From an optimization exercise on the open Yosys and OpenROAD flow, aimed at small area; shortcuts taken in it are not production practice. Function was checked by simulation only, so behaviour that the tests miss may differ from the original. Some runs may be left out. An edit can pass the tests and still lose a function that they never use. No driver is modelled on the clock port, so clocking that relies on it looks cheaper here than on a real chip. No activity file was given, so power comes from the tool's default toggle rates.

$ cat flow/design.v
module ex5_start_rom
(
	input [10:0] address_a,
	input clock0,
	output [255:0] q_a
);
	assign q_a = 256'd0;
endmodule
module ex5_over_rom
(
	input [10:0] addra,
	input clka,
	output [255:0] douta
);
	assign douta = 256'd0;
endmodule
module Key_check_module 
(	
	input Clk_50mhz, 
	input Rst_n, 
	input Left, 
	input Right, 
	input Up, 
	input Down, 
	output reg Key_left, 
	output reg Key_right, 
	output reg Key_up, 
	output reg Key_down 
);
	reg [31:0] Count1; 
	reg Key_left2; 
	reg Key_right2; 
	reg Key_up2; 
	reg Key_down2; 
	always @ (posedge Clk_50mhz or negedge Rst_n)
	begin
		if(!Rst_n)
		begin
			Count1 <= 32'd0;
			Key_left <= 1'd0;
			Key_right <= 1'd0;
			Key_up <= 1'd0;
			Key_down <= 1'd0;
			Key_left2 <= 1'd0;
			Key_right2 <= 1'd0;
			Key_up2 <= 1'd0;
			Key_down2 <= 1'd0;						
		end
		else 
		begin
			if(Count1 == 32'd5)
			begin 
				Count1 <= 0; 
				Key_left2 <= Left; 
				Key_right2 <= Right;
				Key_up2 <= Up;
				Key_down2 <= Down;
				if((Key_left2 == 1'd1) && (Left == 1'd0))
					Key_left <= 1'd1;
				if((Key_right2 == 1'd1) && (Right == 1'd0))
					Key_right <= 1'd1;
				if((Key_up2 == 1'd1) && (Up == 1'd0))
					Key_up <= 1'd1;
				if((Key_down2 == 1'd1) && (Down == 1'd0))
					Key_down <= 1'd1;	
			end
			else
			begin
				Count1 <= Count1 + 32'd1;
				Key_left <= 1'd0;
				Key_right <= 1'd0;
				Key_up <= 1'd0;
				Key_down <= 1'd0;
			end
		end	
	end				
endmodule
module Game_ctrl_module 
(
	input Clk_50mhz, 
	input Rst_n, 
	input Key_left, 
	input Key_right, 
	input Key_up, 
	input Key_down, 
	output reg  [2:0] Game_status, 
	input Hit_wall_sig, 
	input Hit_body_sig, 
	output reg Flash_sig 
);
	parameter START = 3'b001;
	parameter  PLAY = 3'b010;
	parameter   END = 3'b100;
	always @ (posedge Clk_50mhz or negedge Rst_n)
	begin
		if(!Rst_n)
		begin
			Game_status <= START;; 
			Flash_sig <= 1'd1;
		end
		else
		begin
			Game_status <= START;
			case(Game_status) 
				START: 
							begin	
								if(Key_left | Key_right | Key_up | Key_down)
								begin		
									Game_status <= PLAY;
								end
								else
									Game_status <= START; 
							end
				PLAY: 
						begin
							if(Hit_wall_sig | Hit_body_sig)
							begin		
								Game_status <= END;
							end
							else
								Game_status <= PLAY;
						end
				END: 
					begin
						if(Key_left | Key_right | Key_up | Key_down)
						begin
							Game_status <= START;
							Flash_sig <= 1'd1; 
						end
						else
						begin
							Game_status <= END;
							Flash_sig <= 1'd1; 
						end		
					end
			endcase
		end
	end
	endmodule
module Apple_generate_module 
(
	input Clk_50mhz, 
	input Rst_n, 
	input [5:0] Head_x, 
	input [5:0] Head_y, 
	output reg [5:0] Apple_x, 
	output reg [4:0] Apple_y, 
	output reg Apple_type,
	output reg Body_add_sig 
);
	reg [31:0] Count1; 
	reg [10:0] Random_num; 
	always@(posedge Clk_50mhz or negedge Rst_n)
	begin
		if(!Rst_n)
			Random_num <= 11'd0;
		else
		Random_num <= Random_num + 11'd921;   
	end												  
	always@(posedge Clk_50mhz or negedge Rst_n)
	begin
		if(!Rst_n)
		begin
			Count1 <= 32'd0; 
			Apple_type<=0;
			Apple_x <= 6'd28; 
			Apple_y <= 5'd13; 
			Body_add_sig <= 1'd0; 
		end
		else	if(Count1 == 32'd25)
				begin
					Count1 <= 32'd0;
					if((Apple_x == Head_x) && (Apple_y == Head_y)) 
					begin 
						Body_add_sig <= 1'd1;
						Apple_x <= (Random_num[10:5]> 6'd38)?		(Random_num[10:5] - 6'd25)		:		((Random_num[10:5] == 6'd0)?		6'd1		:		Random_num[10:5]);
						Apple_y <= (Random_num[4:0] > 5'd28)?		(Random_num[4:0] - 5'd3)		:		((Random_num[4:0] == 5'd0)?		5'd1		:		Random_num[4:0]);
					end   
					else
						Body_add_sig <= 1'd0;
				end
		else begin
			Count1 <= Count1 + 32'd1;
		end
	end
endmodule
module Snake_ctrl_module 
(
	input Clk_50mhz, 
	input Rst_n, 
	input Key_left, 
	input Key_right, 
	input Key_up, 
	input Key_down, 
	output reg [1:0] Object, 
	input [9:0] Pixel_x, 
	input [9:0] Pixel_y, 
	output [5:0] Head_x,	 
	output [5:0] Head_y, 
	input Body_add_sig, 
	input [2:0] Game_status, 
	output reg Hit_body_sig, 
	output reg Hit_wall_sig, 
	input Flash_sig 
);
	localparam Up = 2'b00;
	localparam Down = 2'b01;
	localparam Left = 2'b10;
	localparam Right = 2'b11;
	localparam NONE = 2'b00;
	localparam HEAD = 2'b01;
	localparam BODY = 2'b10;
	localparam WALL = 2'b11;
	parameter   _END = 3'b100;
	reg [6:0] Body_num; 
	reg [31:0] Count; 
	wire [1:0] Direct;
	reg [1:0] Direct_r; 
	reg [1:0] Direct_next; 
	assign Direct = Direct_r;
	reg Direct_left; 
	reg Direct_right; 
	reg Direct_up; 
	reg Direct_down; 
	reg [5:0] Body_x [15:0]; 
	reg [5:0] Body_y [15:0]; 
	reg [15:0] Snake_light_sig; 
	reg [2:0] color; 
	assign Head_x = Body_x[0]; 
	assign Head_y = Body_y[0];
	always @ (posedge Clk_50mhz or negedge Rst_n)
	begin
		if(!Rst_n)
			Direct_r <= Right; 
		else
			Direct_r <= Direct_next;
	end
	always @ (posedge Clk_50mhz or negedge Rst_n)
	begin
		if(!Rst_n)
		begin
			Count <= 32'd0;
			Body_x[0] <= 6'd10; 
			Body_y[0] <= 6'd5; 
			Body_x[1] <= 6'd9; 
			Body_y[1] <= 6'd5; 
			Body_x[2] <= 6'd8; 
			Body_y[2] <= 6'd5; 
			Body_x[3] <= 6'd9;
			Body_y[3] <= 6'd5;
			Body_x[4] <= 6'd10;
			Body_y[4] <= 6'd5;
			Body_x[5] <= 6'd0;
			Body_y[5] <= 6'd0;
			Body_x[6] <= 6'd0;
			Body_y[6] <= 6'd0;
			Body_x[7] <= 6'd0;
			Body_y[7] <= 6'd0;
			Body_x[8] <= 6'd0;
			Body_y[8] <= 6'd0;
			Body_x[9] <= 6'd0;
			Body_y[9] <= 6'd0;
			Body_x[10] <= 6'd0;
			Body_y[10] <= 6'd0;
			Body_x[11] <= 6'd0;
			Body_y[11] <= 6'd0;
			Body_x[12] <= 6'd0;
			Body_y[12] <= 6'd0;
			Body_x[13] <= 6'd0;
			Body_y[13] <= 6'd0;
			Body_x[14] <= 6'd0;
			Body_y[14] <= 6'd0;
			Body_x[15] <= 6'd0;
			Body_y[15] <= 6'd0;
			Hit_wall_sig <= 1'd0;
			Hit_body_sig <= 1'd0;
		end
		else	if(Count == 32'd1_250)
				begin
					Count <= 32'd0;
					if(Game_status == _END)
					begin
						Body_x[0] <= 6'd10; 
						Body_y[0] <= 6'd5; 
						Body_x[1] <= 6'd9; 
						Body_y[1] <= 6'd5; 
						Body_x[2] <= 6'd8; 
						Body_y[2] <= 6'd5; 
						Body_x[3] <= 6'd0;
						Body_y[3] <= 6'd0;
						Body_x[4] <= 6'd0;
						Body_y[4] <= 6'd0;
						Body_x[5] <= 6'd0;
						Body_y[5] <= 6'd0;
						Body_x[6] <= 6'd0;
						Body_y[6] <= 6'd0;
						Body_x[7] <= 6'd0;
						Body_y[7] <= 6'd0;
						Body_x[8] <= 6'd0;
						Body_y[8] <= 6'd0;
						Body_x[9] <= 6'd0;
						Body_y[9] <= 6'd0;
						Body_x[10] <= 6'd0;
						Body_y[10] <= 6'd0;
						Body_x[11] <= 6'd0;
						Body_y[11] <= 6'd0;
						Body_x[12] <= 6'd0;
						Body_y[12] <= 6'd0;
						Body_x[13] <= 6'd0;
						Body_y[13] <= 6'd0;
						Body_x[14] <= 6'd0;
						Body_y[14] <= 6'd0;
						Body_x[15] <= 6'd0;
						Body_y[15] <= 6'd0;
						Hit_wall_sig <= 1'd0;
						Hit_body_sig <= 1'd0;
					end
					else
					begin 
						if(((Direct == Up) && (Body_y[0] == 6'd1)) | 
							((Direct == Down) && (Body_y[0] == 6'd28)) | 
							((Direct == Left) && (Body_x[0] == 6'd1)) | 
							((Direct == Right) && (Body_x[0] == 6'd38)))
							Hit_wall_sig <= 1'd1;
						else if(((Body_y[0] == Body_y[1]) && (Body_x[0] == Body_x[1]) && (Snake_light_sig[1] == 1'd1)) | 
								((Body_y[0] == Body_y[2]) && (Body_x[0] == Body_x[2]) && (Snake_light_sig[2] == 1'd1)) | 
								((Body_y[0] == Body_y[3]) && (Body_x[0] == Body_x[3]) && (Snake_light_sig[3] == 1'd1)) | 
								((Body_y[0] == Body_y[4]) && (Body_x[0] == Body_x[4]) && (Snake_light_sig[4] == 1'd1)) | 
								((Body_y[0] == Body_y[5]) && (Body_x[0] == Body_x[5]) && (Snake_light_sig[5] == 1'd1)) | 
								((Body_y[0] == Body_y[6]) && (Body_x[0] == Body_x[6]) && (Snake_light_sig[6] == 1'd1)) | 
								((Body_y[0] == Body_y[7]) && (Body_x[0] == Body_x[7]) && (Snake_light_sig[7] == 1'd1)) | 
								((Body_y[0] == Body_y[8]) && (Body_x[0] == Body_x[8]) && (Snake_light_sig[8] == 1'd1)) | 
								((Body_y[0] == Body_y[9]) && (Body_x[0] == Body_x[9]) && (Snake_light_sig[9] == 1'd1)) | 
								((Body_y[0] == Body_y[10]) && (Body_x[0] == Body_x[10]) && (Snake_light_sig[10] == 1'd1)) | 
								((Body_y[0] == Body_y[11]) && (Body_x[0] == Body_x[11]) && (Snake_light_sig[11] == 1'd1)) | 
								((Body_y[0] == Body_y[12]) && (Body_x[0] == Body_x[12]) && (Snake_light_sig[12] == 1'd1)) | 
								((Body_y[0] == Body_y[13]) && (Body_x[0] == Body_x[13]) && (Snake_light_sig[13] == 1'd1)) | 
								((Body_y[0] == Body_y[14]) && (Body_x[0] == Body_x[14]) && (Snake_light_sig[14] == 1'd1)) | 
								((Body_y[0] == Body_y[15]) && (Body_x[0] == Body_x[15]) && (Snake_light_sig[15] == 1'd1)))
								Hit_body_sig <= 1'd1; 
						else
						begin 
							Body_x[1] <= Body_x[0];
							Body_y[1] <= Body_y[0];
							Body_x[2] <= Body_x[1];
							Body_y[2] <= Body_y[1];
							Body_x[3] <= Body_x[2];
							Body_y[3] <= Body_y[2];
							Body_x[4] <= Body_x[3];
							Body_y[4] <= Body_y[3];
							Body_x[5] <= Body_x[4];
							Body_y[5] <= Body_y[4];
							Body_x[6] <= Body_x[5];
							Body_y[6] <= Body_y[5];
							Body_x[7] <= Body_x[6];
							Body_y[7] <= Body_y[6];
							Body_x[8] <= Body_x[7];
							Body_y[8] <= Body_y[7];
							Body_x[9] <= Body_x[8];
							Body_y[9] <= Body_y[8];
							Body_x[10] <= Body_x[9];
							Body_y[10] <= Body_y[9];
							Body_x[11] <= Body_x[10];
							Body_y[11] <= Body_y[10];
							Body_x[12] <= Body_x[11];
							Body_y[12] <= Body_y[11];
							Body_x[13] <= Body_x[12];
							Body_y[13] <= Body_y[12];
							Body_x[14] <= Body_x[13];
							Body_y[14] <= Body_y[13];
							Body_x[15] <= Body_x[14];
							Body_y[15] <= Body_y[14];
							case(Direct) 
								Up:
									begin
									if(Body_y[0] == 6'd1) 
											Hit_wall_sig <= 1'd1;
										else
											Body_y[0] <= Body_y[0] - 6'd1; 
									end
								Down:
									begin
										if(Body_y[0] == 6'd28)
											Hit_wall_sig <= 1'd1;
										else
											Body_y[0] <= Body_y[0] + 6'd1;
									end
								Left:
									begin
										if(Body_x[0] == 6'd1)
											Hit_wall_sig <= 1'd1;
										else
											Body_x[0] <= Body_x[0] - 6'd1; 
									end
								Right:
									begin
										if(Body_x[0] == 6'd38)
											Hit_wall_sig <= 1'd1;
										else
											Body_x[0] <= Body_x[0] + 6'd1;
									end
							endcase																	
						end					
					end
			end 
		else
			Count <= Count + 32'd1; 
	end
	always @ (posedge Clk_50mhz) 
	begin
		if(Key_left == 1'd1)
				Direct_left <= 1'd1; 
		else if(Key_right == 1'd1)
				Direct_right <= 1'd1;
		else if(Key_up == 1'd1)
				Direct_up <= 1'd1;
		else if(Key_down == 1'd1)
				Direct_down <= 1'd1;			
		else 
		begin
			Direct_left <= 1'd0;
			Direct_right <= 1'd0;
			Direct_up <= 1'd0;
			Direct_down <= 1'd0;
		end
	end
	always @ (*) 
	begin    
		Direct_next = Right; 
		case(Direct)
			Up: 
				begin
					if(Direct_left)
						Direct_next = Left;
					else if(Direct_right)
						Direct_next = Right;
					else
						Direct_next = Up;
				end
			Down:
				begin
					if(Direct_left)
						Direct_next = Left;
					else if(Direct_right)
						Direct_next = Right;
					else
						Direct_next = Down;
				end		
			Left:
				begin
					if(Direct_up)
						Direct_next = Up;
					else if(Direct_down)
						Direct_next = Down;
					else
						Direct_next = Left;
				end
			Right:
				begin
					if(Direct_up)
						Direct_next = Up;
					else if(Direct_down)
						Direct_next = Down;
					else
						Direct_next = Right;
				end		
		endcase
	end
	reg Eaten_sig; 
	always @ (posedge Clk_50mhz or negedge Rst_n) 
	begin
		if(!Rst_n)
		begin
			Snake_light_sig <= 16'd7; 
			Body_num <= 7'd3;
			Eaten_sig <= 1'd0; 
		end		
		else if(Game_status == _END)
				begin
					Body_num <= 7'd3;
					Eaten_sig <= 1'd0;
					Snake_light_sig <= 16'd7;
				end 
		else				
		begin 
			case(Eaten_sig)
				1'd0	:
					begin
						if(Body_add_sig)
						begin
							Body_num <= Body_num + 7'd1;
							Snake_light_sig[Body_num] <= 1'b1;
							Eaten_sig <= 1'd1; 
						end
						else
							Snake_light_sig[Body_num] <= Snake_light_sig[Body_num];
					end
				1'd1	:
					begin
						if(!Body_add_sig) 
							Eaten_sig <= 0;
						else
							Eaten_sig <= Eaten_sig;
					end
			endcase
		end
	end
	always @ (Pixel_x or Pixel_y or Snake_light_sig or Flash_sig) 
	begin
		if((Pixel_x >= 10'd0) && (Pixel_x < 10'd640) && (Pixel_y >= 10'd0) && (Pixel_y < 10'd480)) 
		begin
			if(Pixel_x[9:4] == 6'd0 |
				Pixel_y[9:4] == 6'd0 | 
				Pixel_x[9:4] == 6'd39 | 
				Pixel_y[9:4] == 6'd29)
				Object = WALL; 
			else if(Pixel_x[9:4] == Body_x[0] && Pixel_y[9:4] == Body_y[0] && Snake_light_sig[0] == 1'd1) 
					Object = (Flash_sig == 1'd1)?		HEAD		:		NONE; 
			else if(((Pixel_x[9:4] == Body_x[1]) && (Pixel_y[9:4] == Body_y[1]) && (Snake_light_sig[1] == 1'd1)) | 
					 ((Pixel_x[9:4] == Body_x[2]) && (Pixel_y[9:4] == Body_y[2]) && (Snake_light_sig[2] == 1'd1)) | 
					 ((Pixel_x[9:4] == Body_x[3]) && (Pixel_y[9:4] == Body_y[3]) && (Snake_light_sig[3] == 1'd1)) | 
					 ((Pixel_x[9:4] == Body_x[4]) && (Pixel_y[9:4] == Body_y[4]) && (Snake_light_sig[4] == 1'd1)) | 
					 ((Pixel_x[9:4] == Body_x[5]) && (Pixel_y[9:4] == Body_y[5]) && (Snake_light_sig[5] == 1'd1)) | 
					 ((Pixel_x[9:4] == Body_x[6]) && (Pixel_y[9:4] == Body_y[6]) && (Snake_light_sig[6] == 1'd1)) | 
					 ((Pixel_x[9:4] == Body_x[7]) && (Pixel_y[9:4] == Body_y[7]) && (Snake_light_sig[8] == 1'd1)) | 
					 ((Pixel_x[9:4] == Body_x[8]) && (Pixel_y[9:4] == Body_y[8]) && (Snake_light_sig[8] == 1'd1)) | 
					 ((Pixel_x[9:4] == Body_x[9]) && (Pixel_y[9:4] == Body_y[9]) && (Snake_light_sig[9] == 1'd1)) | 
					 ((Pixel_x[9:4] == Body_x[10]) && (Pixel_y[9:4] == Body_y[10]) && (Snake_light_sig[10] == 1'd1)) | 
					 ((Pixel_x[9:4] == Body_x[11]) && (Pixel_y[9:4] == Body_y[11]) && (Snake_light_sig[11] == 1'd1)) | 
					 ((Pixel_x[9:4] == Body_x[12]) && (Pixel_y[9:4] == Body_y[12]) && (Snake_light_sig[12] == 1'd1)) | 
					 ((Pixel_x[9:4] == Body_x[13]) && (Pixel_y[9:4] == Body_y[13]) && (Snake_light_sig[13] == 1'd1)) | 
					 ((Pixel_x[9:4] == Body_x[14]) && (Pixel_y[9:4] == Body_y[14]) && (Snake_light_sig[14] == 1'd1)) | 
					 ((Pixel_x[9:4] == Body_x[15]) && (Pixel_y[9:4] == Body_y[15]) && (Snake_light_sig[15] == 1'd1)))
					Object = (Flash_sig == 1)?		BODY		:		NONE; 
			else 
					Object = NONE;
		end
		else
			Object = NONE;
	end
endmodule
module Vga_ctrl_module 
(
	input Clk_25mhz, 
	input Rst_n, 
	input [1:0] Object, 
	input [5:0] Apple_x, 
	input [4:0] Apple_y, 
	input Apple_type,
	output reg [9:0] Pixel_x,
	output reg [9:0] Pixel_y,
	output reg Hsync_sig, 
	output reg Vsync_sig, 
	output  play_VGA_red,
	output  play_VGA_green,
	output  play_VGA_blue
);
	reg [2:0] Vga_rgb; 
	assign play_VGA_red = Vga_rgb[0];
	assign play_VGA_green = Vga_rgb[1];
	assign play_VGA_blue = Vga_rgb[2];
	reg [9:0] Column_count; 
	reg [9:0] Row_count; 
	localparam NONE = 2'b00;
	localparam HEAD = 2'b01;
	localparam BODY = 2'b10;
	localparam WALL = 2'b11;
	localparam HEAD_COLOR = 3'b011;
	localparam BODY_COLOR = 3'b010;
	reg [3:0] lox;
	reg [3:0] loy;
	always @ (posedge Clk_25mhz or negedge Rst_n)
	begin	
		if(!Rst_n)
		begin
			Row_count <= 10'd0;
			Column_count <= 10'd0;
			Hsync_sig <= 1'd1;
			Vsync_sig <= 1'd1;
			Pixel_x <= 10'd0;
			Pixel_y <= 10'd0;
			Vga_rgb = 3'b000;
		end
		else 
		begin
			Pixel_x <= Row_count - 10'd144; 
			Pixel_y <= Column_count - 10'd33; 
			if(Row_count == 10'd0) 
			begin
				Hsync_sig <= 1'd0;
				Row_count <= Row_count + 10'd1;
			end
			else if(Row_count == 10'd96) 
					begin
						Hsync_sig <= 1'd1;
						Row_count <= Row_count + 10'd1;
					end
			else if(Row_count == 10'd799) 
					begin
						Row_count <= 10'd0;
						Column_count <= Column_count + 10'd1; 
					end
			else 
					Row_count <= Row_count + 10'd1;
			if(Column_count == 10'd0) 
					Vsync_sig <= 1'd0;							
			else if(Column_count == 10'd2) 
						Vsync_sig <= 1'd1;
			else if(Column_count == 10'd521)
					begin
						Column_count <= 10'd0;
						Vsync_sig <= 1'd0;
					end
			if((Pixel_x >= 10'd0) && (Pixel_x < 10'd640) && (Pixel_y >= 10'd0) && (Pixel_y < 10'd480))
			begin
				lox = Pixel_x[3:0];
				loy = Pixel_y[3:0];
				if((Pixel_x[9:4] == Apple_x) && (Pixel_y[9:4] == Apple_y))begin
					if(Apple_type==1)begin
						Vga_rgb=3'b011;
					end else begin
						Vga_rgb=3'b001;
					end
				end 
				else if(Object == NONE)
						Vga_rgb = 3'b000;
				else if(Object == WALL)		
						Vga_rgb = 3'b100;
				else if((Object == HEAD) | (Object == BODY)) 
						begin
							case({lox,loy})
								8'b0000_0000:
													Vga_rgb = 3'b000; 
								8'b0000_1111:
													Vga_rgb = 3'b000; 
								8'b1111_1111:
													Vga_rgb = 3'b000; 
								8'b1111_0000:
													Vga_rgb = 3'b000; 
								default:
													Vga_rgb = (Object == HEAD)?	HEAD_COLOR		:		BODY_COLOR;
							endcase
						end
			end
			else
				Vga_rgb = 3'b000; 
		end
	end
endmodule
	module Smg_display_module 
(
	input Clk_50mhz, 
	input Rst_n, 
	input Body_add_sig, 
	input [2:0] Game_status, 
	input Apple_type,
	output reg [7:0] Smg_duan, 
	output reg [3:0] Smg_we 
);
	reg [15:0] Points; 
	reg [31:0] Count1; 
	reg apple_type;
	parameter   _END = 3'b100;
	always@(posedge Clk_50mhz)begin
		if(Apple_type==1)
			apple_type<=1;
		else
			apple_type<=0;
	end
	always@(posedge Clk_50mhz or negedge Rst_n)
	begin
		if(!Rst_n)
		begin
			Smg_duan <= 8'd0;
			Count1 <= 32'd0;
			Smg_we <= 4'b0000;	
		end
		else
		begin
			if(Count1 == 32'd5)
			begin
				Smg_we <= 4'b1110; 
				Count1 <= Count1 + 32'd1; 
				case(Points[3:0]) 
					4'b0000:
								Smg_duan <= 8'b1100_0000;
					4'b0001:
								Smg_duan <= 8'b1111_1001;
					4'b0010:
								Smg_duan <= 8'b1010_0100;
					4'b0011:
								Smg_duan <= 8'b1011_0000;
					4'b0100:
								Smg_duan <= 8'b1001_1001;
					4'b0101:
								Smg_duan <= 8'b1001_0010;
					4'b0110:
								Smg_duan <= 8'b1000_0010;
					4'b0111:
								Smg_duan <= 8'b1111_1000;
					4'b1000:
								Smg_duan <= 8'b1000_0000;
					4'b1001:
								Smg_duan <= 8'b1001_0000;
				endcase
			end
			else if(Count1 == 32'd10)
					begin
						Smg_we <= 4'b1101; 
						Count1 <= Count1 + 32'd1; 
						case(Points[7:4]) 
							4'b0000:
											Smg_duan <= 8'b1100_0000;
							4'b0001:
											Smg_duan <= 8'b1111_1001;
							4'b0010:
											Smg_duan <= 8'b1010_0100;
							4'b0011:
											Smg_duan <= 8'b1011_0000;
							4'b0100:
											Smg_duan <= 8'b1001_1001;
							4'b0101:
											Smg_duan <= 8'b1001_0010;
							4'b0110:
											Smg_duan <= 8'b1000_0010;
							4'b0111:
											Smg_duan <= 8'b1111_1000;
							4'b1000:
											Smg_duan <= 8'b1000_0000;
							4'b1001:
											Smg_duan <= 8'b1001_0000;							
						endcase
					end
			else if(Count1 == 32'd15)
					begin
						Smg_we <= 4'b1011;
						Count1 <= Count1 + 32'd1; 
						case(Points[11:8]) 
							4'b0000:
										Smg_duan <= 8'b1100_0000;
							4'b0001:
										Smg_duan <= 8'b1111_1001;
							4'b0010:
										Smg_duan <= 8'b1010_0100;
							4'b0011:
										Smg_duan <= 8'b1011_0000;
							4'b0100:
										Smg_duan <= 8'b1001_1001;
							4'b0101:
										Smg_duan <= 8'b1001_0010;
							4'b0110:
										Smg_duan <= 8'b1000_0010;
							4'b0111:
										Smg_duan <= 8'b1111_1000;
							4'b1000:
										Smg_duan <= 8'b1000_0000;
							4'b1001:
										Smg_duan <= 8'b1001_0000;				
						endcase
					end
			else if(Count1 == 32'd20)
					begin
						Count1 <= 32'd0; 
						Smg_we <= 4'b0111;
						case(Points[15:12]) 
							4'b0000:
										Smg_duan <= 8'b1100_0000;
							4'b0001:
										Smg_duan <= 8'b1111_1001;
							4'b0010:
										Smg_duan <= 8'b1010_0100;
							4'b0011:
										Smg_duan <= 8'b1011_0000;
							4'b0100:
										Smg_duan <= 8'b1001_1001;
							4'b0101:
										Smg_duan <= 8'b1001_0010;
							4'b0110:
										Smg_duan <= 8'b1000_0010;
							4'b0111:
										Smg_duan <= 8'b1111_1000;
							4'b1000:
										Smg_duan <= 8'b1000_0000;
							4'b1001:
										Smg_duan <= 8'b1001_0000;					
						endcase
					end				
			else
				Count1 <= Count1 + 32'd1;
		end	
	end
	reg Eaten_sig; 
	always @ (posedge Clk_50mhz or negedge Rst_n)
	begin
		if(!Rst_n)
		begin
			Points <= 16'd0;
			Eaten_sig <= 1'd0;
		end
		else if(Game_status == _END)
				Points <= 16'd0;
		else 
		begin
			case(Eaten_sig)
				1'd0		:
				begin
					if(Body_add_sig) 
					begin
						if(apple_type==0)begin
							if(Points[3:0] < 4'd9) 
								Points[3:0] <= Points[3:0] + 4'd1;
							else begin
								Points[3:0] <= 4'd0; 
								if(Points[7:4] < 4'd9)
									Points[7:4] <= Points[7:4] + 4'd1;
								else begin
									Points[7:4] <= 4'd0; 
									if(Points[11:8] < 4'd9)
										Points[11:8] <= Points[11:8] + 4'd1;
									else begin
										Points[11:8] <= 4'd0; 
										Points[15:12] <= Points[15:12] + 4'd1;
									end
								end
							end								
						end else begin
							if(Points[3:0]<4'd8)begin
								Points[3:0]<=Points[3:0]+4'd2;
							end else begin
								if(Points[3:0]==4'd8)begin
									Points[3:0]<=4'd0;
									if(Points[7:4]==4'd9)begin
										if(Points[11:8]==4'd9)begin
											Points[11:8]<=0;
											Points[7:4]<=0;
											Points[15:12]<=Points[15:12]+1;
										end else begin
											Points[11:8]<=Points[11:8]+1;
										end
									end else begin
										Points[7:4]<=Points[7:4]+1;
									end
								end else if(Points[3:0]==4'd9)begin
									Points[3:0]<=4'd1;
									if(Points[7:4]==4'd9)begin
										if(Points[11:8]==4'd9)begin
											Points[11:8]<=0;
											Points[7:4]<=0;
											Points[15:12]<=Points[15:12]+1;
										end else begin
											Points[11:8]<=Points[11:8]+1;
										end
									end else begin
										Points[7:4]<=Points[7:4]+1;
									end
								end
							end
						end
						Eaten_sig <= 1'd1;
					end
				end
				1'd1		:
					if(!Body_add_sig) 
						Eaten_sig <= 1'd0;	
			endcase
		end							
	end	
endmodule
module start_Vga_sync		 
(
	input CLK_40M,
	input RSTn,
	output start_Hsync_sig,		 
	output start_Vsync_sig,		 
	output start_Ready_sig,		 
	output [10:0] Row_add,	 
	output [10:0] Column_add	 
);
	reg [10:0] Count_hsync;		 
	always @ (posedge CLK_40M or negedge RSTn)
	begin
		if(!RSTn)
			Count_hsync <= 11'd 0;
		else 
			 if(Count_hsync == 11'd 800)
				Count_hsync <= 11'd 0;
			 else	
				Count_hsync <= Count_hsync + 1'd 1;	
	end
	reg [10:0] Count_vsync;		 
	always @ (posedge CLK_40M or negedge RSTn)
	begin
		if(!RSTn)
			Count_vsync <= 11'd 0;
		else 
			if(Count_vsync == 11'd 525)
				Count_vsync <= 11'd 0;
			else	if(Count_hsync == 11'd 800) 		 
						Count_vsync <= Count_vsync + 1'd 1;					
	end
	reg rReady_sig;		 
	always @ (posedge CLK_40M or negedge RSTn)
	begin
		if(!RSTn)
			rReady_sig <= 1'd 0;
		else	if((Count_hsync > (11'd 144 + 11'd200)) && (Count_hsync < (11'd 784 - 11'd184))		 
					 && (Count_vsync > (11'd 35 + 11'd93)) && (Count_vsync < (11'd 515 - 11'd133)))
					rReady_sig <= 1'd 1;
				else
					rReady_sig <= 1'd 0;		
	end
	assign start_Ready_sig = rReady_sig;		 
	reg [10:0] rRow_add;		 
	reg [10:0] rColumn_add;		 
	always @ (posedge CLK_40M or negedge RSTn)
	begin
		if(!RSTn)
			begin
				rRow_add <= 11'd 0;
				rColumn_add <= 11'd 0;
			end
		else	
			begin
				rColumn_add <= (rReady_sig)?		Count_hsync - 11'd 144   :	 11'd 0;		 
				rRow_add <= (rReady_sig)?	 Count_vsync - 11'd 27	 :	 11'd 0; 		 
			end
	end
	assign Row_add = rRow_add;
	assign Column_add = rColumn_add;
	reg rHsync_sig;		 
	reg rVsync_sig;		 
	always @ ( posedge CLK_40M or negedge RSTn )
	begin
		if(!RSTn)
			begin
				rHsync_sig <= 1'd 0;
				rVsync_sig <= 1'd 0;
			end
		else
			begin
				rVsync_sig <= (Count_vsync <= 11'd 2)?		1'd 0	:	1'd 1;		 
				rHsync_sig <= (Count_hsync <= 11'd 96)? 	1'd 0 	:	1'd 1; 		 
			end
	end
	assign start_Hsync_sig = rHsync_sig;
	assign start_Vsync_sig = rVsync_sig;
endmodule 
module start_Vga_control		 
(
	input CLK_40M,
	input RSTn,
	input start_Ready_sig,
	input [10:0] Row_add,
	input [10:0] Column_add,
	input [255:0] Rom_data,
	output [10:0] Rom_add,
	output start_Vga_red,
	output start_Vga_green,
	output start_Vga_blue
);
	reg [10:0] m;
	reg [10:0] n;
	always @ (posedge CLK_40M or negedge RSTn)
	begin
		if(!RSTn)
			begin
				m <= 11'd 0;
				n <= 11'd 0;
			end
		else
			begin 
				n <= (start_Ready_sig && ((11'd0 + 11'd200) < Column_add ) && (Column_add < (11'd 256 + 11'd200)))?		(Column_add [10:0] - 11'd200	)	:	11'd 0;
				m <= (start_Ready_sig && ((11'd0 + 11'd100) < Row_add ) && (Row_add < (11'd 256 + 11'd100)))?				(Row_add [10:0] - 11'd100		)	:	11'd 0;		
			end	
	end
	assign Rom_add = m;
	assign start_Vga_red = (start_Ready_sig)?			(		(Rom_data [11'd 255 - n])?		1'b0	:		1'b1		)				:	1'd 0;
	assign start_Vga_green = (start_Ready_sig)?		(		(Rom_data [11'd 255 - n])?		1'b0	:		1'b1		)				:	1'd 0;
	assign start_Vga_blue = (start_Ready_sig)?	(	(Rom_data [11'd 255 - n])?		1'b1		:		1'b1		):	1'b0;
endmodule 
module start_top		
(								
	input CLK_40M,				
	input RSTn,					
	output start_Vga_green,			
	output start_Vga_blue,			
	output start_Vga_red,
	output start_Hsync_sig,
	output start_Vsync_sig
);
	wire [10:0] Row_add;
	wire [10:0] Rom_add; 	
	wire [255:0] Rom_data;	
	wire [10:0] Column_add;
	wire start_Ready_sig;	
	start_Vga_sync	U2
	(
		.CLK_40M(CLK_40M),
		.RSTn(RSTn),
		.start_Hsync_sig(start_Hsync_sig),
		.start_Vsync_sig(start_Vsync_sig),
		.start_Ready_sig(start_Ready_sig),
		.Row_add(Row_add),
		.Column_add(Column_add)
	);
	start_Vga_control	U3
	(
		.CLK_40M(CLK_40M),
		.RSTn(RSTn),
		.start_Ready_sig(start_Ready_sig),
		.Row_add(Row_add),
		.Column_add(Column_add),
		.start_Vga_red(start_Vga_red),
		.start_Vga_green(start_Vga_green),
		.Rom_add(Rom_add),
		.Rom_data(Rom_data),
		.start_Vga_blue(start_Vga_blue)
	);
	ex5_start_rom	U4 
	(
		.address_a(Rom_add),
		.clock0(CLK_40M),
		.q_a(Rom_data)
	);
endmodule 
module end_Vga_sync		 
(
	input CLK_40M,
	input RSTn,
	output end_Hsync_sig,		 
	output end_Vsync_sig,		 
	output end_Ready_sig,		 
	output [10:0] Row_add,	 
	output [10:0] Column_add	 
);
	reg [10:0] Count_hsync;		 
	always @ (posedge CLK_40M or negedge RSTn)
	begin
		if(!RSTn)
			Count_hsync <= 11'd 0;
		else 
			 if(Count_hsync == 11'd 800)
				Count_hsync <= 11'd 0;
			 else	
				Count_hsync <= Count_hsync + 1'd 1;	
	end
	reg [10:0] Count_vsync;		 
	always @ (posedge CLK_40M or negedge RSTn)
	begin
		if(!RSTn)
			Count_vsync <= 11'd 0;
		else 
			if(Count_vsync == 11'd 525)
				Count_vsync <= 11'd 0;
			else	if(Count_hsync == 11'd 800) 		 
						Count_vsync <= Count_vsync + 1'd 1;					
	end
	reg r_Ready_sig;		 
	always @ (posedge CLK_40M or negedge RSTn)
	begin
		if(!RSTn)
			r_Ready_sig <= 1'd 0;
		else	if((Count_hsync > (11'd 144 + 11'd200)) && (Count_hsync < (11'd 784 - 11'd184))		 
					 && (Count_vsync > (11'd 35 + 11'd93)) && (Count_vsync < (11'd 515 - 11'd133)))
					r_Ready_sig <= 1'd 1;
				else
					r_Ready_sig <= 1'd 0;		
	end
	assign end_Ready_sig = r_Ready_sig;		 
	reg [10:0] rRow_add;		 
	reg [10:0] rColumn_add;		 
	always @ (posedge CLK_40M or negedge RSTn)
	begin
		if(!RSTn)
			begin
				rRow_add <= 11'd 0;
				rColumn_add <= 11'd 0;
			end
		else	
			begin
				rColumn_add <= (r_Ready_sig)?		Count_hsync - 11'd 144   :	 11'd 0;		 
				rRow_add <= (r_Ready_sig)?	 Count_vsync - 11'd 27	 :	 11'd 0; 		 
			end
	end
	assign Row_add = rRow_add;
	assign Column_add = rColumn_add;
	reg r_Hsync_sig;		 
	reg r_Vsync_sig;		 
	always @ ( posedge CLK_40M or negedge RSTn )
	begin
		if(!RSTn)
			begin
				r_Hsync_sig <= 1'd 0;
				r_Vsync_sig <= 1'd 0;
			end
		else
			begin
				r_Vsync_sig <= (Count_vsync <= 11'd 2)?		1'd 0	:	1'd 1;		 
				r_Hsync_sig <= (Count_hsync <= 11'd 96)? 	1'd 0 	:	1'd 1; 		 
			end
	end
	assign end_Hsync_sig = r_Hsync_sig;
	assign end_Vsync_sig = r_Vsync_sig;
endmodule 
module end_Vga_control		 
(
	input CLK_40M,            
	input RSTn,               
	input end_Ready_sig,      
	input [10:0] Row_add,     
	input [10:0] Column_add,  
	input [255:0] Rom_data,   
	output [10:0] Rom_add,    
	output end_Vga_red,       
	output end_Vga_green,     
	output end_Vga_blue       
);
	reg [10:0] m;   
	reg [10:0] n;   
	always @ (posedge CLK_40M or negedge RSTn)
	begin
		if (!RSTn)   
			begin
				m <= 11'd 0;   
				n <= 11'd 0;   
			end
		else
			begin
				n <= (end_Ready_sig && ((11'd0 + 11'd200) < Column_add ) && (Column_add < (11'd 256 + 11'd200)))?
				    (Column_add[10:0] - 11'd200) : 11'd 0;
				m <= (end_Ready_sig && ((11'd0 + 11'd100) < Row_add ) && (Row_add < (11'd 256 + 11'd100)))?
				    (Row_add[10:0] - 11'd100) : 11'd 0;		
			end	
	end
	assign Rom_add = m;
	assign end_Vga_red = (end_Ready_sig) ? ( (Rom_data[11'd 255 - n]) ? 1'b0 : 1'b0 ) : 1'd 0;
	assign end_Vga_green = (end_Ready_sig) ? ( (Rom_data[11'd 255 - n]) ? 1'b0 : 1'b0 ) : 1'd 0;
	assign end_Vga_blue = (end_Ready_sig) ? ( (Rom_data[11'd 255 - n]) ? 1'b1 : 1'b0 ) : 1'b0;
endmodule 
module end_top		 
(								
	input CLK_40M,					
	input RSTn,					
	output end_Vga_green,			
	output end_Vga_blue,			
	output end_Vga_red,
	output end_Hsync_sig,
	output end_Vsync_sig
);
	wire [10:0] Row_add;
	wire [255:0] Rom_data;
	wire [10:0] Rom_add; 	
	wire [10:0] Column_add;
	wire end_Ready_sig;	
	end_Vga_sync	U2
	(
		.CLK_40M(CLK_40M),
		.RSTn(RSTn),
		.end_Hsync_sig(end_Hsync_sig),
		.end_Vsync_sig(end_Vsync_sig),
		.end_Ready_sig(end_Ready_sig),
		.Row_add(Row_add),
		.Column_add(Column_add)
	);
	end_Vga_control	U3
	(
		.CLK_40M(CLK_40M),
		.RSTn(RSTn),
		.end_Ready_sig(end_Ready_sig),
		.Row_add(Row_add),
		.Column_add(Column_add),
		.end_Vga_red(end_Vga_red),
		.end_Vga_green(end_Vga_green),
		.Rom_add(Rom_add),
		.Rom_data(Rom_data),
		.end_Vga_blue(end_Vga_blue)
	);
	ex5_over_rom	U4 
	(
		.addra(Rom_add),
		.clka(CLK_40M),
		.douta(Rom_data)
	);
endmodule 
module vga_select_module 
(	
	input play_VSYNC_Sig,
	input play_HSYNC_Sig,
	input play_VGA_red,
	input play_VGA_green,
	input play_VGA_blue,
	input end_VSYNC_Sig,
	input end_HSYNC_Sig,
	input end_VGA_red,
	input end_VGA_green,
	input end_VGA_blue,
	input start_VSYNC_Sig,
	input start_HSYNC_Sig,
	input start_VGA_red,
	input start_VGA_green,
	input start_VGA_blue,
	input [2:0] Game_status, 
	input Flash_over_sig,
	output VSYNC_Sig_out,
	output HSYNC_Sig_out,
	output VGA_red_out,
	output VGA_green_out,
	output VGA_blue_out
);
	localparam START = 3'b001;
	localparam PLAY = 3'b010;
	localparam _END = 3'b100;
	reg VSYNC_Sig;
	reg HSYNC_Sig;
	reg VGA_red;
	reg VGA_green;
	reg VGA_blue;	
	always @ (*)	
		begin
			case(Game_status)			
				START:
					begin
						VSYNC_Sig = start_VSYNC_Sig; 
						HSYNC_Sig = start_HSYNC_Sig;
						VGA_red 	 = start_VGA_red;
						VGA_green = start_VGA_green;
						VGA_blue  = start_VGA_blue; 									
					end							
				PLAY:
					begin
						VSYNC_Sig = play_VSYNC_Sig; 
						HSYNC_Sig = play_HSYNC_Sig;
						VGA_red   = play_VGA_red;
						VGA_green = play_VGA_green;
						VGA_blue  = play_VGA_blue; 
					end	
				_END:
					begin
						VSYNC_Sig = end_VSYNC_Sig; 
						HSYNC_Sig = end_HSYNC_Sig;
						VGA_red   = end_VGA_red;
						VGA_green = end_VGA_green;
						VGA_blue  = end_VGA_blue; 
					end
				default:
					begin
						VSYNC_Sig = start_VSYNC_Sig; 
						HSYNC_Sig = start_HSYNC_Sig;
						VGA_red   = start_VGA_red;
						VGA_green = start_VGA_green;
						VGA_blue  = start_VGA_blue; 						
					end
			endcase
		end
	assign	VSYNC_Sig_out = VSYNC_Sig; 
	assign   HSYNC_Sig_out = HSYNC_Sig;
	assign	VGA_red_out   = VGA_red;
	assign	VGA_green_out = VGA_green;
	assign	VGA_blue_out  = VGA_blue; 		
endmodule					
module start_and_end_top
(
	input CLK_40M,
	input RSTn,
	input [2:0] Game_status, 
	input play_VGA_red,
	input play_VGA_green,
	input play_VGA_blue,
	input play_HSYNC_sig,
	input play_VSYNC_sig,
	output VSYNC_Sig_out,
	output HSYNC_Sig_out,
	output VGA_red_out,
	output VGA_green_out,
	output VGA_blue_out
);
	wire start_Vga_red;
	wire start_Hsync_sig;
	wire start_Vsync_sig;
	wire start_Vga_green;
	wire start_Vga_blue;
	wire end_Vsync_sig;
	wire end_Hsync_sig;
	wire end_Vga_red;
	wire end_Vga_blue;
	wire end_Vga_green;
	start_top	start_top		 
(								
	.CLK_40M(CLK_40M),					
	.RSTn(RSTn),				
	.start_Vga_green(start_Vga_green),			
	.start_Vga_blue(start_Vga_blue),			
	.start_Vga_red(start_Vga_red),
	.start_Hsync_sig(start_Hsync_sig),
	.start_Vsync_sig(start_Vsync_sig)
);
	end_top		end_top	 
(								
	.CLK_40M(CLK_40M),				
	.RSTn(RSTn),					
	.end_Vga_green(end_Vga_green),			
	.end_Vga_blue(end_Vga_blue),			
	.end_Vga_red(end_Vga_red),
	.end_Hsync_sig(end_Hsync_sig),
	.end_Vsync_sig(end_Vsync_sig)
);
	vga_select_module 	vga_select_module
(
	.play_VSYNC_Sig(play_VSYNC_sig),
	.play_HSYNC_Sig(play_HSYNC_sig),
	.play_VGA_red(play_VGA_red),
	.play_VGA_green(play_VGA_green),
	.play_VGA_blue(play_VGA_blue),
	.end_VSYNC_Sig(end_Vsync_sig),
	.end_HSYNC_Sig(end_Hsync_sig),
	.end_VGA_red(end_Vga_red),
	.end_VGA_green(end_Vga_green),
	.end_VGA_blue(end_Vga_blue),
	.start_VGA_green(start_Vga_green),			 
	.start_VGA_blue(start_Vga_blue),			 
	.start_VGA_red(start_Vga_red),
	.start_HSYNC_Sig(start_Hsync_sig),
	.start_VSYNC_Sig(start_Vsync_sig),
	.Game_status(Game_status),
	.VSYNC_Sig_out(VSYNC_Sig_out),
	.HSYNC_Sig_out(HSYNC_Sig_out),
	.VGA_red_out(VGA_red_out),
	.VGA_green_out(VGA_green_out),
	.VGA_blue_out(VGA_blue_out)
);
endmodule
module Greedy_snake 
(
	input Clk, 
	input Rst_n, 
	input Left, 
	input Right, 
	input Up, 
	input Down, 
	output VSYNC_Sig_out,
	output HSYNC_Sig_out,
	output [4:0] VGA_red_o,
	output [5:0] VGA_green_o,
	output [4:0] VGA_blue_o,
	output vga_blank,
	output vga_sync,
	output [7:0] Smg_duan, 
	output [3:0] Smg_we 
);
	assign VGA_red_o = {5{VGA_red_out}};
	assign VGA_green_o = {6{VGA_green_out}};
	assign VGA_blue_o = {5{VGA_blue_out}};
	wire VGA_red_out;
	wire VGA_green_out;
	wire VGA_blue_out; 
	assign vga_blank = VSYNC_Sig_out & HSYNC_Sig_out;
	assign vga_sync = 1'b0;
	wire Clk_50mhz;
	wire Clk_25mhz;	
	assign Clk_50mhz=Clk;
	assign Clk_25mhz=Clk;
	wire Key_left; 
	wire Key_right; 
	wire Key_up; 
	wire Key_down; 
	wire [2:0] Game_status; 
	wire Hit_wall_sig; 
	wire Hit_body_sig; 
	wire Flash_sig; 
	wire Restart_sig; 
	wire play_VGA_red;
	wire play_VGA_green;
	wire play_VGA_blue;
	wire play_HSYNC_sig;
	wire play_VSYNC_sig;	
	Game_ctrl_module	 U2 
	(
		.Clk_50mhz(Clk_50mhz),
		.Rst_n(Rst_n),
		.Key_left(Key_left),
		.Key_right(Key_right),
		.Key_up(Key_up),
		.Key_down(Key_down),
		.Game_status(Game_status),
		.Hit_wall_sig(Hit_wall_sig),
		.Hit_body_sig(Hit_body_sig),
		.Flash_sig(Flash_sig)
	);
	wire [5:0] Apple_x; 
	wire [4:0] Apple_y; 
	wire [5:0] Head_x; 
	wire [5:0] Head_y; 
	wire Body_add_sig; 
	wire Apple_type;
		Apple_generate_module	 U3 
	(
		.Clk_50mhz(Clk_50mhz),
		.Rst_n(Rst_n),
		.Apple_x(Apple_x),
		.Apple_y(Apple_y),
		.Head_x(Head_x),
		.Head_y(Head_y),
		.Body_add_sig(Body_add_sig),
		.Apple_type(Apple_type)
	);
	wire [1:0] Object; 
	wire [9:0] Pixel_x; 
	wire [9:0] Pixel_y; 
	wire [6:0] Body_num; 
	Snake_ctrl_module		U4 
	(
		.Clk_50mhz(Clk_50mhz),
		.Rst_n(Rst_n),
		.Key_left(Key_left),
		.Key_right(Key_right),
		.Key_up(Key_up),
		.Key_down(Key_down),
		.Object(Object),
		.Pixel_x(Pixel_x),
		.Pixel_y(Pixel_y),
		.Head_x(Head_x),
		.Head_y(Head_y),
		.Body_add_sig(Body_add_sig),
		.Game_status(Game_status),
		.Hit_body_sig(Hit_body_sig),
		.Hit_wall_sig(Hit_wall_sig),
		.Flash_sig(Flash_sig)
	);
	Vga_ctrl_module	 U5 
	(
		.Clk_25mhz(Clk_25mhz),
		.Rst_n(Rst_n),
		.Hsync_sig(play_HSYNC_sig),
		.Vsync_sig(play_VSYNC_sig),
		.Object(Object),
		.Apple_type(Apple_type),
		.play_VGA_red(play_VGA_red),
		.play_VGA_green(play_VGA_green),
		.play_VGA_blue(play_VGA_blue),
		.Pixel_x(Pixel_x),
		.Pixel_y(Pixel_y),
		.Apple_x(Apple_x),
		.Apple_y(Apple_y)
	);
	Key_check_module	 U6 
	(
		.Clk_50mhz(Clk_50mhz),
		.Rst_n(Rst_n),
		.Left(Left),
		.Right(Right),
		.Up(Up),
		.Down(Down),
		.Key_left(Key_left),
		.Key_right(Key_right),
		.Key_up(Key_up),
		.Key_down(Key_down)		
	);
	Smg_display_module	 U7 
	(
		.Clk_50mhz(Clk_50mhz),
		.Rst_n(Rst_n),	
		.Apple_type(Apple_type),
		.Body_add_sig(Body_add_sig),
		.Game_status(Game_status),
		.Smg_duan(Smg_duan),
		.Smg_we(Smg_we)
	);
	start_and_end_top		U8
(
	.CLK_40M(Clk_25mhz),
	.RSTn(Rst_n),
	.Game_status(Game_status),
	.play_VGA_red(play_VGA_red),
	.play_VGA_green(play_VGA_green),
	.play_VGA_blue(play_VGA_blue),
	.play_HSYNC_sig(play_HSYNC_sig),
	.play_VSYNC_sig(play_VSYNC_sig),
	.VSYNC_Sig_out(VSYNC_Sig_out),
	.HSYNC_Sig_out(HSYNC_Sig_out),
	.VGA_red_out(VGA_red_out),
	.VGA_green_out(VGA_green_out),
	.VGA_blue_out(VGA_blue_out)
);
endmodule
$ cat flow/run.sh
#!/bin/bash
# synth_recipe.tcl (not shown) runs the flow's synth.tcl, then flattens the netlist and writes it again
# the make line also repeats each setting of config.mk as NAME=value (left out here)
make -C /OpenROAD-flow-scripts/flow DESIGN_CONFIG=/design/flow/config.mk WORK_HOME=/design/flow/orfs CLKGATE_MAP_FILE= SYNTH_SCRIPT=/design/flow/synth_recipe.tcl finish
$ cat flow/config.mk
export PLATFORM = sky130hd
export DESIGN_NAME = Greedy_snake
export DESIGN_NICKNAME = Greedy_snake
export VERILOG_FILES = /design/flow/design.v
export SDC_FILE = /design/flow/constraint.sdc
export NUM_CORES = 4
export LEC_CHECK = 0
export CAP_MARGIN = 20
export CORE_MARGIN = 2
export CORE_UTILIZATION = 40
export PLACE_DENSITY = 0.6
export SLEW_MARGIN = 20
$ cat flow/constraint.sdc
create_clock -name core_clock -period 10.0 [get_ports {Clk}]
set_input_delay 2.0000 -clock core_clock [delete_from_list [all_inputs] [get_ports {Clk}]]
set_output_delay 2.0000 -clock core_clock [all_outputs]
set_load 0.01 [all_outputs]
==> out/qor.yml, run 1 <==
run_status:
  outcome: "timing/DRC/antenna clean"
timing:
  finalHoldViolCount: 0
  period_share_pct: 48.0
  whs_ps: 423
  fmax_mhz: 208
  period_needed_ps: 4800
  setup_tns_ps: 0
  setup_viol: 0
  rsz0062_at_grt: "no"
  max-slew-margin-rel_pct: 24.0
  clock_skew_ps: 17.1
  worstMarginPinSlew_ps: 1140
  slew_viol_final: 0
yosys:
  syn_nets: 2844
  yosysUniqueCellTypes: 84
  ys.flop_type: "dfrtp_1"
  synth_area_per_cell_sq_um: 10.2
  yosys_warnings: 13
  synth-seq-cells: 509
  synth_area_sq_um: 28300
  synthCells: 2770
  async_flop_share_pct: 99.2
  synth_edf_count: 3
  ys_seq_area_share_pct: 45.2
detailed_routing:
  drc: 0
  dr.first_iter.drc_count: 1684
  wire_per_inst_um: 18.5
  num_vias: 20500
  ant_nets: 0
  viasPerCell: 5.50
  routed_wirelength_um: 68700
final_layout:
  drive_gt1_share_pct: 8.23
  n_antenna_cell: 0
  layout_commonest_cell: "dfrtp_1"
  areaGrowthSynthToFinish_pct: 10.6
  nets: 2810
  design_area_sq_um: 31300
  fill_cells: 6517
  post-route-util_pct: 44.7
  final_cell_mix: "dfrtp_1 (470), xnor2_1 (439), nor2_1 (208)"
floorplanning:
  dieArea_sq_um: 72900
  core-area_sq_um: 70000
  dieHeight_um: 270
  floorplan.initialDensity_pct: 40.4
  rows: 97
  io_pins: 38
  die_x_um: 270
critical_path:
  cp.required_ps: 10530
  r2r-start: "U4.Body_x[0][3]"
  cp-start-kind: "register"
  worstPathArrival_ps: 5330
  r2r_cells: 9
  worstSetupEndpointType: "register"
  r2r_slack_ps: 5200
  critical_path_class: "register to register"
  critPathMaxFanout: 102
  r2r-end: "U4.Body_x[8][3]"
global_route:
  first_global_vias: 20400
  antenna_found_initial: 0
  grt-ovfl-total: 0
  grt_usage_pct: 18.6
  grt_start_max_net_pins: 164
  grt_pass1_wl_um: 111000
min_path:
  hold_path_end: "U4.Direct_r[0]"
  hold_start: "U4.Direct_up"
  hold-path-cell-count: 1
  min_path_type: "register to register"
clocking:
  clockBufferDepth: 3
  cts_tree: "done"
  cts_setup_buffers: 0
  cts.sinks: 509
  cts_buffers: 55
  cts_max_level: 2
  clock-root-buffer: "clkbuf_16"
  path_clk_slew_ps: 70
  ctsHoldBuffers: 0
  cts_resized: 0
pwr:
  p_leak_nw: 13.1
  total_power_mw: 4.55
  peakVddDrop_uv: 121
  power_density_nw_per_um2: 145
placement:
  post_dp_cell_area_sq_um: 29200
  portBuffers: 36
  hpwl_um: 44500
  gp_congestion: 0.907
run:
  drv_cap: 0
==> run 1: cell usage after synthesis, drive strengths merged (19+ instances only) <==
| master | number | area share [%] |
|---|---|---|
| a21oi | 82 | 1.5 |
| a22o | 173 | 5.4 |
| and3 | 49 | 1.1 |
| buf | 115 | 2.8 |
| clkbuf | 48 | 0.64 |
| dfrtp | 470 | 42 |
| dfstp | 35 | 3.2 |
| ha | 68 | 3.0 |
| inv | 75 | 0.99 |
| mux2 | 19 | 0.76 |
| nand2 | 174 | 2.3 |
| nand2b | 21 | 0.46 |
| nand3 | 107 | 1.9 |
| nand4 | 108 | 2.4 |
| nor2 | 209 | 2.8 |
| nor3 | 64 | 1.3 |
| nor4 | 85 | 1.9 |
| o21ai | 55 | 0.97 |
| or3 | 21 | 0.46 |
| xnor2 | 439 | 14 |
| xor2 | 160 | 5.0 |
==> run 1: sequential cells by signal, summed over array words and instances (netlist names), 11 cells and up <==
register,flops
U3.Count1,32
U3.Random_num,11
U4.Body_x,96
U4.Body_y,96
U4.Count,32
U4.Snake_light_sig,16
U6.Count1,32
U7.Count1,32
U7.Points,16
U8.end_top.U2.Count_hsync,11
U8.end_top.U2.Count_vsync,11
U8.start_top.U2.Count_hsync,11
U8.start_top.U2.Count_vsync,11
==> run 1: metrics by stage <==
| step | worst slack, ps | std cells |
|---|---|---|
| floorplan | 6560 | 2770 |
| global placement | 5470 | 3619 |
| detailed placement | 5320 | 3619 |
| CTS | 5240 | 3721 |
| global route | 4950 | 3721 |
| finish | 5200 | 3721 |
==> run 1: critical path: stages (launching register included) <==
cell,delay [ps]
dfstp_2,1070
xnor2_1,160
nand4_1,130
nor4_1,70
nor4_2,520
nand4_2,510
nor2_4,260
buf_4,660
buf_4,920
a22o_1,250
==> run 1: per-layer routing <==
layer	global-route usage, %	vias to the layer above	part of all wire, %
met5	0	-	0
met4	7.18	0	3.6
met3	2.77	163	5.7
met2	29.6	596	46
met1	25.5	10100	45
li1	-	9604	-
==> run 1: logic make-up after synthesis <==
| group | after synthesis | share of synthesized area, % |
|---|---|---|
| buffers and inverters | 238 | 4.40 |
| flip-flops | 509 | 45.2 |
| multiplexers | 36 | 1.58 |
| XOR/XNOR | 599 | 18.5 |
| AO/OA/AOI/OAI | 394 | 10.3 |
| adder cells (fa/ha/maj) | 68 | 3.01 |
| AND/OR/NAND/NOR | 925 | 17.0 |
| other | 1 | 0.0132 |
==> run 1: how the worst max path moves through the flow <==
stage	from	to	slack [ps]	cells after the start
2_1_floorplan	U2.Game_status[2]	VGA_green_o[0]	6560	5
3_3_place_gp	U4.Body_y[0][2]	U4.Body_x[15][5]	5470	9
3_5_place_dp	U4.Body_y[0][2]	U4.Body_x[11][3]	5320	9
4_1_cts	U2.Game_status[2]	VGA_green_o[1]	5240	4
5_1_grt	U4.Body_x[0][3]	U4.Body_x[10][5]	4950	9
6_report	U4.Body_x[0][3]	U4.Body_x[8][3]	5200	9
==> run 1: final cells by class <==
cell class                      instances  area [sq um]  share of cell area [%]
Clock inverter                         36           613                    1.96
Multi-Input combinational cell       2023         14300                    45.6
Clock buffer                           66          1520                    4.85
Inverter                               75           282                   0.899
Tap cell                              940          1180                    3.76
Sequential cell                       509         12800                    40.8
Timing Repair Buffer                   72           648                    2.07
==> run 1: report_power, final <==
group	internal (mW)	switching, mW
Combinational	0.0288	0.0794
Sequential	2.07	0.0121
Clock	1.49	0.866
Total	3.59	0.957
### The metal 1 layer, run 1

Drawn at 1.5 px/um. Supply wires on this layer in grey.
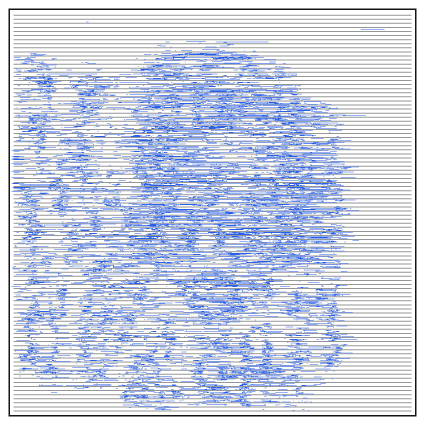
share of all routed wire	45%
main direction	horizontal
nets with wire on the layer	2614

### Signal wires on met2, run 1

Drawn at 1.5 px/um. Cells faint in the background.
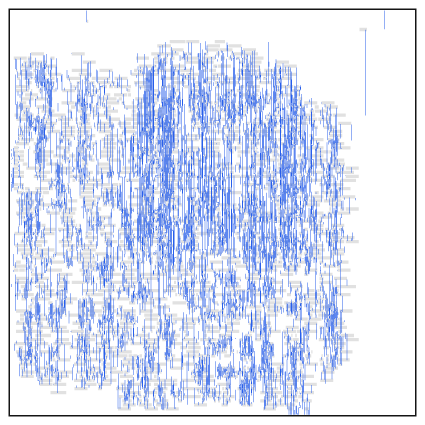
nets with wire on the layer	2296
share of all routed wire	46%

### M3 wires, run 1

Drawn at 2 px/um. Cells faint in the background.
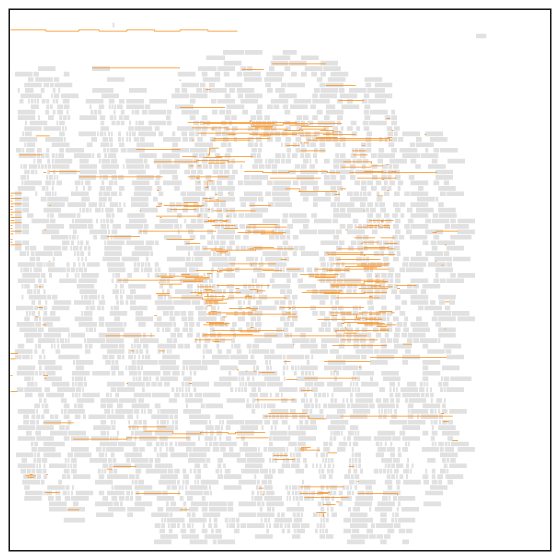
wire length on this layer	3910 um
longest straight run	67.4 um
nets with wire on the layer	175

## Run 2: files that changed since run 1, shown whole
==> flow/design.v <==
module Greedy_snake
(
	input Clk,
	input Rst_n,
	input Left,
	input Right,
	input Up,
	input Down,
	output VSYNC_Sig_out,
	output HSYNC_Sig_out,
	output [4:0] VGA_red_o,
	output [5:0] VGA_green_o,
	output [4:0] VGA_blue_o,
	output vga_blank,
	output vga_sync,
	output [7:0] Smg_duan,
	output [3:0] Smg_we
);
	reg [2:0] kc;
	reg [3:0] k2;
	reg       kany;
	reg [1:0] kidx;
	wire kc_s5 = kc[2] & ~kc[1];
	wire kc_s0 = ~kc[2] & ~kc[0];
	wire kc_s1 = ~kc[1] & kc[0];
	wire [3:0] kin = {Down, Up, Right, Left};
	wire [3:0] kfall = k2 & ~kin;
	always @(posedge Clk or negedge Rst_n)
		if (!Rst_n) begin
			kc <= 3'b000;
			k2 <= 4'd0;
			kany <= 1'b0;
			kidx <= 2'd0;
		end else begin
			kc <= {kc[1:0], ~kc[2]};
			if (kc_s5) begin
				k2 <= kin;
				kany <= |kfall;
				kidx <= kfall[0] ? 2'd0 : kfall[1] ? 2'd1 : kfall[2] ? 2'd2 : 2'd3;
			end
		end
	wire key_any = kany & kc_s0;
	reg [1:0] gs;
	wire st_play = gs[0];
	wire st_end = gs[1];
	reg hitw, hitb;
	always @(posedge Clk or negedge Rst_n)
		if (!Rst_n)
			gs <= 2'b00;
		else if (st_end) begin
			if (key_any) gs <= 2'b00;
		end else if (st_play) begin
			if (hitw | hitb) gs <= 2'b10;
		end else begin
			if (key_any) gs <= 2'b01;
		end
	reg [10:0] rnd;
	reg [4:0] ac;
	reg [5:0] ax;
	reg [4:0] ay;
	reg add;
	wire [5:0] hx;
	wire [4:0] hy;
	wire ac_end = ac[4] & ac[3] & ac[0];
	wire [5:0] rx = rnd[10:5];
	wire [4:0] ry = rnd[4:0];
	always @(posedge Clk or negedge Rst_n)
		if (!Rst_n)
			rnd <= 11'd0;
		else
			rnd <= rnd + 11'd921;
	always @(posedge Clk or negedge Rst_n)
		if (!Rst_n) begin
			ac <= 5'd0;
			ax <= 6'd28;
			ay <= 5'd13;
			add <= 1'b0;
		end else if (ac_end) begin
			ac <= 5'd0;
			if (ax == hx && ay == hy) begin
				add <= 1'b1;
				ax <= (rx > 6'd38) ? (rx - 6'd25) : ((rx == 6'd0) ? 6'd1 : rx);
				ay <= (ry > 5'd28) ? (ry - 5'd3) : ((ry == 5'd0) ? 5'd1 : ry);
			end else
				add <= 1'b0;
		end else
			ac <= ac + 5'd1;
	reg [10:0] sc;
	wire step = sc[10] & sc[7] & sc[6] & sc[5] & sc[1];    
	reg [1:0] dr;    
	reg [5:0] bx [0:15];
	reg [4:0] by [0:15];
	reg [3:0] lc;    
	reg eat_s;
	assign hx = bx[0];
	assign hy = by[0];
	wire [15:0] light;
	genvar gi;
	assign light[2:0] = 3'b111;
	generate
		for (gi = 3; gi < 16; gi = gi + 1) begin : g_light
			assign light[gi] = (lc >= gi - 2);
		end
	endgenerate
	always @(posedge Clk or negedge Rst_n)
		if (!Rst_n)
			sc <= 11'd0;
		else if (step)
			sc <= 11'd0;
		else
			sc <= sc + 11'd1;
	always @(posedge Clk or negedge Rst_n)
		if (!Rst_n)
			dr <= 2'b11;
		else if (kc_s1 & kany & (kidx[1] == dr[1]))
			dr <= {~kidx[1], kidx[0]};
	wire wallc = ((dr == 2'b00) && (hy == 5'd1)) |
	             ((dr == 2'b01) && (hy == 5'd28)) |
	             ((dr == 2'b10) && (hx == 6'd1)) |
	             ((dr == 2'b11) && (hx == 6'd38));
	reg bodyc;
	integer i;
	always @(*) begin
		bodyc = 1'b0;
		for (i = 1; i < 16; i = i + 1)
			if (bx[i] == hx && by[i] == hy && light[i]) bodyc = 1'b1;
	end
	always @(posedge Clk or negedge Rst_n)
		if (!Rst_n) begin
			bx[0] <= 6'd10; by[0] <= 5'd5;
			bx[1] <= 6'd9;  by[1] <= 5'd5;
			bx[2] <= 6'd8;  by[2] <= 5'd5;
			bx[3] <= 6'd9;  by[3] <= 5'd5;
			bx[4] <= 6'd10; by[4] <= 5'd5;
			for (i = 5; i < 16; i = i + 1) begin
				bx[i] <= 6'd0; by[i] <= 5'd0;
			end
			hitw <= 1'b0;
			hitb <= 1'b0;
		end else if (step) begin
			if (st_end) begin
				bx[0] <= 6'd10; by[0] <= 5'd5;
				bx[1] <= 6'd9;  by[1] <= 5'd5;
				bx[2] <= 6'd8;  by[2] <= 5'd5;
				for (i = 3; i < 16; i = i + 1) begin
					bx[i] <= 6'd0; by[i] <= 5'd0;
				end
				hitw <= 1'b0;
				hitb <= 1'b0;
			end else if (wallc)
				hitw <= 1'b1;
			else if (bodyc)
				hitb <= 1'b1;
			else begin
				for (i = 1; i < 16; i = i + 1) begin
					bx[i] <= bx[i-1]; by[i] <= by[i-1];
				end
				case (dr)
					2'b00: by[0] <= hy - 5'd1;
					2'b01: by[0] <= hy + 5'd1;
					2'b10: bx[0] <= hx - 6'd1;
					2'b11: bx[0] <= hx + 6'd1;
				endcase
			end
		end
	always @(posedge Clk or negedge Rst_n)
		if (!Rst_n) begin
			lc <= 4'd0;
			eat_s <= 1'b0;
		end else if (st_end) begin
			lc <= 4'd0;
			eat_s <= 1'b0;
		end else begin
			eat_s <= add;
			if (~eat_s & add & (lc != 4'd13))
				lc <= lc + 4'd1;
		end
	reg [9:0] px;
	reg [9:0] py;
	reg [2:0] rgb;
	wire px_end = (px == 10'd655);
	always @(posedge Clk or negedge Rst_n)
		if (!Rst_n) begin
			px <= 10'd655;
			py <= 10'd990;
		end else begin
			px <= px_end ? 10'd880 : px + 10'd1;
			if (py == 10'd488)
				py <= 10'd991;
			else if (px_end)
				py <= py + 10'd1;
		end
	wire p_hs = ~(px[9] & px[8] & ~(px[7] & px[6] & (px[5] | px[4])));
	wire p_vs = ~((py == 10'd991) | (py == 10'd992) | (py == 10'd488));
	wire inx = ~px[9] | (~px[8] & ~px[7]);
	wire iny = ~py[9] & ~(py[8] & py[7] & py[6] & py[5]);
	wire inr = inx & iny;
	wire [5:0] cx = px[9:4];
	wire [4:0] cy = py[8:4];
	wire [3:0] lox = px[3:0];
	wire [3:0] loy = py[3:0];
	wire wallp = (cx == 6'd0) | (cy == 5'd0) | (cx == 6'd39) | (cy == 5'd29);
	wire headp = (cx == hx) & (cy == hy);
	reg bodyp;
	always @(*) begin
		bodyp = 1'b0;
		for (i = 1; i < 16; i = i + 1)
			if (bx[i] == cx && by[i] == cy && light[(i == 7) ? 8 : i]) bodyp = 1'b1;
	end
	wire applep = (cx == ax) & (cy == ay);
	wire corner = ((lox == 4'd0) | (lox == 4'd15)) & ((loy == 4'd0) | (loy == 4'd15));
	reg [9:0] sh;
	reg [9:0] sv;
	wire first = sv[9] & sv[5];    
	wire sh_end = (sh == 10'd800);
	always @(posedge Clk or negedge Rst_n)
		if (!Rst_n) begin
			sh <= 10'd800;
			sv <= 10'd1023;
		end else begin
			sh <= sh_end ? 10'd0 : sh + 10'd1;
			if (sv == 10'd525)
				sv <= 10'd0;
			else if (sh_end)
				sv <= sv + 10'd1;
		end
	always @(posedge Clk or negedge Rst_n)
		if (!Rst_n)
			rgb <= 3'b000;
		else if (first)
			rgb <= 3'b100;
		else if (!inr)
			rgb <= 3'b000;
		else if (applep)
			rgb <= 3'b001;
		else if (wallp)
			rgb <= 3'b100;
		else if ((headp | bodyp) & ~corner)
			rgb <= headp ? 3'b011 : 3'b010;
		else
			rgb <= 3'b000;
	wire s_hs = ~first & (sh > 10'd96);
	wire s_vs = ~first & (sv > 10'd2);
	wire s_rdy = (sh > 10'd344) & (sh < 10'd600) & (sv > 10'd128) & (sv < 10'd382);
	assign HSYNC_Sig_out = st_play ? p_hs : s_hs;
	assign VSYNC_Sig_out = st_play ? p_vs : s_vs;
	wire r_o = st_play ? rgb[0] : (~st_end & s_rdy);
	wire g_o = st_play ? rgb[1] : (~st_end & s_rdy);
	wire b_o = st_play ? rgb[2] : (~st_end & s_rdy);
	assign VGA_red_o = {5{r_o}};
	assign VGA_green_o = {6{g_o}};
	assign VGA_blue_o = {5{b_o}};
	assign vga_blank = VSYNC_Sig_out & HSYNC_Sig_out;
	assign vga_sync = 1'b0;
	reg [4:0] sm;
	reg [15:0] pts;
	reg eat_m;
	reg [3:0] dig;
	wire started = ~(sm[4] & sm[3]);
	wire u0 = (sm == 5'd5) | (sm == 5'd31);
	wire u1 = (sm == 5'd10);
	wire u2 = (sm == 5'd15);
	wire u3 = (sm == 5'd20);
	always @(posedge Clk or negedge Rst_n)
		if (!Rst_n)
			sm <= 5'd26;
		else if (u3)
			sm <= 5'd0;
		else if (sm == 5'd31)
			sm <= 5'd6;
		else
			sm <= sm + 5'd1;
	always @(posedge Clk or negedge Rst_n)
		if (!Rst_n)
			dig <= 4'd0;
		else if (u0)
			dig <= pts[3:0];
		else if (u1)
			dig <= pts[7:4];
		else if (u2)
			dig <= pts[11:8];
		else if (u3 & (pts[15:12] <= 4'd9))
			dig <= pts[15:12];
	reg [7:0] seg;
	always @(*)
		case (dig)
			4'd0: seg = 8'b1100_0000;
			4'd1: seg = 8'b1111_1001;
			4'd2: seg = 8'b1010_0100;
			4'd3: seg = 8'b1011_0000;
			4'd4: seg = 8'b1001_1001;
			4'd5: seg = 8'b1001_0010;
			4'd6: seg = 8'b1000_0010;
			4'd7: seg = 8'b1111_1000;
			4'd8: seg = 8'b1000_0000;
			default: seg = 8'b1001_0000;
		endcase
	assign Smg_duan = started ? seg : 8'd0;
	reg [3:0] we;
	always @(*)
		if (!started) we = 4'b0000;
		else if (sm <= 5'd5) we = 4'b0111;
		else if (sm <= 5'd10) we = 4'b1110;
		else if (sm <= 5'd15) we = 4'b1101;
		else we = 4'b1011;
	assign Smg_we = we;
	always @(posedge Clk or negedge Rst_n)
		if (!Rst_n)
			eat_m <= 1'b0;
		else if (!st_end)
			eat_m <= add;
	always @(posedge Clk or negedge Rst_n)
		if (!Rst_n)
			pts <= 16'd0;
		else if (st_end)
			pts <= 16'd0;
		else if (~eat_m & add) begin
			if (pts[3:0] != 4'd9)
				pts[3:0] <= pts[3:0] + 4'd1;
			else begin
				pts[3:0] <= 4'd0;
				if (pts[7:4] != 4'd9)
					pts[7:4] <= pts[7:4] + 4'd1;
				else begin
					pts[7:4] <= 4'd0;
					if (pts[11:8] != 4'd9)
						pts[11:8] <= pts[11:8] + 4'd1;
					else begin
						pts[11:8] <= 4'd0;
						pts[15:12] <= pts[15:12] + 4'd1;
					end
				end
			end
		end
endmodule
### The metal 1 layer, run 2

Drawn at 2 px/um. Supply wires on this layer in grey.
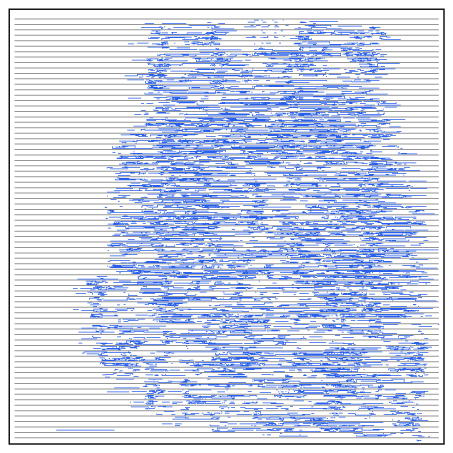
main direction	horizontal
nets with wire on the layer	1679
longest straight run	65.3 um

==> run 2 against run 1 <==
Still clean on timing, DRC and antenna. First-iteration DRC count decreased by 32%. Count of clock-buffer cells in the layout fell by 19. Cell area fell by 36%. Die area decreased by 36%.
==> out/qor.yml, run 2 <==
yosys:
  synth_edf_count: 0
  ys_seq_area_share_pct: 42.6
  syn_nets: 1839
  synth_area_sq_um: 18100
  yosysUniqueCellTypes: 64
  synth-seq-cells: 305
  synth_commonest_cells: "dfrtp_1 (248), xnor2_1 (242), xor2_1 (181)"
  ys.flop_type: "dfrtp_1"
  yosys_warnings: 3
  synthCells: 1784
  synth.top_cell.area_share_pct: 34.3
  synth_most_common_cell: "dfrtp_1"
  synth_area_leaders: "dfrtp_1 (34%), xnor2_1 (12%), xor2_1 (8.8%)"
  yosysTopAreaCell: "dfrtp_1"
  synth_area_per_cell_sq_um: 10.1
  async_flop_share_pct: 100
timing:
  fmax_mhz: 200
  worstMarginPinSlew_ps: 1080
  max-slew-margin-rel_pct: 28.1
  period_needed_ps: 5000
  clock_skew_ps: 17.0
  finalHoldViolCount: 0
  period_share_pct: 50.0
  setup_viol: 0
  slew_viol_final: 0
  rsz0062_at_grt: "no"
  setup_tns_ps: 0
floorplanning:
  core-area_sq_um: 44400
  floorplan.initialDensity_pct: 40.7
  die_x_um: 217
  dieArea_sq_um: 46900
  rows: 77
  dieHeight_um: 217
  io_pins: 38
placement:
  post_dp_cell_area_sq_um: 18700
  portBuffers: 36
  gp_congestion: 0.844
  hpwl_um: 29500
critical_path:
  worstPathArrival_ps: 3000
  critPathLaunch: "py[5]"
  critPathMaxFanout: 25
  cp.required_ps: 8000
  r2r_cells: 11
  critical_path_class: "register to output port"
  cp-start-kind: "register"
  worstSetupEndpointType: "output port"
  r2r-start: "bx[0][1]"
final_layout:
  fill_cells: 4041
  layout_commonest_cell: "dfrtp_1"
  drive_gt1_share_pct: 8.78
  seq_area_sq_um: 7700
  reg_top3: "bx x96, by x80, pts x16"
  largest-register: "bx"
  nets: 1805
  areaGrowthSynthToFinish_pct: 10.2
  n_antenna_cell: 0
  design_area_sq_um: 19900
  multi_input_area_sq_um: 9440
  largest_reg_flops: 96
  final_cell_mix: "dfrtp_1 (248), xnor2_1 (242), xor2_1 (181)"
detailed_routing:
  routed_wirelength_um: 47000
  drc: 0
  viasPerCell: 5.63
  wire_per_inst_um: 19.8
  dr.first_iter.drc_count: 1152
  num_vias: 13300
  ant_nets: 0
  firstDrtPassIters: 5
global_route:
  first_global_vias: 13200
  antenna_found_initial: 0
  grt_pass1_wl_um: 76300
  grt_start_max_net_pins: 103
  grt-ovfl-total: 0
  grt_usage_pct: 20.3
clocking:
  cts_resized: 0
  clockBufferDepth: 3
  ctsHoldBuffers: 0
  cts_max_level: 2
  cts.sinks: 305
  insertion_delay_ps: 530
  clock-root-buffer: "clkbuf_16"
  cts_buffers: 36
  cts_tree: "done"
  path_clk_slew_ps: 60
  cts_setup_buffers: 0
pwr:
  comb_power_share_pct: 1.8
  swShare_pct: 21.0
  seqPwrFrac_pct: 45.9
  switchingPower_uw: 572
  peakVddDrop_uv: 117
  clkPwrFrac_pct: 52.3
  power_density_nw_per_um2: 136
  p_leak_nw: 8.92
  p_int_mw: 2.15
run:
  drv_cap: 0
min_path:
  hold_start: "kc[1]"
  min_path_type: "register to register"
  hold-path-cell-count: 0
run_status:
  outcome: "timing/DRC/antenna clean"
### Signal wires on met2, run 2

Drawn at 2 px/um. Cells faint in the background.
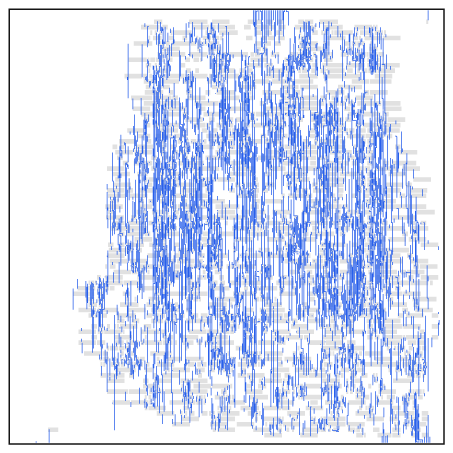
share of all routed wire	45%
main direction	vertical

-- run 2: changes by cell type after synthesis, sizes merged, moves of 45 or more --
cell / change
nand2: -90
nand3: -61
xnor2: -197
nand4: -45
nor2: -124
dfrtp: -222
-- run 2: worst paths after layout --
kind | endpoint | slack [ps]
max in group asynchronous | sh[0] | 7010
worst max-delay path | vga_blank | 5000
min in group asynchronous | rnd[10] | 1490
worst min-delay path | kc[2] | 390
worst max register to register | by[12][1] | 5410
worst min register to register | kc[2] | 390
-- run 2: critical path, cell delays in order (launching register included) --
cell	delay, ps
dfrtp_1	320
buf_4	400
or3b_2	510
nor3b_1	370
a21o_1	140
a31oi_1	90
and2_1	170
clkdlybuf4s50_1	470
-- run 2: cells by family (layout without fill, tap and decap cells) --
family / Yosys count / count (layout) / synth area share [%]
other: 1 / 1 / 0.0207
multiplexers: 28 / 28 / 1.61
adder cells (fa/ha/maj): 49 / 49 / 3.39
buffers and inverters: 192 / 184 / 5.28
AND/OR/NAND/NOR: 457 / 457 / 13.2
flip-flops: 305 / 305 / 42.6
XOR/XNOR: 423 / 423 / 20.5
AO/OA/AOI/OAI: 329 / 329 / 13.4
-- run 2: power groups by stage --
stage	registers (mW)	clock network [mW]	logic, mW
global route	1.25	1.51	0.0589
global placement	1.27	0	0.0502
floorplan	1.26	0	0.0238
finish	1.25	1.42	0.0494
detailed placement	1.27	0	0.0510
CTS	1.25	1.46	0.0514
-- run 2: layer usage --
| metal | global-route usage [%] | wire length [um] |
|---|---|---|
| met3 | 3.45 | 2410 |
| met1 | 28.7 | 21900 |
| met4 | 7.63 | 1610 |
| met2 | 31.2 | 21000 |
| met5 | 0 | 0 |
-- run 2: through the flow --
| step | power (mW) | hold WS [ps] | util (%) | worst slack (ps) | cells |
|---|---|---|---|---|---|
| after floorplan | 1.29 | 358 | - | 5970 | 1784 |
| after global placement | 1.32 | 366 | 42.0 | 5500 | 2303 |
| after detailed placement | 1.32 | 370 | 42.0 | 5380 | 2303 |
| after CTS | 2.75 | 389 | 44.8 | 4990 | 2367 |
| after global routing | 2.81 | 415 | 44.9 | 4810 | 2368 |
| final | 2.72 | 392 | 44.9 | 5000 | 2368 |
-- run 2: layout make-up --
class	count	share of cell area, %
inverters	58	1.09
clock buffers	47	4.88
multi-input cells	1287	47.3
clock inverters	17	1.46
flip-flops and latches	305	38.6
repair buffers	62	2.87
well taps	592	3.72
==> run 3: changes to the inputs <==
--- a/flow/design.v
+++ b/flow/design.v
@@ -60,6 +60,6 @@
 	reg [4:0] ay;
 	reg add;
-	wire [5:0] hx;
-	wire [4:0] hy;
+	reg [5:0] hx;    
+	reg [4:0] hy;
 	wire ac_end = ac[4] & ac[3] & ac[0];
 	wire [5:0] rx = rnd[10:5];
@@ -89,18 +89,10 @@
 	wire step = sc[10] & sc[7] & sc[6] & sc[5] & sc[1];    
 	reg [1:0] dr;    
-	reg [5:0] bx [0:15];
-	reg [4:0] by [0:15];
+	reg [1:0] mv [0:14];
+	reg [3:0] vc;    
 	reg [3:0] lc;    
 	reg eat_s;
-	assign hx = bx[0];
-	assign hy = by[0];
-	wire [15:0] light;
-	genvar gi;
-	assign light[2:0] = 3'b111;
-	generate
-		for (gi = 3; gi < 16; gi = gi + 1) begin : g_light
-			assign light[gi] = (lc >= gi - 2);
-		end
-	endgenerate
+	reg [3:0] hidx;  
+	integer i;
 	always @(posedge Clk or negedge Rst_n)
 		if (!Rst_n)
@@ -119,31 +111,57 @@
 	             ((dr == 2'b10) && (hx == 6'd1)) |
 	             ((dr == 2'b11) && (hx == 6'd38));
-	reg bodyc;
-	integer i;
+	wire [4:0] lit_max = {1'b0, lc} + 5'd2;         
+	wire bodyc = (hidx != 4'd0) & ({1'b0, hidx} <= lit_max);
+	wire rstep = step & st_end;                       
+	wire mstep = step & ~st_end & ~wallc & ~bodyc;    
+	reg [5:0] hx_n;
+	reg [4:0] hy_n;
 	always @(*) begin
-		bodyc = 1'b0;
-		for (i = 1; i < 16; i = i + 1)
-			if (bx[i] == hx && by[i] == hy && light[i]) bodyc = 1'b1;
+		hx_n = hx;
+		hy_n = hy;
+		if (rstep) begin
+			hx_n = 6'd10;
+			hy_n = 5'd5;
+		end else if (mstep)
+			case (dr)
+				2'b00: hy_n = hy - 5'd1;
+				2'b01: hy_n = hy + 5'd1;
+				2'b10: hx_n = hx - 6'd1;
+				2'b11: hx_n = hx + 6'd1;
+			endcase
 	end
 	always @(posedge Clk or negedge Rst_n)
 		if (!Rst_n) begin
-			bx[0] <= 6'd10; by[0] <= 5'd5;
-			bx[1] <= 6'd9;  by[1] <= 5'd5;
-			bx[2] <= 6'd8;  by[2] <= 5'd5;
-			bx[3] <= 6'd9;  by[3] <= 5'd5;
-			bx[4] <= 6'd10; by[4] <= 5'd5;
-			for (i = 5; i < 16; i = i + 1) begin
-				bx[i] <= 6'd0; by[i] <= 5'd0;
-			end
+			hx <= 6'd10;
+			hy <= 5'd5;
+		end else begin
+			hx <= hx_n;
+			hy <= hy_n;
+		end
+	always @(posedge Clk or negedge Rst_n)
+		if (!Rst_n) begin
+			for (i = 0; i < 15; i = i + 1)
+				mv[i] <= 2'b11;
+		end else if (rstep) begin
+			mv[0] <= 2'b11;
+			mv[1] <= 2'b11;
+		end else if (mstep) begin
+			for (i = 1; i < 15; i = i + 1)
+				mv[i] <= mv[i-1];
+			mv[0] <= dr;
+		end
+	always @(posedge Clk or negedge Rst_n)
+		if (!Rst_n)
+			vc <= 4'd0;
+		else if (rstep)
+			vc <= 4'd0;
+		else if (mstep && vc != 4'd13)
+			vc <= vc + 4'd1;
+	always @(posedge Clk or negedge Rst_n)
+		if (!Rst_n) begin
 			hitw <= 1'b0;
 			hitb <= 1'b0;
 		end else if (step) begin
 			if (st_end) begin
-				bx[0] <= 6'd10; by[0] <= 5'd5;
-				bx[1] <= 6'd9;  by[1] <= 5'd5;
-				bx[2] <= 6'd8;  by[2] <= 5'd5;
-				for (i = 3; i < 16; i = i + 1) begin
-					bx[i] <= 6'd0; by[i] <= 5'd0;
-				end
 				hitw <= 1'b0;
 				hitb <= 1'b0;
@@ -152,15 +170,4 @@
 			else if (bodyc)
 				hitb <= 1'b1;
-			else begin
-				for (i = 1; i < 16; i = i + 1) begin
-					bx[i] <= bx[i-1]; by[i] <= by[i-1];
-				end
-				case (dr)
-					2'b00: by[0] <= hy - 5'd1;
-					2'b01: by[0] <= hy + 5'd1;
-					2'b10: bx[0] <= hx - 6'd1;
-					2'b11: bx[0] <= hx + 6'd1;
-				endcase
-			end
 		end
 	always @(posedge Clk or negedge Rst_n)
@@ -202,10 +209,77 @@
 	wire wallp = (cx == 6'd0) | (cy == 5'd0) | (cx == 6'd39) | (cy == 5'd29);
 	wire headp = (cx == hx) & (cy == hy);
-	reg bodyp;
-	always @(*) begin
-		bodyp = 1'b0;
-		for (i = 1; i < 16; i = i + 1)
-			if (bx[i] == cx && by[i] == cy && light[(i == 7) ? 8 : i]) bodyp = 1'b1;
-	end
+	wire [3:0] j = px[3:0];
+	wire j15 = &j;
+	wire dmode = (cx <= 6'd37);
+	wire [5:0] tx = dmode ? cx + 6'd1 : hx;
+	wire [4:0] ty = dmode ? cy : hy;
+	reg [5:0] wx;
+	reg [4:0] wy;
+	wire [1:0] mvj = mv[j];
+	wire cmpv = (wx == tx) & (wy == ty) & ({1'b0, j} <= {1'b0, vc} + 5'd2);
+	reg [3:0] nidx;    
+	reg n0;            
+	reg [3:0] midx;    
+	reg wclean;        
+	reg rb;            
+	wire [3:0] nshift = n0 ? 4'd1 : ((nidx != 4'd0) ? nidx + 4'd1 : 4'd0);
+	wire [3:0] nfin = (nidx != 4'd0) ? nidx : (cmpv ? 4'd15 : 4'd0);
+	always @(posedge Clk or negedge Rst_n)
+		if (!Rst_n) begin
+			wx <= 6'd0;
+			wy <= 5'd0;
+		end else if (j15) begin
+			wx <= hx_n;
+			wy <= hy_n;
+		end else if (!mstep)
+			case (mvj)
+				2'b00: wy <= wy + 5'd1;
+				2'b01: wy <= wy - 5'd1;
+				2'b10: wx <= wx + 6'd1;
+				2'b11: wx <= wx - 6'd1;
+			endcase
+	always @(posedge Clk or negedge Rst_n)
+		if (!Rst_n) begin
+			nidx <= 4'd0;
+			n0 <= 1'b0;
+		end else if (j15) begin
+			nidx <= 4'd0;
+			n0 <= 1'b0;
+		end else if (mstep) begin
+			nidx <= nshift;
+			n0 <= 1'b0;
+		end else if (j == 4'd0)
+			n0 <= cmpv;
+		else if (cmpv && nidx == 4'd0)
+			nidx <= j;
+	always @(posedge Clk or negedge Rst_n)
+		if (!Rst_n)
+			midx <= 4'd0;
+		else if (j15)
+			midx <= mstep ? nshift : nfin;
+		else if (mstep)
+			midx <= headp ? 4'd1 : ((midx != 4'd0 && midx != 4'd15) ? midx + 4'd1 : 4'd0);
+	always @(posedge Clk or negedge Rst_n)
+		if (!Rst_n)
+			hidx <= 4'd0;
+		else if (j15 & ~dmode & wclean & ~mstep & ~rstep)
+			hidx <= nfin;
+	always @(posedge Clk or negedge Rst_n)
+		if (!Rst_n) begin
+			wclean <= 1'b0;
+			rb <= 1'b1;
+		end else begin
+			if (j15)
+				wclean <= 1'b1;
+			else if (mstep | rstep)
+				wclean <= 1'b0;
+			if (rstep)
+				rb <= 1'b1;
+			else if (j15 & wclean & ~mstep)
+				rb <= 1'b0;
+		end
+	wire [4:0] lq = (midx == 4'd7) ? 5'd8 : {1'b0, midx};
+	wire bodyp = rb ? ((cy == 5'd5) & ((cx == 6'd8) | (cx == 6'd9)))
+	                : ((midx != 4'd0) & (lq <= lit_max));
 	wire applep = (cx == ax) & (cy == ay);
 	wire corner = ((lox == 4'd0) | (lox == 4'd15)) & ((loy == 4'd0) | (loy == 4'd15));
==> flow/flow/run.sh (new file) <==
#!/bin/bash
# Layout flow: the standard ORFS flow (standard.sh), with a clock tree
# of fewer, larger sink clusters and no dummy clock loads, and minimum-size
# port buffers.  The make output goes to flow_make.log; each ORFS step keeps
# its own log under orfs/logs/.
set -euo pipefail
bash standard.sh \
  "CTS_ARGS=-sink_clustering_enable -repair_clock_nets -dont_use_dummy_load -sink_clustering_size 30 -sink_clustering_max_diameter 150 -buf_list {sky130_fd_sc_hd__clkbuf_8}" \
  "BUFFER_PORTS_ARGS=-buffer_cell sky130_fd_sc_hd__buf_1" \
  finish > flow_make.log 2>&1
==> flow/standard.sh (new file) <==
#!/bin/bash
# synth_recipe.tcl (not shown) runs the flow's synth.tcl, then flattens the netlist and writes it again
# the make line also repeats each setting of config.mk as NAME=value (left out here)
make -C /OpenROAD-flow-scripts/flow DESIGN_CONFIG=/design/flow/config.mk WORK_HOME=/design/flow/orfs CLKGATE_MAP_FILE= SYNTH_SCRIPT=/design/flow/synth_recipe.tcl "${@:-finish}"
removed: flow/run.sh
### The metal 4 layer, run 3

Drawn at 2 px/um. Supply wires on this layer in grey.
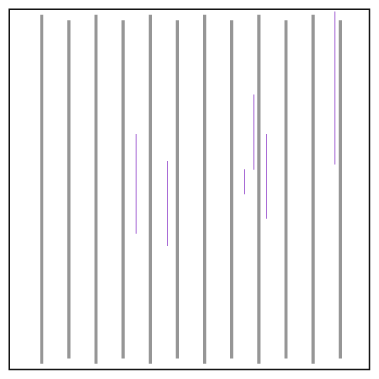
nets with wire on the layer	4
wire length on this layer	260 um
longest straight run	76.2 um

==> run 3 against run 2 <==
Sequential power shrank 34%. Die area shrank 31%. Sequential cell count shrank 105. Largest power group is now registers. Critical endpoint is now VGA_green_o[3]. Final cell count shrank 27%. Power shrank 53%.
==> out/qor.yml, run 3 <==
placement:
  gp_congestion: 0.814
  hpwl_um: 18200
  portBuffers: 36
  place_inst: 1713
pwr:
  power_density_nw_per_um2: 98.7
  p_leak_nw: 5.69
  peakVddDrop_uv: 85.9
critical_path:
  r2r-end: "wx[5]"
  critPathLaunch: "sv[6]"
  crit_buf_inv: 1
  slowest_stage: "or4_1"
  cp.required_ps: 8000
  critical_path_depth: 7
  r2r-start: "px[0]"
  critPathMaxFanout: 6
  worstPathArrival_ps: 2720
  r2r_slack_ps: 5980
  cp-start-kind: "register"
  worstSetupEndpointType: "output port"
  timing.critical_path.mode_cell: "or4_1"
  slowest_delay_ps: 540
  r2r_cells: 17
clocking:
  cts_max_level: 4
  cts_resized: 0
  clock-root-buffer: "clkbuf_8"
  clockBufferDepth: 2
  insertion_delay_ps: 500
  cts_tree: "done"
  path_clk_slew_ps: 80
  cts_buffers: 17
  cts_setup_buffers: 0
  cts.sinks: 200
global_route:
  grt_start_max_net_pins: 158
  grt_usage_pct: 16.8
  grt-ovfl-total: 0
  use_met2_pct: 27.7
  busiest_layer: "met2"
  grtUsageMet1_pct: 23.3
  grt_pass1_wl_um: 43800
  antenna_found_initial: 0
  use_met3_pct: 2.59
yosys:
  synth_most_common_cell: "nand2_1"
  synth_area_leaders: "dfrtp_1 (26%), dfstp_2 (16%), ha_1 (7.8%)"
  yosysTopAreaCell: "dfrtp_1"
  synth_area_sq_um: 12300
  yosysUniqueCellTypes: 79
  synth_edf_count: 0
  synth_commonest_cells: "nand2_1 (185), dfrtp_1 (127), nor2_1 (117)"
  async_flop_share_pct: 100
  synth.top_cell.area_share_pct: 25.8
  yosys_warnings: 2
  ys_seq_area_share_pct: 41.4
  syn_nets: 1450
  synthCells: 1365
  synth-seq-cells: 200
  ys.flop_type: "dfrtp_1"
timing:
  fmax_mhz: 212
  setup_viol: 0
  whs_ps: 393
  slew_viol_final: 0
  setup_tns_ps: 0
  period_share_pct: 47.2
  max-slew-margin-rel_pct: 40.7
  rsz0062_at_grt: "no"
  period_needed_ps: 4720
  clock_skew_ps: 51.2
floorplanning:
  io_pins: 38
  core-area_sq_um: 30400
  die_x_um: 179
  floorplan.initialDensity_pct: 40.4
  dieHeight_um: 179
final_layout:
  final_cell_mix: "nand2_1 (185), dfrtp_1 (127), nor2_1 (117)"
  fill_cells: 3057
  reg_top3: "mv x30, pts x16"
  nets: 1421
  n_antenna_cell: 0
  layout_commonest_cell: "nand2_1"
  largest_reg_flops: 30
  drive_gt1_share_pct: 9.67
  areaGrowthSynthToFinish_pct: 4.16
run:
  drv_cap: 0
detailed_routing:
  drc: 0
  firstDrtPassIters: 4
  dr.first_iter.drc_count: 506
  ant_nets: 0
  num_vias: 9120
  wire_per_inst_um: 14.8
min_path:
  min_path_type: "register to register"
  hold-path-cell-count: 0
  hold_start: "kc[1]"
  hold_path_end: "kc[2]"
run_status:
  outcome: "timing/DRC/antenna clean"
### Final layout, run 3

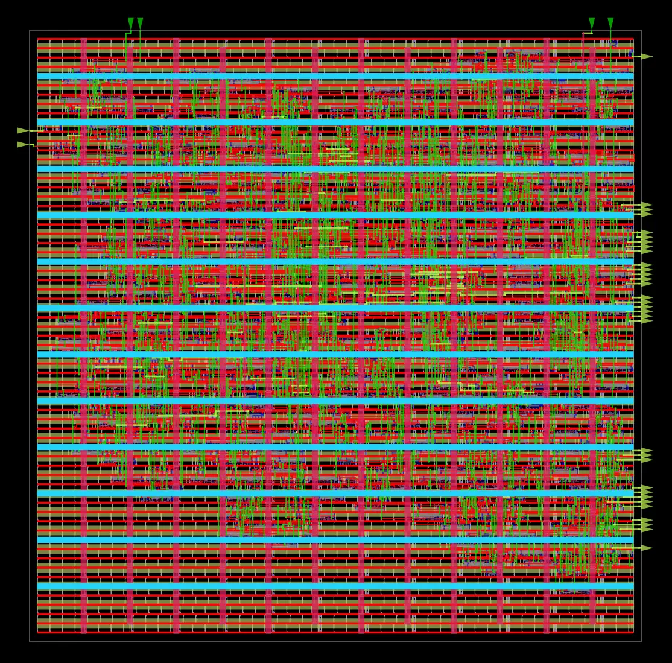
non-filler cells, final: 1730
Site Rows: 64
WL final: 25700 um
die area: 32200 sq um

[run 3: logic make-up (layout without fill, tap and decap cells)]
| kind of cell | count (synthesis) | in the layout | synth area share, % |
|---|---|---|---|
| AO/OA/AOI/OAI | 237 | 237 | 12.0 |
| multiplexers | 34 | 34 | 2.94 |
| adder cells (fa/ha/maj) | 79 | 79 | 8.15 |
| flip-flops | 200 | 200 | 41.4 |
| other | 1 | 1 | 0.0305 |
| XOR/XNOR | 135 | 135 | 9.61 |
| AND/OR/NAND/NOR | 519 | 519 | 20.3 |
| buffers and inverters | 160 | 129 | 5.55 |
[run 3: layout make-up]
class | instances | area [sq um] | share of cell area, %
multi-input cells | 1005 | 6530 | 51.0
well taps | 396 | 495 | 3.87
inverters | 70 | 263 | 2.05
repair buffers | 42 | 196 | 1.53
clock buffers | 17 | 234 | 1.83
flip-flops and latches | 200 | 5100 | 39.8
[run 3: routing by layer]
layer,share of wire (%),routed length (um)
met5,0,0
met3,3.0,759
met4,1.0,259
met2,46,11800
met1,50,12800
[run 3: report_power, final]
group	switching, mW	internal (mW)
Sequential	0.0119	0.815
Clock	0.250	0.151
Combinational	0.0244	0.0125
[run 3: per-stage QoR]
step | power, mW | instance area (sq um) | worst slack [ps] | util [%]
final | 1.27 | 12800 | 5280 | 42.1
after global routing | 1.32 | 12800 | 5090 | 42.1
after CTS | 1.28 | 12800 | 5240 | 42.1
after detailed placement | 0.880 | 12600 | 5760 | 41.3
after global placement | 0.880 | 12600 | 5790 | 41.3
after floorplan | 0.857 | 12300 | 5850 | -
[run 3: worst max path at each step]
stage	end	slack, ps
finish	VGA_green_o[3]	5280
global route	VGA_green_o[1]	5090
CTS	VGA_green_o[3]	5240
detailed placement	VGA_green_o[3]	5760
global placement	VGA_green_o[1]	5790
floorplan	VGA_green_o[0]	5850
==> run 4: changes to the inputs <==
==> flow/run.sh (new file) <==
#!/bin/bash
# synth_recipe.tcl (not shown) runs the flow's synth.tcl, then flattens the netlist and writes it again
# the make line also repeats each setting of config.mk as NAME=value (left out here)
make -C /OpenROAD-flow-scripts/flow DESIGN_CONFIG=/design/flow/config.mk WORK_HOME=/design/flow/orfs CLKGATE_MAP_FILE= SYNTH_SCRIPT=/design/flow/synth_recipe.tcl finish
removed: flow/flow/run.sh
removed: flow/standard.sh
### The metal 1 layer, run 4

Drawn at 3 px/um. Supply wires on this layer in grey.
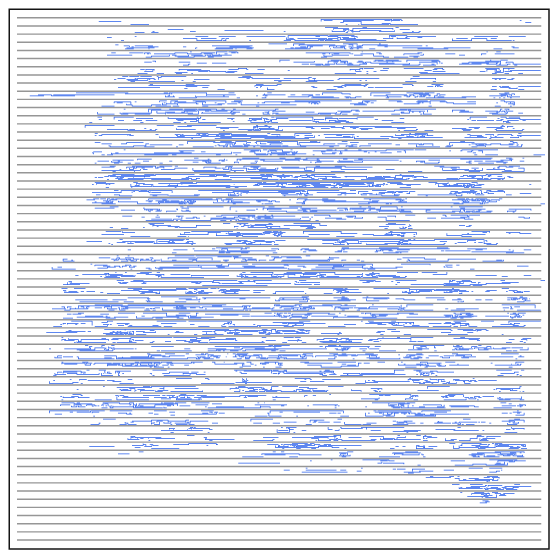
wire length on this layer	13100 um
share of all routed wire	50%
main direction	horizontal
longest straight run	62.1 um

==> run 4 against run 3 <==
Highest routed layer unchanged. Sequential cell count unchanged. Largest cell class unchanged. Combinational power grew 6.0%. Still clean. Clock power grew 84%. Synthesized area unchanged.
==> out/qor.yml, run 4 <==
final_layout:
  final_cells: 1745
  fill_cells: 2909
  final_cell_mix: "nand2_1 (185), dfrtp_1 (127), nor2_1 (117)"
  layout_commonest_cell: "nand2_1"
  areaGrowthSynthToFinish_pct: 9.10
  largest_reg_flops: 30
  multi_input_area_sq_um: 6530
  seq_area_sq_um: 5100
  drive_gt1_share_pct: 10.6
  nets: 1421
  n_antenna_cell: 0
  reg_top3: "mv x30, pts x16"
  largest-register: "mv"
yosys:
  synth-seq-cells: 200
  yosysUniqueCellTypes: 79
  yosysTopAreaCell: "dfrtp_1"
  yosys_warnings: 2
  async_flop_share_pct: 100
  ys.flop_type: "dfrtp_1"
  synth_most_common_cell: "nand2_1"
  synth_area_leaders: "dfrtp_1 (26%), dfstp_2 (16%), ha_1 (7.8%)"
  synth.top_cell.area_share_pct: 25.8
  synth_area_per_cell_sq_um: 9.02
  synth_commonest_cells: "nand2_1 (185), dfrtp_1 (127), nor2_1 (117)"
  syn_nets: 1450
  synth_area_sq_um: 12300
  synth_edf_count: 0
  ys_seq_area_share_pct: 41.4
  synthCells: 1365
detailed_routing:
  drc: 0
  routed_wirelength_um: 26400
  wire_per_inst_um: 15.1
  viasPerCell: 5.29
  num_vias: 9224
  firstDrtPassIters: 5
  ant_nets: 0
  dr.first_iter.drc_count: 603
run_status:
  outcome: "timing/DRC/antenna clean"
critical_path:
  worstPathArrival_ps: 3040
  cp.required_ps: 8000
  r2r_cells: 17
  slowest_stage: "or4_1"
  critPathMaxFanout: 6
  r2r-end: "wx[5]"
  critical_path_class: "register to output port"
  r2r_slack_ps: 5910
  critPathLaunch: "sv[4]"
  crit_buf_inv: 1
  slowest_delay_ps: 520
  worstPathCellList: "or4_1, or4_1, or3_1, a21oi_1, a211oi_1, a21o_1, clkdlybuf4s50_1"
  cp-start-kind: "register"
  crit_family: "simple AND/OR/NAND/NOR gates"
  r2r-start: "px[0]"
  timing.critical_path.mode_cell: "or4_1"
  worstSetupEndpointType: "output port"
global_route:
  first_global_vias: 8730
  grt_start_max_net_pins: 78
  grt_pass1_wl_um: 44400
  antenna_found_initial: 0
  grt-ovfl-total: 0
  grt_usage_pct: 17.0
timing:
  slew_viol_final: 0
  worstMarginPinSlew_ps: 987
  setup_tns_ps: 0
  fmax_mhz: 198
  clock_skew_ps: 16.6
  period_share_pct: 50.4
  rsz0062_at_grt: "no"
  max-slew-margin-rel_pct: 34.2
  setup_viol: 0
  period_needed_ps: 5040
  finalHoldViolCount: 0
floorplanning:
  io_pins: 38
  floorplan.initialDensity_pct: 40.4
  core-area_sq_um: 30400
  die_x_um: 179
  dieArea_sq_um: 32200
  rows: 64
  dieHeight_um: 179
clocking:
  clock-root-buffer: "clkbuf_16"
  cts_tree: "done"
  insertion_delay_ps: 440
  clockBufferDepth: 2
  cts.sinks: 200
  cts_setup_buffers: 0
  ctsHoldBuffers: 0
  cts_max_level: 4
  cts_buffers: 17
  cts_resized: 0
  path_clk_slew_ps: 80
min_path:
  hold_path_end: "kc[2]"
  hold_start: "kc[1]"
  min_path_type: "register to register"
  hold-path-cell-count: 0
run:
  drv_cap: 0
placement:
  hpwl_um: 18400
  portBuffers: 36
  place_inst: 1713
  gp_congestion: 0.850
pwr:
  peakVddDrop_uv: 119
  power_density_nw_per_um2: 120
  p_leak_nw: 5.97
### The metal 4 layer, run 4

Drawn at 2 px/um. Supply wires on this layer in grey.
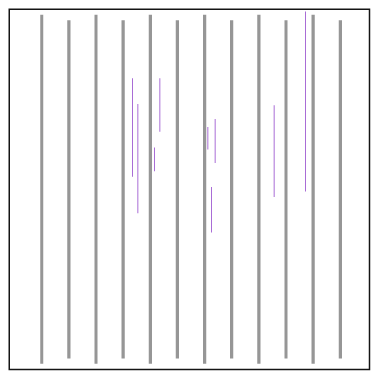
main direction	vertical
share of all routed wire	1.3%

==> run 4: cell types whose count changed in the layout (fill, tap and decap cells not counted), sizes merged <==
| cell | before | now |
|---|---|---|
| clkdlybuf4s50 | 0 | 35 |
| clkinv | 0 | 5 |
| buf | 41 | 6 |
| inv | 70 | 78 |
| bufinv | 0 | 2 |
==> run 4: power breakdown <==
| part | total, mW | switching (mW) | internal [mW] |
|---|---|---|---|
| Combinational | 0.0391 | 0.0256 | 0.0134 |
| Sequential | 0.827 | 0.0117 | 0.815 |
| Clock | 0.739 | 0.354 | 0.385 |
==> run 4: worst max-delay path by stage <==
stage | to | depth (start not counted)
detailed placement | VGA_green_o[4] | 7
floorplan | VGA_green_o[0] | 7
global placement | VGA_green_o[0] | 7
CTS | VGA_green_o[4] | 7
finish | VGA_green_o[4] | 7
global route | VGA_green_o[4] | 7
==> run 4: kinds of logic after synthesis <==
family	Yosys count	synth area share, %
simple gates	519	20.3
compound gates	237	12.0
flops	200	41.4
buf+inv	160	5.55
xor+xnor	135	9.61
fa+ha+maj	79	8.15
mux	34	2.94
other cells	1	0.0305
==> run 4: final cells by class <==
cell class / instances / share of cell area, %
well taps: 396 / 3.69
clock buffers: 17 / 3.17
clock inverters: 15 / 1.52
inverters: 70 / 1.96
flip-flops and latches: 200 / 38.0
repair buffers: 42 / 3.05
multi-input cells: 1005 / 48.7
==> run 4: worst register-to-register path: stages, from the launching register on <==
cell,delay (ps)
dfstp_2,580
inv_1,110
ha_1,340
a222oi_1,360
nand4b_1,130
a32o_1,270
mux2_2,330
nand2_1,120
inv_1,120
ha_1,280
a21o_1,170
a21oi_1,220
o21bai_1,100
a21oi_1,190
xor2_1,170
nor2_1,80
xor2_1,150
mux2_2,260
==> run 4: metal layers <==
layer	vias up	share of wire (%)	global-route usage (%)
met5	-	0	0
met4	0	1.3	4.67
met3	20	3.0	2.57
met2	144	46	27.4
met1	4483	50	23.7
li1	4577	-	-
==> run 4: per-stage QoR <==
stage	setup slack, ps	hold WS (ps)	power, mW	util [%]	instance area, sq um
global route	4780	412	1.66	44.1	13400
finish	4960	392	1.60	44.1	13400
floorplan	5850	358	0.857	-	12300
CTS	4930	393	1.63	44.1	13400
detailed placement	5420	375	0.882	42.0	12800
global placement	5410	370	0.881	42.0	12800
==> run 5: changes to the inputs <==
--- a/flow/config.mk
+++ b/flow/config.mk
@@ -6,4 +6,5 @@
 export NUM_CORES = 4
 export LEC_CHECK = 0
+export ABC_AREA = 1
 export CAP_MARGIN = 20
 export CORE_MARGIN = 2
### Final layout, run 5

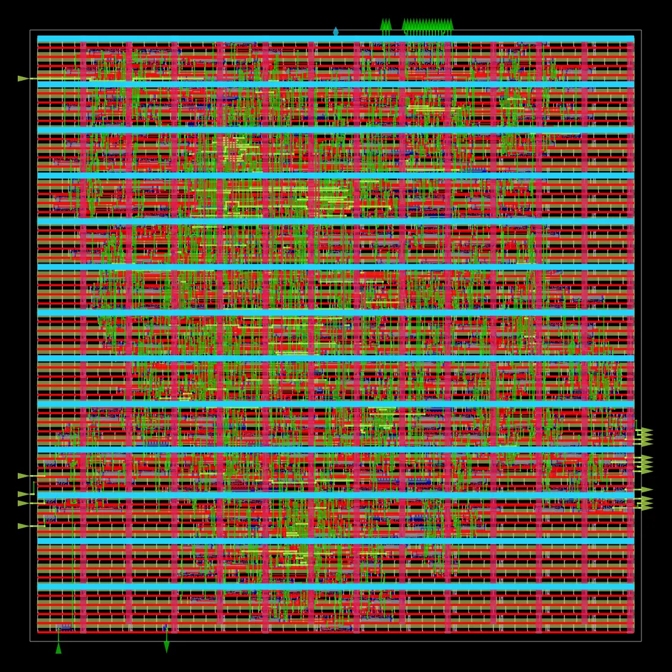
die width: 182 um
WL final: 29500 um

==> run 5 against run 4 <==
Still clean on timing, DRC and antenna. Core utilization rose by 0.13 points. Critical path depth grew 1. Setup slack better by 480 ps. Sequential power down 1%. Hold slack improved by 16 ps. Wire length is 12% higher. Sequential share of layout area fell by 1.3 points.
==> out/qor.yml, run 5 <==
run_status:
  outcome: "timing/DRC/antenna clean"
clocking:
  insertion_delay_ps: 440
  cts_max_level: 4
  clock-root-buffer: "clkbuf_16"
  cts.sinks: 200
  cts_resized: 0
  cts_setup_buffers: 0
  cts_tree: "done"
  path_clk_slew_ps: 80
  clockBufferDepth: 2
  ctsHoldBuffers: 0
  cts_buffers: 17
yosys:
  synth_edf_count: 0
  synthCells: 1645
  yosysUniqueCellTypes: 60
  synth-seq-cells: 200
  synth_area_leaders: "dfrtp_1 (25%), dfstp_2 (15%), nand2_1 (9.5%)"
  ys_seq_area_share_pct: 40.2
  yosysTopAreaCell: "dfrtp_1"
  synth_area_per_cell_sq_um: 7.71
  synth_area_sq_um: 12700
  yosys_warnings: 2
  async_flop_share_pct: 100
  synth_most_common_cell: "nand2_1"
  ys.flop_type: "dfrtp_1"
  synth.top_cell.area_share_pct: 25.0
  synth_commonest_cells: "nand2_1 (321), inv_1 (246), nor2_1 (147)"
  syn_nets: 1730
floorplanning:
  dieArea_sq_um: 33200
  floorplan.initialDensity_pct: 40.4
  core-area_sq_um: 31400
  io_pins: 38
  rows: 65
final_layout:
  final_cell_mix: "nand2_1 (321), inv_1 (246), nor2_1 (147)"
  drive_gt1_share_pct: 8.36
  areaGrowthSynthToFinish_pct: 9.49
  design_area_sq_um: 13900
  layout_commonest_cell: "nand2_1"
  n_antenna_cell: 0
  multi_input_area_sq_um: 6330
  largest-register: "mv"
  final_cells: 2064
  reg_top3: "mv x30, pts x16"
  seq_area_sq_um: 5100
  fill_cells: 3085
  nets: 1734
  largest_reg_flops: 30
pwr:
  clkPwrFrac_pct: 45.0
  swShare_pct: 24.4
  comb_power_share_pct: 2.7
  peakVddDrop_uv: 114
  p_leak_nw: 6.56
  p_int_mw: 1.18
  power_density_nw_per_um2: 112
  switchingPower_uw: 380
  seqPwrFrac_pct: 52.3
critical_path:
  crit_family: "simple AND/OR/NAND/NOR gates"
  worstPathCellList: "nand2_1, nor2_1, nand2_1, nor4_1, inv_1, nand3_1, a21oi_1, clkdlybuf4s50_1"
  timing.critical_path.mode_cell: "nand2_1"
  critical_path_class: "register to output port"
  r2r_slack_ps: 6210
  cp-start-kind: "register"
  r2r-start: "px[0]"
  cp.required_ps: 8000
  worstSetupEndpointType: "output port"
  worstPathArrival_ps: 2560
  r2r_cells: 19
  crit_buf_inv: 2
  r2r-end: "wx[5]"
  slowest_delay_ps: 610
  slowest_stage: "dfstp_2"
  critPathMaxFanout: 7
placement:
  gp_congestion: 0.910
  place_inst: 2031
  post_dp_cell_area_sq_um: 13300
  portBuffers: 36
  hpwl_um: 21500
detailed_routing:
  drc: 0
  ant_nets: 0
  dr.first_iter.drc_count: 750
  viasPerCell: 5.11
  num_vias: 10500
  wire_per_inst_um: 14.3
  firstDrtPassIters: 7
min_path:
  hold-path-cell-count: 0
  hold_start: "kc[0]"
  hold_path_end: "kc[1]"
  min_path_type: "register to register"
timing:
  worstMarginPinSlew_ps: 940
  fmax_mhz: 219
  clock_skew_ps: 15.9
  setup_viol: 0
  slew_viol_final: 0
  period_needed_ps: 4560
  finalHoldViolCount: 0
  max-slew-margin-rel_pct: 36.9
  setup_tns_ps: 0
  period_share_pct: 45.6
  rsz0062_at_grt: "no"
run:
  drv_cap: 0
global_route:
  antenna_found_initial: 0
  use_met3_pct: 2.57
  first_global_vias: 10000
  busiest_layer: "met2"
  grt_usage_pct: 18.2
  use_met2_pct: 31.6
  grtUsageMet1_pct: 23.5
  grt_pass1_wl_um: 49100
  grt_start_max_net_pins: 129
  grt-ovfl-total: 0
### The metal 4 layer, run 5

Drawn at 2 px/um. Supply wires on this layer in grey.
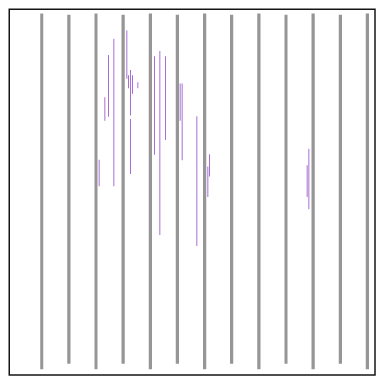
wire length on this layer	594 um
main direction	vertical
longest straight run	91.8 um
share of all routed wire	2.0%

-- run 5: cell types whose count changed after synthesis, sizes merged, moves of 17 or more --
cell	delta
mux2	-17
nand2	+138
o21ai	+68
clkbuf	-39
nor2	+34
inv	+182
xnor2	-58
nand3	+87
mux2i	-17
-- run 5: metal layers --
layer  share of wire, %  wire length (um)
met1                 47             13800
met2                 48             14100
met3                3.3               975
met4                2.0               594
met5                  0                 0
-- run 5: area by class of cell --
cell class	count	area share, %
clock buffer	18	3.09
clock inverter	14	1.16
inverter	253	6.84
multi-input combinational	1136	45.6
sequential	200	36.7
tap	402	3.62
timing repair buffer	41	3.04
-- run 5: cell families (layout without fill, tap and decap cells) --
kind of cell / Yosys count / after routing / share of synthesized area (%)
compound gates: 277 / 277 / 12.3
xor+xnor: 74 / 74 / 5.11
fa+ha+maj: 79 / 79 / 7.91
buf+inv: 309 / 326 / 10.0
flops: 200 / 200 / 40.2
other cells: 1 / 1 / 0.0296
simple gates: 705 / 705 / 24.5
-- run 5: through the flow --
| step | setup WS [ps] | power, mW | hold slack [ps] | util, % |
|---|---|---|---|---|
| floorplan | 6460 | 0.849 | 375 | - |
| global placement | 6000 | 0.873 | 380 | 42.3 |
| detailed placement | 5940 | 0.873 | 388 | 42.3 |
| CTS | 5450 | 1.59 | 406 | 44.2 |
| global route | 5260 | 1.63 | 415 | 44.2 |
| finish | 5440 | 1.56 | 408 | 44.2 |
-- run 5: power by group through the flow --
stage / combinational, mW / sequential, mW / clock (mW)
finish: 0.0415 / 0.817 / 0.703
floorplan: 0.0174 / 0.831 / 0
global route: 0.0483 / 0.818 / 0.762
detailed placement: 0.0416 / 0.832 / 0
CTS: 0.0417 / 0.817 / 0.727
global placement: 0.0414 / 0.832 / 0
-- run 5: worst reg2reg max path, cell delays in order (launching register included) --
cell and delay, ps:
dfstp_2 570, inv_1 110, ha_1 290, or2_2 310, o21ai_0 80, o2111ai_1 230
nand4_1 280, nand2_1 150, nor2_1 310, ha_1 350, a21oi_1 210, nand2_1 90
a21oi_1 150, o21bai_1 90, xor2_1 190, inv_1 60, nand2_1 60, nand2_1 40
nand2_1 50, nand3_1 70
-- run 5: worst max path at each step --
| stage | cells after the start | start | endpoint | slack, ps |
|---|---|---|---|---|
| 4_1_cts | 8 | py[7] | vga_blank | 5450 |
| 2_1_floorplan | 8 | py[7] | vga_blank | 6460 |
| 6_report | 8 | py[7] | vga_blank | 5440 |
| 3_3_place_gp | 8 | py[7] | vga_blank | 6000 |
| 5_1_grt | 8 | sm[1] | Smg_we[1] | 5260 |
| 3_5_place_dp | 8 | py[7] | vga_blank | 5940 |
==> run 6: changes to the inputs <==
--- a/flow/design.v
+++ b/flow/design.v
@@ -31,5 +31,4 @@
 			k2 <= 4'd0;
 			kany <= 1'b0;
-			kidx <= 2'd0;
 		end else begin
 			kc <= {kc[1:0], ~kc[2]};
@@ -37,7 +36,9 @@
 				k2 <= kin;
 				kany <= |kfall;
-				kidx <= kfall[0] ? 2'd0 : kfall[1] ? 2'd1 : kfall[2] ? 2'd2 : 2'd3;
 			end
 		end
+	always @(posedge Clk)
+		if (kc_s5)
+			kidx <= kfall[0] ? 2'd0 : kfall[1] ? 2'd1 : kfall[2] ? 2'd2 : 2'd3;
 	wire key_any = kany & kc_s0;
 	reg [1:0] gs;
@@ -141,14 +142,17 @@
 	always @(posedge Clk or negedge Rst_n)
 		if (!Rst_n) begin
-			for (i = 0; i < 15; i = i + 1)
-				mv[i] <= 2'b11;
+			mv[0] <= 2'b11;
+			mv[1] <= 2'b11;
 		end else if (rstep) begin
 			mv[0] <= 2'b11;
 			mv[1] <= 2'b11;
 		end else if (mstep) begin
-			for (i = 1; i < 15; i = i + 1)
-				mv[i] <= mv[i-1];
+			mv[1] <= mv[0];
 			mv[0] <= dr;
 		end
+	always @(posedge Clk)
+		if (mstep)
+			for (i = 2; i < 15; i = i + 1)
+				mv[i] <= mv[i-1];
 	always @(posedge Clk or negedge Rst_n)
 		if (!Rst_n)
@@ -225,9 +229,6 @@
 	wire [3:0] nshift = n0 ? 4'd1 : ((nidx != 4'd0) ? nidx + 4'd1 : 4'd0);
 	wire [3:0] nfin = (nidx != 4'd0) ? nidx : (cmpv ? 4'd15 : 4'd0);
-	always @(posedge Clk or negedge Rst_n)
-		if (!Rst_n) begin
-			wx <= 6'd0;
-			wy <= 5'd0;
-		end else if (j15) begin
+	always @(posedge Clk)
+		if (j15) begin
 			wx <= hx_n;
 			wy <= hy_n;
@@ -239,9 +240,6 @@
 				2'b11: wx <= wx - 6'd1;
 			endcase
-	always @(posedge Clk or negedge Rst_n)
-		if (!Rst_n) begin
-			nidx <= 4'd0;
-			n0 <= 1'b0;
-		end else if (j15) begin
+	always @(posedge Clk)
+		if (j15) begin
 			nidx <= 4'd0;
 			n0 <= 1'b0;
@@ -253,15 +251,11 @@
 		else if (cmpv && nidx == 4'd0)
 			nidx <= j;
-	always @(posedge Clk or negedge Rst_n)
-		if (!Rst_n)
-			midx <= 4'd0;
-		else if (j15)
+	always @(posedge Clk)
+		if (j15)
 			midx <= mstep ? nshift : nfin;
 		else if (mstep)
 			midx <= headp ? 4'd1 : ((midx != 4'd0 && midx != 4'd15) ? midx + 4'd1 : 4'd0);
-	always @(posedge Clk or negedge Rst_n)
-		if (!Rst_n)
-			hidx <= 4'd0;
-		else if (j15 & ~dmode & wclean & ~mstep & ~rstep)
+	always @(posedge Clk)
+		if (j15 & ~dmode & wclean & ~mstep & ~rstep)
 			hidx <= nfin;
 	always @(posedge Clk or negedge Rst_n)
@@ -299,10 +293,6 @@
 				sv <= sv + 10'd1;
 		end
-	always @(posedge Clk or negedge Rst_n)
-		if (!Rst_n)
-			rgb <= 3'b000;
-		else if (first)
-			rgb <= 3'b100;
-		else if (!inr)
+	always @(posedge Clk)
+		if (!inr)
 			rgb <= 3'b000;
 		else if (applep)
@@ -345,8 +335,6 @@
 		else
 			sm <= sm + 5'd1;
-	always @(posedge Clk or negedge Rst_n)
-		if (!Rst_n)
-			dig <= 4'd0;
-		else if (u0)
+	always @(posedge Clk)
+		if (u0)
 			dig <= pts[3:0];
 		else if (u1)
==> flow/flow/run.sh (new file) <==
#!/bin/bash
# Layout flow: the standard ORFS flow (standard.sh), with a clock tree
# built from small clock buffers and no dummy clock loads, and minimum-size
# port buffers.  The make output goes to flow_make.log; each ORFS step keeps
# its own log under orfs/logs/.
set -euo pipefail
bash standard.sh \
  "CTS_ARGS=-sink_clustering_enable -repair_clock_nets -dont_use_dummy_load -buf_list {sky130_fd_sc_hd__clkbuf_2 sky130_fd_sc_hd__clkbuf_4 sky130_fd_sc_hd__clkbuf_8}" \
  "BUFFER_PORTS_ARGS=-buffer_cell sky130_fd_sc_hd__buf_1" \
  finish > flow_make.log 2>&1
==> flow/standard.sh (new file) <==
#!/bin/bash
# synth_recipe.tcl (not shown) runs the flow's synth.tcl, then flattens the netlist and writes it again
# the make line also repeats each setting of config.mk as NAME=value (left out here)
make -C /OpenROAD-flow-scripts/flow DESIGN_CONFIG=/design/flow/config.mk WORK_HOME=/design/flow/orfs CLKGATE_MAP_FILE= SYNTH_SCRIPT=/design/flow/synth_recipe.tcl "${@:-finish}"
removed: flow/run.sh
### Signal wires on met2, run 6

Drawn at 2 px/um. Cells faint in the background.
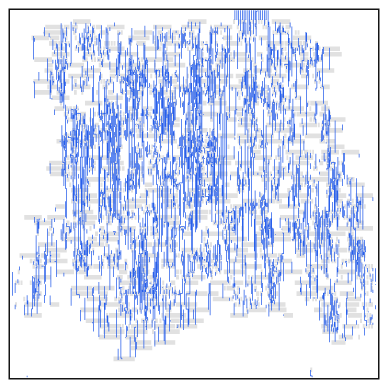
share of all routed wire	45%
longest straight run	51.7 um
main direction	vertical
nets with wire on the layer	1325

==> run 6 against run 5 <==
Still clean. Wire length rose by 0.88%. Count of clock-buffer cells in the layout up 22. Die area up 2.1%. Critical path depth decreased by 1. Power is 0.98% higher. Largest power group unchanged.
==> out/qor.yml, run 6 <==
run_status:
  outcome: "timing/DRC/antenna clean"
clocking:
  path_clk_slew_ps: 60
  ctsHoldBuffers: 0
  cts_setup_buffers: 0
  clock-root-buffer: "clkbuf_8"
  cts_tree: "done"
  clockBufferDepth: 3
  cts_buffers: 40
  cts_resized: 0
  cts_max_level: 2
  insertion_delay_ps: 540
  cts.sinks: 207
yosys:
  synth_commonest_cells: "nand2_1 (314), inv_1 (242), nor2_1 (157)"
  synthCells: 1608
  yosysUniqueCellTypes: 65
  yosysTopAreaCell: "dfrtp_1"
  synth_area_leaders: "dfrtp_1 (18%), edfxtp_1 (12%), dfstp_2 (9.5%)"
  syn_nets: 1693
  synthXorXnorAreaFrac_pct: 4.12
  ys.flop_type: "dfrtp_1"
  synth_compound_area_share_pct: 10.8
  yosys_warnings: 2
  async_flop_share_pct: 68.1
  synthMuxAreaShare_pct: 0.155
  synth_area_per_cell_sq_um: 8.06
  yosys.area_share.simple_pct: 25.3
  synth_most_common_cell: "nand2_1"
  synth_top_family_by_area: "simple AND/OR/NAND/NOR gates"
  synth_area_sq_um: 13000
  synth.top_cell.area_share_pct: 18.2
  synth-seq-cells: 207
  synth_edf_count: 51
  synth-adder-area-share_pct: 7.75
  ys_seq_area_share_pct: 41.8
pwr:
  seqPwrFrac_pct: 55.1
  clkPwrFrac_pct: 43.3
  peakVddDrop_uv: 71.9
  total_power_mw: 1.58
  switchingPower_uw: 354
  p_leak_nw: 6.30
  swShare_pct: 22.5
  comb_power_share_pct: 1.6
  p_int_mw: 1.22
  power_density_nw_per_um2: 114
critical_path:
  worstSetupEndpointType: "output port"
  r2r-start: "px[0]"
  slowest_stage: "dfrtp_1"
  slowest_delay_ps: 470
  worstPathArrival_ps: 2410
  cp-start-kind: "register"
  cp.required_ps: 8000
  crit_buf_inv: 3
  crit_family: "compound AO/OA/AOI/OAI gates"
  r2r_cells: 22
  critical_path_class: "register to output port"
  r2r_slack_ps: 6230
  r2r-end: "wx[5]"
  critPathMaxFanout: 9
  timing.critical_path.mode_cell: "inv_1"
  worstPathCellList: "inv_1, ha_1, inv_1, a211oi_1, o21a_1, a21oi_1, buf_1"
floorplanning:
  io_pins: 38
  dieHeight_um: 184
  rows: 65
  die_x_um: 184
  dieArea_sq_um: 33800
  floorplan.initialDensity_pct: 40.8
  core-area_sq_um: 31700
final_layout:
  n_antenna_cell: 0
  fill_cells: 3157
  largest-register: "mv"
  areaGrowthSynthToFinish_pct: 6.80
  nets: 1723
  reg_top3: "mv x30, pts x16"
  drive_gt1_share_pct: 9.54
  final_cell_mix: "nand2_1 (314), inv_1 (242), nor2_1 (156)"
  largest_reg_flops: 30
  design_area_sq_um: 13800
  layout_commonest_cell: "nand2_1"
placement:
  place_ws_ps: 6150
  hpwl_um: 21400
  portBuffers: 36
  gp_congestion: 0.875
  post_dp_cell_area_sq_um: 13300
min_path:
  hold_start: "kc[0]"
  min_path_type: "register to register"
  hold_path_end: "kc[1]"
  hold-path-cell-count: 0
timing:
  rsz0062_at_grt: "no"
  period_needed_ps: 4410
  worst_slack_ps: 5590
  setup_viol: 0
  max-slew-margin-rel_pct: 34.4
  fmax_mhz: 227
  finalHoldViolCount: 0
  clock_skew_ps: 35.2
  setup_tns_ps: 0
  slew_viol_final: 0
  worstMarginPinSlew_ps: 975
  period_share_pct: 44.1
detailed_routing:
  firstDrtPassIters: 5
  drc: 0
  ant_nets: 0
  dr.first_iter.drc_count: 641
  routed_wirelength_um: 29700
  num_vias: 10400
  wire_per_inst_um: 14.6
  viasPerCell: 5.08
global_route:
  grt-ovfl-total: 0
  grt_usage_pct: 18.1
  first_global_vias: 10100
  antenna_found_initial: 0
  grt_pass1_wl_um: 49800
  grt_start_max_net_pins: 61
run:
  drv_cap: 0
### The metal 4 layer, run 6

Drawn at 2 px/um. Supply wires on this layer in grey.
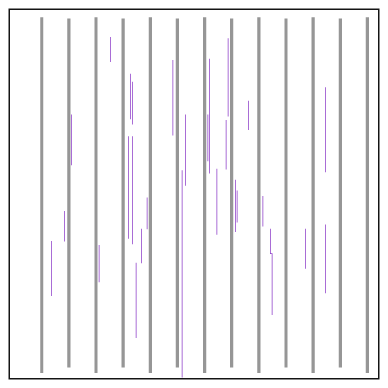
wire length on this layer	879 um
longest straight run	103 um

run 6: cell type report:
cell class | count | area (sq um) | share of cell area (%)
Multi-Input combinational cell | 1097 | 6240 | 45.1
Timing Repair Buffer | 41 | 176 | 1.28
Clock buffer | 40 | 551 | 3.98
Inverter | 251 | 942 | 6.81
Sequential cell | 207 | 5420 | 39.2
Tap cell | 402 | 503 | 3.64
run 6: through the flow:
stage,std cells,hold WS [ps],utilization [%]
CTS,2038,400,43.6
floorplan,1608,375,-
finish,2038,395,43.6
global placement,1998,382,41.9
global route,2038,426,43.6
detailed placement,1998,388,41.9
run 6: routing by layer:
layer | track usage, % | part of all wire (%) | vias to the layer above | routed length, um
met2 | 29.7 | 45 | 232 | 13500
met3 | 2.95 | 5.0 | 66 | 1480
met5 | 0 | 0 | - | 0
met1 | 24.2 | 47 | 4782 | 13900
li1 | - | - | 5281 | -
met4 | 6.40 | 3.0 | 0 | 878
run 6: worst reg2reg max path, cell delays in order (launching register included):
cell      delay [ps]
dfstp_2          560
ha_1             310
inv_1            110
nor2_1           240
inv_1             70
o211ai_1          80
nor2_1            90
inv_1             90
nand3_1          100
o22ai_1          240
nor2_1           170
ha_1             360
a21oi_1          170
inv_1             50
a31oi_1          140
inv_1             70
nand2_1           80
nand2_1           60
a21oi_1          160
xor2_1           190
nand2_1           70
nand3_1           80
nand2_1           60
run 6: how the worst max path moves through the flow:
stage,slack [ps],cells past startpoint,from,endpoint
after global routing,5410,8,gs[1],VGA_green_o[4]
after detailed placement,6150,8,gs[1],VGA_green_o[4]
after CTS,5590,8,gs[1],VGA_green_o[4]
final,5590,7,px[4],vga_blank
after floorplan,6440,10,gs[1],VGA_green_o[0]
after global placement,6200,8,gs[1],VGA_green_o[1]
run 6: power by group through the flow:
stage          registers (mW)  clock network, mW  logic, mW
3_3_place_gp            0.884                  0     0.0259
2_1_floorplan           0.882                  0    0.00976
3_5_place_dp            0.884                  0     0.0263
6_report                0.870              0.682     0.0252
5_1_grt                 0.869              0.738     0.0294
4_1_cts                 0.869              0.709     0.0263
run 6: logic make-up after synthesis:
logic type / Yosys count
multiplexers: 2
AO/OA/AOI/OAI: 240
other: 1
XOR/XNOR: 61
adder cells (fa/ha/maj): 79
AND/OR/NAND/NOR: 714
flip-flops: 207
buffers and inverters: 304
==> run 7: changes to the inputs <==
==> flow/flow/run.sh (replaced) <==
#!/bin/bash
# Layout flow: the standard ORFS flow (standard.sh) with three changes:
#  - synthesis: the standard synthesis script, but the combinational logic
#    is mapped with an area-oriented ABC script (abc_mine.script, no delay
#    target) and without the full-adder extraction; the registers are the
#    standard synthesis's (same passes up to flip-flop mapping);
#  - clock tree: fewer, larger sink clusters of clkbuf_8 and no dummy loads;
#  - port buffers: minimum-size buffers.
# The make output goes to flow_make.log; each ORFS step keeps its own log
# under orfs/logs/.
set -euo pipefail
W=$PWD
export MY_ABC_SCRIPT=$W/flow/abc_mine.script
bash standard.sh \
  "SYNTH_SCRIPT=$W/flow/synth_recipe_area.tcl" \
  "ADDER_MAP_FILE=" \
  "CTS_ARGS=-sink_clustering_enable -repair_clock_nets -dont_use_dummy_load -sink_clustering_size 24 -sink_clustering_max_diameter 100 -buf_list {sky130_fd_sc_hd__clkbuf_16}" \
  "BUFFER_PORTS_ARGS=-buffer_cell sky130_fd_sc_hd__buf_1" \
  finish > flow_make.log 2>&1
==> flow/flow/abc_mine.script (new file) <==
strash
&get -n
&fraig -x
&put
scorr
dc2
dretime
strash
&get -n
&dch -f
&nf
&put
==> flow/flow/synth_recipe_area.tcl (new file) <==
proc synth {args} { yosys synth -nofsm -noshare {*}$args }
# Map the combinational logic with an area-oriented ABC script (no delay
# target); the registers are the standard synthesis's.
proc abc {args} {
  set i [lsearch -exact $args -script]
  if {$i >= 0} { set args [lreplace $args $i [expr {$i + 1}] -script $::env(MY_ABC_SCRIPT)] }
  set i [lsearch -exact $args -D]
  if {$i >= 0} { set args [lreplace $args $i [expr {$i + 1}]] }
  yosys abc {*}$args
}
source $::env(SCRIPTS_DIR)/synth.tcl
# left out here: clear keep_hierarchy, flatten, clean up, hide names made inside functions, write 1_2_yosys.v
--- a/flow/config.mk
+++ b/flow/config.mk
@@ -6,5 +6,4 @@
 export NUM_CORES = 4
 export LEC_CHECK = 0
-export ABC_AREA = 1
 export CAP_MARGIN = 20
 export CORE_MARGIN = 2
### M3 wires, run 7

Drawn at 3 px/um. Cells faint in the background.
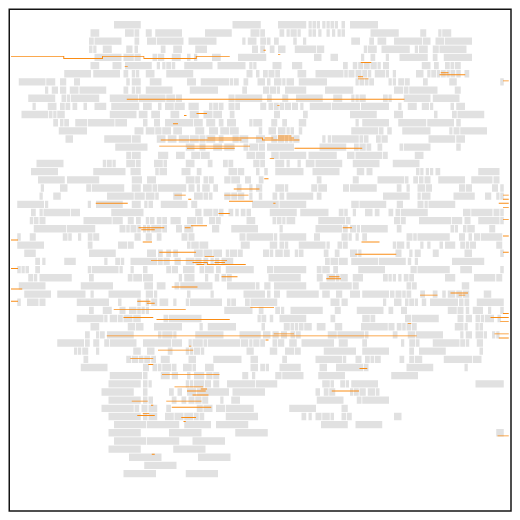
longest straight run	103 um
main direction	horizontal

==> run 7 against run 6 <==
Maximum frequency decreased by 1.9%. Via count fell by 22%. Cell area decreased by 18%. Synthesized area fell by 18%. Hold slack better by 15 ps. Setup slack lost 84 ps. Sequential cell count did not move. Power is 13% lower. Sequential power about the same. Final cell count fell by 29%. Non-clock buffer count increased by 4.
==> out/qor.yml, run 7 <==
run_status:
  outcome: "timing/DRC/antenna clean"
pwr:
  peakVddDrop_uv: 76.1
  p_leak_nw: 4.22
  power_density_nw_per_um2: 120
yosys:
  synth_area_leaders: "dfrtp_1 (22%), edfxtp_1 (14%), dfstp_2 (12%)"
  synth_edf_count: 51
  synth_most_common_cell: "nor2_1"
  yosysUniqueCellTypes: 61
  synth_area_sq_um: 10600
  async_flop_share_pct: 68.1
  synth_area_per_cell_sq_um: 9.85
  synth.top_cell.area_share_pct: 22.2
  yosysTopAreaCell: "dfrtp_1"
  synthCells: 1076
  syn_nets: 1082
  synth-seq-cells: 207
  ys_seq_area_share_pct: 51.1
  synth_commonest_cells: "nor2_1 (111), dfrtp_1 (94), a21oi_1 (93)"
  yosys_warnings: 2
  ys.flop_type: "dfrtp_1"
placement:
  gp_congestion: 0.849
  hpwl_um: 16000
  portBuffers: 36
final_layout:
  largest-register: "mv"
  n_antenna_cell: 0
  reg_top3: "mv x30, pts x16"
  drive_gt1_share_pct: 6.27
  areaGrowthSynthToFinish_pct: 7.58
  largest_reg_flops: 30
  nets: 1124
  post-route-util_pct: 43.8
  layout_commonest_cell: "nor2_1"
floorplanning:
  floorplan.initialDensity_pct: 40.7
  dieHeight_um: 167
  rows: 59
  io_pins: 38
  dieArea_sq_um: 27800
  core-area_sq_um: 26100
  die_x_um: 167
clocking:
  path_clk_slew_ps: 90
  insertion_delay_ps: 480
  cts_max_level: 1
  clockBufferDepth: 3
  cts_setup_buffers: 0
  clock-root-buffer: "clkbuf_16"
  ctsHoldBuffers: 0
  cts_tree: "done"
  cts_resized: 0
critical_path:
  slowest_delay_ps: 620
  slowest_stage: "dfstp_2"
  worstPathCellList: "and2_0, nand3b_1, or3_1, a32o_1, and2_0, buf_1"
  cp-start-kind: "register"
  timing.critical_path.mode_cell: "and2_0"
  critPathLaunch: "py[6]"
  cp.required_ps: 8000
  crit_buf_inv: 1
  critical_path_class: "register to output port"
  worstSetupEndpointType: "output port"
  r2r-start: "px[1]"
  critPathMaxFanout: 7
detailed_routing:
  viasPerCell: 5.57
  drc: 0
  num_vias: 8084
  firstDrtPassIters: 5
  routed_wirelength_um: 22800
global_route:
  grt_start_max_net_pins: 74
  first_global_vias: 7407
  antenna_found_initial: 0
  grt_usage_pct: 16.3
  grt_pass1_wl_um: 38100
run:
  drv_cap: 0
min_path:
  hold_start: "kc[1]"
  min_path_type: "register to register"
timing:
  rsz0062_at_grt: "no"
  setup_viol: 0
  max-slew-margin-rel_pct: 33.8
  worstMarginPinSlew_ps: 984
  fmax_mhz: 222
  slew_viol_final: 0
  whs_ps: 410
### The metal 4 layer, run 7

Drawn at 2 px/um. Supply wires on this layer in grey.
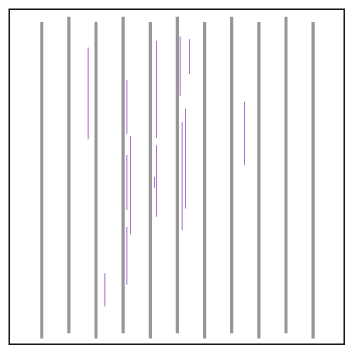
nets with wire on the layer	13
main direction	vertical
share of all routed wire	2.0%
longest straight run	53.7 um

## run 7: cell types whose count changed after synthesis, sizes merged, moves of 23 or more
cell / previous run / this run
nand2: 329 / 91
inv: 250 / 0
nor2: 168 / 111
nand3: 130 / 48
o21ai: 102 / 53
xnor2: 12 / 65
ha: 77 / 0
and2: 0 / 23
buf: 43 / 17
a21oi: 68 / 93
## run 7: layout make-up
cell class                 instances  area (sq um)
clock buffer                      12           300
tap                              335           419
multi-input combinational        831          4980
sequential                       207          5420
fill                            2486         14700
timing repair buffer              45           206
inverter                          21          78.8
## run 7: path summary, 6_finish.rpt
check	end	slack, ps	cells past startpoint
worst max-delay path	vga_blank	5500	6
worst min-delay path	kc[2]	410	0
worst max register to register	wy[4]	6200	12
worst min register to register	kc[2]	410	0
max in group asynchronous	rnd[8]	6800	3
min in group asynchronous	sm[2]	1390	1
## run 7: metrics by stage
stage	std cells	cell area [sq um]	total power, mW	setup WS (ps)
3_5_place_dp	1439	11100	0.908	6010
6_report	1451	11400	1.37	5500
3_3_place_gp	1439	11100	0.908	6050
2_1_floorplan	1076	10600	0.892	5930
4_1_cts	1451	11400	1.40	5470
5_1_grt	1451	11400	1.43	5330
## run 7: power by group
part           switching [mW]  total, mW  internal, mW
registers             0.00313      0.868         0.865
clock network           0.266      0.482         0.216
logic                  0.0170     0.0227       0.00567
total                   0.286       1.37          1.09
## run 7: metal layers
metal | share of wire [%] | track usage (%)
met1 | 49 | 23.3
met2 | 45 | 26.4
met3 | 3.8 | 1.85
met4 | 2.0 | 4.09
met5 | 0 | 0
## run 7: logic make-up after synthesis
logic type,after synthesis,share of synthesized area [%]
XOR/XNOR,100,8.26
flip-flops,207,51.1
AO/OA/AOI/OAI,243,14.0
buffers and inverters,38,1.95
adder cells (fa/ha/maj),4,0.378
multiplexers,22,2.20
other,1,0.0354
AND/OR/NAND/NOR,461,22.0
==> run 8: changes to the inputs <==
--- a/flow/flow/run.sh
+++ b/flow/flow/run.sh
@@ -15,5 +15,5 @@
   "SYNTH_SCRIPT=$W/flow/synth_recipe_area.tcl" \
   "ADDER_MAP_FILE=" \
-  "CTS_ARGS=-sink_clustering_enable -repair_clock_nets -dont_use_dummy_load -sink_clustering_size 24 -sink_clustering_max_diameter 100 -buf_list {sky130_fd_sc_hd__clkbuf_16}" \
+  "CTS_ARGS=-sink_clustering_enable -repair_clock_nets -dont_use_dummy_load -sink_clustering_size 14 -sink_clustering_max_diameter 70 -buf_list {sky130_fd_sc_hd__clkbuf_8}" \
   "BUFFER_PORTS_ARGS=-buffer_cell sky130_fd_sc_hd__buf_1" \
   finish > flow_make.log 2>&1
### Final layout, run 8

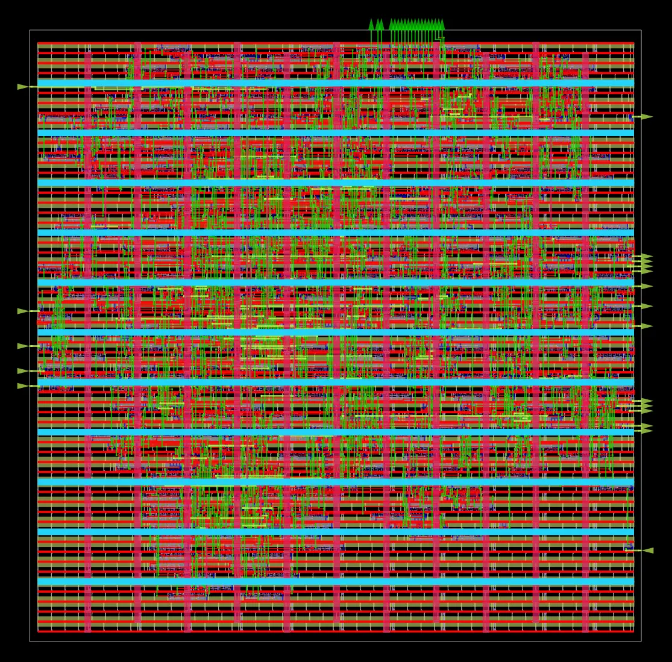
die area: 27800 sq um
I/O pins: 38
die width: 167 um
WL final: 23000 um

==> run 8 against run 7 <==
Clock power down 11%. Highest routed layer unchanged. Count of clock-buffer cells in the layout up 6. Via count up 0.74%. Largest power group unchanged. Critical path type unchanged. Sequential power about the same. Die area unchanged. Combinational power about the same.
==> out/qor.yml, run 8 <==
yosys:
  synth_area_sq_um: 10600
  async_flop_share_pct: 68.1
  synth_area_leaders: "dfrtp_1 (22%), edfxtp_1 (14%), dfstp_2 (12%)"
  synthCells: 1076
  synth_commonest_cells: "nor2_1 (111), dfrtp_1 (94), a21oi_1 (93)"
  yosysTopAreaCell: "dfrtp_1"
  syn_nets: 1082
  yosys_warnings: 2
  synth.top_cell.area_share_pct: 22.2
  synth-seq-cells: 207
  synth_edf_count: 51
  yosysUniqueCellTypes: 61
  ys.flop_type: "dfrtp_1"
  ys_seq_area_share_pct: 51.1
  synth_most_common_cell: "nor2_1"
clocking:
  cts_max_level: 1
  clock-root-buffer: "clkbuf_8"
  clockBufferDepth: 3
  ctsHoldBuffers: 0
  cts_tree: "done"
  cts_buffers: 18
  cts_setup_buffers: 0
  path_clk_slew_ps: 90
  cts_resized: 0
  insertion_delay_ps: 520
timing:
  setup_viol: 0
  worstMarginPinSlew_ps: 1010
  clock_skew_ps: 23.7
  finalHoldViolCount: 0
  slew_viol_final: 0
  fmax_mhz: 220
  setup_tns_ps: 0
  worst_slack_ps: 5460
detailed_routing:
  firstDrtPassIters: 5
  ant_nets: 0
  drc: 0
  viasPerCell: 5.59
  dr.first_iter.drc_count: 635
  wire_per_inst_um: 15.8
final_layout:
  nets: 1130
  areaGrowthSynthToFinish_pct: 7.08
  layout_commonest_cell: "nor2_1"
  reg_top3: "mv x30, pts x16"
  largest_reg_flops: 30
  n_antenna_cell: 0
pwr:
  switchingPower_uw: 289
  peakVddDrop_uv: 78.5
  swShare_pct: 21.9
  seqPwrFrac_pct: 65.7
  comb_power_share_pct: 1.7
  p_leak_nw: 4.21
  p_int_mw: 1.03
  power_density_nw_per_um2: 116
placement:
  post_dp_cell_area_sq_um: 11100
  hpwl_um: 16000
  place_ws_ps: 6010
min_path:
  hold_start: "kc[1]"
  min_path_type: "register to register"
critical_path:
  slowest_delay_ps: 620
  cp-start-kind: "register"
  critPathMaxFanout: 7
  r2r-start: "px[0]"
  worstPathCellList: "and2_0, nand3b_1, or3_1, a32o_1, and2_0, buf_1"
  timing.critical_path.mode_cell: "and2_0"
  critical_path_class: "register to output port"
  critPathLaunch: "py[6]"
  worstPathArrival_ps: 2540
  crit_family: "simple AND/OR/NAND/NOR gates"
  cp.required_ps: 8000
global_route:
  grt_usage_pct: 16.3
  grt-ovfl-total: 0
  first_global_vias: 7416
  grt_start_max_net_pins: 74
  grt_pass1_wl_um: 38200
run:
  drv_cap: 0
floorplanning:
  floorplan.initialDensity_pct: 40.7
  core-area_sq_um: 26100
  rows: 59
run_status:
  outcome: "timing/DRC/antenna clean"
### The metal 4 layer, run 8

Drawn at 2 px/um. Supply wires on this layer in grey.
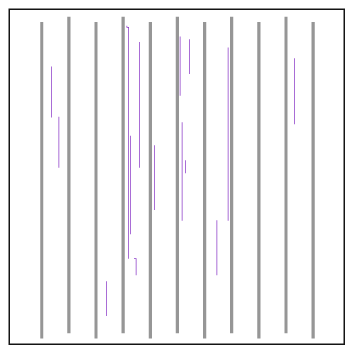
nets with wire on the layer	10
main direction	vertical

-- run 8: cell counts after synthesis --
No cell type changed its count.
-- run 8: logic make-up after synthesis --
group / after synthesis / synth area share, %
other: 1 / 0.0354
flip-flops: 207 / 51.1
buffers and inverters: 38 / 1.95
XOR/XNOR: 100 / 8.26
AND/OR/NAND/NOR: 461 / 22.0
AO/OA/AOI/OAI: 243 / 14.0
adder cells (fa/ha/maj): 4 / 0.378
multiplexers: 22 / 2.20
-- run 8: path summary, 6_finish.rpt --
check / endpoint / slack, ps / cells after the start
max: vga_blank / 5460 / 6
max in group asynchronous: rnd[5] / 6850 / 3
max reg2reg: wy[4] / 6170 / 12
min in group asynchronous: sm[2] / 1320 / 1
min reg2reg: kc[2] / 410 / 0
min: kc[2] / 410 / 0
-- run 8: power groups by stage --
| stage | logic [mW] | clock network, mW | registers (mW) |
|---|---|---|---|
| global placement | 0.0236 | 0 | 0.884 |
| finish | 0.0227 | 0.431 | 0.868 |
| detailed placement | 0.0237 | 0 | 0.884 |
| floorplan | 0.00899 | 0 | 0.883 |
| global route | 0.0271 | 0.481 | 0.868 |
| CTS | 0.0238 | 0.455 | 0.868 |
-- run 8: layout make-up --
type                       instances  area, sq um  share of cell area (%)
inverter                          21         78.8                   0.695
timing repair buffer              45          206                    1.82
clock buffer                      18          248                    2.18
tap                              335          419                    3.69
sequential                       207         5420                    47.8
multi-input combinational        831         4980                    43.9
-- run 8: per-layer routing --
| metal | up-vias | share of wire, % | global-route usage, % |
|---|---|---|---|
| met4 | 0 | 2.5 | 4.50 |
| met2 | 161 | 45 | 26.3 |
| li1 | 4012 | - | - |
| met5 | - | 0 | 0 |
| met3 | 35 | 3.9 | 1.90 |
| met1 | 3936 | 48 | 23.4 |
-- run 8: metrics by stage --
stage          utilization [%]  hold WS, ps  std cells
4_1_cts                   43.5          415       1457
5_1_grt                   43.5          429       1457
2_1_floorplan                -          367       1076
3_3_place_gp              42.6          382       1439
6_report                  43.5          406       1457
3_5_place_dp              42.6          393       1439
-- run 8: worst register-to-register path: cells and delay by family (launching register included) --
| kind | cells | cell delay [ps] |
|---|---|---|
| buffers and inverters | 1 | 200 |
| adders and majority gates | 2 | 810 |
| AOI/OAI and AO/OA | 4 | 1150 |
| and+or+nand+nor | 3 | 690 |
| xor gates and xnor gates | 1 | 130 |
| DFF | 1 | 430 |
| muxes | 1 | 140 |
==> run 9: changes to the inputs <==
--- a/flow/design.v
+++ b/flow/design.v
@@ -45,5 +45,5 @@
 	wire st_play = gs[0];
 	wire st_end = gs[1];
-	reg hitw, hitb;
+	reg hit;    
 	always @(posedge Clk or negedge Rst_n)
 		if (!Rst_n)
@@ -52,5 +52,5 @@
 			if (key_any) gs <= 2'b00;
 		end else if (st_play) begin
-			if (hitw | hitb) gs <= 2'b10;
+			if (hit) gs <= 2'b10;
 		end else begin
 			if (key_any) gs <= 2'b01;
@@ -63,5 +63,5 @@
 	reg [5:0] hx;    
 	reg [4:0] hy;
-	wire ac_end = ac[4] & ac[3] & ac[0];
+	wire ac_end = ~ac[0] & ~ac[2] & ~ac[4];
 	wire [5:0] rx = rnd[10:5];
 	wire [4:0] ry = rnd[4:0];
@@ -73,10 +73,10 @@
 	always @(posedge Clk or negedge Rst_n)
 		if (!Rst_n) begin
-			ac <= 5'd0;
+			ac <= 5'd4;
 			ax <= 6'd28;
 			ay <= 5'd13;
 			add <= 1'b0;
 		end else if (ac_end) begin
-			ac <= 5'd0;
+			ac <= 5'd4;
 			if (ax == hx && ay == hy) begin
 				add <= 1'b1;
@@ -86,11 +86,11 @@
 				add <= 1'b0;
 		end else
-			ac <= ac + 5'd1;
+			ac <= {ac[3:0], ac[4] ^ ac[2]};
 	reg [10:0] sc;
-	wire step = sc[10] & sc[7] & sc[6] & sc[5] & sc[1];    
+	wire step = sc[2] & ~sc[3] & ~sc[4] & sc[5] & ~sc[6] & ~sc[7] & sc[8] & ~sc[10];
 	reg [1:0] dr;    
 	reg [1:0] mv [0:14];
-	reg [3:0] vc;    
-	reg [3:0] lc;    
+	reg [3:0] vcp;   
+	reg [3:0] lcp;   
 	reg eat_s;
 	reg [3:0] hidx;  
@@ -98,9 +98,9 @@
 	always @(posedge Clk or negedge Rst_n)
 		if (!Rst_n)
-			sc <= 11'd0;
+			sc <= 11'd13;
 		else if (step)
-			sc <= 11'd0;
+			sc <= 11'd13;
 		else
-			sc <= sc + 11'd1;
+			sc <= {sc[9:0], sc[10] ^ sc[8]};
 	always @(posedge Clk or negedge Rst_n)
 		if (!Rst_n)
@@ -112,6 +112,5 @@
 	             ((dr == 2'b10) && (hx == 6'd1)) |
 	             ((dr == 2'b11) && (hx == 6'd38));
-	wire [4:0] lit_max = {1'b0, lc} + 5'd2;         
-	wire bodyc = (hidx != 4'd0) & ({1'b0, hidx} <= lit_max);
+		wire bodyc = (hidx != 4'd0) & (hidx <= lcp);
 	wire rstep = step & st_end;                       
 	wire mstep = step & ~st_end & ~wallc & ~bodyc;    
@@ -157,44 +156,44 @@
 	always @(posedge Clk or negedge Rst_n)
 		if (!Rst_n)
-			vc <= 4'd0;
+			vcp <= 4'd2;
 		else if (rstep)
-			vc <= 4'd0;
-		else if (mstep && vc != 4'd13)
-			vc <= vc + 4'd1;
+			vcp <= 4'd2;
+		else if (mstep && vcp != 4'd15)
+			vcp <= vcp + 4'd1;
 	always @(posedge Clk or negedge Rst_n)
-		if (!Rst_n) begin
-			hitw <= 1'b0;
-			hitb <= 1'b0;
-		end else if (step) begin
-			if (st_end) begin
-				hitw <= 1'b0;
-				hitb <= 1'b0;
-			end else if (wallc)
-				hitw <= 1'b1;
-			else if (bodyc)
-				hitb <= 1'b1;
+		if (!Rst_n)
+			hit <= 1'b0;
+		else if (step) begin
+			if (st_end)
+				hit <= 1'b0;
+			else if (wallc | bodyc)
+				hit <= 1'b1;
 		end
 	always @(posedge Clk or negedge Rst_n)
 		if (!Rst_n) begin
-			lc <= 4'd0;
+			lcp <= 4'd2;
 			eat_s <= 1'b0;
 		end else if (st_end) begin
-			lc <= 4'd0;
+			lcp <= 4'd2;
 			eat_s <= 1'b0;
 		end else begin
 			eat_s <= add;
-			if (~eat_s & add & (lc != 4'd13))
-				lc <= lc + 4'd1;
+			if (~eat_s & add & (lcp != 4'd15))
+				lcp <= lcp + 4'd1;
 		end
-	reg [9:0] px;
+	wire [3:0] t16 = {rnd[3] ^ rnd[0], rnd[2:0]};
+	wire [3:0] pxl = t16 - 4'd1;
+	reg [5:0] pxh;
+	wire [9:0] px = {pxh, pxl};
 	reg [9:0] py;
 	reg [2:0] rgb;
-	wire px_end = (px == 10'd655);
+	wire px_end = (pxh == 6'd40) & (t16 == 4'd0);
 	always @(posedge Clk or negedge Rst_n)
 		if (!Rst_n) begin
-			px <= 10'd655;
+			pxh <= 6'd40;
 			py <= 10'd990;
 		end else begin
-			px <= px_end ? 10'd880 : px + 10'd1;
+			if (t16 == 4'd0)
+				pxh <= (pxh == 6'd40) ? 6'd55 : pxh + 6'd1;
 			if (py == 10'd488)
 				py <= 10'd991;
@@ -221,5 +220,5 @@
 	reg [4:0] wy;
 	wire [1:0] mvj = mv[j];
-	wire cmpv = (wx == tx) & (wy == ty) & ({1'b0, j} <= {1'b0, vc} + 5'd2);
+	wire cmpv = (wx == tx) & (wy == ty) & (j <= vcp);
 	reg [3:0] nidx;    
 	reg n0;            
@@ -273,7 +272,7 @@
 				rb <= 1'b0;
 		end
-	wire [4:0] lq = (midx == 4'd7) ? 5'd8 : {1'b0, midx};
+	wire [3:0] lq = (midx == 4'd7) ? 4'd8 : midx;
 	wire bodyp = rb ? ((cy == 5'd5) & ((cx == 6'd8) | (cx == 6'd9)))
-	                : ((midx != 4'd0) & (lq <= lit_max));
+	                : ((midx != 4'd0) & (lq <= lcp));
 	wire applep = (cx == ax) & (cy == ay);
 	wire corner = ((lox == 4'd0) | (lox == 4'd15)) & ((loy == 4'd0) | (loy == 4'd15));
--- a/flow/flow/run.sh
+++ b/flow/flow/run.sh
@@ -15,5 +15,5 @@
   "SYNTH_SCRIPT=$W/flow/synth_recipe_area.tcl" \
   "ADDER_MAP_FILE=" \
-  "CTS_ARGS=-sink_clustering_enable -repair_clock_nets -dont_use_dummy_load -sink_clustering_size 14 -sink_clustering_max_diameter 70 -buf_list {sky130_fd_sc_hd__clkbuf_8}" \
+  "CTS_ARGS=-sink_clustering_enable -repair_clock_nets -dont_use_dummy_load -buf_list {sky130_fd_sc_hd__clkbuf_4 sky130_fd_sc_hd__clkbuf_8}" \
   "BUFFER_PORTS_ARGS=-buffer_cell sky130_fd_sc_hd__buf_1" \
   finish > flow_make.log 2>&1
--- a/flow/config.mk
+++ b/flow/config.mk
@@ -8,5 +8,5 @@
 export CAP_MARGIN = 20
 export CORE_MARGIN = 2
-export CORE_UTILIZATION = 40
-export PLACE_DENSITY = 0.6
+export CORE_UTILIZATION = 65
+export PLACE_DENSITY = 0.8
 export SLEW_MARGIN = 20
### Signal wires on met2, run 9

Drawn at 4 px/um. Cells faint in the background.
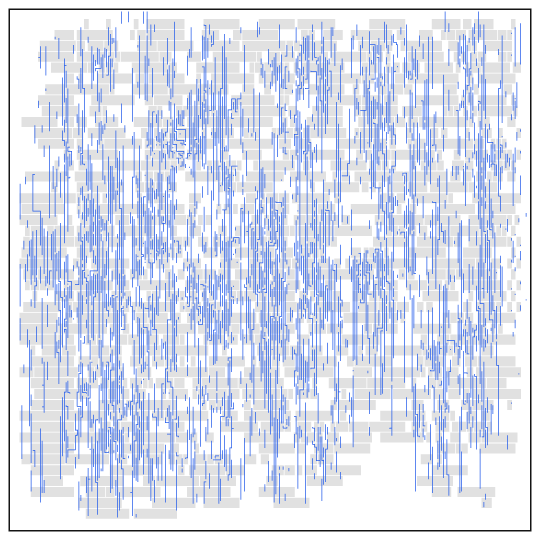
share of all routed wire	47%
nets with wire on the layer	918
wire length on this layer	10300 um

==> run 9 against run 8 <==
Core utilization increased by 27 points. Maximum frequency is 0.46% lower. Synthesized cell count shrank 2.2%. Clock skew rose by 7.1 ps. Count of clock-buffer cells in the layout grew 17. Combinational power up 2%. Setup slack worse by 21 ps. Wire length shrank 4.1%. Sequential share of layout area about the same. Clock power increased by 38%. Largest cell class unchanged. Power rose by 11%. Final cell count fell by 9.5%.
==> out/qor.yml, run 9 <==
final_layout:
  post-route-util_pct: 70.6
  layout_commonest_cell: "nand2_1"
  drive_gt1_share_pct: 8.16
  design_area_sq_um: 11100
  n_antenna_cell: 0
  final_cell_mix: "nand2_1 (115), nor2_1 (98), dfrtp_1 (87)"
  areaGrowthSynthToFinish_pct: 7.49
  multi_input_area_sq_um: 4730
  largest-register: "mv"
  reg_top3: "mv x30, pts x16"
  fill_cells: 1195
  largest_reg_flops: 30
  nets: 1111
  seq_area_sq_um: 5300
detailed_routing:
  num_vias: 8076
  routed_wirelength_um: 22100
  drc: 0
  viasPerCell: 6.12
  wire_per_inst_um: 16.7
  dr.first_iter.drc_count: 693
  firstDrtPassIters: 6
  ant_nets: 0
yosys:
  syn_nets: 1058
  synth_commonest_cells: "nand2_1 (115), nor2_1 (98), dfrtp_1 (87)"
  synth_area_leaders: "dfrtp_1 (21%), edfxtp_1 (15%), dfstp_2 (12%)"
  synthCells: 1052
  ys_seq_area_share_pct: 51.3
  ys.flop_type: "dfrtp_1"
  synth_area_sq_um: 10300
  synth-seq-cells: 202
  synth_most_common_cell: "nand2_1"
  yosys_warnings: 2
  yosysUniqueCellTypes: 67
  synth.top_cell.area_share_pct: 21.1
  yosysTopAreaCell: "dfrtp_1"
  synth_area_per_cell_sq_um: 9.81
  async_flop_share_pct: 67.3
  synth_edf_count: 51
critical_path:
  slowest_delay_ps: 600
  cp-start-kind: "register"
  r2r-end: "wx[3]"
  r2r-start: "dr[0]"
  slowest_stage: "or4_1"
  critPathMaxFanout: 7
  endpoint: "vga_blank"
  critPathLaunch: "py[0]"
  worstPathCellList: "or3_1, or4_1, a32o_1, and2_0, buf_1"
  worstSetupEndpointType: "output port"
  r2r_slack_ps: 5700
  critical_path_class: "register to output port"
  worstPathArrival_ps: 2560
  cp.required_ps: 8000
  r2r_cells: 11
clocking:
  cts_setup_buffers: 0
  cts_max_level: 2
  cts_buffers: 35
  cts_resized: 0
  path_clk_slew_ps: 60
  ctsHoldBuffers: 0
  clock-root-buffer: "clkbuf_8"
  cts_tree: "done"
  insertion_delay_ps: 510
  clockBufferDepth: 3
  cts.sinks: 202
min_path:
  min_path_type: "register to register"
  hold_start: "sc[2]"
floorplanning:
  dieHeight_um: 130
  die_x_um: 130
  core-area_sq_um: 15700
  io_pins: 38
  floorplan.initialDensity_pct: 65.7
  rows: 46
  dieArea_sq_um: 16900
pwr:
  peakVddDrop_uv: 140
  p_leak_nw: 4.41
  power_density_nw_per_um2: 132
  total_power_mw: 1.47
timing:
  max-slew-margin-rel_pct: 26.3
  slew_viol_final: 0
  finalHoldViolCount: 0
  setup_viol: 0
  whs_ps: 376
  period_share_pct: 45.6
  rsz0062_at_grt: "no"
  setup_tns_ps: 0
  worstMarginPinSlew_ps: 1110
  fmax_mhz: 219
  period_needed_ps: 4560
  clock_skew_ps: 30.8
run:
  drv_cap: 0
global_route:
  antenna_found_initial: 0
  grtUsageMet1_pct: 37.5
  grt_usage_pct: 27.0
  grt-ovfl-total: 0
  grt_pass1_wl_um: 36400
  busiest_layer: "met2"
  first_global_vias: 7458
  grt_start_max_net_pins: 71
  use_met3_pct: 5.08
  use_met2_pct: 42.6
run_status:
  outcome: "timing/DRC/antenna clean"
placement:
  hpwl_um: 15200
  gp_congestion: 0.891
  portBuffers: 36
  post_dp_cell_area_sq_um: 10600
### M3 wires, run 9

Drawn at 4 px/um. Cells faint in the background.
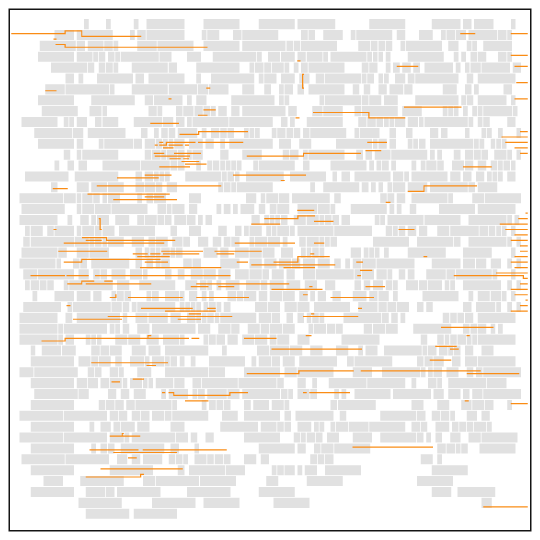
wire length on this layer	1380 um
nets with wire on the layer	120
longest straight run	35.4 um
share of all routed wire	6.3%
main direction	horizontal

==> run 9: changes by cell type in the layout (fill, tap and decap cells not counted), sizes merged, moves of 11 or more <==
cell,before,now
nand2,91,115
clkinv,21,38
xnor2,65,50
nor2,111,98
nand3,48,37
a21oi,93,78
clkbuf,19,36
xor2,35,49
==> run 9: logic make-up after synthesis <==
logic type               count (synthesis)  share of synthesized area, %
AND/OR/NAND/NOR                        423                          20.2
AO/OA/AOI/OAI                          232                          13.8
flip-flops                             202                          51.3
XOR/XNOR                                99                          8.40
buffers and inverters                   62                          2.87
multiplexers                            26                          2.65
adder cells (fa/ha/maj)                  7                         0.679
other                                    1                        0.0363
==> run 9: per-layer routing <==
layer  up-vias  part of all wire [%]
met5         -                     0
met4         0                   2.9
met3        60                   6.3
met2       276                    47
met1      3867                    44
li1       3873                     -
==> run 9: worst min path at each step <==
stage	to	slack (ps)	depth (start not counted)
after floorplan	kc[2]	370	0
after global placement	sc[3]	350	0
after detailed placement	sc[3]	360	0
after CTS	sc[3]	370	0
after global routing	sc[3]	380	0
final	sc[3]	380	0
==> run 9: power by group <==
part / switching (mW) / internal, mW / total (mW)
Clock: 0.288 / 0.309 / 0.596
Combinational: 0.0174 / 0.00582 / 0.0232
Sequential: 0.00360 / 0.847 / 0.850
==> run 9: critical path, delay by kind of cell, from the launching register on <==
kind                   cells  cell delay [ps]
buffers and inverters      1              120
flip-flops                 1              430
AO/OA/AOI/OAI              1              330
AND/OR/NAND/NOR            3             1180
==> run 9: cell type report <==
class	instances	share of cell area, %
Inverter	38	1.29
Clock buffer	35	4.34
Tap cell	216	2.44
Multi-Input combinational cell	788	42.7
Sequential cell	202	47.7
Timing Repair Buffer	40	1.52
==> run 9: stage by stage <==
stage / instances / setup WS (ps)
floorplan: 1052 / 6120
global placement: 1284 / 5740
detailed placement: 1284 / 5740
CTS: 1319 / 5420
global route: 1319 / 5320
finish: 1319 / 5440
==> run 10: changes to the inputs <==
--- a/flow/flow/run.sh
+++ b/flow/flow/run.sh
@@ -15,5 +15,5 @@
   "SYNTH_SCRIPT=$W/flow/synth_recipe_area.tcl" \
   "ADDER_MAP_FILE=" \
-  "CTS_ARGS=-sink_clustering_enable -repair_clock_nets -dont_use_dummy_load -buf_list {sky130_fd_sc_hd__clkbuf_4 sky130_fd_sc_hd__clkbuf_8}" \
+  "CTS_ARGS=-sink_clustering_enable -repair_clock_nets -dont_use_dummy_load -sink_clustering_size 14 -sink_clustering_max_diameter 70 -buf_list {sky130_fd_sc_hd__clkbuf_8}" \
   "BUFFER_PORTS_ARGS=-buffer_cell sky130_fd_sc_hd__buf_1" \
   finish > flow_make.log 2>&1
### The metal 4 layer, run 10

Drawn at 3 px/um. Supply wires on this layer in grey.
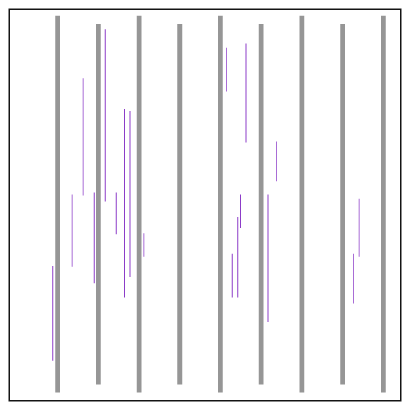
longest straight run	62.6 um
main direction	vertical
wire length on this layer	509 um
share of all routed wire	2.4%

==> run 10 against run 9 <==
Still clean on timing, DRC and antenna. Count of clock-buffer cells in the layout decreased by 17. Hold slack got worse by 5.7 ps. Non-clock buffer count unchanged. Highest routed layer unchanged. Clock skew increased by 7.8 ps. Critical path type unchanged. Die area unchanged. Synthesized cell count unchanged. Critical endpoint unchanged. Critical path depth unchanged. Sequential share of layout area increased by 1.0 points.
==> out/qor.yml, run 10 <==
yosys:
  synth_commonest_cells: "nand2_1 (115), nor2_1 (98), dfrtp_1 (87)"
  syn_nets: 1058
  synth_most_common_cell: "nand2_1"
  ys_seq_area_share_pct: 51.3
  yosys_warnings: 2
  yosysUniqueCellTypes: 67
  synthCells: 1052
  synth-seq-cells: 202
  synth_area_per_cell_sq_um: 9.81
  synth_area_sq_um: 10300
  async_flop_share_pct: 67.3
  synth.top_cell.area_share_pct: 21.1
  synth_area_leaders: "dfrtp_1 (21%), edfxtp_1 (15%), dfstp_2 (12%)"
  ys.flop_type: "dfrtp_1"
  yosysTopAreaCell: "dfrtp_1"
  synth_edf_count: 51
final_layout:
  largest-register: "mv"
  multi_input_area_sq_um: 4730
  final_cells: 1302
  drive_gt1_share_pct: 6.72
  nets: 1094
  reg_top3: "mv x30, pts x16"
  areaGrowthSynthToFinish_pct: 5.22
  final_cell_mix: "nand2_1 (115), nor2_1 (98), dfrtp_1 (87)"
  seq_area_sq_um: 5300
  largest_reg_flops: 30
  fill_cells: 1217
  n_antenna_cell: 0
  layout_commonest_cell: "nand2_1"
global_route:
  grt_pass1_wl_um: 35700
  grt_start_max_net_pins: 71
  first_global_vias: 7206
  antenna_found_initial: 0
  grt-ovfl-total: 0
  grt_usage_pct: 26.1
timing:
  setup_tns_ps: 0
  period_needed_ps: 4550
  setup_viol: 0
  clock_skew_ps: 38.6
  slew_viol_final: 0
  worstMarginPinSlew_ps: 1060
  fmax_mhz: 220
  finalHoldViolCount: 0
  rsz0062_at_grt: "no"
  period_share_pct: 45.5
detailed_routing:
  drc: 0
  firstDrtPassIters: 5
  dr.first_iter.drc_count: 568
  viasPerCell: 6.07
  ant_nets: 0
  num_vias: 7903
  wire_per_inst_um: 16.5
critical_path:
  worstSetupEndpointType: "output port"
  critical_path_class: "register to output port"
  worstPathArrival_ps: 2550
  cp-start-kind: "register"
  critPathMaxFanout: 11
  cp.required_ps: 8000
pwr:
  swShare_pct: 21.0
  power_density_nw_per_um2: 118
  comb_power_share_pct: 1.8
  peakVddDrop_uv: 111
  p_int_mw: 1.01
  p_leak_nw: 4.29
  clkPwrFrac_pct: 32.0
  seqPwrFrac_pct: 66.2
clocking:
  cts_setup_buffers: 0
  cts_buffers: 18
  cts_max_level: 1
  cts_tree: "done"
  insertion_delay_ps: 510
  path_clk_slew_ps: 90
  clock-root-buffer: "clkbuf_8"
  clockBufferDepth: 3
  ctsHoldBuffers: 0
  cts_resized: 0
  cts.sinks: 202
floorplanning:
  core-area_sq_um: 15700
  floorplan.initialDensity_pct: 65.7
  dieArea_sq_um: 16900
  die_x_um: 130
placement:
  portBuffers: 36
  place_inst: 1284
  gp_congestion: 0.891
  hpwl_um: 15200
  post_dp_cell_area_sq_um: 10600
run_status:
  outcome: "timing/DRC/antenna clean"
min_path:
  min_path_type: "register to register"
run:
  drv_cap: 0
### Final layout, run 10

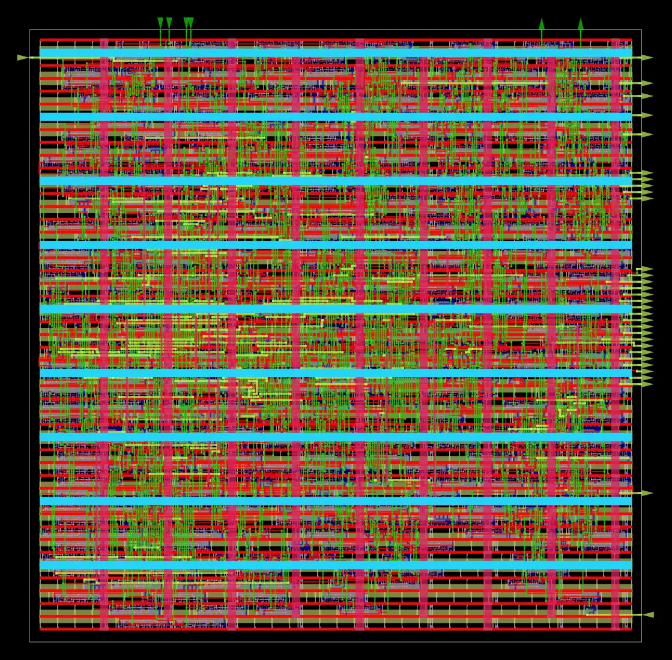
Site Rows: 46
Post-Route Utilization: 69.1%
final instance area: 10900 sq um
WL final: 21500 um
chip height: 130 um

==> run 10: cell types whose count changed in the layout (fill, tap and decap cells not counted) <==
| cell | previous run | this run |
|---|---|---|
| clkbuf_8 | 35 | 18 |
==> run 10: power by group through the flow <==
stage               sequential (mW)  combinational (mW)  clock (mW)
detailed placement            0.864              0.0238           0
global placement              0.864              0.0234           0
floorplan                     0.863              0.0100           0
finish                        0.848              0.0233       0.410
global route                  0.848              0.0272       0.456
CTS                           0.848              0.0240       0.427
==> run 10: logic make-up after synthesis <==
| kind of cell | Yosys count | synth area share, % |
|---|---|---|
| simple gates | 423 | 20.2 |
| compound gates | 232 | 13.8 |
| flops | 202 | 51.3 |
| xor+xnor | 99 | 8.40 |
| buf+inv | 62 | 2.87 |
| mux | 26 | 2.65 |
| fa+ha+maj | 7 | 0.679 |
| other cells | 1 | 0.0363 |
==> run 10: worst max-delay path, cell delays in order, from the launching register on <==
cell and delay [ps]:
dfstp_2 680, nand3_1 130, or4_1 640, a32o_1 330, and2_0 140, buf_1 120
==> run 10: metal layers <==
metal	wire, um	GRT usage [%]	vias to the layer above
met5	0	0	-
met1	9690	38.0	3763
met4	508	7.59	0
met2	9910	41.3	266
met3	1410	3.65	37
li1	-	-	3837
==> run 10: layout make-up <==
type | count | area share [%]
Multi-Input combinational cell | 788 | 43.6
Clock buffer | 18 | 2.28
Timing Repair Buffer | 40 | 1.56
Inverter | 38 | 1.31
Sequential cell | 202 | 48.8
Tap cell | 216 | 2.49
==> run 10: final timing paths <==
check                       from        end  slack [ps]  depth (start not counted)
setup / recovery           py[7]  vga_blank        5450                          5
hold / removal             sc[2]      sc[3]         370                          0
setup reg to reg           dr[0]      wx[3]        5630                         11
hold reg to reg            sc[2]      sc[3]         370                          0
max in group asynchronous  Rst_n      sc[4]        6970                          2
min in group asynchronous  Rst_n      sh[3]        1650                          1
==> run 10: through the flow <==
stage	setup slack, ps	utilization [%]	hold WS [ps]	total power, mW
6_report	5450	69.1	371	1.28
3_5_place_dp	5740	67.5	360	0.888
3_3_place_gp	5740	67.5	354	0.888
4_1_cts	5420	69.1	373	1.30
2_1_floorplan	6120	-	367	0.873
5_1_grt	5320	69.1	376	1.33
==> run 11: changes to the inputs <==
--- a/flow/flow/run.sh
+++ b/flow/flow/run.sh
@@ -15,5 +15,5 @@
   "SYNTH_SCRIPT=$W/flow/synth_recipe_area.tcl" \
   "ADDER_MAP_FILE=" \
-  "CTS_ARGS=-sink_clustering_enable -repair_clock_nets -dont_use_dummy_load -sink_clustering_size 14 -sink_clustering_max_diameter 70 -buf_list {sky130_fd_sc_hd__clkbuf_8}" \
+  "CTS_ARGS=-sink_clustering_enable -repair_clock_nets -dont_use_dummy_load -sink_clustering_size 10 -sink_clustering_max_diameter 50 -buf_list {sky130_fd_sc_hd__clkbuf_4}" \
   "BUFFER_PORTS_ARGS=-buffer_cell sky130_fd_sc_hd__buf_1" \
   finish > flow_make.log 2>&1
### The metal 4 layer, run 11

Drawn at 3 px/um. Supply wires on this layer in grey.
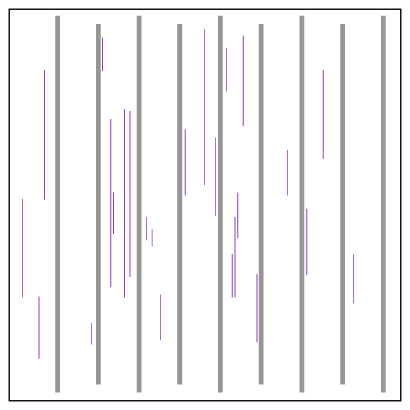
nets with wire on the layer	16
wire length on this layer	632 um
share of all routed wire	2.9%

==> run 11 against run 10 <==
Still clean on timing, DRC and antenna. Final cell count increased by 0.69%. Critical path depth unchanged. Cell area decreased by 0.41%. Clock power decreased by 9.0%. Sequential cell count unchanged. Setup slack got worse by 110 ps. Register-to-register slack improved by 40 ps. Global-route usage increased by 0.071 points. Largest cell class unchanged. Largest power group unchanged.
==> out/qor.yml, run 11 <==
floorplanning:
  io_pins: 38
  core-area_sq_um: 15700
  dieArea_sq_um: 16900
  floorplan.initialDensity_pct: 65.7
  rows: 46
  dieHeight_um: 130
yosys:
  synth_edf_count: 51
  syn_nets: 1058
  synth_area_per_cell_sq_um: 9.81
  synthCells: 1052
  synth.top_cell.area_share_pct: 21.1
  synth_commonest_cells: "nand2_1 (115), nor2_1 (98), dfrtp_1 (87)"
  ys_seq_area_share_pct: 51.3
  async_flop_share_pct: 67.3
  synth_area_leaders: "dfrtp_1 (21%), edfxtp_1 (15%), dfstp_2 (12%)"
detailed_routing:
  dr.first_iter.drc_count: 580
  viasPerCell: 6.11
  num_vias: 8006
  routed_wirelength_um: 21500
critical_path:
  critical_path_class: "register to output port"
  cp-start-kind: "register"
  r2r_slack_ps: 5670
  worstSetupEndpointType: "output port"
  cp.required_ps: 8000
global_route:
  grt_start_max_net_pins: 71
  first_global_vias: 7285
  use_met2_pct: 41.6
  grtUsageMet1_pct: 37.4
  use_met3_pct: 4.22
  antenna_found_initial: 0
  grt-ovfl-total: 0
clocking:
  cts_buffers: 27
  insertion_delay_ps: 680
  cts_resized: 0
  path_clk_slew_ps: 100
  cts.sinks: 202
  cts_tree: "done"
  cts_setup_buffers: 0
  ctsHoldBuffers: 0
final_layout:
  reg_top3: "mv x30, pts x16"
  fill_cells: 1240
  post-route-util_pct: 68.8
  final_cells: 1311
  layout_commonest_cell: "nand2_1"
  drive_gt1_share_pct: 7.49
  final_cell_mix: "nand2_1 (115), nor2_1 (98), dfrtp_1 (87)"
  largest_reg_flops: 30
  n_antenna_cell: 0
  nets: 1103
  design_area_sq_um: 10800
placement:
  portBuffers: 36
timing:
  finalHoldViolCount: 0
  clock_skew_ps: 80.4
  slew_viol_final: 0
  period_needed_ps: 4660
  period_share_pct: 46.6
  max-slew-margin-rel_pct: 28.6
  fmax_mhz: 215
pwr:
  peakVddDrop_uv: 110
run:
  drv_cap: 0
run_status:
  outcome: "timing/DRC/antenna clean"
min_path:
  min_path_type: "register to register"
### The metal 1 layer, run 11

Drawn at 4 px/um. Supply wires on this layer in grey.
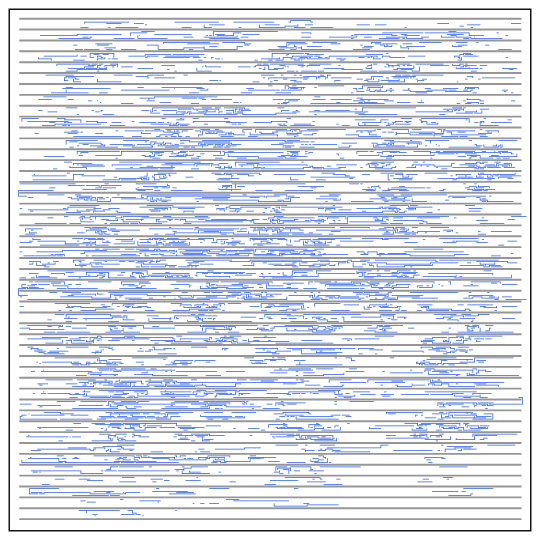
nets with wire on the layer	1015
longest straight run	31.7 um
wire length on this layer	9510 um
share of all routed wire	44%
main direction	horizontal

## run 11: cell counts after synthesis
Identical to the previous run, type by type.
## run 11: final cells by class
cell class                 count  area [sq um]  area share (%)
sequential                   202          5300            49.0
multi-input combinational    788          4730            43.8
tap                          216           270            2.50
clock buffer                  27           203            1.87
timing repair buffer          40           169            1.56
inverter                      38           143            1.32
## run 11: final timing paths
check / startpoint / endpoint / depth (start not counted)
worst max-delay path: py[6] / vga_blank / 5
worst min-delay path: sc[2] / sc[3] / 0
worst max register to register: dr[0] / wx[3] / 11
worst min register to register: sc[2] / sc[3] / 0
max in group asynchronous: Rst_n / pts[6] / 2
min in group asynchronous: Rst_n / ax[1] / 1
## run 11: layer usage
| metal | share of wire [%] | wire (um) |
|---|---|---|
| met4 | 2.9 | 632 |
| met3 | 6.7 | 1440 |
| met1 | 44 | 9510 |
| met5 | 0 | 0 |
| met2 | 46 | 9880 |
## run 11: where the power goes
part | internal [mW] | total (mW) | switching [mW]
combinational | 0.00582 | 0.0230 | 0.0171
clock | 0.123 | 0.373 | 0.250
sequential | 0.845 | 0.848 | 0.00365
## run 11: logic make-up after synthesis
logic type | after synthesis | synth area share, %
compound gates | 232 | 13.8
simple gates | 423 | 20.2
fa+ha+maj | 7 | 0.679
flops | 202 | 51.3
xor+xnor | 99 | 8.40
other cells | 1 | 0.0363
buf+inv | 62 | 2.87
mux | 26 | 2.65
## run 11: worst max-delay path: stages (launching register included)
cell and delay [ps]:
dfstp_2 680, nand3_1 120, or4_1 640, a32o_1 320
and2_0 150, buf_1 130
## run 11: per-stage QoR
step,power (mW),setup slack (ps)
2_1_floorplan,0.873,6120
3_3_place_gp,0.888,5740
3_5_place_dp,0.888,5740
4_1_cts,1.26,5320
5_1_grt,1.30,5210
6_report,1.24,5340
==> run 12: changes to the inputs <==
==> flow/flow/abc_mine.script (replaced) <==
strash
&get -n
&fraig -x
&put
scorr
dc2
dretime
strash
&get -n
&dch -f
&nf -R 100
&put
--- a/flow/config.mk
+++ b/flow/config.mk
@@ -8,5 +8,5 @@
 export CAP_MARGIN = 20
 export CORE_MARGIN = 2
-export CORE_UTILIZATION = 65
-export PLACE_DENSITY = 0.8
+export CORE_UTILIZATION = 80
+export PLACE_DENSITY = 0.9
 export SLEW_MARGIN = 20
### M3 wires, run 12

Drawn at 4 px/um. Cells faint in the background.
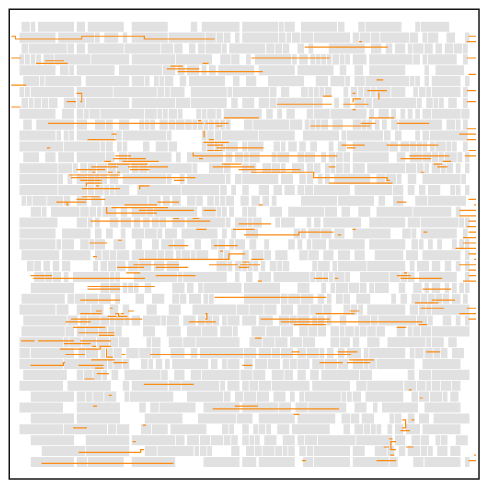
share of all routed wire	6.5%
longest straight run	49.9 um
main direction	horizontal

==> run 12 against run 11 <==
Register-to-register slack worse by 320 ps. Maximum frequency down 1.6%. Still clean. Non-clock buffer count up 1. Synthesized area down 0.91%. Sequential share of layout area up 0.75 points. Die area down 19%.
==> out/qor.yml, run 12 <==
global_route:
  first_global_vias: 7478
  grt_start_max_net_pins: 52
  grt_usage_pct: 34.1
  grt_pass1_wl_um: 36600
  antenna_found_initial: 0
pwr:
  swShare_pct: 21.8
  seqPwrFrac_pct: 69.0
  p_int_uw: 960
  power_density_nw_per_um2: 115
  peakVddDrop_uv: 122
  p_leak_nw: 4.23
  clkPwrFrac_pct: 29.1
  comb_power_share_pct: 1.9
timing:
  slew_viol_final: 0
  setup_viol: 0
  period_share_pct: 47.3
  fmax_mhz: 211
  rsz0062_at_grt: "no"
  setup_tns_ps: 0
  worstMarginPinSlew_ps: 911
  period_needed_ps: 4730
  worst_slack_ps: 5270
  clock_skew_ps: 52.7
yosys:
  yosys_warnings: 2
  synth_area_sq_um: 10200
  synthCells: 1040
  synth_most_common_cell: "nand2_1"
  ys.flop_type: "dfrtp_1"
  async_flop_share_pct: 67.3
  yosysUniqueCellTypes: 66
  synth.top_cell.area_share_pct: 21.3
  synth_edf_count: 51
  synth_compound_area_share_pct: 14.5
  yosys.area_share.simple_pct: 19.5
  syn_nets: 1046
  ys_seq_area_share_pct: 51.8
  synth-seq-cells: 202
  synth_area_per_cell_sq_um: 9.83
  synthXorXnorAreaFrac_pct: 8.82
detailed_routing:
  wl_met3_um: 1470
  num_vias: 8195
  firstDrtPassIters: 5
  drc: 0
  viasPerCell: 6.54
  dr.first_iter.drc_count: 741
  ant_nets: 0
  routed.top_layer: "met4"
final_layout:
  largest-register: "mv"
  n_antenna_cell: 0
  nets: 1089
  layout_commonest_cell: "nand2_1"
  reg_top3: "mv x30, pts x16"
critical_path:
  worstPathCellList: "nand3_1, or4_1, a32o_1, and2_0, buf_1"
  crit_buf_inv: 1
  cp.required_ps: 8000
  slowest_delay_ps: 690
  r2r-start: "rnd[3]"
  cp-start-kind: "register"
min_path:
  hold_start: "sc[2]"
  min_path_type: "register to register"
clocking:
  cts_resized: 0
  clockBufferDepth: 3
  path_clk_slew_ps: 100
  cts_tree: "done"
  ctsHoldBuffers: 0
  cts_max_level: 1
  clock-root-buffer: "clkbuf_4"
  insertion_delay_ps: 650
  cts_buffers: 24
  cts_setup_buffers: 0
placement:
  place_ws_ps: 5430
  portBuffers: 36
  gp_congestion: 0.913
floorplanning:
  io_pins: 38
  dieArea_sq_um: 13700
  dieHeight_um: 117
  core-area_sq_um: 12600
  floorplan.initialDensity_pct: 81.4
run:
  drv_cap: 0
run_status:
  outcome: "timing/DRC/antenna clean"
### Signal wires on met2, run 12

Drawn at 4 px/um. Cells faint in the background.
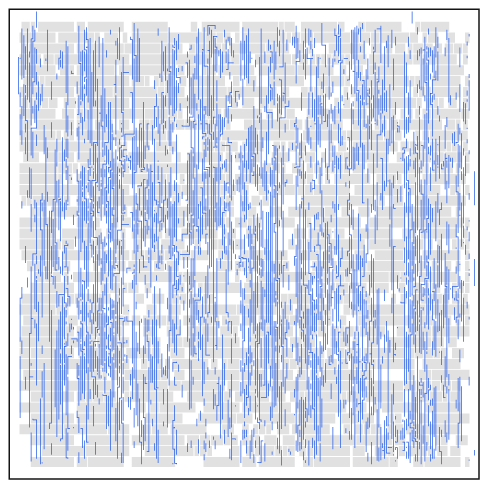
main direction	vertical
wire length on this layer	10900 um

-- run 12: cell types whose count changed in the layout (fill, tap and decap cells not counted), sizes merged, moves of 4 or more --
cell and delta:
a21oi +8, nor2 -5, mux2 -5, nand4 -4
-- run 12: kinds of logic after synthesis --
logic type,count (synthesis)
AO/OA/AOI/OAI,240
other,1
buffers and inverters,59
multiplexers,18
XOR/XNOR,103
AND/OR/NAND/NOR,409
adder cells (fa/ha/maj),8
flip-flops,202
-- run 12: worst paths after layout --
path	end	slack, ps	cells after the start
setup / recovery	vga_blank	5270	5
hold / removal	sc[3]	370	0
setup reg to reg	wy[4]	5350	14
hold reg to reg	sc[3]	370	0
max in group asynchronous	hx[0]	7550	2
min in group asynchronous	hy[1]	1370	1
-- run 12: final cells by class --
| cell class | instances | area, sq um |
|---|---|---|
| inverter | 35 | 131 |
| sequential | 202 | 5300 |
| timing repair buffer | 41 | 176 |
| fill | 718 | 1920 |
| clock buffer | 24 | 180 |
| multi-input combinational | 779 | 4650 |
| tap | 172 | 215 |
-- run 12: through the flow --
| stage | utilization (%) | area (sq um) | cells | hold WS (ps) |
|---|---|---|---|---|
| finish | 84.7 | 10700 | 1253 | 372 |
| global route | 84.7 | 10700 | 1253 | 376 |
| CTS | 84.7 | 10700 | 1253 | 371 |
| detailed placement | 83.3 | 10500 | 1229 | 357 |
| global placement | 83.3 | 10500 | 1229 | 357 |
| floorplan | - | 10200 | 1040 | 367 |
-- run 12: power by group through the flow --
stage               Combinational, mW  Clock (mW)  Sequential (mW)
floorplan                     0.00920           0            0.862
global placement               0.0225           0            0.863
detailed placement             0.0232           0            0.864
CTS                            0.0233       0.365            0.848
global route                   0.0266       0.398            0.848
finish                         0.0228       0.358            0.848
-- run 12: per-layer routing --
metal | GRT usage, % | vias to the layer above
li1 | - | 3834
met1 | 46.1 | 3898
met2 | 57.5 | 383
met3 | 4.84 | 80
met4 | 11.8 | 0
met5 | 0 | -
==> run 13: changes to the inputs <==
--- a/flow/flow/run.sh
+++ b/flow/flow/run.sh
@@ -15,5 +15,5 @@
   "SYNTH_SCRIPT=$W/flow/synth_recipe_area.tcl" \
   "ADDER_MAP_FILE=" \
-  "CTS_ARGS=-sink_clustering_enable -repair_clock_nets -dont_use_dummy_load -sink_clustering_size 10 -sink_clustering_max_diameter 50 -buf_list {sky130_fd_sc_hd__clkbuf_4}" \
+  "CTS_ARGS=-sink_clustering_enable -repair_clock_nets -dont_use_dummy_load -sink_clustering_size 8 -sink_clustering_max_diameter 40 -buf_list {sky130_fd_sc_hd__clkbuf_4}" \
   "BUFFER_PORTS_ARGS=-buffer_cell sky130_fd_sc_hd__buf_1" \
   finish > flow_make.log 2>&1
### Signal wires on met2, run 13

Drawn at 4 px/um. Cells faint in the background.
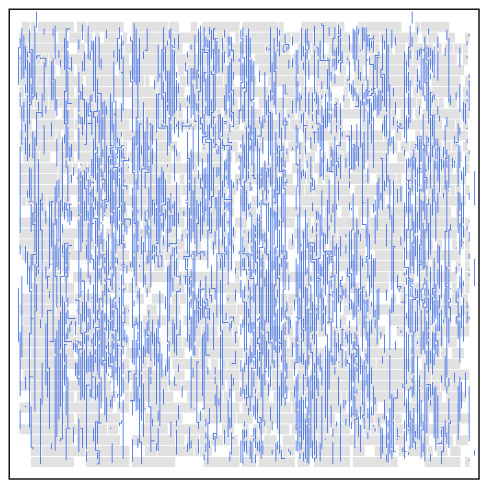
share of all routed wire	49%
main direction	vertical
wire length on this layer	10900 um

==> run 13 against run 12 <==
Still clean. Wire length shrank 0.28%. Sequential share of layout area is 0.21 points lower. Sequential power about the same. Count of clock-buffer cells in the layout increased by 6. Cell area up 0.42%. First-iteration DRC count fell by 5.1%. Synthesized cell count stayed put. Global-route usage shrank 0.23 points. Highest routed layer unchanged.
==> out/qor.yml, run 13 <==
detailed_routing:
  firstDrtPassIters: 6
  num_vias: 8196
  dr.first_iter.drc_count: 703
  ant_nets: 0
  drc: 0
  wire_per_inst_um: 17.9
  viasPerCell: 6.51
global_route:
  grt_pass1_wl_um: 36500
  grt-ovfl-total: 0
  grt_start_max_net_pins: 52
  grt_usage_pct: 33.9
  first_global_vias: 7560
  antenna_found_initial: 0
placement:
  place_ws_ps: 5430
  gp_congestion: 0.913
  portBuffers: 36
  hpwl_um: 16000
floorplanning:
  floorplan.initialDensity_pct: 81.4
  dieArea_sq_um: 13700
  core-area_sq_um: 12600
  io_pins: 38
  rows: 41
clocking:
  insertion_delay_ps: 700
  cts_tree: "done"
  ctsHoldBuffers: 0
  cts_buffers: 30
  cts_setup_buffers: 0
  clock-root-buffer: "clkbuf_4"
  clockBufferDepth: 3
  cts_resized: 0
  cts_max_level: 1
  cts.sinks: 202
  path_clk_slew_ps: 90
pwr:
  peakVddDrop_uv: 115
  power_density_nw_per_um2: 118
  p_leak_nw: 4.26
yosys:
  synth_compound_area_share_pct: 14.5
  synthMuxAreaShare_pct: 1.84
  yosys_warnings: 2
  yosysTopAreaCell: "dfrtp_1"
  ys.flop_type: "dfrtp_1"
  synth_top_family_by_area: "simple AND/OR/NAND/NOR gates"
  synth_area_leaders: "dfrtp_1 (21%), edfxtp_1 (15%), dfstp_2 (13%)"
  synth-seq-cells: 202
  syn_nets: 1046
  synth_area_sq_um: 10200
  synth.top_cell.area_share_pct: 21.3
  yosys.area_share.simple_pct: 19.5
  synthXorXnorAreaFrac_pct: 8.82
  yosysUniqueCellTypes: 66
  synth_edf_count: 51
  synth_area_per_cell_sq_um: 9.83
  synthCells: 1040
  synth-adder-area-share_pct: 0.783
  ys_seq_area_share_pct: 51.8
  synth_most_common_cell: "nand2_1"
  async_flop_share_pct: 67.3
  synth_commonest_cells: "nand2_1 (116), nor2_1 (93), dfrtp_1 (87)"
timing:
  whs_ps: 369
  fmax_mhz: 209
  finalHoldViolCount: 0
  worst_slack_ps: 5220
  slew_viol_final: 0
  period_needed_ps: 4780
  max-slew-margin-rel_pct: 38.4
  period_share_pct: 47.8
  setup_tns_ps: 0
  setup_viol: 0
  rsz0062_at_grt: "no"
  worstMarginPinSlew_ps: 923
  clock_skew_ps: 102
critical_path:
  critPathLaunch: "gs[1]"
  critical_path_class: "register to output port"
  r2r-start: "rnd[3]"
  endpoint: "VGA_green_o[0]"
  r2r-end: "wx[5]"
  worstPathArrival_ps: 2780
  cp.required_ps: 8000
  worstSetupEndpointType: "output port"
  r2r_cells: 18
  cp-start-kind: "register"
  critPathMaxFanout: 15
  r2r_slack_ps: 5290
min_path:
  hold_start: "sc[2]"
  hold-path-cell-count: 0
  min_path_type: "register to register"
final_layout:
  drive_gt1_share_pct: 7.91
  reg_top3: "mv x30, pts x16"
  areaGrowthSynthToFinish_pct: 4.59
  n_antenna_cell: 0
  largest-register: "mv"
  multi_input_area_sq_um: 4650
  largest_reg_flops: 30
  final_cell_mix: "nand2_1 (116), nor2_1 (93), dfrtp_1 (87)"
  nets: 1095
  seq_area_sq_um: 5300
  fill_cells: 713
  layout_commonest_cell: "nand2_1"
run:
  drv_cap: 0
run_status:
  outcome: "timing/DRC/antenna clean"
### Final layout, run 13

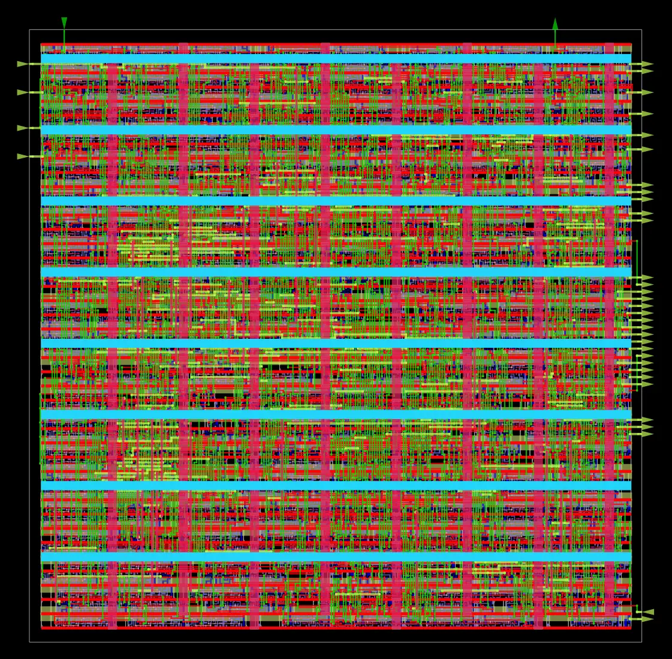
final instance area: 10700 sq um
WL final: 22600 um
die width: 117 um
chip height: 117 um

run 13: worst max-delay path, cell delays in order, from the launching register on:
cell and delay (ps):
dfrtp_1 630, nor3_1 260, o21ai_0 120, nor4_1 650
a21o_1 260, buf_1 180
run 13: where the power goes:
group / switching [mW] / internal [mW] / total [mW] / leakage [nW]
combinational: 0.0171 / 0.00550 / 0.0226 / 1.96
clock: 0.255 / 0.137 / 0.392 / 0.138
sequential: 0.00319 / 0.844 / 0.847 / 2.16
run 13: kinds of logic (layout without fill, tap and decap cells):
kind of cell / after synthesis / in the layout
other: 1 / 1
multiplexers: 18 / 18
flip-flops: 202 / 202
buffers and inverters: 59 / 106
XOR/XNOR: 103 / 103
AND/OR/NAND/NOR: 409 / 409
adder cells (fa/ha/maj): 8 / 8
AO/OA/AOI/OAI: 240 / 240
run 13: worst min path at each step:
stage,end
after detailed placement,sc[3]
after CTS,sc[3]
after global routing,sc[3]
after floorplan,kc[2]
final,sc[3]
after global placement,sc[3]
run 13: per-layer routing:
metal  vias up  GRT usage, %  wire (um)
met5         -             0          0
met4         0          11.5        653
met3        63          5.05       1460
met2       379          56.8      10900
met1      3893          45.9       9510
li1       3861             -          -
run 13: layout make-up:
type	count	share of cell area, %
well taps	172	2.01
inverters	35	1.23
clock buffers	30	2.11
multi-input cells	779	43.5
repair buffers	41	1.65
flip-flops and latches	202	49.5
run 13: metrics by stage:
stage	cell area, sq um	utilization [%]	power, mW	cells
CTS	10700	85.1	1.27	1259
detailed placement	10500	83.3	0.887	1229
floorplan	10200	-	0.872	1040
finish	10700	85.1	1.26	1259
global route	10700	85.1	1.31	1259
global placement	10500	83.3	0.886	1229
==> run 14: changes to the inputs <==
--- a/flow/design.v
+++ b/flow/design.v
@@ -94,5 +94,6 @@
 	reg [3:0] lcp;   
 	reg eat_s;
-	reg [3:0] hidx;  
+	reg [3:1] hidx_r;
+	wire [3:0] hidx = {hidx_r, 1'b0};
 	integer i;
 	always @(posedge Clk or negedge Rst_n)
@@ -112,5 +113,5 @@
 	             ((dr == 2'b10) && (hx == 6'd1)) |
 	             ((dr == 2'b11) && (hx == 6'd38));
-		wire bodyc = (hidx != 4'd0) & (hidx <= lcp);
+	wire bodyc = (hidx != 4'd0) & (hidx <= lcp);
 	wire rstep = step & st_end;                       
 	wire mstep = step & ~st_end & ~wallc & ~bodyc;    
@@ -221,11 +222,11 @@
 	wire [1:0] mvj = mv[j];
 	wire cmpv = (wx == tx) & (wy == ty) & (j <= vcp);
-	reg [3:0] nidx;    
-	reg n0;            
+	reg [3:0] nidx;
 	reg [3:0] midx;    
 	reg wclean;        
 	reg rb;            
-	wire [3:0] nshift = n0 ? 4'd1 : ((nidx != 4'd0) ? nidx + 4'd1 : 4'd0);
-	wire [3:0] nfin = (nidx != 4'd0) ? nidx : (cmpv ? 4'd15 : 4'd0);
+	wire nnone = (nidx == 4'd15);
+	wire [3:0] ninc = nidx + 4'd1;    
+	wire [3:0] nfin = nnone ? (cmpv ? 4'd15 : 4'd0) : nidx;
 	always @(posedge Clk)
 		if (j15) begin
@@ -240,22 +241,18 @@
 			endcase
 	always @(posedge Clk)
-		if (j15) begin
-			nidx <= 4'd0;
-			n0 <= 1'b0;
-		end else if (mstep) begin
-			nidx <= nshift;
-			n0 <= 1'b0;
-		end else if (j == 4'd0)
-			n0 <= cmpv;
-		else if (cmpv && nidx == 4'd0)
+		if (j15)
+			nidx <= 4'd15;
+		else if (mstep)
+			nidx <= nnone ? 4'd15 : ninc;
+		else if (cmpv && nnone && (dmode || j != 4'd0))
 			nidx <= j;
 	always @(posedge Clk)
 		if (j15)
-			midx <= mstep ? nshift : nfin;
+			midx <= mstep ? ninc : nfin;
 		else if (mstep)
 			midx <= headp ? 4'd1 : ((midx != 4'd0 && midx != 4'd15) ? midx + 4'd1 : 4'd0);
 	always @(posedge Clk)
 		if (j15 & ~dmode & wclean & ~mstep & ~rstep)
-			hidx <= nfin;
+			hidx_r <= nfin[3:1];
 	always @(posedge Clk or negedge Rst_n)
 		if (!Rst_n) begin
==> flow/flow/run.sh (replaced) <==
#!/bin/bash
# Layout flow: the standard ORFS flow (standard.sh) with three changes:
#  - synthesis: the standard synthesis script, but the combinational logic
#    is mapped with an area-oriented ABC script (abc_mine.script, no delay
#    target) and without the full-adder extraction; the registers are the
#    standard synthesis's (same passes up to flip-flop mapping);
#  - clock tree: small sink clusters of clkbuf_4 and no dummy loads; if the
#    clock tree tool finds no clustering solution with those limits, the
#    clock tree is built again with clusters of clkbuf_8 (which keep the
#    flip-flop clock slew low without clustering too);
#  - port buffers: minimum-size buffers.
# The make output goes to flow_make.log; each ORFS step keeps its own log
# under orfs/logs/.
set -euo pipefail
W=$PWD
export MY_ABC_SCRIPT=$W/flow/abc_mine.script
COMMON=(
  "SYNTH_SCRIPT=$W/flow/synth_recipe_area.tcl"
  "ADDER_MAP_FILE="
  "BUFFER_PORTS_ARGS=-buffer_cell sky130_fd_sc_hd__buf_1"
)
CTS="CTS_ARGS=-sink_clustering_enable -repair_clock_nets -dont_use_dummy_load -sink_clustering_size 10 -sink_clustering_max_diameter 50 -buf_list {sky130_fd_sc_hd__clkbuf_4}"
CTS_BIG="CTS_ARGS=-sink_clustering_enable -repair_clock_nets -dont_use_dummy_load -sink_clustering_size 14 -sink_clustering_max_diameter 70 -buf_list {sky130_fd_sc_hd__clkbuf_8}"
bash standard.sh "${COMMON[@]}" "$CTS" cts > flow_make.log 2>&1
CTS_LOG=$(ls "$W"/orfs/logs/*/Greedy_snake/base/4_1_cts.log)
if ! grep -q "A clustering solution was found" "$CTS_LOG"; then
  echo "no clustering solution with clkbuf_4; building the clock tree with clkbuf_8" >> flow_make.log
  cp "$CTS_LOG" "$W/cts_clkbuf4_attempt.log"
  bash standard.sh "${COMMON[@]}" "$CTS" clean_cts >> flow_make.log 2>&1
  CTS="$CTS_BIG"
  bash standard.sh "${COMMON[@]}" "$CTS" cts >> flow_make.log 2>&1
fi
bash standard.sh "${COMMON[@]}" "$CTS" finish >> flow_make.log 2>&1
### Final layout, run 14

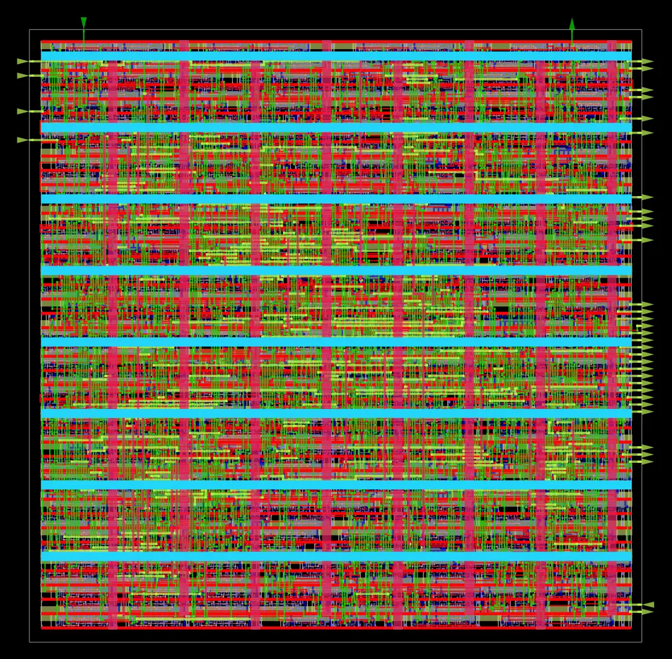
die area: 13600 sq um
chip height: 117 um
Site Rows: 41
die width: 117 um

==> run 14 against run 13 <==
Final cell count decreased by 2.5%. Clock power shrank 1%. Count of clock-buffer cells in the layout down 13. Setup slack worse by 81 ps. Sequential share of layout area down 0.27 points. Non-clock buffer count is 3 higher. Sequential power shrank 0.9%. Sequential cell count shrank 2. Critical path type is now register to register. Largest power group unchanged. Highest routed layer unchanged.
==> out/qor.yml, run 14 <==
yosys:
  synthCells: 1019
  synth_area_per_cell_sq_um: 9.95
  async_flop_share_pct: 68.0
  synthMuxAreaShare_pct: 1.56
  synth_compound_area_share_pct: 13.8
  synth.top_cell.area_share_pct: 21.5
  ys.flop_type: "dfrtp_1"
  synth_most_common_cell: "nor2_1"
  synth_edf_count: 50
  synth_commonest_cells: "nor2_1 (101), nand2_1 (94), dfrtp_1 (87)"
  synth_area_sq_um: 10100
  yosys.area_share.simple_pct: 20.0
  synthXorXnorAreaFrac_pct: 9.59
timing:
  max-slew-margin-rel_pct: 33.9
  slew_viol_final: 0
  rsz0062_at_grt: "no"
  setup_viol: 0
  clock_skew_ps: 30.1
  worstMarginPinSlew_ps: 978
  period_needed_ps: 4860
  finalHoldViolCount: 0
  period_share_pct: 48.6
pwr:
  seqPwrFrac_pct: 67.1
  power_density_nw_per_um2: 117
  clkPwrFrac_pct: 30.9
  p_leak_nw: 4.17
  comb_power_share_pct: 2.0
  swShare_pct: 20.6
  peakVddDrop_uv: 192
  p_int_uw: 993
critical_path:
  worstPathCellList: "or3_1, nor2_1, buf_4, a21oi_1, nand2_1, nor3_1, a22oi_1, nand2_1, nor3_1, nor2b_1, maj3_1, maj3_1, maj3_1, mux2i_1, a21oi_1, xnor2_1, a21oi_1"
  worstPathArrival_ps: 5060
  cp-start-kind: "register"
  r2r_cells: 17
  r2r_slack_ps: 5140
  cp.required_ps: 10200
  critical_path_class: "register to register"
  critPathLaunch: "rnd[1]"
placement:
  hpwl_um: 16000
  portBuffers: 36
  gp_congestion: 0.946
detailed_routing:
  wire_per_inst_um: 18.5
  dr.first_iter.drc_count: 1060
  viasPerCell: 6.65
  ant_nets: 0
  routed_wirelength_um: 22800
  drc: 0
  num_vias: 8172
final_layout:
  fill_cells: 732
  n_antenna_cell: 0
  reg_top3: "mv x30, pts x16"
  largest_reg_flops: 30
  design_area_sq_um: 10700
  nets: 1064
floorplanning:
  core-area_sq_um: 12500
  io_pins: 38
  floorplan.initialDensity_pct: 81.0
global_route:
  grt_pass1_wl_um: 36600
  first_global_vias: 7506
  grt_start_max_net_pins: 82
  antenna_found_initial: 0
  grt-ovfl-total: 0
clocking:
  clockBufferDepth: 2
  cts_tree: "done"
  path_clk_slew_ps: 90
  ctsHoldBuffers: 0
  cts_max_level: 4
  insertion_delay_ps: 480
run_status:
  outcome: "timing/DRC/antenna clean"
min_path:
  min_path_type: "register to register"
run:
  drv_cap: 0
### The metal 4 layer, run 14

Drawn at 3 px/um. Supply wires on this layer in grey.
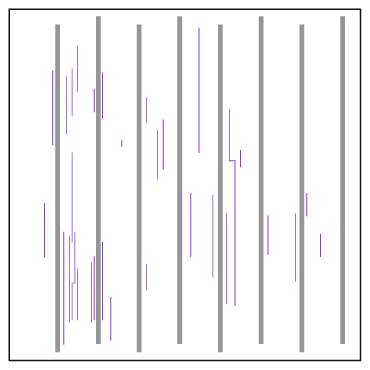
main direction	vertical
longest straight run	48.3 um
nets with wire on the layer	28
wire length on this layer	632 um
share of all routed wire	2.8%

run 14: cell count changes in the layout (fill, tap and decap cells not counted), moves of 10 or more:
cell and change:
nand2_1 -22, clkinv_1 -10, o21ai_0 -12, clkbuf_8 +17
xnor2_1 +10, a21oi_1 -10, clkbuf_4 -30
run 14: power by group through the flow:
stage          clock, mW  sequential [mW]  combinational, mW
2_1_floorplan          0            0.854            0.00958
3_3_place_gp           0            0.855             0.0228
3_5_place_dp           0            0.855             0.0233
4_1_cts            0.392            0.839             0.0233
5_1_grt            0.421            0.840             0.0280
6_report           0.387            0.839             0.0245
run 14: cell families (layout without fill, tap and decap cells):
kind of cell	count (synthesis)	in the layout
AOI/OAI and AO/OA	225	225
adders and majority gates	8	8
and+or+nand+nor	410	410
DFF	200	200
other	1	1
buffers and inverters	49	86
xor gates and xnor gates	111	111
muxes	15	15
run 14: cell type report:
| class | instances | area, sq um | area share, % |
|---|---|---|---|
| multi-input combinational | 770 | 4650 | 43.6 |
| sequential | 200 | 5250 | 49.2 |
| tap | 172 | 215 | 2.02 |
| timing repair buffer | 44 | 219 | 2.06 |
| clock buffer | 17 | 234 | 2.20 |
| inverter | 25 | 93.8 | 0.881 |
run 14: critical path, delay by kind of cell, from the launching register on:
family	cells	cell delay, ps
DFF	1	560
adders and majority gates	3	1280
buffers and inverters	1	270
muxes	1	140
AOI/OAI and AO/OA	4	610
and+or+nand+nor	7	1600
xor gates and xnor gates	1	140
run 14: worst min path at each step:
stage / startpoint / to / slack (ps) / cells after the start
floorplan: kc[1] / kc[2] / 370 / 0
global placement: sc[2] / sc[3] / 350 / 0
detailed placement: sc[2] / sc[3] / 360 / 0
CTS: sc[2] / sc[3] / 370 / 0
global route: sc[2] / sc[3] / 380 / 0
finish: sc[2] / sc[3] / 370 / 0
run 14: per-stage QoR:
stage | worst slack (ps) | total power, mW | utilization (%) | instances
floorplan | 5420 | 0.864 | - | 1019
global placement | 5510 | 0.878 | 83.0 | 1210
detailed placement | 5250 | 0.879 | 83.0 | 1210
CTS | 5210 | 1.25 | 84.9 | 1227
global route | 4780 | 1.29 | 85.1 | 1228
finish | 5140 | 1.25 | 85.1 | 1228
run 14: routing by layer:
layer  up-vias  GRT usage, %  part of all wire, %
li1       3744             -                    -
met1      3891          47.9                   41
met2       467          56.1                   48
met3        70          7.94                  8.5
met4         0          12.3                  2.8
met5         -             0                    0
==> run 15: changes to the inputs <==
--- a/flow/config.mk
+++ b/flow/config.mk
@@ -6,7 +6,8 @@
 export NUM_CORES = 4
 export LEC_CHECK = 0
-export CAP_MARGIN = 20
+export CAP_MARGIN = 0
 export CORE_MARGIN = 2
 export CORE_UTILIZATION = 80
+export GPL_TIMING_DRIVEN = 0
 export PLACE_DENSITY = 0.9
-export SLEW_MARGIN = 20
+export SLEW_MARGIN = 0
### The metal 4 layer, run 15

Drawn at 3 px/um. Supply wires on this layer in grey.
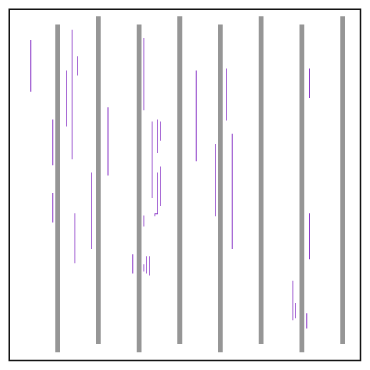
share of all routed wire	2.0%
nets with wire on the layer	24
main direction	vertical
wire length on this layer	446 um
longest straight run	42.8 um

==> run 15 against run 14 <==
Via count decreased by 1.3%. Still clean on timing, DRC and antenna. Cell area increased by 1.7%. Synthesized area unchanged. Critical endpoint unchanged. Highest routed layer unchanged. Die area unchanged. Setup slack got worse by 900 ps.
==> out/qor.yml, run 15 <==
global_route:
  antenna_found_initial: 0
  grt_usage_pct: 34.3
  grt_start_max_net_pins: 40
  first_global_vias: 7426
  grt_pass1_wl_um: 36000
  grt-ovfl-total: 0
placement:
  hpwl_um: 15500
  gp_congestion: 0.904
  portBuffers: 36
critical_path:
  crit_buf_inv: 0
  r2r_cells: 16
  critPathLaunch: "rnd[0]"
  cp-start-kind: "register"
  r2r_slack_ps: 4240
  critical_path_depth: 16
  worstSetupEndpointType: "register"
  cp.required_ps: 10180
  slowest_delay_ps: 1030
  r2r-start: "rnd[0]"
  endpoint: "wx[5]"
  worstPathArrival_ps: 5930
  crit_family: "simple AND/OR/NAND/NOR gates"
  r2r-end: "wx[5]"
  critPathMaxFanout: 20
  critical_path_class: "register to register"
  worstPathCellList: "or3_1, nor2_1, a21oi_1, nand2_1, nor3_1, a22oi_1, nand2_1, nor3_1, nor2b_1, maj3_1, maj3_1, maj3_1, mux2i_1, a21oi_1, xnor2_1, a21oi_1"
  slowest_stage: "nor2_1"
yosys:
  synth_commonest_cells: "nor2_1 (101), nand2_1 (94), dfrtp_1 (87)"
  ys_seq_area_share_pct: 51.8
  synth_top_family_by_area: "simple AND/OR/NAND/NOR gates"
  synth_area_leaders: "dfrtp_1 (21%), edfxtp_1 (15%), dfstp_2 (13%)"
  synth-adder-area-share_pct: 0.790
  async_flop_share_pct: 68.0
  synthCells: 1019
  synth_compound_area_share_pct: 13.8
  yosys_warnings: 2
  synthMuxAreaShare_pct: 1.56
  synth.top_cell.area_share_pct: 21.5
  ys.flop_type: "dfrtp_1"
  syn_nets: 1025
  synth_edf_count: 50
  synthXorXnorAreaFrac_pct: 9.59
  synth_area_per_cell_sq_um: 9.95
  yosysUniqueCellTypes: 59
  yosysTopAreaCell: "dfrtp_1"
  synth_most_common_cell: "nor2_1"
  synth-seq-cells: 200
  synth_area_sq_um: 10100
  yosys.area_share.simple_pct: 20.0
run:
  drv_cap: 0
clocking:
  ctsHoldBuffers: 0
  cts_tree: "done"
  clockBufferDepth: 2
  cts_buffers: 17
  cts_max_level: 4
  clock-root-buffer: "clkbuf_8"
  path_clk_slew_ps: 90
  cts_resized: 0
  insertion_delay_ps: 490
  cts_setup_buffers: 0
  cts.sinks: 200
detailed_routing:
  firstDrtPassIters: 7
  dr.first_iter.drc_count: 960
  viasPerCell: 6.46
  ant_nets: 0
  num_vias: 8067
  wire_per_inst_um: 17.6
  routed_wirelength_um: 22000
  drc: 0
timing:
  setup_viol: 0
  period_needed_ps: 5760
  setup_tns_ps: 0
  rsz0062_at_grt: "no"
  max-slew-margin-rel_pct: 8.92
  clock_skew_ps: 31.3
  worstMarginPinSlew_ps: 1360
  fmax_mhz: 174
  whs_ps: 429
  period_share_pct: 57.6
  finalHoldViolCount: 0
  slew_viol_final: 0
floorplanning:
  dieHeight_um: 117
  dieArea_sq_um: 13600
  core-area_sq_um: 12500
  floorplan.initialDensity_pct: 81.0
  io_pins: 38
  rows: 41
  die_x_um: 117
final_layout:
  layout_commonest_cell: "nor2_1"
  reg_top3: "mv x30, pts x16"
  fill_cells: 682
  final_cell_mix: "nor2_1 (101), nand2_1 (94), dfrtp_1 (87)"
  areaGrowthSynthToFinish_pct: 6.94
  post-route-util_pct: 86.6
  largest-register: "mv"
  nets: 1085
  n_antenna_cell: 0
  drive_gt1_share_pct: 8.45
  largest_reg_flops: 30
pwr:
  peakVddDrop_uv: 118
  comb_power_share_pct: 2.1
  swShare_pct: 21.0
  clkPwrFrac_pct: 31.2
  power_density_nw_per_um2: 116
  p_leak_nw: 4.27
  p_int_uw: 995
  seqPwrFrac_pct: 66.7
  switchingPower_uw: 265
min_path:
  min_path_type: "register to register"
run_status:
  outcome: "timing/DRC/antenna clean"
### Signal wires on met2, run 15

Drawn at 4 px/um. Cells faint in the background.
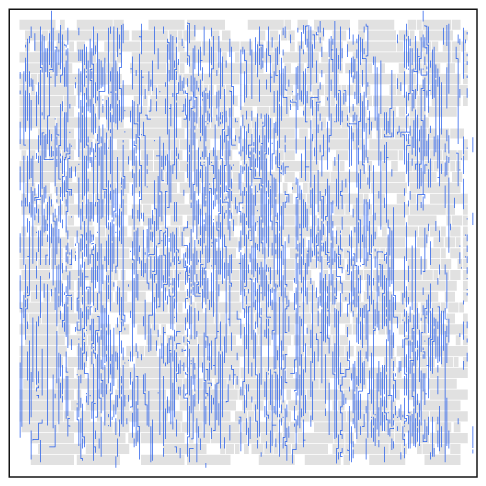
nets with wire on the layer	924
share of all routed wire	48%
wire length on this layer	10700 um
main direction	vertical
longest straight run	35.5 um

[run 15: changes by cell type in the layout (fill, tap and decap cells not counted)]
cell,change
buf_6,+1
clkbuf_4,-1
buf_1,+7
buf_4,+10
buf_12,+2
buf_2,+1
nor4_1,-1
buf_16,+1
nor4_2,+1
[run 15: cell type report]
| class | instances | area [sq um] | area share [%] |
|---|---|---|---|
| buffer | 24 | 154 | 1.42 |
| clock buffer | 17 | 234 | 2.16 |
| inverter | 25 | 93.8 | 0.866 |
| multi-input combinational | 770 | 4650 | 42.9 |
| sequential | 200 | 5250 | 48.4 |
| tap | 172 | 215 | 1.99 |
| timing repair buffer | 41 | 243 | 2.24 |
[run 15: routing by layer]
| layer | up-vias | wire length [um] | track usage (%) |
|---|---|---|---|
| li1 | 3798 | - | - |
| met1 | 3810 | 9350 | 47.1 |
| met2 | 398 | 10700 | 56.2 |
| met3 | 61 | 1570 | 6.90 |
| met4 | 0 | 445 | 10.6 |
| met5 | - | 0 | 0 |
[run 15: kinds of logic (layout without fill, tap and decap cells)]
group | Yosys count | count (layout)
other cells | 1 | 1
simple gates | 410 | 410
flops | 200 | 200
mux | 15 | 15
compound gates | 225 | 225
xor+xnor | 111 | 111
fa+ha+maj | 8 | 8
buf+inv | 49 | 107
[run 15: worst min-delay path by stage]
stage	start	cells after the start	endpoint
finish	kc[1]	0	kc[2]
detailed placement	kc[1]	0	kc[2]
global route	kc[1]	0	kc[2]
CTS	kc[0]	0	kc[1]
floorplan	kc[1]	0	kc[2]
global placement	kc[0]	0	kc[1]
[run 15: through the flow]
stage,area (sq um),setup slack (ps),std cells,power (mW)
after floorplan,10100,5420,1019,0.864
after global placement,10500,1020,1227,0.878
after detailed placement,10600,4270,1231,0.882
after CTS,10800,4230,1248,1.26
after global routing,10800,3790,1249,1.29
final,10800,4240,1249,1.26
[run 15: worst reg2reg max path, stage by stage, from the launching register on]
cell and delay [ps]:
dfrtp_1 590, or3_1 450, nor2_1 1030, a21oi_1 320, nand2_1 190, nor3_1 80, a22oi_1 160, nand2_1 70
nor3_1 440, nor2b_1 300, maj3_1 450, maj3_1 410, maj3_1 420, mux2i_1 140, a21oi_1 190, xnor2_1 140
a21oi_1 90
[run 15: power by group through the flow]
stage	Sequential, mW	Clock, mW	Combinational (mW)
CTS	0.840	0.394	0.0265
floorplan	0.854	0	0.00958
finish	0.840	0.393	0.0262
global placement	0.856	0	0.0221
global route	0.841	0.424	0.0300
detailed placement	0.856	0	0.0264
==> run 16: changes to the inputs <==
--- a/flow/config.mk
+++ b/flow/config.mk
@@ -9,5 +9,4 @@
 export CORE_MARGIN = 2
 export CORE_UTILIZATION = 80
-export GPL_TIMING_DRIVEN = 0
 export PLACE_DENSITY = 0.9
 export SLEW_MARGIN = 0
### Final layout, run 16

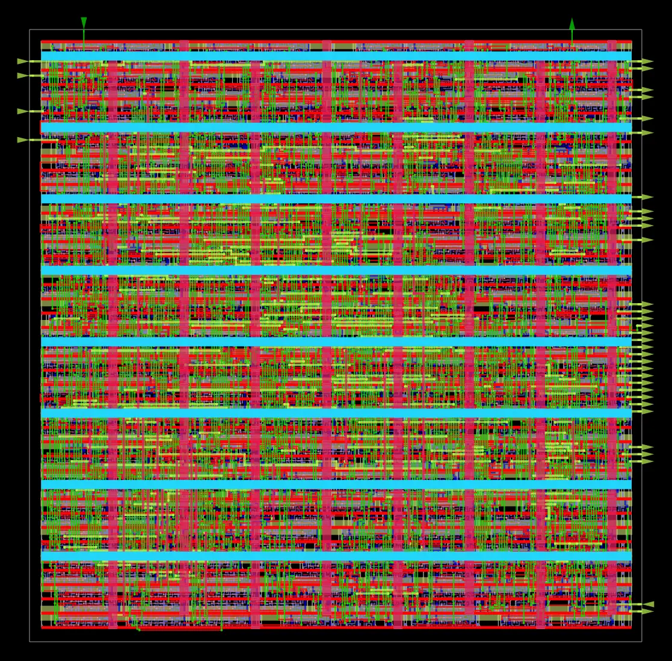
non-filler cells, final: 1227
final instance area: 10600 sq um

==> run 16 against run 15 <==
Combinational power fell by 13%. Die area did not move. Sequential power barely moved. Clock power barely moved. Clock skew barely moved. Global-route usage rose by 0.65 points. Non-clock buffer count fell by 22. Hold slack got worse by 59 ps. Sequential cell count did not move. Critical path type unchanged. Largest cell class unchanged. Largest power group unchanged.
==> out/qor.yml, run 16 <==
yosys:
  synth.top_cell.area_share_pct: 21.5
  synth-seq-cells: 200
  synth_compound_area_share_pct: 13.8
  synth_commonest_cells: "nor2_1 (101), nand2_1 (94), dfrtp_1 (87)"
  synth_area_sq_um: 10100
  synth_area_leaders: "dfrtp_1 (21%), edfxtp_1 (15%), dfstp_2 (13%)"
  yosysTopAreaCell: "dfrtp_1"
  synth-adder-area-share_pct: 0.790
  ys.flop_type: "dfrtp_1"
  yosys.area_share.simple_pct: 20.0
  synthMuxAreaShare_pct: 1.56
  synth_most_common_cell: "nor2_1"
  ys_seq_area_share_pct: 51.8
  synthXorXnorAreaFrac_pct: 9.59
  synth_top_family_by_area: "simple AND/OR/NAND/NOR gates"
  syn_nets: 1025
  yosys_warnings: 2
  synthCells: 1019
  synth_area_per_cell_sq_um: 9.95
  synth_edf_count: 50
  async_flop_share_pct: 68.0
critical_path:
  cp-start-kind: "register"
  r2r_cells: 17
  worstSetupEndpointType: "register"
  worstPathArrival_ps: 5050
  cp.required_ps: 10210
  critical_path_class: "register to register"
  critPathMaxFanout: 20
  r2r-end: "wx[5]"
  r2r-start: "rnd[1]"
  r2r_slack_ps: 5160
detailed_routing:
  drc: 0
  num_vias: 8094
  viasPerCell: 6.60
  routed_wirelength_um: 22400
  wire_per_inst_um: 18.3
  dr.first_iter.drc_count: 973
final_layout:
  areaGrowthSynthToFinish_pct: 4.85
  fill_cells: 742
  drive_gt1_share_pct: 7.11
  n_antenna_cell: 0
  nets: 1063
  layout_commonest_cell: "nor2_1"
  largest-register: "mv"
  largest_reg_flops: 30
  reg_top3: "mv x30, pts x16"
  final_cell_mix: "nor2_1 (101), nand2_1 (94), dfrtp_1 (87)"
pwr:
  power_density_nw_per_um2: 118
  peakVddDrop_uv: 195
clocking:
  cts_setup_buffers: 0
  cts_buffers: 17
  path_clk_slew_ps: 90
  cts.sinks: 200
  cts_tree: "done"
  insertion_delay_ps: 480
floorplanning:
  die_x_um: 117
  dieArea_sq_um: 13600
  io_pins: 38
placement:
  hpwl_um: 16000
  gp_congestion: 0.946
  post_dp_cell_area_sq_um: 10400
timing:
  period_share_pct: 48.4
  worst_slack_ps: 5160
  max-slew-margin-rel_pct: 34.3
  rsz0062_at_grt: "no"
  finalHoldViolCount: 0
  setup_viol: 0
  clock_skew_ps: 31.4
  worstMarginPinSlew_ps: 972
  setup_tns_ps: 0
  slew_viol_final: 0
global_route:
  antenna_found_initial: 0
  grt-ovfl-total: 0
  grt_usage_pct: 35.0
  grt_pass1_wl_um: 36600
min_path:
  hold-path-cell-count: 0
  hold_start: "sc[2]"
  min_path_type: "register to register"
run_status:
  outcome: "timing/DRC/antenna clean"
### M3 wires, run 16

Drawn at 4 px/um. Cells faint in the background.
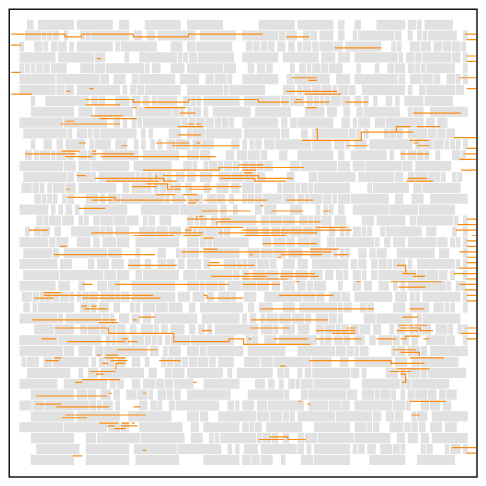
longest straight run	37.3 um
wire length on this layer	1790 um

-- run 16: cell counts after synthesis --
No cell type changed its count.
-- run 16: worst max-delay path by stage --
| stage | start | cells past startpoint | slack, ps | endpoint |
|---|---|---|---|---|
| 2_1_floorplan | rnd[1] | 16 | 5420 | wx[5] |
| 3_5_place_dp | rnd[1] | 17 | 5250 | wx[5] |
| 3_3_place_gp | rnd[1] | 17 | 5510 | wx[5] |
| 5_1_grt | rnd[0] | 17 | 4780 | wx[5] |
| 6_report | rnd[1] | 17 | 5160 | wx[5] |
| 4_1_cts | rnd[1] | 17 | 5210 | wx[5] |
-- run 16: report_power, final --
| group | internal, mW | switching, mW | total (mW) |
|---|---|---|---|
| logic | 0.00575 | 0.0171 | 0.0229 |
| registers | 0.836 | 0.00341 | 0.839 |
| clock network | 0.150 | 0.239 | 0.390 |
| total | 0.992 | 0.260 | 1.25 |
-- run 16: logic make-up (layout without fill, tap and decap cells) --
kind of cell,count (synthesis),count (layout)
buffers and inverters,49,85
adders and majority gates,8,8
DFF,200,200
and+or+nand+nor,410,410
xor gates and xnor gates,111,111
muxes,15,15
AOI/OAI and AO/OA,225,225
other,1,1
-- run 16: cell type report --
| type | count | area [sq um] | area share (%) |
|---|---|---|---|
| Clock buffer | 17 | 234 | 2.20 |
| Inverter | 25 | 93.8 | 0.883 |
| Multi-Input combinational cell | 770 | 4650 | 43.7 |
| Sequential cell | 200 | 5250 | 49.4 |
| Tap cell | 172 | 215 | 2.03 |
| Timing Repair Buffer | 43 | 191 | 1.80 |
-- run 16: metrics by stage --
step	util, %	instances	total power [mW]	hold WS [ps]
2_1_floorplan	-	1019	0.864	367
3_3_place_gp	83.0	1210	0.878	353
3_5_place_dp	83.0	1210	0.879	357
4_1_cts	84.9	1227	1.25	370
5_1_grt	84.9	1227	1.29	375
6_report	84.9	1227	1.25	370
-- run 16: layer usage --
metal	share of wire (%)	track usage [%]	routed length, um
met5	0	0	0
met4	2.7	12.3	607
met1	41	47.9	9280
met2	48	56.1	10700
met3	8.0	7.94	1790
-- run 16: critical path, stage by stage, from the launching register on --
cell	delay, ps
dfrtp_1	560
or3_1	470
nor2_1	120
buf_4	270
a21oi_1	150
nand2_1	140
nor3_1	90
a22oi_1	200
nand2_1	90
nor3_1	400
nor2b_1	280
maj3_1	450
maj3_1	410
maj3_1	410
mux2i_1	140
a21oi_1	180
xnor2_1	140
a21oi_1	80
==> run 17: changes to the inputs <==
--- a/flow/design.v
+++ b/flow/design.v
@@ -313,31 +313,30 @@
 	assign vga_blank = VSYNC_Sig_out & HSYNC_Sig_out;
 	assign vga_sync = 1'b0;
-	reg [4:0] sm;
+	reg [1:0] sp;
+	reg [2:0] sq;
+	reg started;
 	reg [15:0] pts;
 	reg eat_m;
 	reg [3:0] dig;
-	wire started = ~(sm[4] & sm[3]);
-	wire u0 = (sm == 5'd5) | (sm == 5'd31);
-	wire u1 = (sm == 5'd10);
-	wire u2 = (sm == 5'd15);
-	wire u3 = (sm == 5'd20);
+	wire sq_end = sq[2] & ~sq[1];
 	always @(posedge Clk or negedge Rst_n)
-		if (!Rst_n)
-			sm <= 5'd26;
-		else if (u3)
-			sm <= 5'd0;
-		else if (sm == 5'd31)
-			sm <= 5'd6;
-		else
-			sm <= sm + 5'd1;
+		if (!Rst_n) begin
+			sp <= 2'd3;
+			sq <= 3'b000;
+			started <= 1'b0;
+		end else if (sq_end) begin
+			sp <= sp + 2'd1;
+			sq <= (sp == 2'd2) ? 3'b000 : 3'b001;
+			started <= 1'b1;
+		end else
+			sq <= {sq[1:0], ~sq[2]};
 	always @(posedge Clk)
-		if (u0)
-			dig <= pts[3:0];
-		else if (u1)
-			dig <= pts[7:4];
-		else if (u2)
-			dig <= pts[11:8];
-		else if (u3 & (pts[15:12] <= 4'd9))
-			dig <= pts[15:12];
+		if (sq_end)
+			case (sp)
+				2'd3: dig <= pts[3:0];
+				2'd0: dig <= pts[7:4];
+				2'd1: dig <= pts[11:8];
+				default: if (pts[15:12] <= 4'd9) dig <= pts[15:12];
+			endcase
 	reg [7:0] seg;
 	always @(*)
@@ -358,8 +357,10 @@
 	always @(*)
 		if (!started) we = 4'b0000;
-		else if (sm <= 5'd5) we = 4'b0111;
-		else if (sm <= 5'd10) we = 4'b1110;
-		else if (sm <= 5'd15) we = 4'b1101;
-		else we = 4'b1011;
+		else case (sp)
+			2'd3: we = 4'b0111;
+			2'd0: we = 4'b1110;
+			2'd1: we = 4'b1101;
+			default: we = 4'b1011;
+		endcase
 	assign Smg_we = we;
 	always @(posedge Clk or negedge Rst_n)
### The metal 4 layer, run 17

Drawn at 3 px/um. Supply wires on this layer in grey.
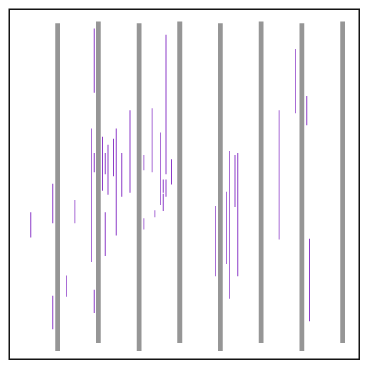
wire length on this layer	648 um
share of all routed wire	2.8%
nets with wire on the layer	30
longest straight run	49.0 um
main direction	vertical

==> run 17 against run 16 <==
Still clean. Count of clock-buffer cells in the layout grew 7. Non-clock buffer count fell by 1. Clock skew is 19 ps higher. Core utilization rose by 1.3 points. Cell area decreased by 1.3%. Highest routed layer unchanged. Hold slack better by 4.9 ps. Combinational power about the same. Largest power group unchanged. Power down 2.0%.
==> out/qor.yml, run 17 <==
critical_path:
  worstPathArrival_ps: 2650
  slowest_stage: "dfstp_2"
  r2r-start: "rnd[3]"
  critical_path_class: "register to output port"
  r2r_slack_ps: 5640
  cp.required_ps: 8000
  r2r_cells: 15
  slowest_delay_ps: 620
  r2r-end: "wx[5]"
  critPathMaxFanout: 6
  worstSetupEndpointType: "output port"
  worstPathCellList: "xnor2_1, nor4_1, o21ai_0, a31o_1, a211oi_1, a21o_1, buf_1"
  cp-start-kind: "register"
pwr:
  p_int_uw: 956
  swShare_pct: 22.0
  clkPwrFrac_pct: 29.4
  comb_power_share_pct: 1.9
  p_leak_nw: 4.18
  seqPwrFrac_pct: 68.8
  total_power_mw: 1.23
  peakVddDrop_uv: 125
  switchingPower_uw: 270
  power_density_nw_per_um2: 117
final_layout:
  layout_commonest_cell: "nor2_1"
  n_antenna_cell: 0
  reg_top3: "mv x30, pts x16"
  largest-register: "mv"
  final_cell_mix: "nor2_1 (114), a21oi_1 (94), nand2_1 (89), dfrtp_1 (89), nand3_1 (51)"
  post-route-util_pct: 86.2
  drive_gt1_share_pct: 7.72
  fill_cells: 713
  areaGrowthSynthToFinish_pct: 4.18
  nets: 1070
  largest_reg_flops: 30
floorplanning:
  io_pins: 38
  dieArea_sq_um: 13500
  core-area_sq_um: 12200
  floorplan.initialDensity_pct: 82.8
  die_x_um: 116
  rows: 40
  dieHeight_um: 116
timing:
  rsz0062_at_grt: "no"
  fmax_mhz: 215
  period_needed_ps: 4650
  period_share_pct: 46.5
  max-slew-margin-rel_pct: 32.8
  clock_skew_ps: 49.9
  finalHoldViolCount: 0
  setup_tns_ps: 0
  setup_viol: 0
  worstMarginPinSlew_ps: 1010
  slew_viol_final: 0
  whs_ps: 375
yosys:
  synth_edf_count: 50
  synth_commonest_cells: "nor2_1 (114), a21oi_1 (94), dfrtp_1 (89), nand2_1 (89), nand3_1 (51)"
  synth_most_common_cell: "nor2_1"
  async_flop_share_pct: 68.2
  ys.flop_type: "dfrtp_1"
  yosys_warnings: 2
  yosysTopAreaCell: "dfrtp_1"
  synthCells: 1022
  syn_nets: 1028
  synth_area_sq_um: 10100
  yosysUniqueCellTypes: 63
  synth-seq-cells: 201
  ys_seq_area_share_pct: 52.4
  synth_area_leaders: "dfrtp_1 (22%), edfxtp_1 (15%), dfstp_2 (13%)"
  synth_area_per_cell_sq_um: 9.85
  synth.top_cell.area_share_pct: 22.1
detailed_routing:
  wire_per_inst_um: 18.6
  drc: 0
  dr.first_iter.drc_count: 912
  routed_wirelength_um: 22800
  firstDrtPassIters: 8
  num_vias: 8155
  viasPerCell: 6.63
  ant_nets: 0
placement:
  hpwl_um: 16000
  portBuffers: 36
  gp_congestion: 0.951
clocking:
  cts_max_level: 1
  clock-root-buffer: "clkbuf_4"
  cts_resized: 0
  clockBufferDepth: 3
  ctsHoldBuffers: 0
  cts_setup_buffers: 0
  cts_buffers: 24
  insertion_delay_ps: 650
  cts_tree: "done"
  path_clk_slew_ps: 110
  cts.sinks: 201
min_path:
  min_path_type: "register to register"
  hold_path_end: "sc[3]"
  hold-path-cell-count: 0
  hold_start: "sc[2]"
global_route:
  grt_start_max_net_pins: 81
  grt_usage_pct: 35.3
  grt_pass1_wl_um: 37200
  first_global_vias: 7546
  grt-ovfl-total: 0
  antenna_found_initial: 0
run_status:
  outcome: "timing/DRC/antenna clean"
run:
  drv_cap: 0
### The metal 1 layer, run 17

Drawn at 4 px/um. Supply wires on this layer in grey.
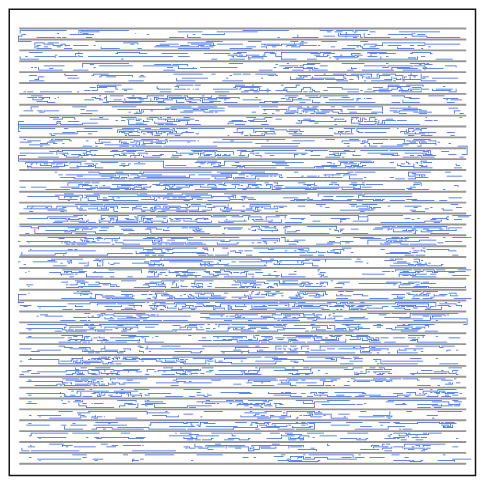
share of all routed wire	40%
nets with wire on the layer	987
main direction	horizontal

-- run 17: cell types whose count changed after synthesis, sizes merged, moves of 6 or more --
cell   delta
nor2b     +6
xnor2    -17
nor2     +13
a21oi    +18
nand3    +17
nor4     -15
a22oi     -7
-- run 17: power by group through the flow --
stage	logic, mW	registers (mW)	clock network [mW]
after global placement	0.0226	0.859	0
after floorplan	0.00956	0.858	0
after CTS	0.0233	0.843	0.362
after detailed placement	0.0233	0.859	0
after global routing	0.0270	0.844	0.395
final	0.0229	0.843	0.360
-- run 17: how the worst max path moves through the flow --
stage / end / start / cells past startpoint
6_report: VGA_green_o[2] / sv[7] / 7
5_1_grt: VGA_green_o[2] / gs[1] / 6
4_1_cts: VGA_green_o[2] / gs[1] / 6
3_5_place_dp: wx[5] / rnd[3] / 15
3_3_place_gp: wx[5] / rnd[3] / 15
2_1_floorplan: wx[0] / lcp[1] / 9
-- run 17: area by class of cell --
cell class,count,area [sq um],area share [%]
clock buffer,24,180,1.72
timing repair buffer,42,184,1.75
tap,168,210,2.00
sequential,201,5270,50.3
multi-input combinational,769,4540,43.3
inverter,26,97.6,0.931
-- run 17: routing by layer --
metal / GRT usage (%) / part of all wire (%) / up-vias
met5: 0 / 0 / -
met4: 10.5 / 2.8 / 0
met3: 5.50 / 8.8 / 79
met2: 58.6 / 49 / 445
met1: 49.0 / 40 / 3872
li1: - / - / 3759
-- run 17: metrics by stage --
step,instance area (sq um),std cells,setup WS [ps]
after detailed placement,10300,1206,5790
after global routing,10500,1230,5140
final,10500,1230,5350
after CTS,10500,1230,5370
after floorplan,10100,1022,5950
after global placement,10300,1206,6040
-- run 17: critical path: cells and delay by family (launching register included) --
family | cells | cell delay (ps)
compound gates | 4 | 930
flops | 1 | 620
simple gates | 1 | 190
buf+inv | 1 | 170
xor+xnor | 1 | 110
-- run 17: cells by family (layout without fill, tap and decap cells) --
family	Yosys count	in the layout	share of synthesized area, %
other	1	1	0.0373
AO/OA/AOI/OAI	225	225	13.5
flip-flops	201	201	52.4
multiplexers	16	16	1.83
buffers and inverters	52	92	2.61
XOR/XNOR	93	93	8.09
AND/OR/NAND/NOR	427	427	20.9
adder cells (fa/ha/maj)	7	7	0.696
==> run 18: changes to the inputs <==
--- a/flow/design.v
+++ b/flow/design.v
@@ -189,5 +189,7 @@
 	reg [9:0] py;
 	reg [2:0] rgb;
-	wire px_end = (pxh == 6'd40) & (t16 == 4'd0);
+	wire pxh40 = pxh[5] & ~pxh[4] & pxh[3];                  
+	wire py488 = ~py[9] & (py[8:3] == 6'b111101);            
+	wire px_end = pxh40 & (t16 == 4'd0);
 	always @(posedge Clk or negedge Rst_n)
 		if (!Rst_n) begin
@@ -196,6 +198,6 @@
 		end else begin
 			if (t16 == 4'd0)
-				pxh <= (pxh == 6'd40) ? 6'd55 : pxh + 6'd1;
-			if (py == 10'd488)
+				pxh <= pxh40 ? 6'd55 : pxh + 6'd1;
+			if (py488)
 				py <= 10'd991;
 			else if (px_end)
@@ -203,5 +205,5 @@
 		end
 	wire p_hs = ~(px[9] & px[8] & ~(px[7] & px[6] & (px[5] | px[4])));
-	wire p_vs = ~((py == 10'd991) | (py == 10'd992) | (py == 10'd488));
+	wire p_vs = ~((py[9] & ((py[5:0] == 6'd31) | (py[5:0] == 6'd32))) | py488);    
 	wire inx = ~px[9] | (~px[8] & ~px[7]);
 	wire iny = ~py[9] & ~(py[8] & py[7] & py[6] & py[5]);
@@ -211,5 +213,5 @@
 	wire [3:0] lox = px[3:0];
 	wire [3:0] loy = py[3:0];
-	wire wallp = (cx == 6'd0) | (cy == 5'd0) | (cx == 6'd39) | (cy == 5'd29);
+	wire wallp = (cx == 6'd0) | (cy == 5'd0) | (cx[5] & cx[2] & cx[1] & cx[0]) | (cy[4] & cy[3] & cy[2] & cy[0]);
 	wire headp = (cx == hx) & (cy == hy);
 	wire [3:0] j = px[3:0];
@@ -277,5 +279,5 @@
 	reg [9:0] sv;
 	wire first = sv[9] & sv[5];    
-	wire sh_end = (sh == 10'd800);
+	wire sh_end = sh[9] & sh[8] & sh[5];    
 	always @(posedge Clk or negedge Rst_n)
 		if (!Rst_n) begin
@@ -284,5 +286,5 @@
 		end else begin
 			sh <= sh_end ? 10'd0 : sh + 10'd1;
-			if (sv == 10'd525)
+			if (sv[9] & ~sv[4] & sv[3] & sv[2] & sv[0])    
 				sv <= 10'd0;
 			else if (sh_end)
@@ -339,18 +341,14 @@
 				default: if (pts[15:12] <= 4'd9) dig <= pts[15:12];
 			endcase
-	reg [7:0] seg;
-	always @(*)
-		case (dig)
-			4'd0: seg = 8'b1100_0000;
-			4'd1: seg = 8'b1111_1001;
-			4'd2: seg = 8'b1010_0100;
-			4'd3: seg = 8'b1011_0000;
-			4'd4: seg = 8'b1001_1001;
-			4'd5: seg = 8'b1001_0010;
-			4'd6: seg = 8'b1000_0010;
-			4'd7: seg = 8'b1111_1000;
-			4'd8: seg = 8'b1000_0000;
-			default: seg = 8'b1001_0000;
-		endcase
+	wire [3:0] d = dig;
+	wire [7:0] seg;
+	assign seg[7] = 1'b1;
+	assign seg[6] = (d[0] & d[1] & d[2]) | (~d[1] & ~d[2] & ~d[3]);
+	assign seg[5] = (d[0] & d[1]) | (d[1] & ~d[2]) | (d[0] & ~d[2] & ~d[3]);
+	assign seg[4] = d[0] | (~d[1] & d[2]);
+	assign seg[3] = (~d[0] & ~d[1] & d[2]) | (d[0] & d[1] & d[2]) | (d[0] & ~d[1] & ~d[2] & ~d[3]);
+	assign seg[2] = ~d[0] & d[1] & ~d[2];
+	assign seg[1] = (d[0] & ~d[1] & d[2]) | (~d[0] & d[1] & d[2]);
+	assign seg[0] = (~d[0] & ~d[1] & d[2]) | (d[0] & ~d[1] & ~d[2] & ~d[3]);
 	assign Smg_duan = started ? seg : 8'd0;
 	reg [3:0] we;
### Final layout, run 18

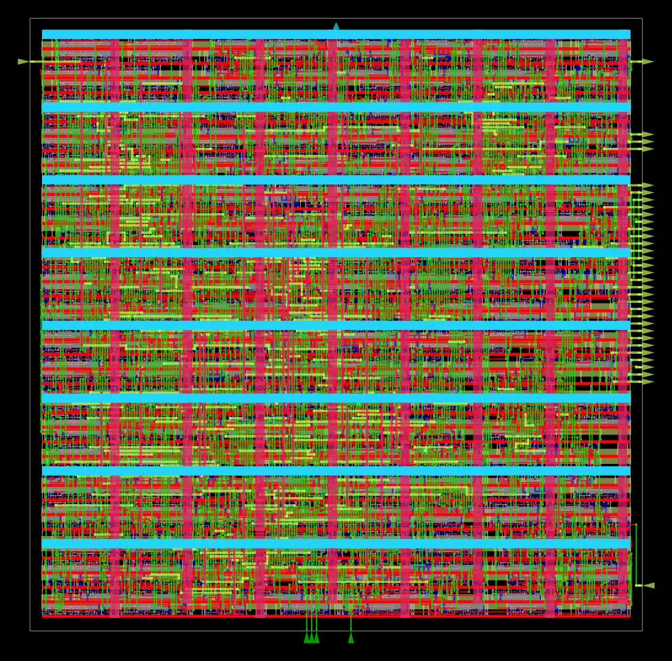
die width: 115 um
die area: 13100 sq um
chip height: 115 um

==> run 18 against run 17 <==
Register-to-register slack worse by 80 ps. Via count down 1.5%. Non-clock buffer count up 1. Critical path type is now register to register. Largest cell class unchanged. Largest power group unchanged.
==> out/qor.yml, run 18 <==
run_status:
  outcome: "timing/DRC/antenna clean"
timing:
  fmax_mhz: 225
  period_share_pct: 44.4
  period_needed_ps: 4440
  rsz0062_at_grt: "no"
  slew_viol_final: 0
  setup_tns_ps: 0
  clock_skew_ps: 26.3
  setup_viol: 0
  max-slew-margin-rel_pct: 19.7
  finalHoldViolCount: 0
  worst_slack_ps: 5560
  worstMarginPinSlew_ps: 1200
  whs_ps: 376
clocking:
  cts_tree: "done"
  cts_max_level: 4
  clockBufferDepth: 2
  insertion_delay_ps: 480
  cts_setup_buffers: 0
  cts_resized: 0
  cts.sinks: 194
  cts_buffers: 17
  path_clk_slew_ps: 90
  ctsHoldBuffers: 0
  clock-root-buffer: "clkbuf_8"
yosys:
  yosysTopAreaCell: "dfrtp_1"
  synthCells: 983
  yosysUniqueCellTypes: 61
  synth_commonest_cells: "nand2_1 (101), nor2_1 (92), dfrtp_1 (89)"
  async_flop_share_pct: 70.6
  ys_seq_area_share_pct: 52.5
  ys.flop_type: "dfrtp_1"
  syn_nets: 989
  synth.top_cell.area_share_pct: 22.8
  synth_most_common_cell: "nand2_1"
  synth_area_leaders: "dfrtp_1 (23%), edfxtp_1 (15%), dfstp_2 (13%)"
  synth-seq-cells: 194
  synth_area_per_cell_sq_um: 9.94
  synth_edf_count: 50
  yosys_warnings: 2
  synth_area_sq_um: 9770
pwr:
  peakVddDrop_uv: 144
  power_density_nw_per_um2: 119
  p_leak_nw: 4.23
final_layout:
  largest_reg_flops: 30
  layout_commonest_cell: "nand2_1"
  final_cells: 1164
  final_cell_mix: "nand2_1 (101), nor2_1 (92), dfrtp_1 (89)"
  n_antenna_cell: 0
  nets: 1025
  drive_gt1_share_pct: 7.37
  areaGrowthSynthToFinish_pct: 4.66
  largest-register: "mv"
  reg_top3: "mv x30, pts x16"
critical_path:
  worstPathArrival_ps: 4650
  r2r_slack_ps: 5560
  worstSetupEndpointType: "register"
  critical_path_class: "register to register"
  critPathMaxFanout: 16
  cp-start-kind: "register"
  cp.required_ps: 10200
detailed_routing:
  firstDrtPassIters: 8
  wl_met3_um: 1760
  routed.top_layer: "met4"
  routed_wirelength_um: 23000
  wl_met1_um: 8900
  drc: 0
  num_vias: 8035
  ant_nets: 0
  dr.first_iter.drc_count: 1143
  wl_met2_um: 11400
  wire_per_inst_um: 19.8
  viasPerCell: 6.90
placement:
  place_inst: 1147
  hpwl_um: 16000
  place_ws_ps: 5830
  gp_congestion: 0.997
  portBuffers: 36
floorplanning:
  io_pins: 38
  floorplan.initialDensity_pct: 81.7
  core-area_sq_um: 12000
  rows: 40
run:
  drv_cap: 0
global_route:
  grt_usage_pct: 37.3
  grt_pass1_wl_um: 38000
  grt_start_max_net_pins: 71
  grt-ovfl-total: 0
  first_global_vias: 7718
  antenna_found_initial: 0
min_path:
  min_path_type: "register to register"
### The metal 1 layer, run 18

Drawn at 4 px/um. Supply wires on this layer in grey.
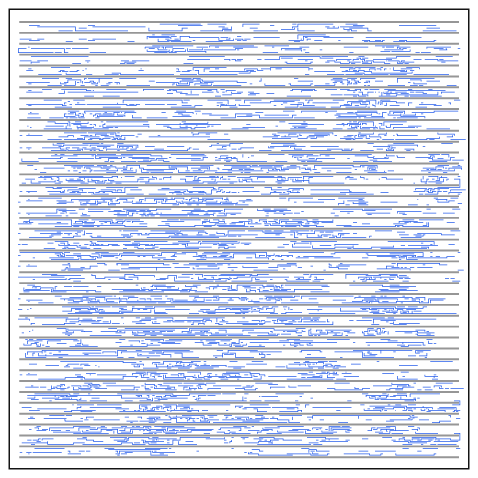
share of all routed wire	39%
wire length on this layer	8900 um
longest straight run	24.4 um
main direction	horizontal
nets with wire on the layer	953

-- run 18: critical path, cell delays in order, from the launching register on --
cell and delay, ps:
dfrtp_1 690, nor3_1 180, a32o_1 290, a2111oi_0 530, nand3_1 150, a21oi_1 180
a31oi_1 160, and2_0 350, maj3_1 460, maj3_1 410, mux2i_1 210, a21oi_1 90
xor2_1 160, mux2_1 300
-- run 18: worst paths after layout --
kind,startpoint,to,cells past startpoint
setup / recovery,rnd[2],wy[4],13
hold / removal,sc[2],sc[3],0
setup reg to reg,rnd[2],wy[4],13
hold reg to reg,sc[2],sc[3],0
max in group asynchronous,Rst_n,hy[1],2
min in group asynchronous,Rst_n,gs[0],1
-- run 18: cells by family after synthesis --
family,Yosys count,share of synthesized area (%)
buffers and inverters,51,2.65
other,1,0.0384
XOR/XNOR,92,8.24
multiplexers,19,2.05
AO/OA/AOI/OAI,230,14.4
flip-flops,194,52.5
AND/OR/NAND/NOR,389,19.4
adder cells (fa/ha/maj),7,0.717
-- run 18: cell type report --
type | instances | area [sq um]
multi-input combinational | 738 | 4400
sequential | 194 | 5130
timing repair buffer | 43 | 191
tap | 147 | 184
clock buffer | 17 | 234
fill | 656 | 1730
inverter | 25 | 93.8
-- run 18: metal layers --
layer	vias to the layer above	global-route usage (%)
met5	-	0
li1	3613	-
met2	494	61.5
met4	0	17.5
met3	92	7.83
met1	3836	47.6
-- run 18: power breakdown --
| part | leakage, nW | switching (mW) | internal (mW) |
|---|---|---|---|
| combinational | 2.02 | 0.0166 | 0.00547 |
| clock | 0.122 | 0.229 | 0.150 |
| sequential | 2.09 | 0.00346 | 0.812 |
-- run 18: metrics by stage --
| step | util, % | area [sq um] | power (mW) |
|---|---|---|---|
| 5_1_grt | 85.5 | 10200 | 1.25 |
| 3_5_place_dp | 83.6 | 9990 | 0.853 |
| 6_report | 85.5 | 10200 | 1.22 |
| 3_3_place_gp | 83.6 | 9990 | 0.852 |
| 4_1_cts | 85.5 | 10200 | 1.22 |
| 2_1_floorplan | - | 9770 | 0.839 |
==> run 19: changes to the inputs <==
--- a/flow/flow/run.sh
+++ b/flow/flow/run.sh
@@ -20,5 +20,5 @@
   "BUFFER_PORTS_ARGS=-buffer_cell sky130_fd_sc_hd__buf_1"
 )
-CTS="CTS_ARGS=-sink_clustering_enable -repair_clock_nets -dont_use_dummy_load -sink_clustering_size 10 -sink_clustering_max_diameter 50 -buf_list {sky130_fd_sc_hd__clkbuf_4}"
+CTS="CTS_ARGS=-sink_clustering_enable -repair_clock_nets -dont_use_dummy_load -sink_clustering_size 8 -sink_clustering_max_diameter 40 -buf_list {sky130_fd_sc_hd__clkbuf_4}"
 CTS_BIG="CTS_ARGS=-sink_clustering_enable -repair_clock_nets -dont_use_dummy_load -sink_clustering_size 14 -sink_clustering_max_diameter 70 -buf_list {sky130_fd_sc_hd__clkbuf_8}"
 bash standard.sh "${COMMON[@]}" "$CTS" cts > flow_make.log 2>&1
### The metal 4 layer, run 19

Drawn at 3 px/um. Supply wires on this layer in grey.
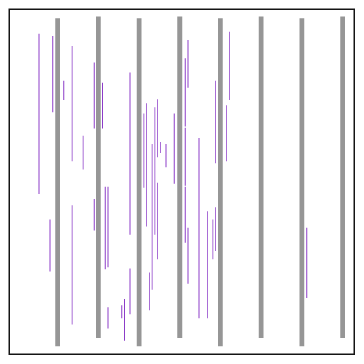
wire length on this layer	937 um
share of all routed wire	4.1%

==> run 19 against run 18 <==
Cell area stayed put. Sequential share of layout area stayed put. Wire length stayed put. Non-clock buffer count stayed put. Synthesized cell count stayed put. Count of clock-buffer cells in the layout stayed put. Still clean. Core utilization stayed put. Power stayed put.
==> out/qor.yml, run 19 <==
timing:
  rsz0062_at_grt: "no"
  setup_viol: 0
  fmax_mhz: 225
  clock_skew_ps: 26.3
  period_share_pct: 44.4
  whs_ps: 376
  worstMarginPinSlew_ps: 1200
  max-slew-margin-rel_pct: 19.7
  slew_viol_final: 0
  finalHoldViolCount: 0
  worst_slack_ps: 5560
  setup_tns_ps: 0
  period_needed_ps: 4440
detailed_routing:
  wire_per_inst_um: 19.8
  viasPerCell: 6.90
  ant_nets: 0
  firstDrtPassIters: 8
  drc: 0
  routed_wirelength_um: 23000
  num_vias: 8035
  dr.first_iter.drc_count: 1143
clocking:
  ctsHoldBuffers: 0
  cts_buffers: 17
  cts_resized: 0
  cts_setup_buffers: 0
  insertion_delay_ps: 480
  cts_tree: "done"
  clockBufferDepth: 2
  path_clk_slew_ps: 90
  cts.sinks: 194
  clock-root-buffer: "clkbuf_8"
  cts_max_level: 4
global_route:
  grt_pass1_wl_um: 38000
  first_global_vias: 7718
  grt_start_max_net_pins: 71
  grt-ovfl-total: 0
  antenna_found_initial: 0
  grt_usage_pct: 37.3
floorplanning:
  dieArea_sq_um: 13100
  dieHeight_um: 115
  io_pins: 38
  core-area_sq_um: 12000
  rows: 40
  die_x_um: 115
  floorplan.initialDensity_pct: 81.7
critical_path:
  critical_path_class: "register to register"
  critPathMaxFanout: 16
  crit_buf_inv: 0
  worstPathArrival_ps: 4650
  worstPathCellList: "nor3_1, a32o_1, a2111oi_0, nand3_1, a21oi_1, a31oi_1, and2_0, maj3_1, maj3_1, mux2i_1, a21oi_1, xor2_1, mux2_1"
  worstSetupEndpointType: "register"
  cp-start-kind: "register"
  crit_family: "compound AO/OA/AOI/OAI gates"
  slowest_stage: "dfrtp_1"
  slowest_delay_ps: 690
  r2r_cells: 13
  critical_path_depth: 13
  cp.required_ps: 10200
yosys:
  yosysTopAreaCell: "dfrtp_1"
  yosys_warnings: 2
  synth_area_sq_um: 9770
  synth-seq-cells: 194
  synthCells: 983
  synth_area_leaders: "dfrtp_1 (23%), edfxtp_1 (15%), dfstp_2 (13%)"
  yosysUniqueCellTypes: 61
  ys_seq_area_share_pct: 52.5
  ys.flop_type: "dfrtp_1"
  synth_commonest_cells: "nand2_1 (101), nor2_1 (92), dfrtp_1 (89)"
  async_flop_share_pct: 70.6
  synth.top_cell.area_share_pct: 22.8
  syn_nets: 989
  synth_area_per_cell_sq_um: 9.94
  synth_edf_count: 50
  synth_most_common_cell: "nand2_1"
pwr:
  total_power_mw: 1.22
  p_leak_nw: 4.23
  power_density_nw_per_um2: 119
  peakVddDrop_uv: 144
final_layout:
  areaGrowthSynthToFinish_pct: 4.66
  largest-register: "mv"
  multi_input_area_sq_um: 4400
  largest_reg_flops: 30
  drive_gt1_share_pct: 7.37
  seq_area_sq_um: 5130
  final_cell_mix: "nand2_1 (101), nor2_1 (92), dfrtp_1 (89)"
  nets: 1025
  fill_cells: 656
  reg_top3: "mv x30, pts x16"
  n_antenna_cell: 0
  layout_commonest_cell: "nand2_1"
  final_cells: 1164
placement:
  gp_congestion: 0.997
  place_ws_ps: 5830
  portBuffers: 36
  place_inst: 1147
  hpwl_um: 16000
min_path:
  hold-path-cell-count: 0
  min_path_type: "register to register"
run:
  drv_cap: 0
run_status:
  outcome: "timing/DRC/antenna clean"
### M3 wires, run 19

Drawn at 4 px/um. Cells faint in the background.
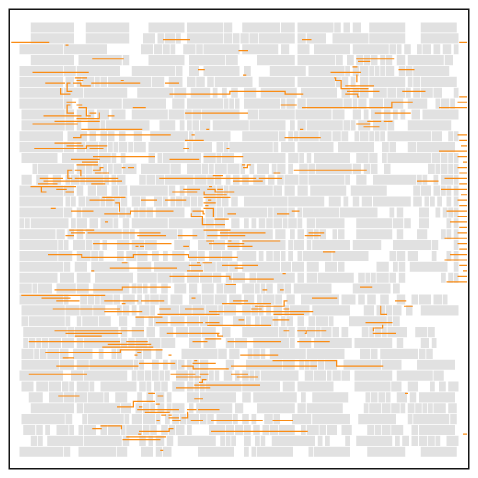
main direction	horizontal
wire length on this layer	1760 um

-- run 19: cell counts after synthesis --
No cell type changed its count.
-- run 19: layout make-up --
cell class,count,share of cell area (%)
Tap cell,147,1.80
Multi-Input combinational cell,738,43.0
Inverter,25,0.917
Timing Repair Buffer,43,1.87
Sequential cell,194,50.2
Clock buffer,17,2.29
-- run 19: final timing paths --
path                       slack [ps]    from    end
max                              5560  rnd[2]  wy[4]
min                               380   sc[2]  sc[3]
max reg2reg                      5560  rnd[2]  wy[4]
min reg2reg                       380   sc[2]  sc[3]
max in group asynchronous        6920   Rst_n  hy[1]
min in group asynchronous        1690   Rst_n  gs[0]
-- run 19: per-stage QoR --
| step | cell area [sq um] | utilization (%) |
|---|---|---|
| 3_3_place_gp | 9990 | 83.6 |
| 2_1_floorplan | 9770 | - |
| 5_1_grt | 10200 | 85.5 |
| 3_5_place_dp | 9990 | 83.6 |
| 6_report | 10200 | 85.5 |
| 4_1_cts | 10200 | 85.5 |
-- run 19: cell families after synthesis --
group / share of synthesized area (%)
simple gates: 19.4
compound gates: 14.4
flops: 52.5
xor+xnor: 8.24
buf+inv: 2.65
mux: 2.05
fa+ha+maj: 0.717
other cells: 0.0384
-- run 19: power breakdown --
part	total, mW	switching [mW]	internal, mW
Combinational	0.0221	0.0166	0.00547
Clock	0.380	0.229	0.150
Sequential	0.816	0.00346	0.812
Total	1.22	0.249	0.968
-- run 19: metal layers --
metal,up-vias,GRT usage (%),share of wire (%)
li1,3613,-,-
met1,3836,47.6,39
met3,92,7.83,7.6
met2,494,61.5,50
met4,0,17.5,4.1
met5,-,0,0
==> run 20: changes to the inputs <==
--- a/flow/design.v
+++ b/flow/design.v
@@ -116,20 +116,8 @@
 	wire rstep = step & st_end;                       
 	wire mstep = step & ~st_end & ~wallc & ~bodyc;    
-	reg [5:0] hx_n;
-	reg [4:0] hy_n;
-	always @(*) begin
-		hx_n = hx;
-		hy_n = hy;
-		if (rstep) begin
-			hx_n = 6'd10;
-			hy_n = 5'd5;
-		end else if (mstep)
-			case (dr)
-				2'b00: hy_n = hy - 5'd1;
-				2'b01: hy_n = hy + 5'd1;
-				2'b10: hx_n = hx - 6'd1;
-				2'b11: hx_n = hx + 6'd1;
-			endcase
-	end
+	wire [5:0] hdx = (mstep & dr[1]) ? (dr[0] ? 6'h01 : 6'h3f) : 6'h00;
+	wire [4:0] hdy = (mstep & ~dr[1]) ? (dr[0] ? 5'h01 : 5'h1f) : 5'h00;
+	wire [5:0] hx_n = rstep ? 6'd10 : hx + hdx;
+	wire [4:0] hy_n = rstep ? 5'd5 : hy + hdy;
 	always @(posedge Clk or negedge Rst_n)
 		if (!Rst_n) begin
@@ -160,6 +148,6 @@
 		else if (rstep)
 			vcp <= 4'd2;
-		else if (mstep && vcp != 4'd15)
-			vcp <= vcp + 4'd1;
+		else
+			vcp <= vcp + {3'd0, mstep & (vcp != 4'd15)};
 	always @(posedge Clk or negedge Rst_n)
 		if (!Rst_n)
@@ -180,6 +168,5 @@
 		end else begin
 			eat_s <= add;
-			if (~eat_s & add & (lcp != 4'd15))
-				lcp <= lcp + 4'd1;
+			lcp <= lcp + {3'd0, ~eat_s & add & (lcp != 4'd15)};
 		end
 	wire [3:0] t16 = {rnd[3] ^ rnd[0], rnd[2:0]};
@@ -197,10 +184,6 @@
 			py <= 10'd990;
 		end else begin
-			if (t16 == 4'd0)
-				pxh <= pxh40 ? 6'd55 : pxh + 6'd1;
-			if (py488)
-				py <= 10'd991;
-			else if (px_end)
-				py <= py + 10'd1;
+			pxh <= (pxh40 & (t16 == 4'd0)) ? 6'd55 : pxh + {5'd0, t16 == 4'd0};
+			py <= py488 ? 10'd991 : py + {9'd0, px_end};
 		end
 	wire p_hs = ~(px[9] & px[8] & ~(px[7] & px[6] & (px[5] | px[4])));
@@ -231,15 +214,11 @@
 	wire [3:0] ninc = nidx + 4'd1;    
 	wire [3:0] nfin = nnone ? (cmpv ? 4'd15 : 4'd0) : nidx;
-	always @(posedge Clk)
-		if (j15) begin
-			wx <= hx_n;
-			wy <= hy_n;
-		end else if (!mstep)
-			case (mvj)
-				2'b00: wy <= wy + 5'd1;
-				2'b01: wy <= wy - 5'd1;
-				2'b10: wx <= wx + 6'd1;
-				2'b11: wx <= wx - 6'd1;
-			endcase
+	wire wgo = ~mstep;
+	wire [5:0] wdx = (wgo & mvj[1]) ? (mvj[0] ? 6'h3f : 6'h01) : 6'h00;
+	wire [4:0] wdy = (wgo & ~mvj[1]) ? (mvj[0] ? 5'h1f : 5'h01) : 5'h00;
+	always @(posedge Clk) begin
+		wx <= j15 ? hx_n : wx + wdx;
+		wy <= j15 ? hy_n : wy + wdy;
+	end
 	always @(posedge Clk)
 		if (j15)
@@ -288,6 +267,6 @@
 			if (sv[9] & ~sv[4] & sv[3] & sv[2] & sv[0])    
 				sv <= 10'd0;
-			else if (sh_end)
-				sv <= sv + 10'd1;
+			else
+				sv <= sv + {9'd0, sh_end};
 		end
 	always @(posedge Clk)
--- a/flow/flow/run.sh
+++ b/flow/flow/run.sh
@@ -20,5 +20,5 @@
   "BUFFER_PORTS_ARGS=-buffer_cell sky130_fd_sc_hd__buf_1"
 )
-CTS="CTS_ARGS=-sink_clustering_enable -repair_clock_nets -dont_use_dummy_load -sink_clustering_size 8 -sink_clustering_max_diameter 40 -buf_list {sky130_fd_sc_hd__clkbuf_4}"
+CTS="CTS_ARGS=-sink_clustering_enable -repair_clock_nets -dont_use_dummy_load -sink_clustering_size 10 -sink_clustering_max_diameter 50 -buf_list {sky130_fd_sc_hd__clkbuf_4}"
 CTS_BIG="CTS_ARGS=-sink_clustering_enable -repair_clock_nets -dont_use_dummy_load -sink_clustering_size 14 -sink_clustering_max_diameter 70 -buf_list {sky130_fd_sc_hd__clkbuf_8}"
 bash standard.sh "${COMMON[@]}" "$CTS" cts > flow_make.log 2>&1
### The metal 1 layer, run 20

Drawn at 4 px/um. Supply wires on this layer in grey.
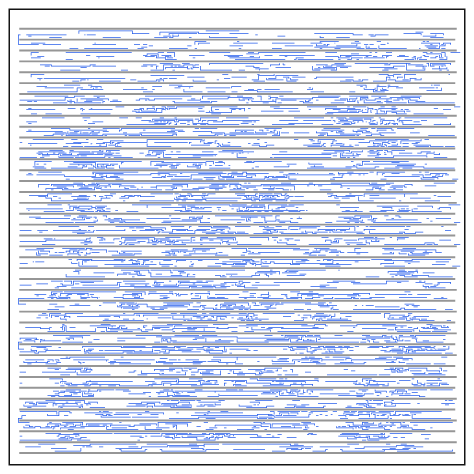
share of all routed wire	39%
longest straight run	35.7 um
nets with wire on the layer	943
wire length on this layer	8710 um
main direction	horizontal

==> run 20 against run 19 <==
Final cell count is 1.1% lower. Count of clock-buffer cells in the layout stayed put. Critical path depth is 4 higher. Hold slack worse by 4.1 ps. Die area is 1.8% lower. First-iteration DRC count is 7.0% lower. Global-route usage is 1.1 points lower. Clock power is 1% higher. Core utilization is 1.1 points higher. Non-clock buffer count is 2 lower. Via count is 3.0% lower. Critical path type unchanged. Critical endpoint is now wx[5].
==> out/qor.yml, run 20 <==
run_status:
  outcome: "timing/DRC/antenna clean"
yosys:
  ys.flop_type: "dfrtp_1"
  yosysUniqueCellTypes: 61
  yosys_warnings: 2
  synth_edf_count: 39
  ys_seq_area_share_pct: 52.3
  synth_area_sq_um: 9590
  synth-seq-cells: 194
  synth_commonest_cells: "nand2_1 (109), dfrtp_1 (89), nor2_1 (89)"
  syn_nets: 982
  async_flop_share_pct: 70.6
  synth.top_cell.area_share_pct: 23.2
  synth_area_leaders: "dfrtp_1 (23%), dfstp_2 (13%), edfxtp_1 (12%)"
  synth_area_per_cell_sq_um: 9.83
  synthCells: 976
  synth_most_common_cell: "nand2_1"
clocking:
  path_clk_slew_ps: 90
  cts_buffers: 17
  cts_setup_buffers: 0
  insertion_delay_ps: 470
  clock-root-buffer: "clkbuf_8"
  ctsHoldBuffers: 0
  cts.sinks: 194
  cts_resized: 0
  clockBufferDepth: 2
  cts_tree: "done"
  cts_max_level: 4
final_layout:
  largest-register: "mv"
  final_cells: 1151
  reg_top3: "mv x30, pts x16"
  drive_gt1_share_pct: 7.04
  fill_cells: 622
  layout_commonest_cell: "nand2_1"
  nets: 1016
  n_antenna_cell: 0
  areaGrowthSynthToFinish_pct: 4.42
  largest_reg_flops: 30
  post-route-util_pct: 86.6
critical_path:
  slowest_stage: "nor4_1"
  timing.critical_path.mode_cell: "nand2_1"
  worstPathArrival_ps: 5410
  critical_path_class: "register to register"
  worstSetupEndpointType: "register"
  critPathMaxFanout: 43
  slowest_delay_ps: 1010
  cp.required_ps: 10340
  critPathLaunch: "sc[2]"
  worstPathCellList: "nor4bb_1, nand2_1, nor4_1, nand2_1, clkinv_1, buf_4, nor3_1, xnor2_1, nor2_1, a21oi_1, nand2_1, nand2_1, nor2_1, nor2_1, o21ai_0, xnor2_1, a21oi_1"
  cp-start-kind: "register"
  r2r-start: "sc[2]"
global_route:
  grt_usage_pct: 36.2
  first_global_vias: 7608
  antenna_found_initial: 0
  grt-ovfl-total: 0
  grt_start_max_net_pins: 71
  grt_pass1_wl_um: 36800
timing:
  period_share_pct: 50.7
  worstMarginPinSlew_ps: 1140
  rsz0062_at_grt: "no"
  max-slew-margin-rel_pct: 23.4
  setup_tns_ps: 0
  clock_skew_ps: 21.7
  fmax_mhz: 197
  finalHoldViolCount: 0
  period_needed_ps: 5070
  setup_viol: 0
  slew_viol_final: 0
pwr:
  swShare_pct: 20.7
  peakVddDrop_uv: 130
  power_density_nw_per_um2: 121
  comb_power_share_pct: 1.4
  p_leak_nw: 4.01
  clkPwrFrac_pct: 31.7
  p_int_uw: 960
  seqPwrFrac_pct: 66.8
  switchingPower_uw: 251
floorplanning:
  die_x_um: 113
  io_pins: 38
  dieHeight_um: 113
  dieArea_sq_um: 12900
  rows: 39
  floorplan.initialDensity_pct: 82.9
  core-area_sq_um: 11600
placement:
  portBuffers: 36
  place_inst: 1134
  gp_congestion: 0.938
run:
  drv_cap: 0
min_path:
  hold_start: "sc[2]"
  min_path_type: "register to register"
detailed_routing:
  wire_per_inst_um: 19.3
  dr.first_iter.drc_count: 1063
  viasPerCell: 6.77
  num_vias: 7797
  routed_wirelength_um: 22200
  firstDrtPassIters: 6
  ant_nets: 0
  drc: 0
### M3 wires, run 20

Drawn at 4 px/um. Cells faint in the background.
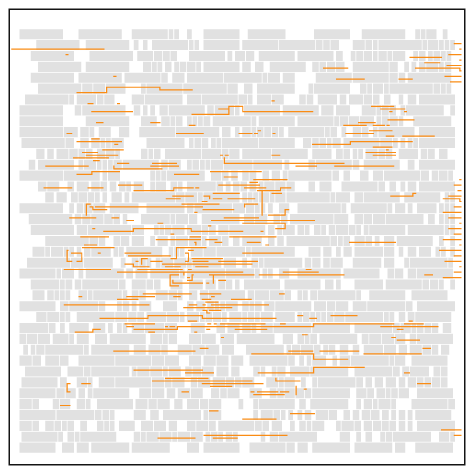
nets with wire on the layer	163
wire length on this layer	1620 um
main direction	horizontal

## run 20: changes by cell type in the layout (fill, tap and decap cells not counted), moves of 6 or more
cell / previous run / this run
nor2b_1: 18 / 12
dfxtp_1: 7 / 18
or3_1: 1 / 7
xor2_1: 40 / 33
xnor2_1: 52 / 65
edfxtp_1: 50 / 39
nand2_1: 101 / 109
## run 20: per-stage QoR
step / worst slack [ps] / instance area, sq um / total power, mW / hold slack (ps)
after floorplan: 5310 / 9590 / 0.828 / 367
after global placement: 5520 / 9780 / 0.841 / 353
after detailed placement: 5040 / 9780 / 0.842 / 360
after CTS: 4940 / 10000 / 1.21 / 373
after global routing: 4390 / 10000 / 1.24 / 382
final: 4930 / 10000 / 1.21 / 372
## run 20: cell families (layout without fill, tap and decap cells)
logic type                 count (synthesis)  count (layout)  share of synthesized area [%]
AOI/OAI and AO/OA                        221             221                           14.0
xor gates and xnor gates                  98              98                           8.95
adders and majority gates                  5               5                          0.522
buffers and inverters                     50              82                           2.66
DFF                                      194             194                           52.3
muxes                                     15              15                           1.64
other                                      1               1                         0.0391
and+or+nand+nor                          392             392                           19.9
## run 20: critical path, delay by kind of cell (launching register included)
| family | cells | cell delay (ps) |
|---|---|---|
| simple gates | 10 | 2910 |
| buf+inv | 2 | 600 |
| flops | 1 | 540 |
| xor+xnor | 2 | 450 |
| compound gates | 3 | 430 |
## run 20: final cells by class
type                       instances  area, sq um  area share [%]
sequential                       194         5020            50.1
multi-input combinational        732         4320            43.1
clock buffer                      17          234            2.34
tap                              143          179            1.79
timing repair buffer              41          176            1.76
inverter                          24         90.1           0.900
## run 20: worst paths after layout
path	slack, ps	cells past startpoint	to
setup reg to reg	4930	17	wx[5]
max in group asynchronous	6890	2	pts[2]
setup / recovery	4930	17	wx[5]
min in group asynchronous	1700	1	sh[0]
hold reg to reg	370	0	sc[3]
hold / removal	370	0	sc[3]
## run 20: power groups by stage
| stage | clock (mW) | sequential [mW] | combinational [mW] |
|---|---|---|---|
| after floorplan | 0 | 0.823 | 0.00478 |
| after detailed placement | 0 | 0.824 | 0.0176 |
| after CTS | 0.387 | 0.809 | 0.0177 |
| after global routing | 0.415 | 0.809 | 0.0201 |
| after global placement | 0 | 0.824 | 0.0169 |
| final | 0.384 | 0.809 | 0.0171 |
## run 20: routing by layer
layer	wire length (um)	GRT usage [%]	vias up	share of wire, %
met2	11000	61.4	437	50
li1	-	-	3571	-
met3	1620	7.23	103	7.3
met4	868	15.1	0	3.9
met1	8710	46.0	3686	39
met5	0	0	-	0
==> run 21: changes to the inputs <==
--- a/flow/design.v
+++ b/flow/design.v
@@ -346,4 +346,8 @@
 		else if (!st_end)
 			eat_m <= add;
+	wire pc0 = ~eat_m & add;                       
+	wire pc1 = pc0 & pts[3] & pts[0];              
+	wire pc2 = pc1 & pts[7] & pts[4];
+	wire pc3 = pc2 & pts[11] & pts[8];
 	always @(posedge Clk or negedge Rst_n)
 		if (!Rst_n)
@@ -351,21 +355,9 @@
 		else if (st_end)
 			pts <= 16'd0;
-		else if (~eat_m & add) begin
-			if (pts[3:0] != 4'd9)
-				pts[3:0] <= pts[3:0] + 4'd1;
-			else begin
-				pts[3:0] <= 4'd0;
-				if (pts[7:4] != 4'd9)
-					pts[7:4] <= pts[7:4] + 4'd1;
-				else begin
-					pts[7:4] <= 4'd0;
-					if (pts[11:8] != 4'd9)
-						pts[11:8] <= pts[11:8] + 4'd1;
-					else begin
-						pts[11:8] <= 4'd0;
-						pts[15:12] <= pts[15:12] + 4'd1;
-					end
-				end
-			end
+		else begin
+			pts[3:0] <= (pc0 & pts[3] & pts[0]) ? 4'd0 : pts[3:0] + {3'd0, pc0};
+			pts[7:4] <= (pc1 & pts[7] & pts[4]) ? 4'd0 : pts[7:4] + {3'd0, pc1};
+			pts[11:8] <= (pc2 & pts[11] & pts[8]) ? 4'd0 : pts[11:8] + {3'd0, pc2};
+			pts[15:12] <= pts[15:12] + {3'd0, pc3};
 		end
 endmodule
### Final layout, run 21

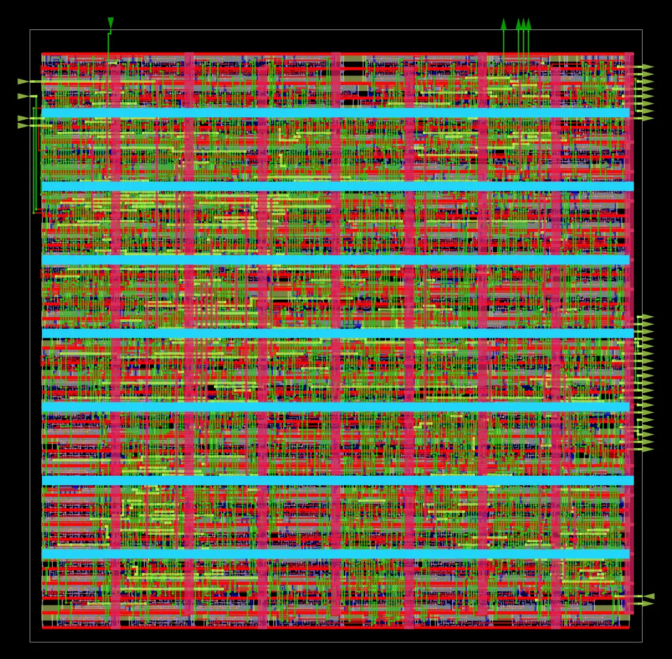
die width: 113 um
chip height: 113 um
final instance area: 9980 sq um

==> run 21 against run 20 <==
Still clean on timing, DRC and antenna. Maximum frequency down 8.0%. Synthesized area down 0.38%. Clock power about the same. Sequential power about the same. Clock skew up 4.0 ps. Global-route usage up 0.85 points. Combinational power up 5%. Sequential cell count unchanged.
==> out/qor.yml, run 21 <==
final_layout:
  drive_gt1_share_pct: 7.23
  largest-register: "mv"
  largest_reg_flops: 30
  nets: 1004
  areaGrowthSynthToFinish_pct: 4.51
  reg_top3: "mv x30, pts x16"
  fill_cells: 612
  final_cell_mix: "nand2_1 (110), dfrtp_1 (89), nor2_1 (72)"
  final_cells: 1139
  layout_commonest_cell: "nand2_1"
  seq_area_sq_um: 5020
  n_antenna_cell: 0
  post-route-util_pct: 86.7
  multi_input_area_sq_um: 4280
timing:
  worstMarginPinSlew_ps: 1140
  rsz0062_at_grt: "no"
  whs_ps: 372
  worst_slack_ps: 4490
  setup_viol: 0
  fmax_mhz: 181
  setup_tns_ps: 0
  max-slew-margin-rel_pct: 23.0
  clock_skew_ps: 25.6
  period_needed_ps: 5510
  slew_viol_final: 0
  period_share_pct: 55.1
  finalHoldViolCount: 0
yosys:
  synth_area_per_cell_sq_um: 9.91
  synth_area_sq_um: 9550
  synth_commonest_cells: "nand2_1 (110), dfrtp_1 (89), nor2_1 (72)"
  synth-seq-cells: 194
  synth.top_cell.area_share_pct: 23.3
  ys.flop_type: "dfrtp_1"
  yosys_warnings: 2
  async_flop_share_pct: 70.6
  yosysTopAreaCell: "dfrtp_1"
  syn_nets: 970
  yosysUniqueCellTypes: 55
  synthCells: 964
  synth_edf_count: 39
  synth_area_leaders: "dfrtp_1 (23%), dfstp_2 (13%), edfxtp_1 (12%)"
  ys_seq_area_share_pct: 52.5
  synth_most_common_cell: "nand2_1"
critical_path:
  cp.required_ps: 10340
  critPathMaxFanout: 34
  critical_path_class: "register to register"
  cp-start-kind: "register"
  worstPathArrival_ps: 5850
  worstSetupEndpointType: "register"
placement:
  gp_congestion: 0.948
  place_ws_ps: 4630
  hpwl_um: 15700
  portBuffers: 36
  place_inst: 1122
  post_dp_cell_area_sq_um: 9750
clocking:
  clock-root-buffer: "clkbuf_8"
  clockBufferDepth: 2
  cts_setup_buffers: 0
  cts_buffers: 17
  cts_tree: "done"
  insertion_delay_ps: 470
  cts_max_level: 4
  ctsHoldBuffers: 0
  cts.sinks: 194
  cts_resized: 0
  path_clk_slew_ps: 100
detailed_routing:
  num_vias: 7747
  firstDrtPassIters: 7
  ant_nets: 0
  routed_wirelength_um: 22600
  viasPerCell: 6.80
  dr.first_iter.drc_count: 747
  wire_per_inst_um: 19.8
  drc: 0
pwr:
  p_leak_nw: 4.08
  peakVddDrop_uv: 216
  power_density_nw_per_um2: 121
  total_power_mw: 1.21
global_route:
  grt-ovfl-total: 0
  grt_usage_pct: 37.1
  antenna_found_initial: 0
  grt_pass1_wl_um: 37100
  grt_start_max_net_pins: 88
  first_global_vias: 7576
floorplanning:
  core-area_sq_um: 11500
  io_pins: 38
  dieArea_sq_um: 12800
  floorplan.initialDensity_pct: 83.0
  rows: 39
run_status:
  outcome: "timing/DRC/antenna clean"
min_path:
  min_path_type: "register to register"
run:
  drv_cap: 0
### M3 wires, run 21

Drawn at 4 px/um. Cells faint in the background.
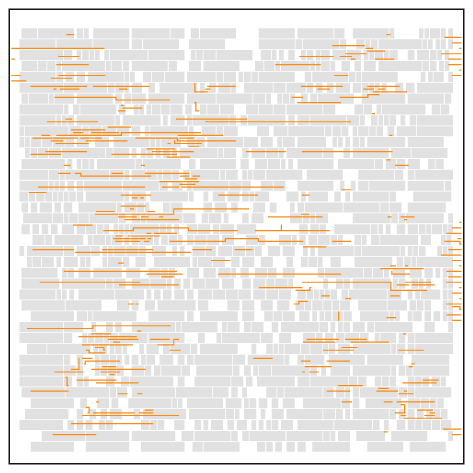
longest straight run	36.1 um
share of all routed wire	7.3%
wire length on this layer	1660 um
nets with wire on the layer	179

run 21: cell types whose count changed after synthesis, moves of 11 or more:
cell     previous run  this run
nand3_1            24        48
a21oi_1            84        63
nor2_1             89        72
xnor2_1            65        51
xor2_1             33        47
maj3_1              5        16
run 21: cell families (layout without fill, tap and decap cells):
| logic type | after synthesis | after routing | share of synthesized area, % |
|---|---|---|---|
| AO/OA/AOI/OAI | 198 | 198 | 12.5 |
| XOR/XNOR | 98 | 98 | 8.98 |
| adder cells (fa/ha/maj) | 16 | 16 | 1.68 |
| buffers and inverters | 51 | 83 | 2.71 |
| flip-flops | 194 | 194 | 52.5 |
| multiplexers | 18 | 18 | 1.98 |
| other | 1 | 1 | 0.0392 |
| AND/OR/NAND/NOR | 388 | 388 | 19.6 |
run 21: area by class of cell:
cell class / instances / area share [%]
flip-flops and latches: 194 / 50.3
multi-input cells: 719 / 42.9
clock buffers: 17 / 2.34
well taps: 143 / 1.79
inverters: 25 / 0.940
repair buffers: 41 / 1.77
run 21: worst max-delay path: stages (launching register included):
cell	delay [ps]
dfstp_2	610
nor2b_1	80
maj3_1	380
maj3_1	370
o21ai_0	150
a21oi_1	90
nor2b_1	240
nand2_1	480
clkinv_1	270
buf_4	330
nor3_1	730
xnor2_1	220
o21ai_0	360
maj3_1	310
mux2i_1	200
a21oi_1	70
xor2_1	180
mux2_1	310
run 21: per-layer routing:
metal	GRT usage [%]	routed length, um	vias up
li1	-	-	3501
met1	47.5	8920	3731
met2	62.8	11300	442
met3	6.64	1660	73
met4	15.9	683	0
met5	0	0	-
run 21: worst paths after layout:
path / startpoint / end / slack, ps / depth (start not counted)
hold / removal: sc[2] / sc[3] / 370 / 0
min in group asynchronous: Rst_n / sh[0] / 1600 / 1
hold reg to reg: sc[2] / sc[3] / 370 / 0
setup / recovery: lcp[1] / wy[4] / 4490 / 17
setup reg to reg: lcp[1] / wy[4] / 4490 / 17
max in group asynchronous: Rst_n / pxh[1] / 6880 / 2
run 21: power breakdown:
part | switching, mW | leakage, nW | internal [mW]
clock network | 0.231 | 0.122 | 0.150
logic | 0.0143 | 1.91 | 0.00365
registers | 0.00317 | 2.05 | 0.806

## Gallery

M3 wires.
shot_01.png
Drawn at 4 px/um. Cells faint in the background.
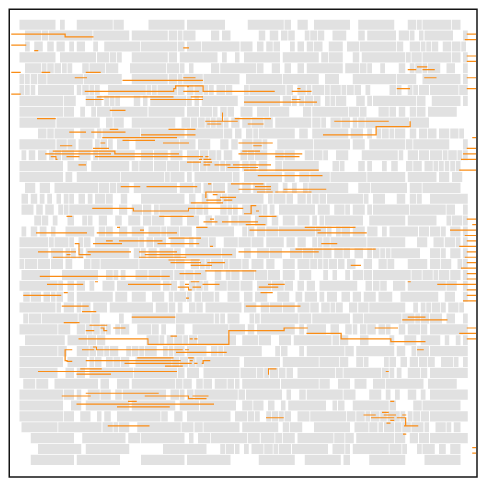
shot_02.png
Drawn at 4 px/um. Cells faint in the background.
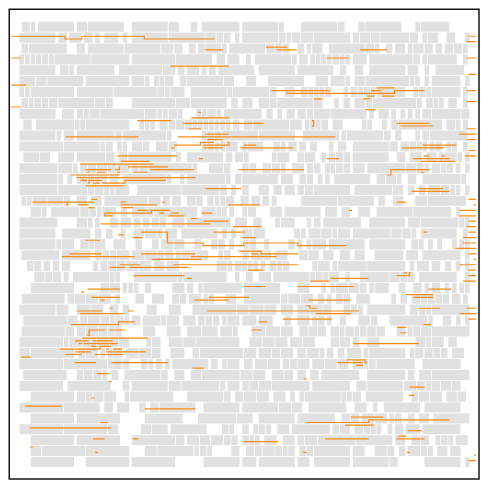
shot_03.png
Drawn at 4 px/um. Cells faint in the background.
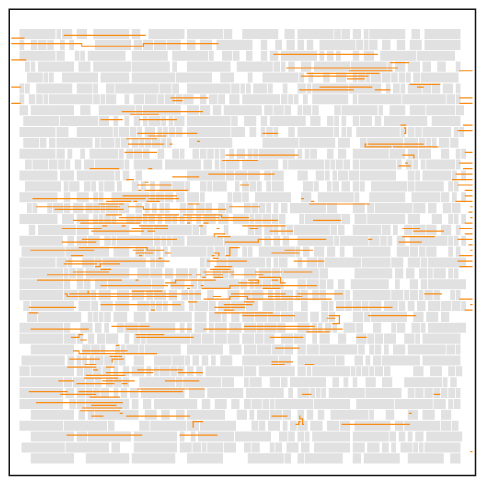
shot_04.png
Drawn at 3 px/um. Cells faint in the background.
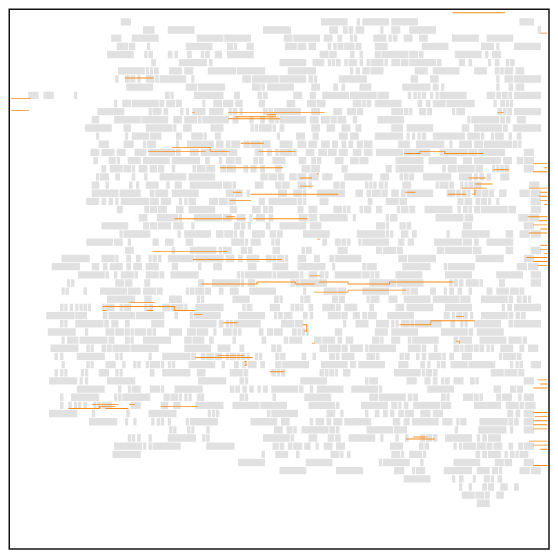
shot_05.png
Drawn at 3 px/um. Cells faint in the background.
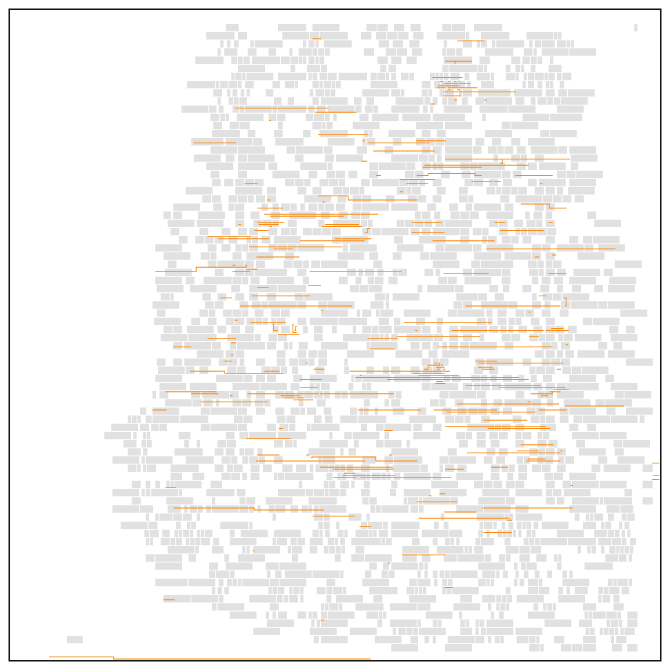
shot_06.png
Drawn at 3 px/um. Cells faint in the background.
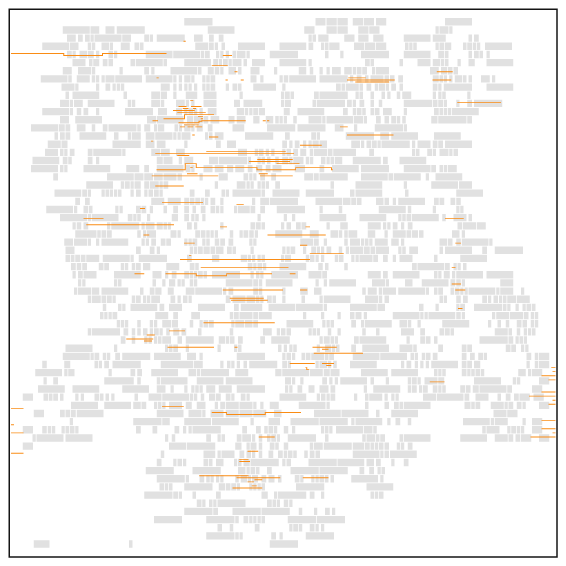
shot_02.png: run 13
shot_03.png: run 17
shot_04.png: run 4
shot_05.png: run 2
shot_06.png: run 5
shot_01.png: run 15
The one with the largest die is shot_05.png.


==> gallery <==
The metal 4 layer.
(a)
Drawn at 3 px/um. Supply wires on this layer in grey.
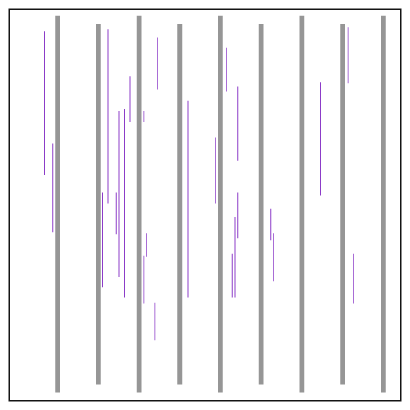
(b)
Drawn at 1.5 px/um. Supply wires on this layer in grey.
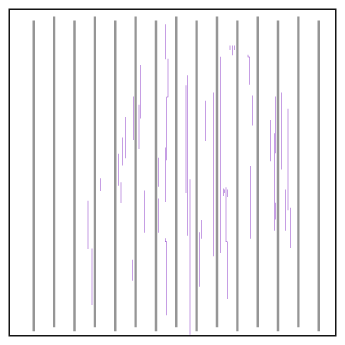
(c)
Drawn at 3 px/um. Supply wires on this layer in grey.
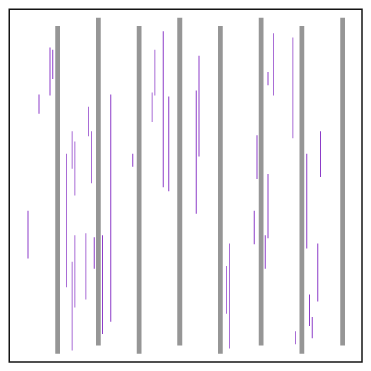
(d)
Drawn at 3 px/um. Supply wires on this layer in grey.
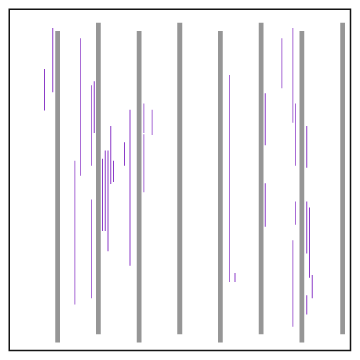
(e)
Drawn at 1.5 px/um. Supply wires on this layer in grey.
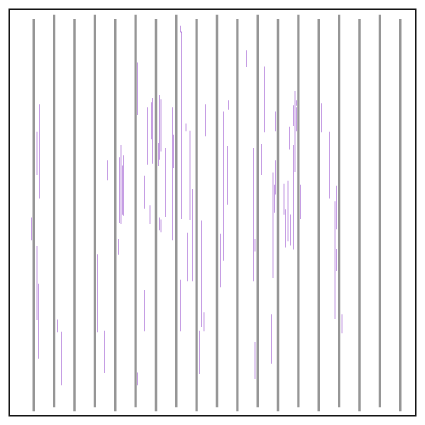
(f)
Drawn at 3 px/um. Supply wires on this layer in grey.
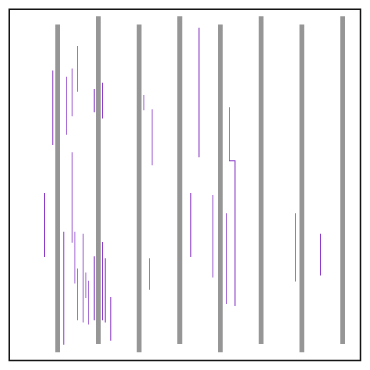
(b) is run 2.
(d) is run 21.
(a) is run 9.
(c) is run 12.
(e) is run 1.
(f) is run 16.
- largest die: (e)

Key to (d):
wire length on this layer	683 um
nets with wire on the layer	30
share of all routed wire	3.0%
longest straight run	68.7 um
main direction	vertical

[separate check: timing with driven ports]
Ports are ideal in the flow. The routed layouts listed here were re-timed in OpenROAD. Step 1: set_driving_cell puts a clkbuf_16 on Clk and a buf_2 on each other input, an assumption about the parent block. Step 2 times the ports against the registers' clock, not the clock port: input delays grow and output delays shrink by t, the midpoint of the rising clock arrivals with the driver on. Three values: no drivers, after step 1, after step 2; two values: the first two.
run	t (ns)	setup slack, ns	latest minus earliest clock arrival (ns)	worst register clock-pin slew, ns	worst slew at a driven data input, ns
run 1	0.665	5.203 / 5.203 / 5.203	0.017 / 0.017	0.07 / 0.07	0.06
run 2	0.573	5.001 / 4.947 / 5.410	0.017 / 0.017	0.06 / 0.06	0.05
run 3	0.514	5.278 / 5.233 / 5.748	0.052 / 0.051	0.12 / 0.12	0.03
run 4	0.483	4.958 / 4.910 / 5.394	0.017 / 0.017	0.09 / 0.09	0.03
run 5	0.488	5.442 / 5.391 / 5.879	0.016 / 0.016	0.09 / 0.09	0.05
run 6	0.567	5.585 / 5.539 / 6.105	0.038 / 0.037	0.06 / 0.06	0.03
run 7	0.506	5.501 / 5.456 / 5.961	0.035 / 0.035	0.10 / 0.10	0.03
run 8	0.555	5.465 / 5.420 / 5.975	0.023 / 0.024	0.10 / 0.10	0.03
run 9	0.536	5.444 / 5.406 / 5.699	0.037 / 0.037	0.06 / 0.06	0.03
run 10	0.533	5.447 / 5.405 / 5.634	0.039 / 0.038	0.10 / 0.10	0.03
run 11	0.674	5.340 / 5.302 / 5.671	0.081 / 0.081	0.11 / 0.11	0.03
run 12	0.661	5.267 / 5.229 / 5.345	0.052 / 0.053	0.12 / 0.12	0.03
run 13	0.684	5.221 / 5.183 / 5.286	0.102 / 0.102	0.11 / 0.11	0.03
run 14	0.499	5.140 / 5.140 / 5.140	0.031 / 0.032	0.10 / 0.10	0.03
run 15	0.509	4.243 / 4.243 / 4.243	0.033 / 0.032	0.10 / 0.10	0.04
run 16	0.504	5.158 / 5.158 / 5.158	0.033 / 0.033	0.10 / 0.10	0.03
run 17	0.662	5.346 / 5.312 / 5.641	0.050 / 0.050	0.12 / 0.12	0.03
run 18	0.506	5.556 / 5.556 / 5.556	0.027 / 0.026	0.10 / 0.10	0.04
run 19	0.506	5.556 / 5.556 / 5.556	0.027 / 0.026	0.10 / 0.10	0.04
run 20	0.496	4.932 / 4.932 / 4.932	0.023 / 0.023	0.10 / 0.10	0.03
run 21	0.500	4.490 / 4.490 / 4.490	0.027 / 0.027	0.10 / 0.10	0.04
After both steps every run listed still meets setup and hold.
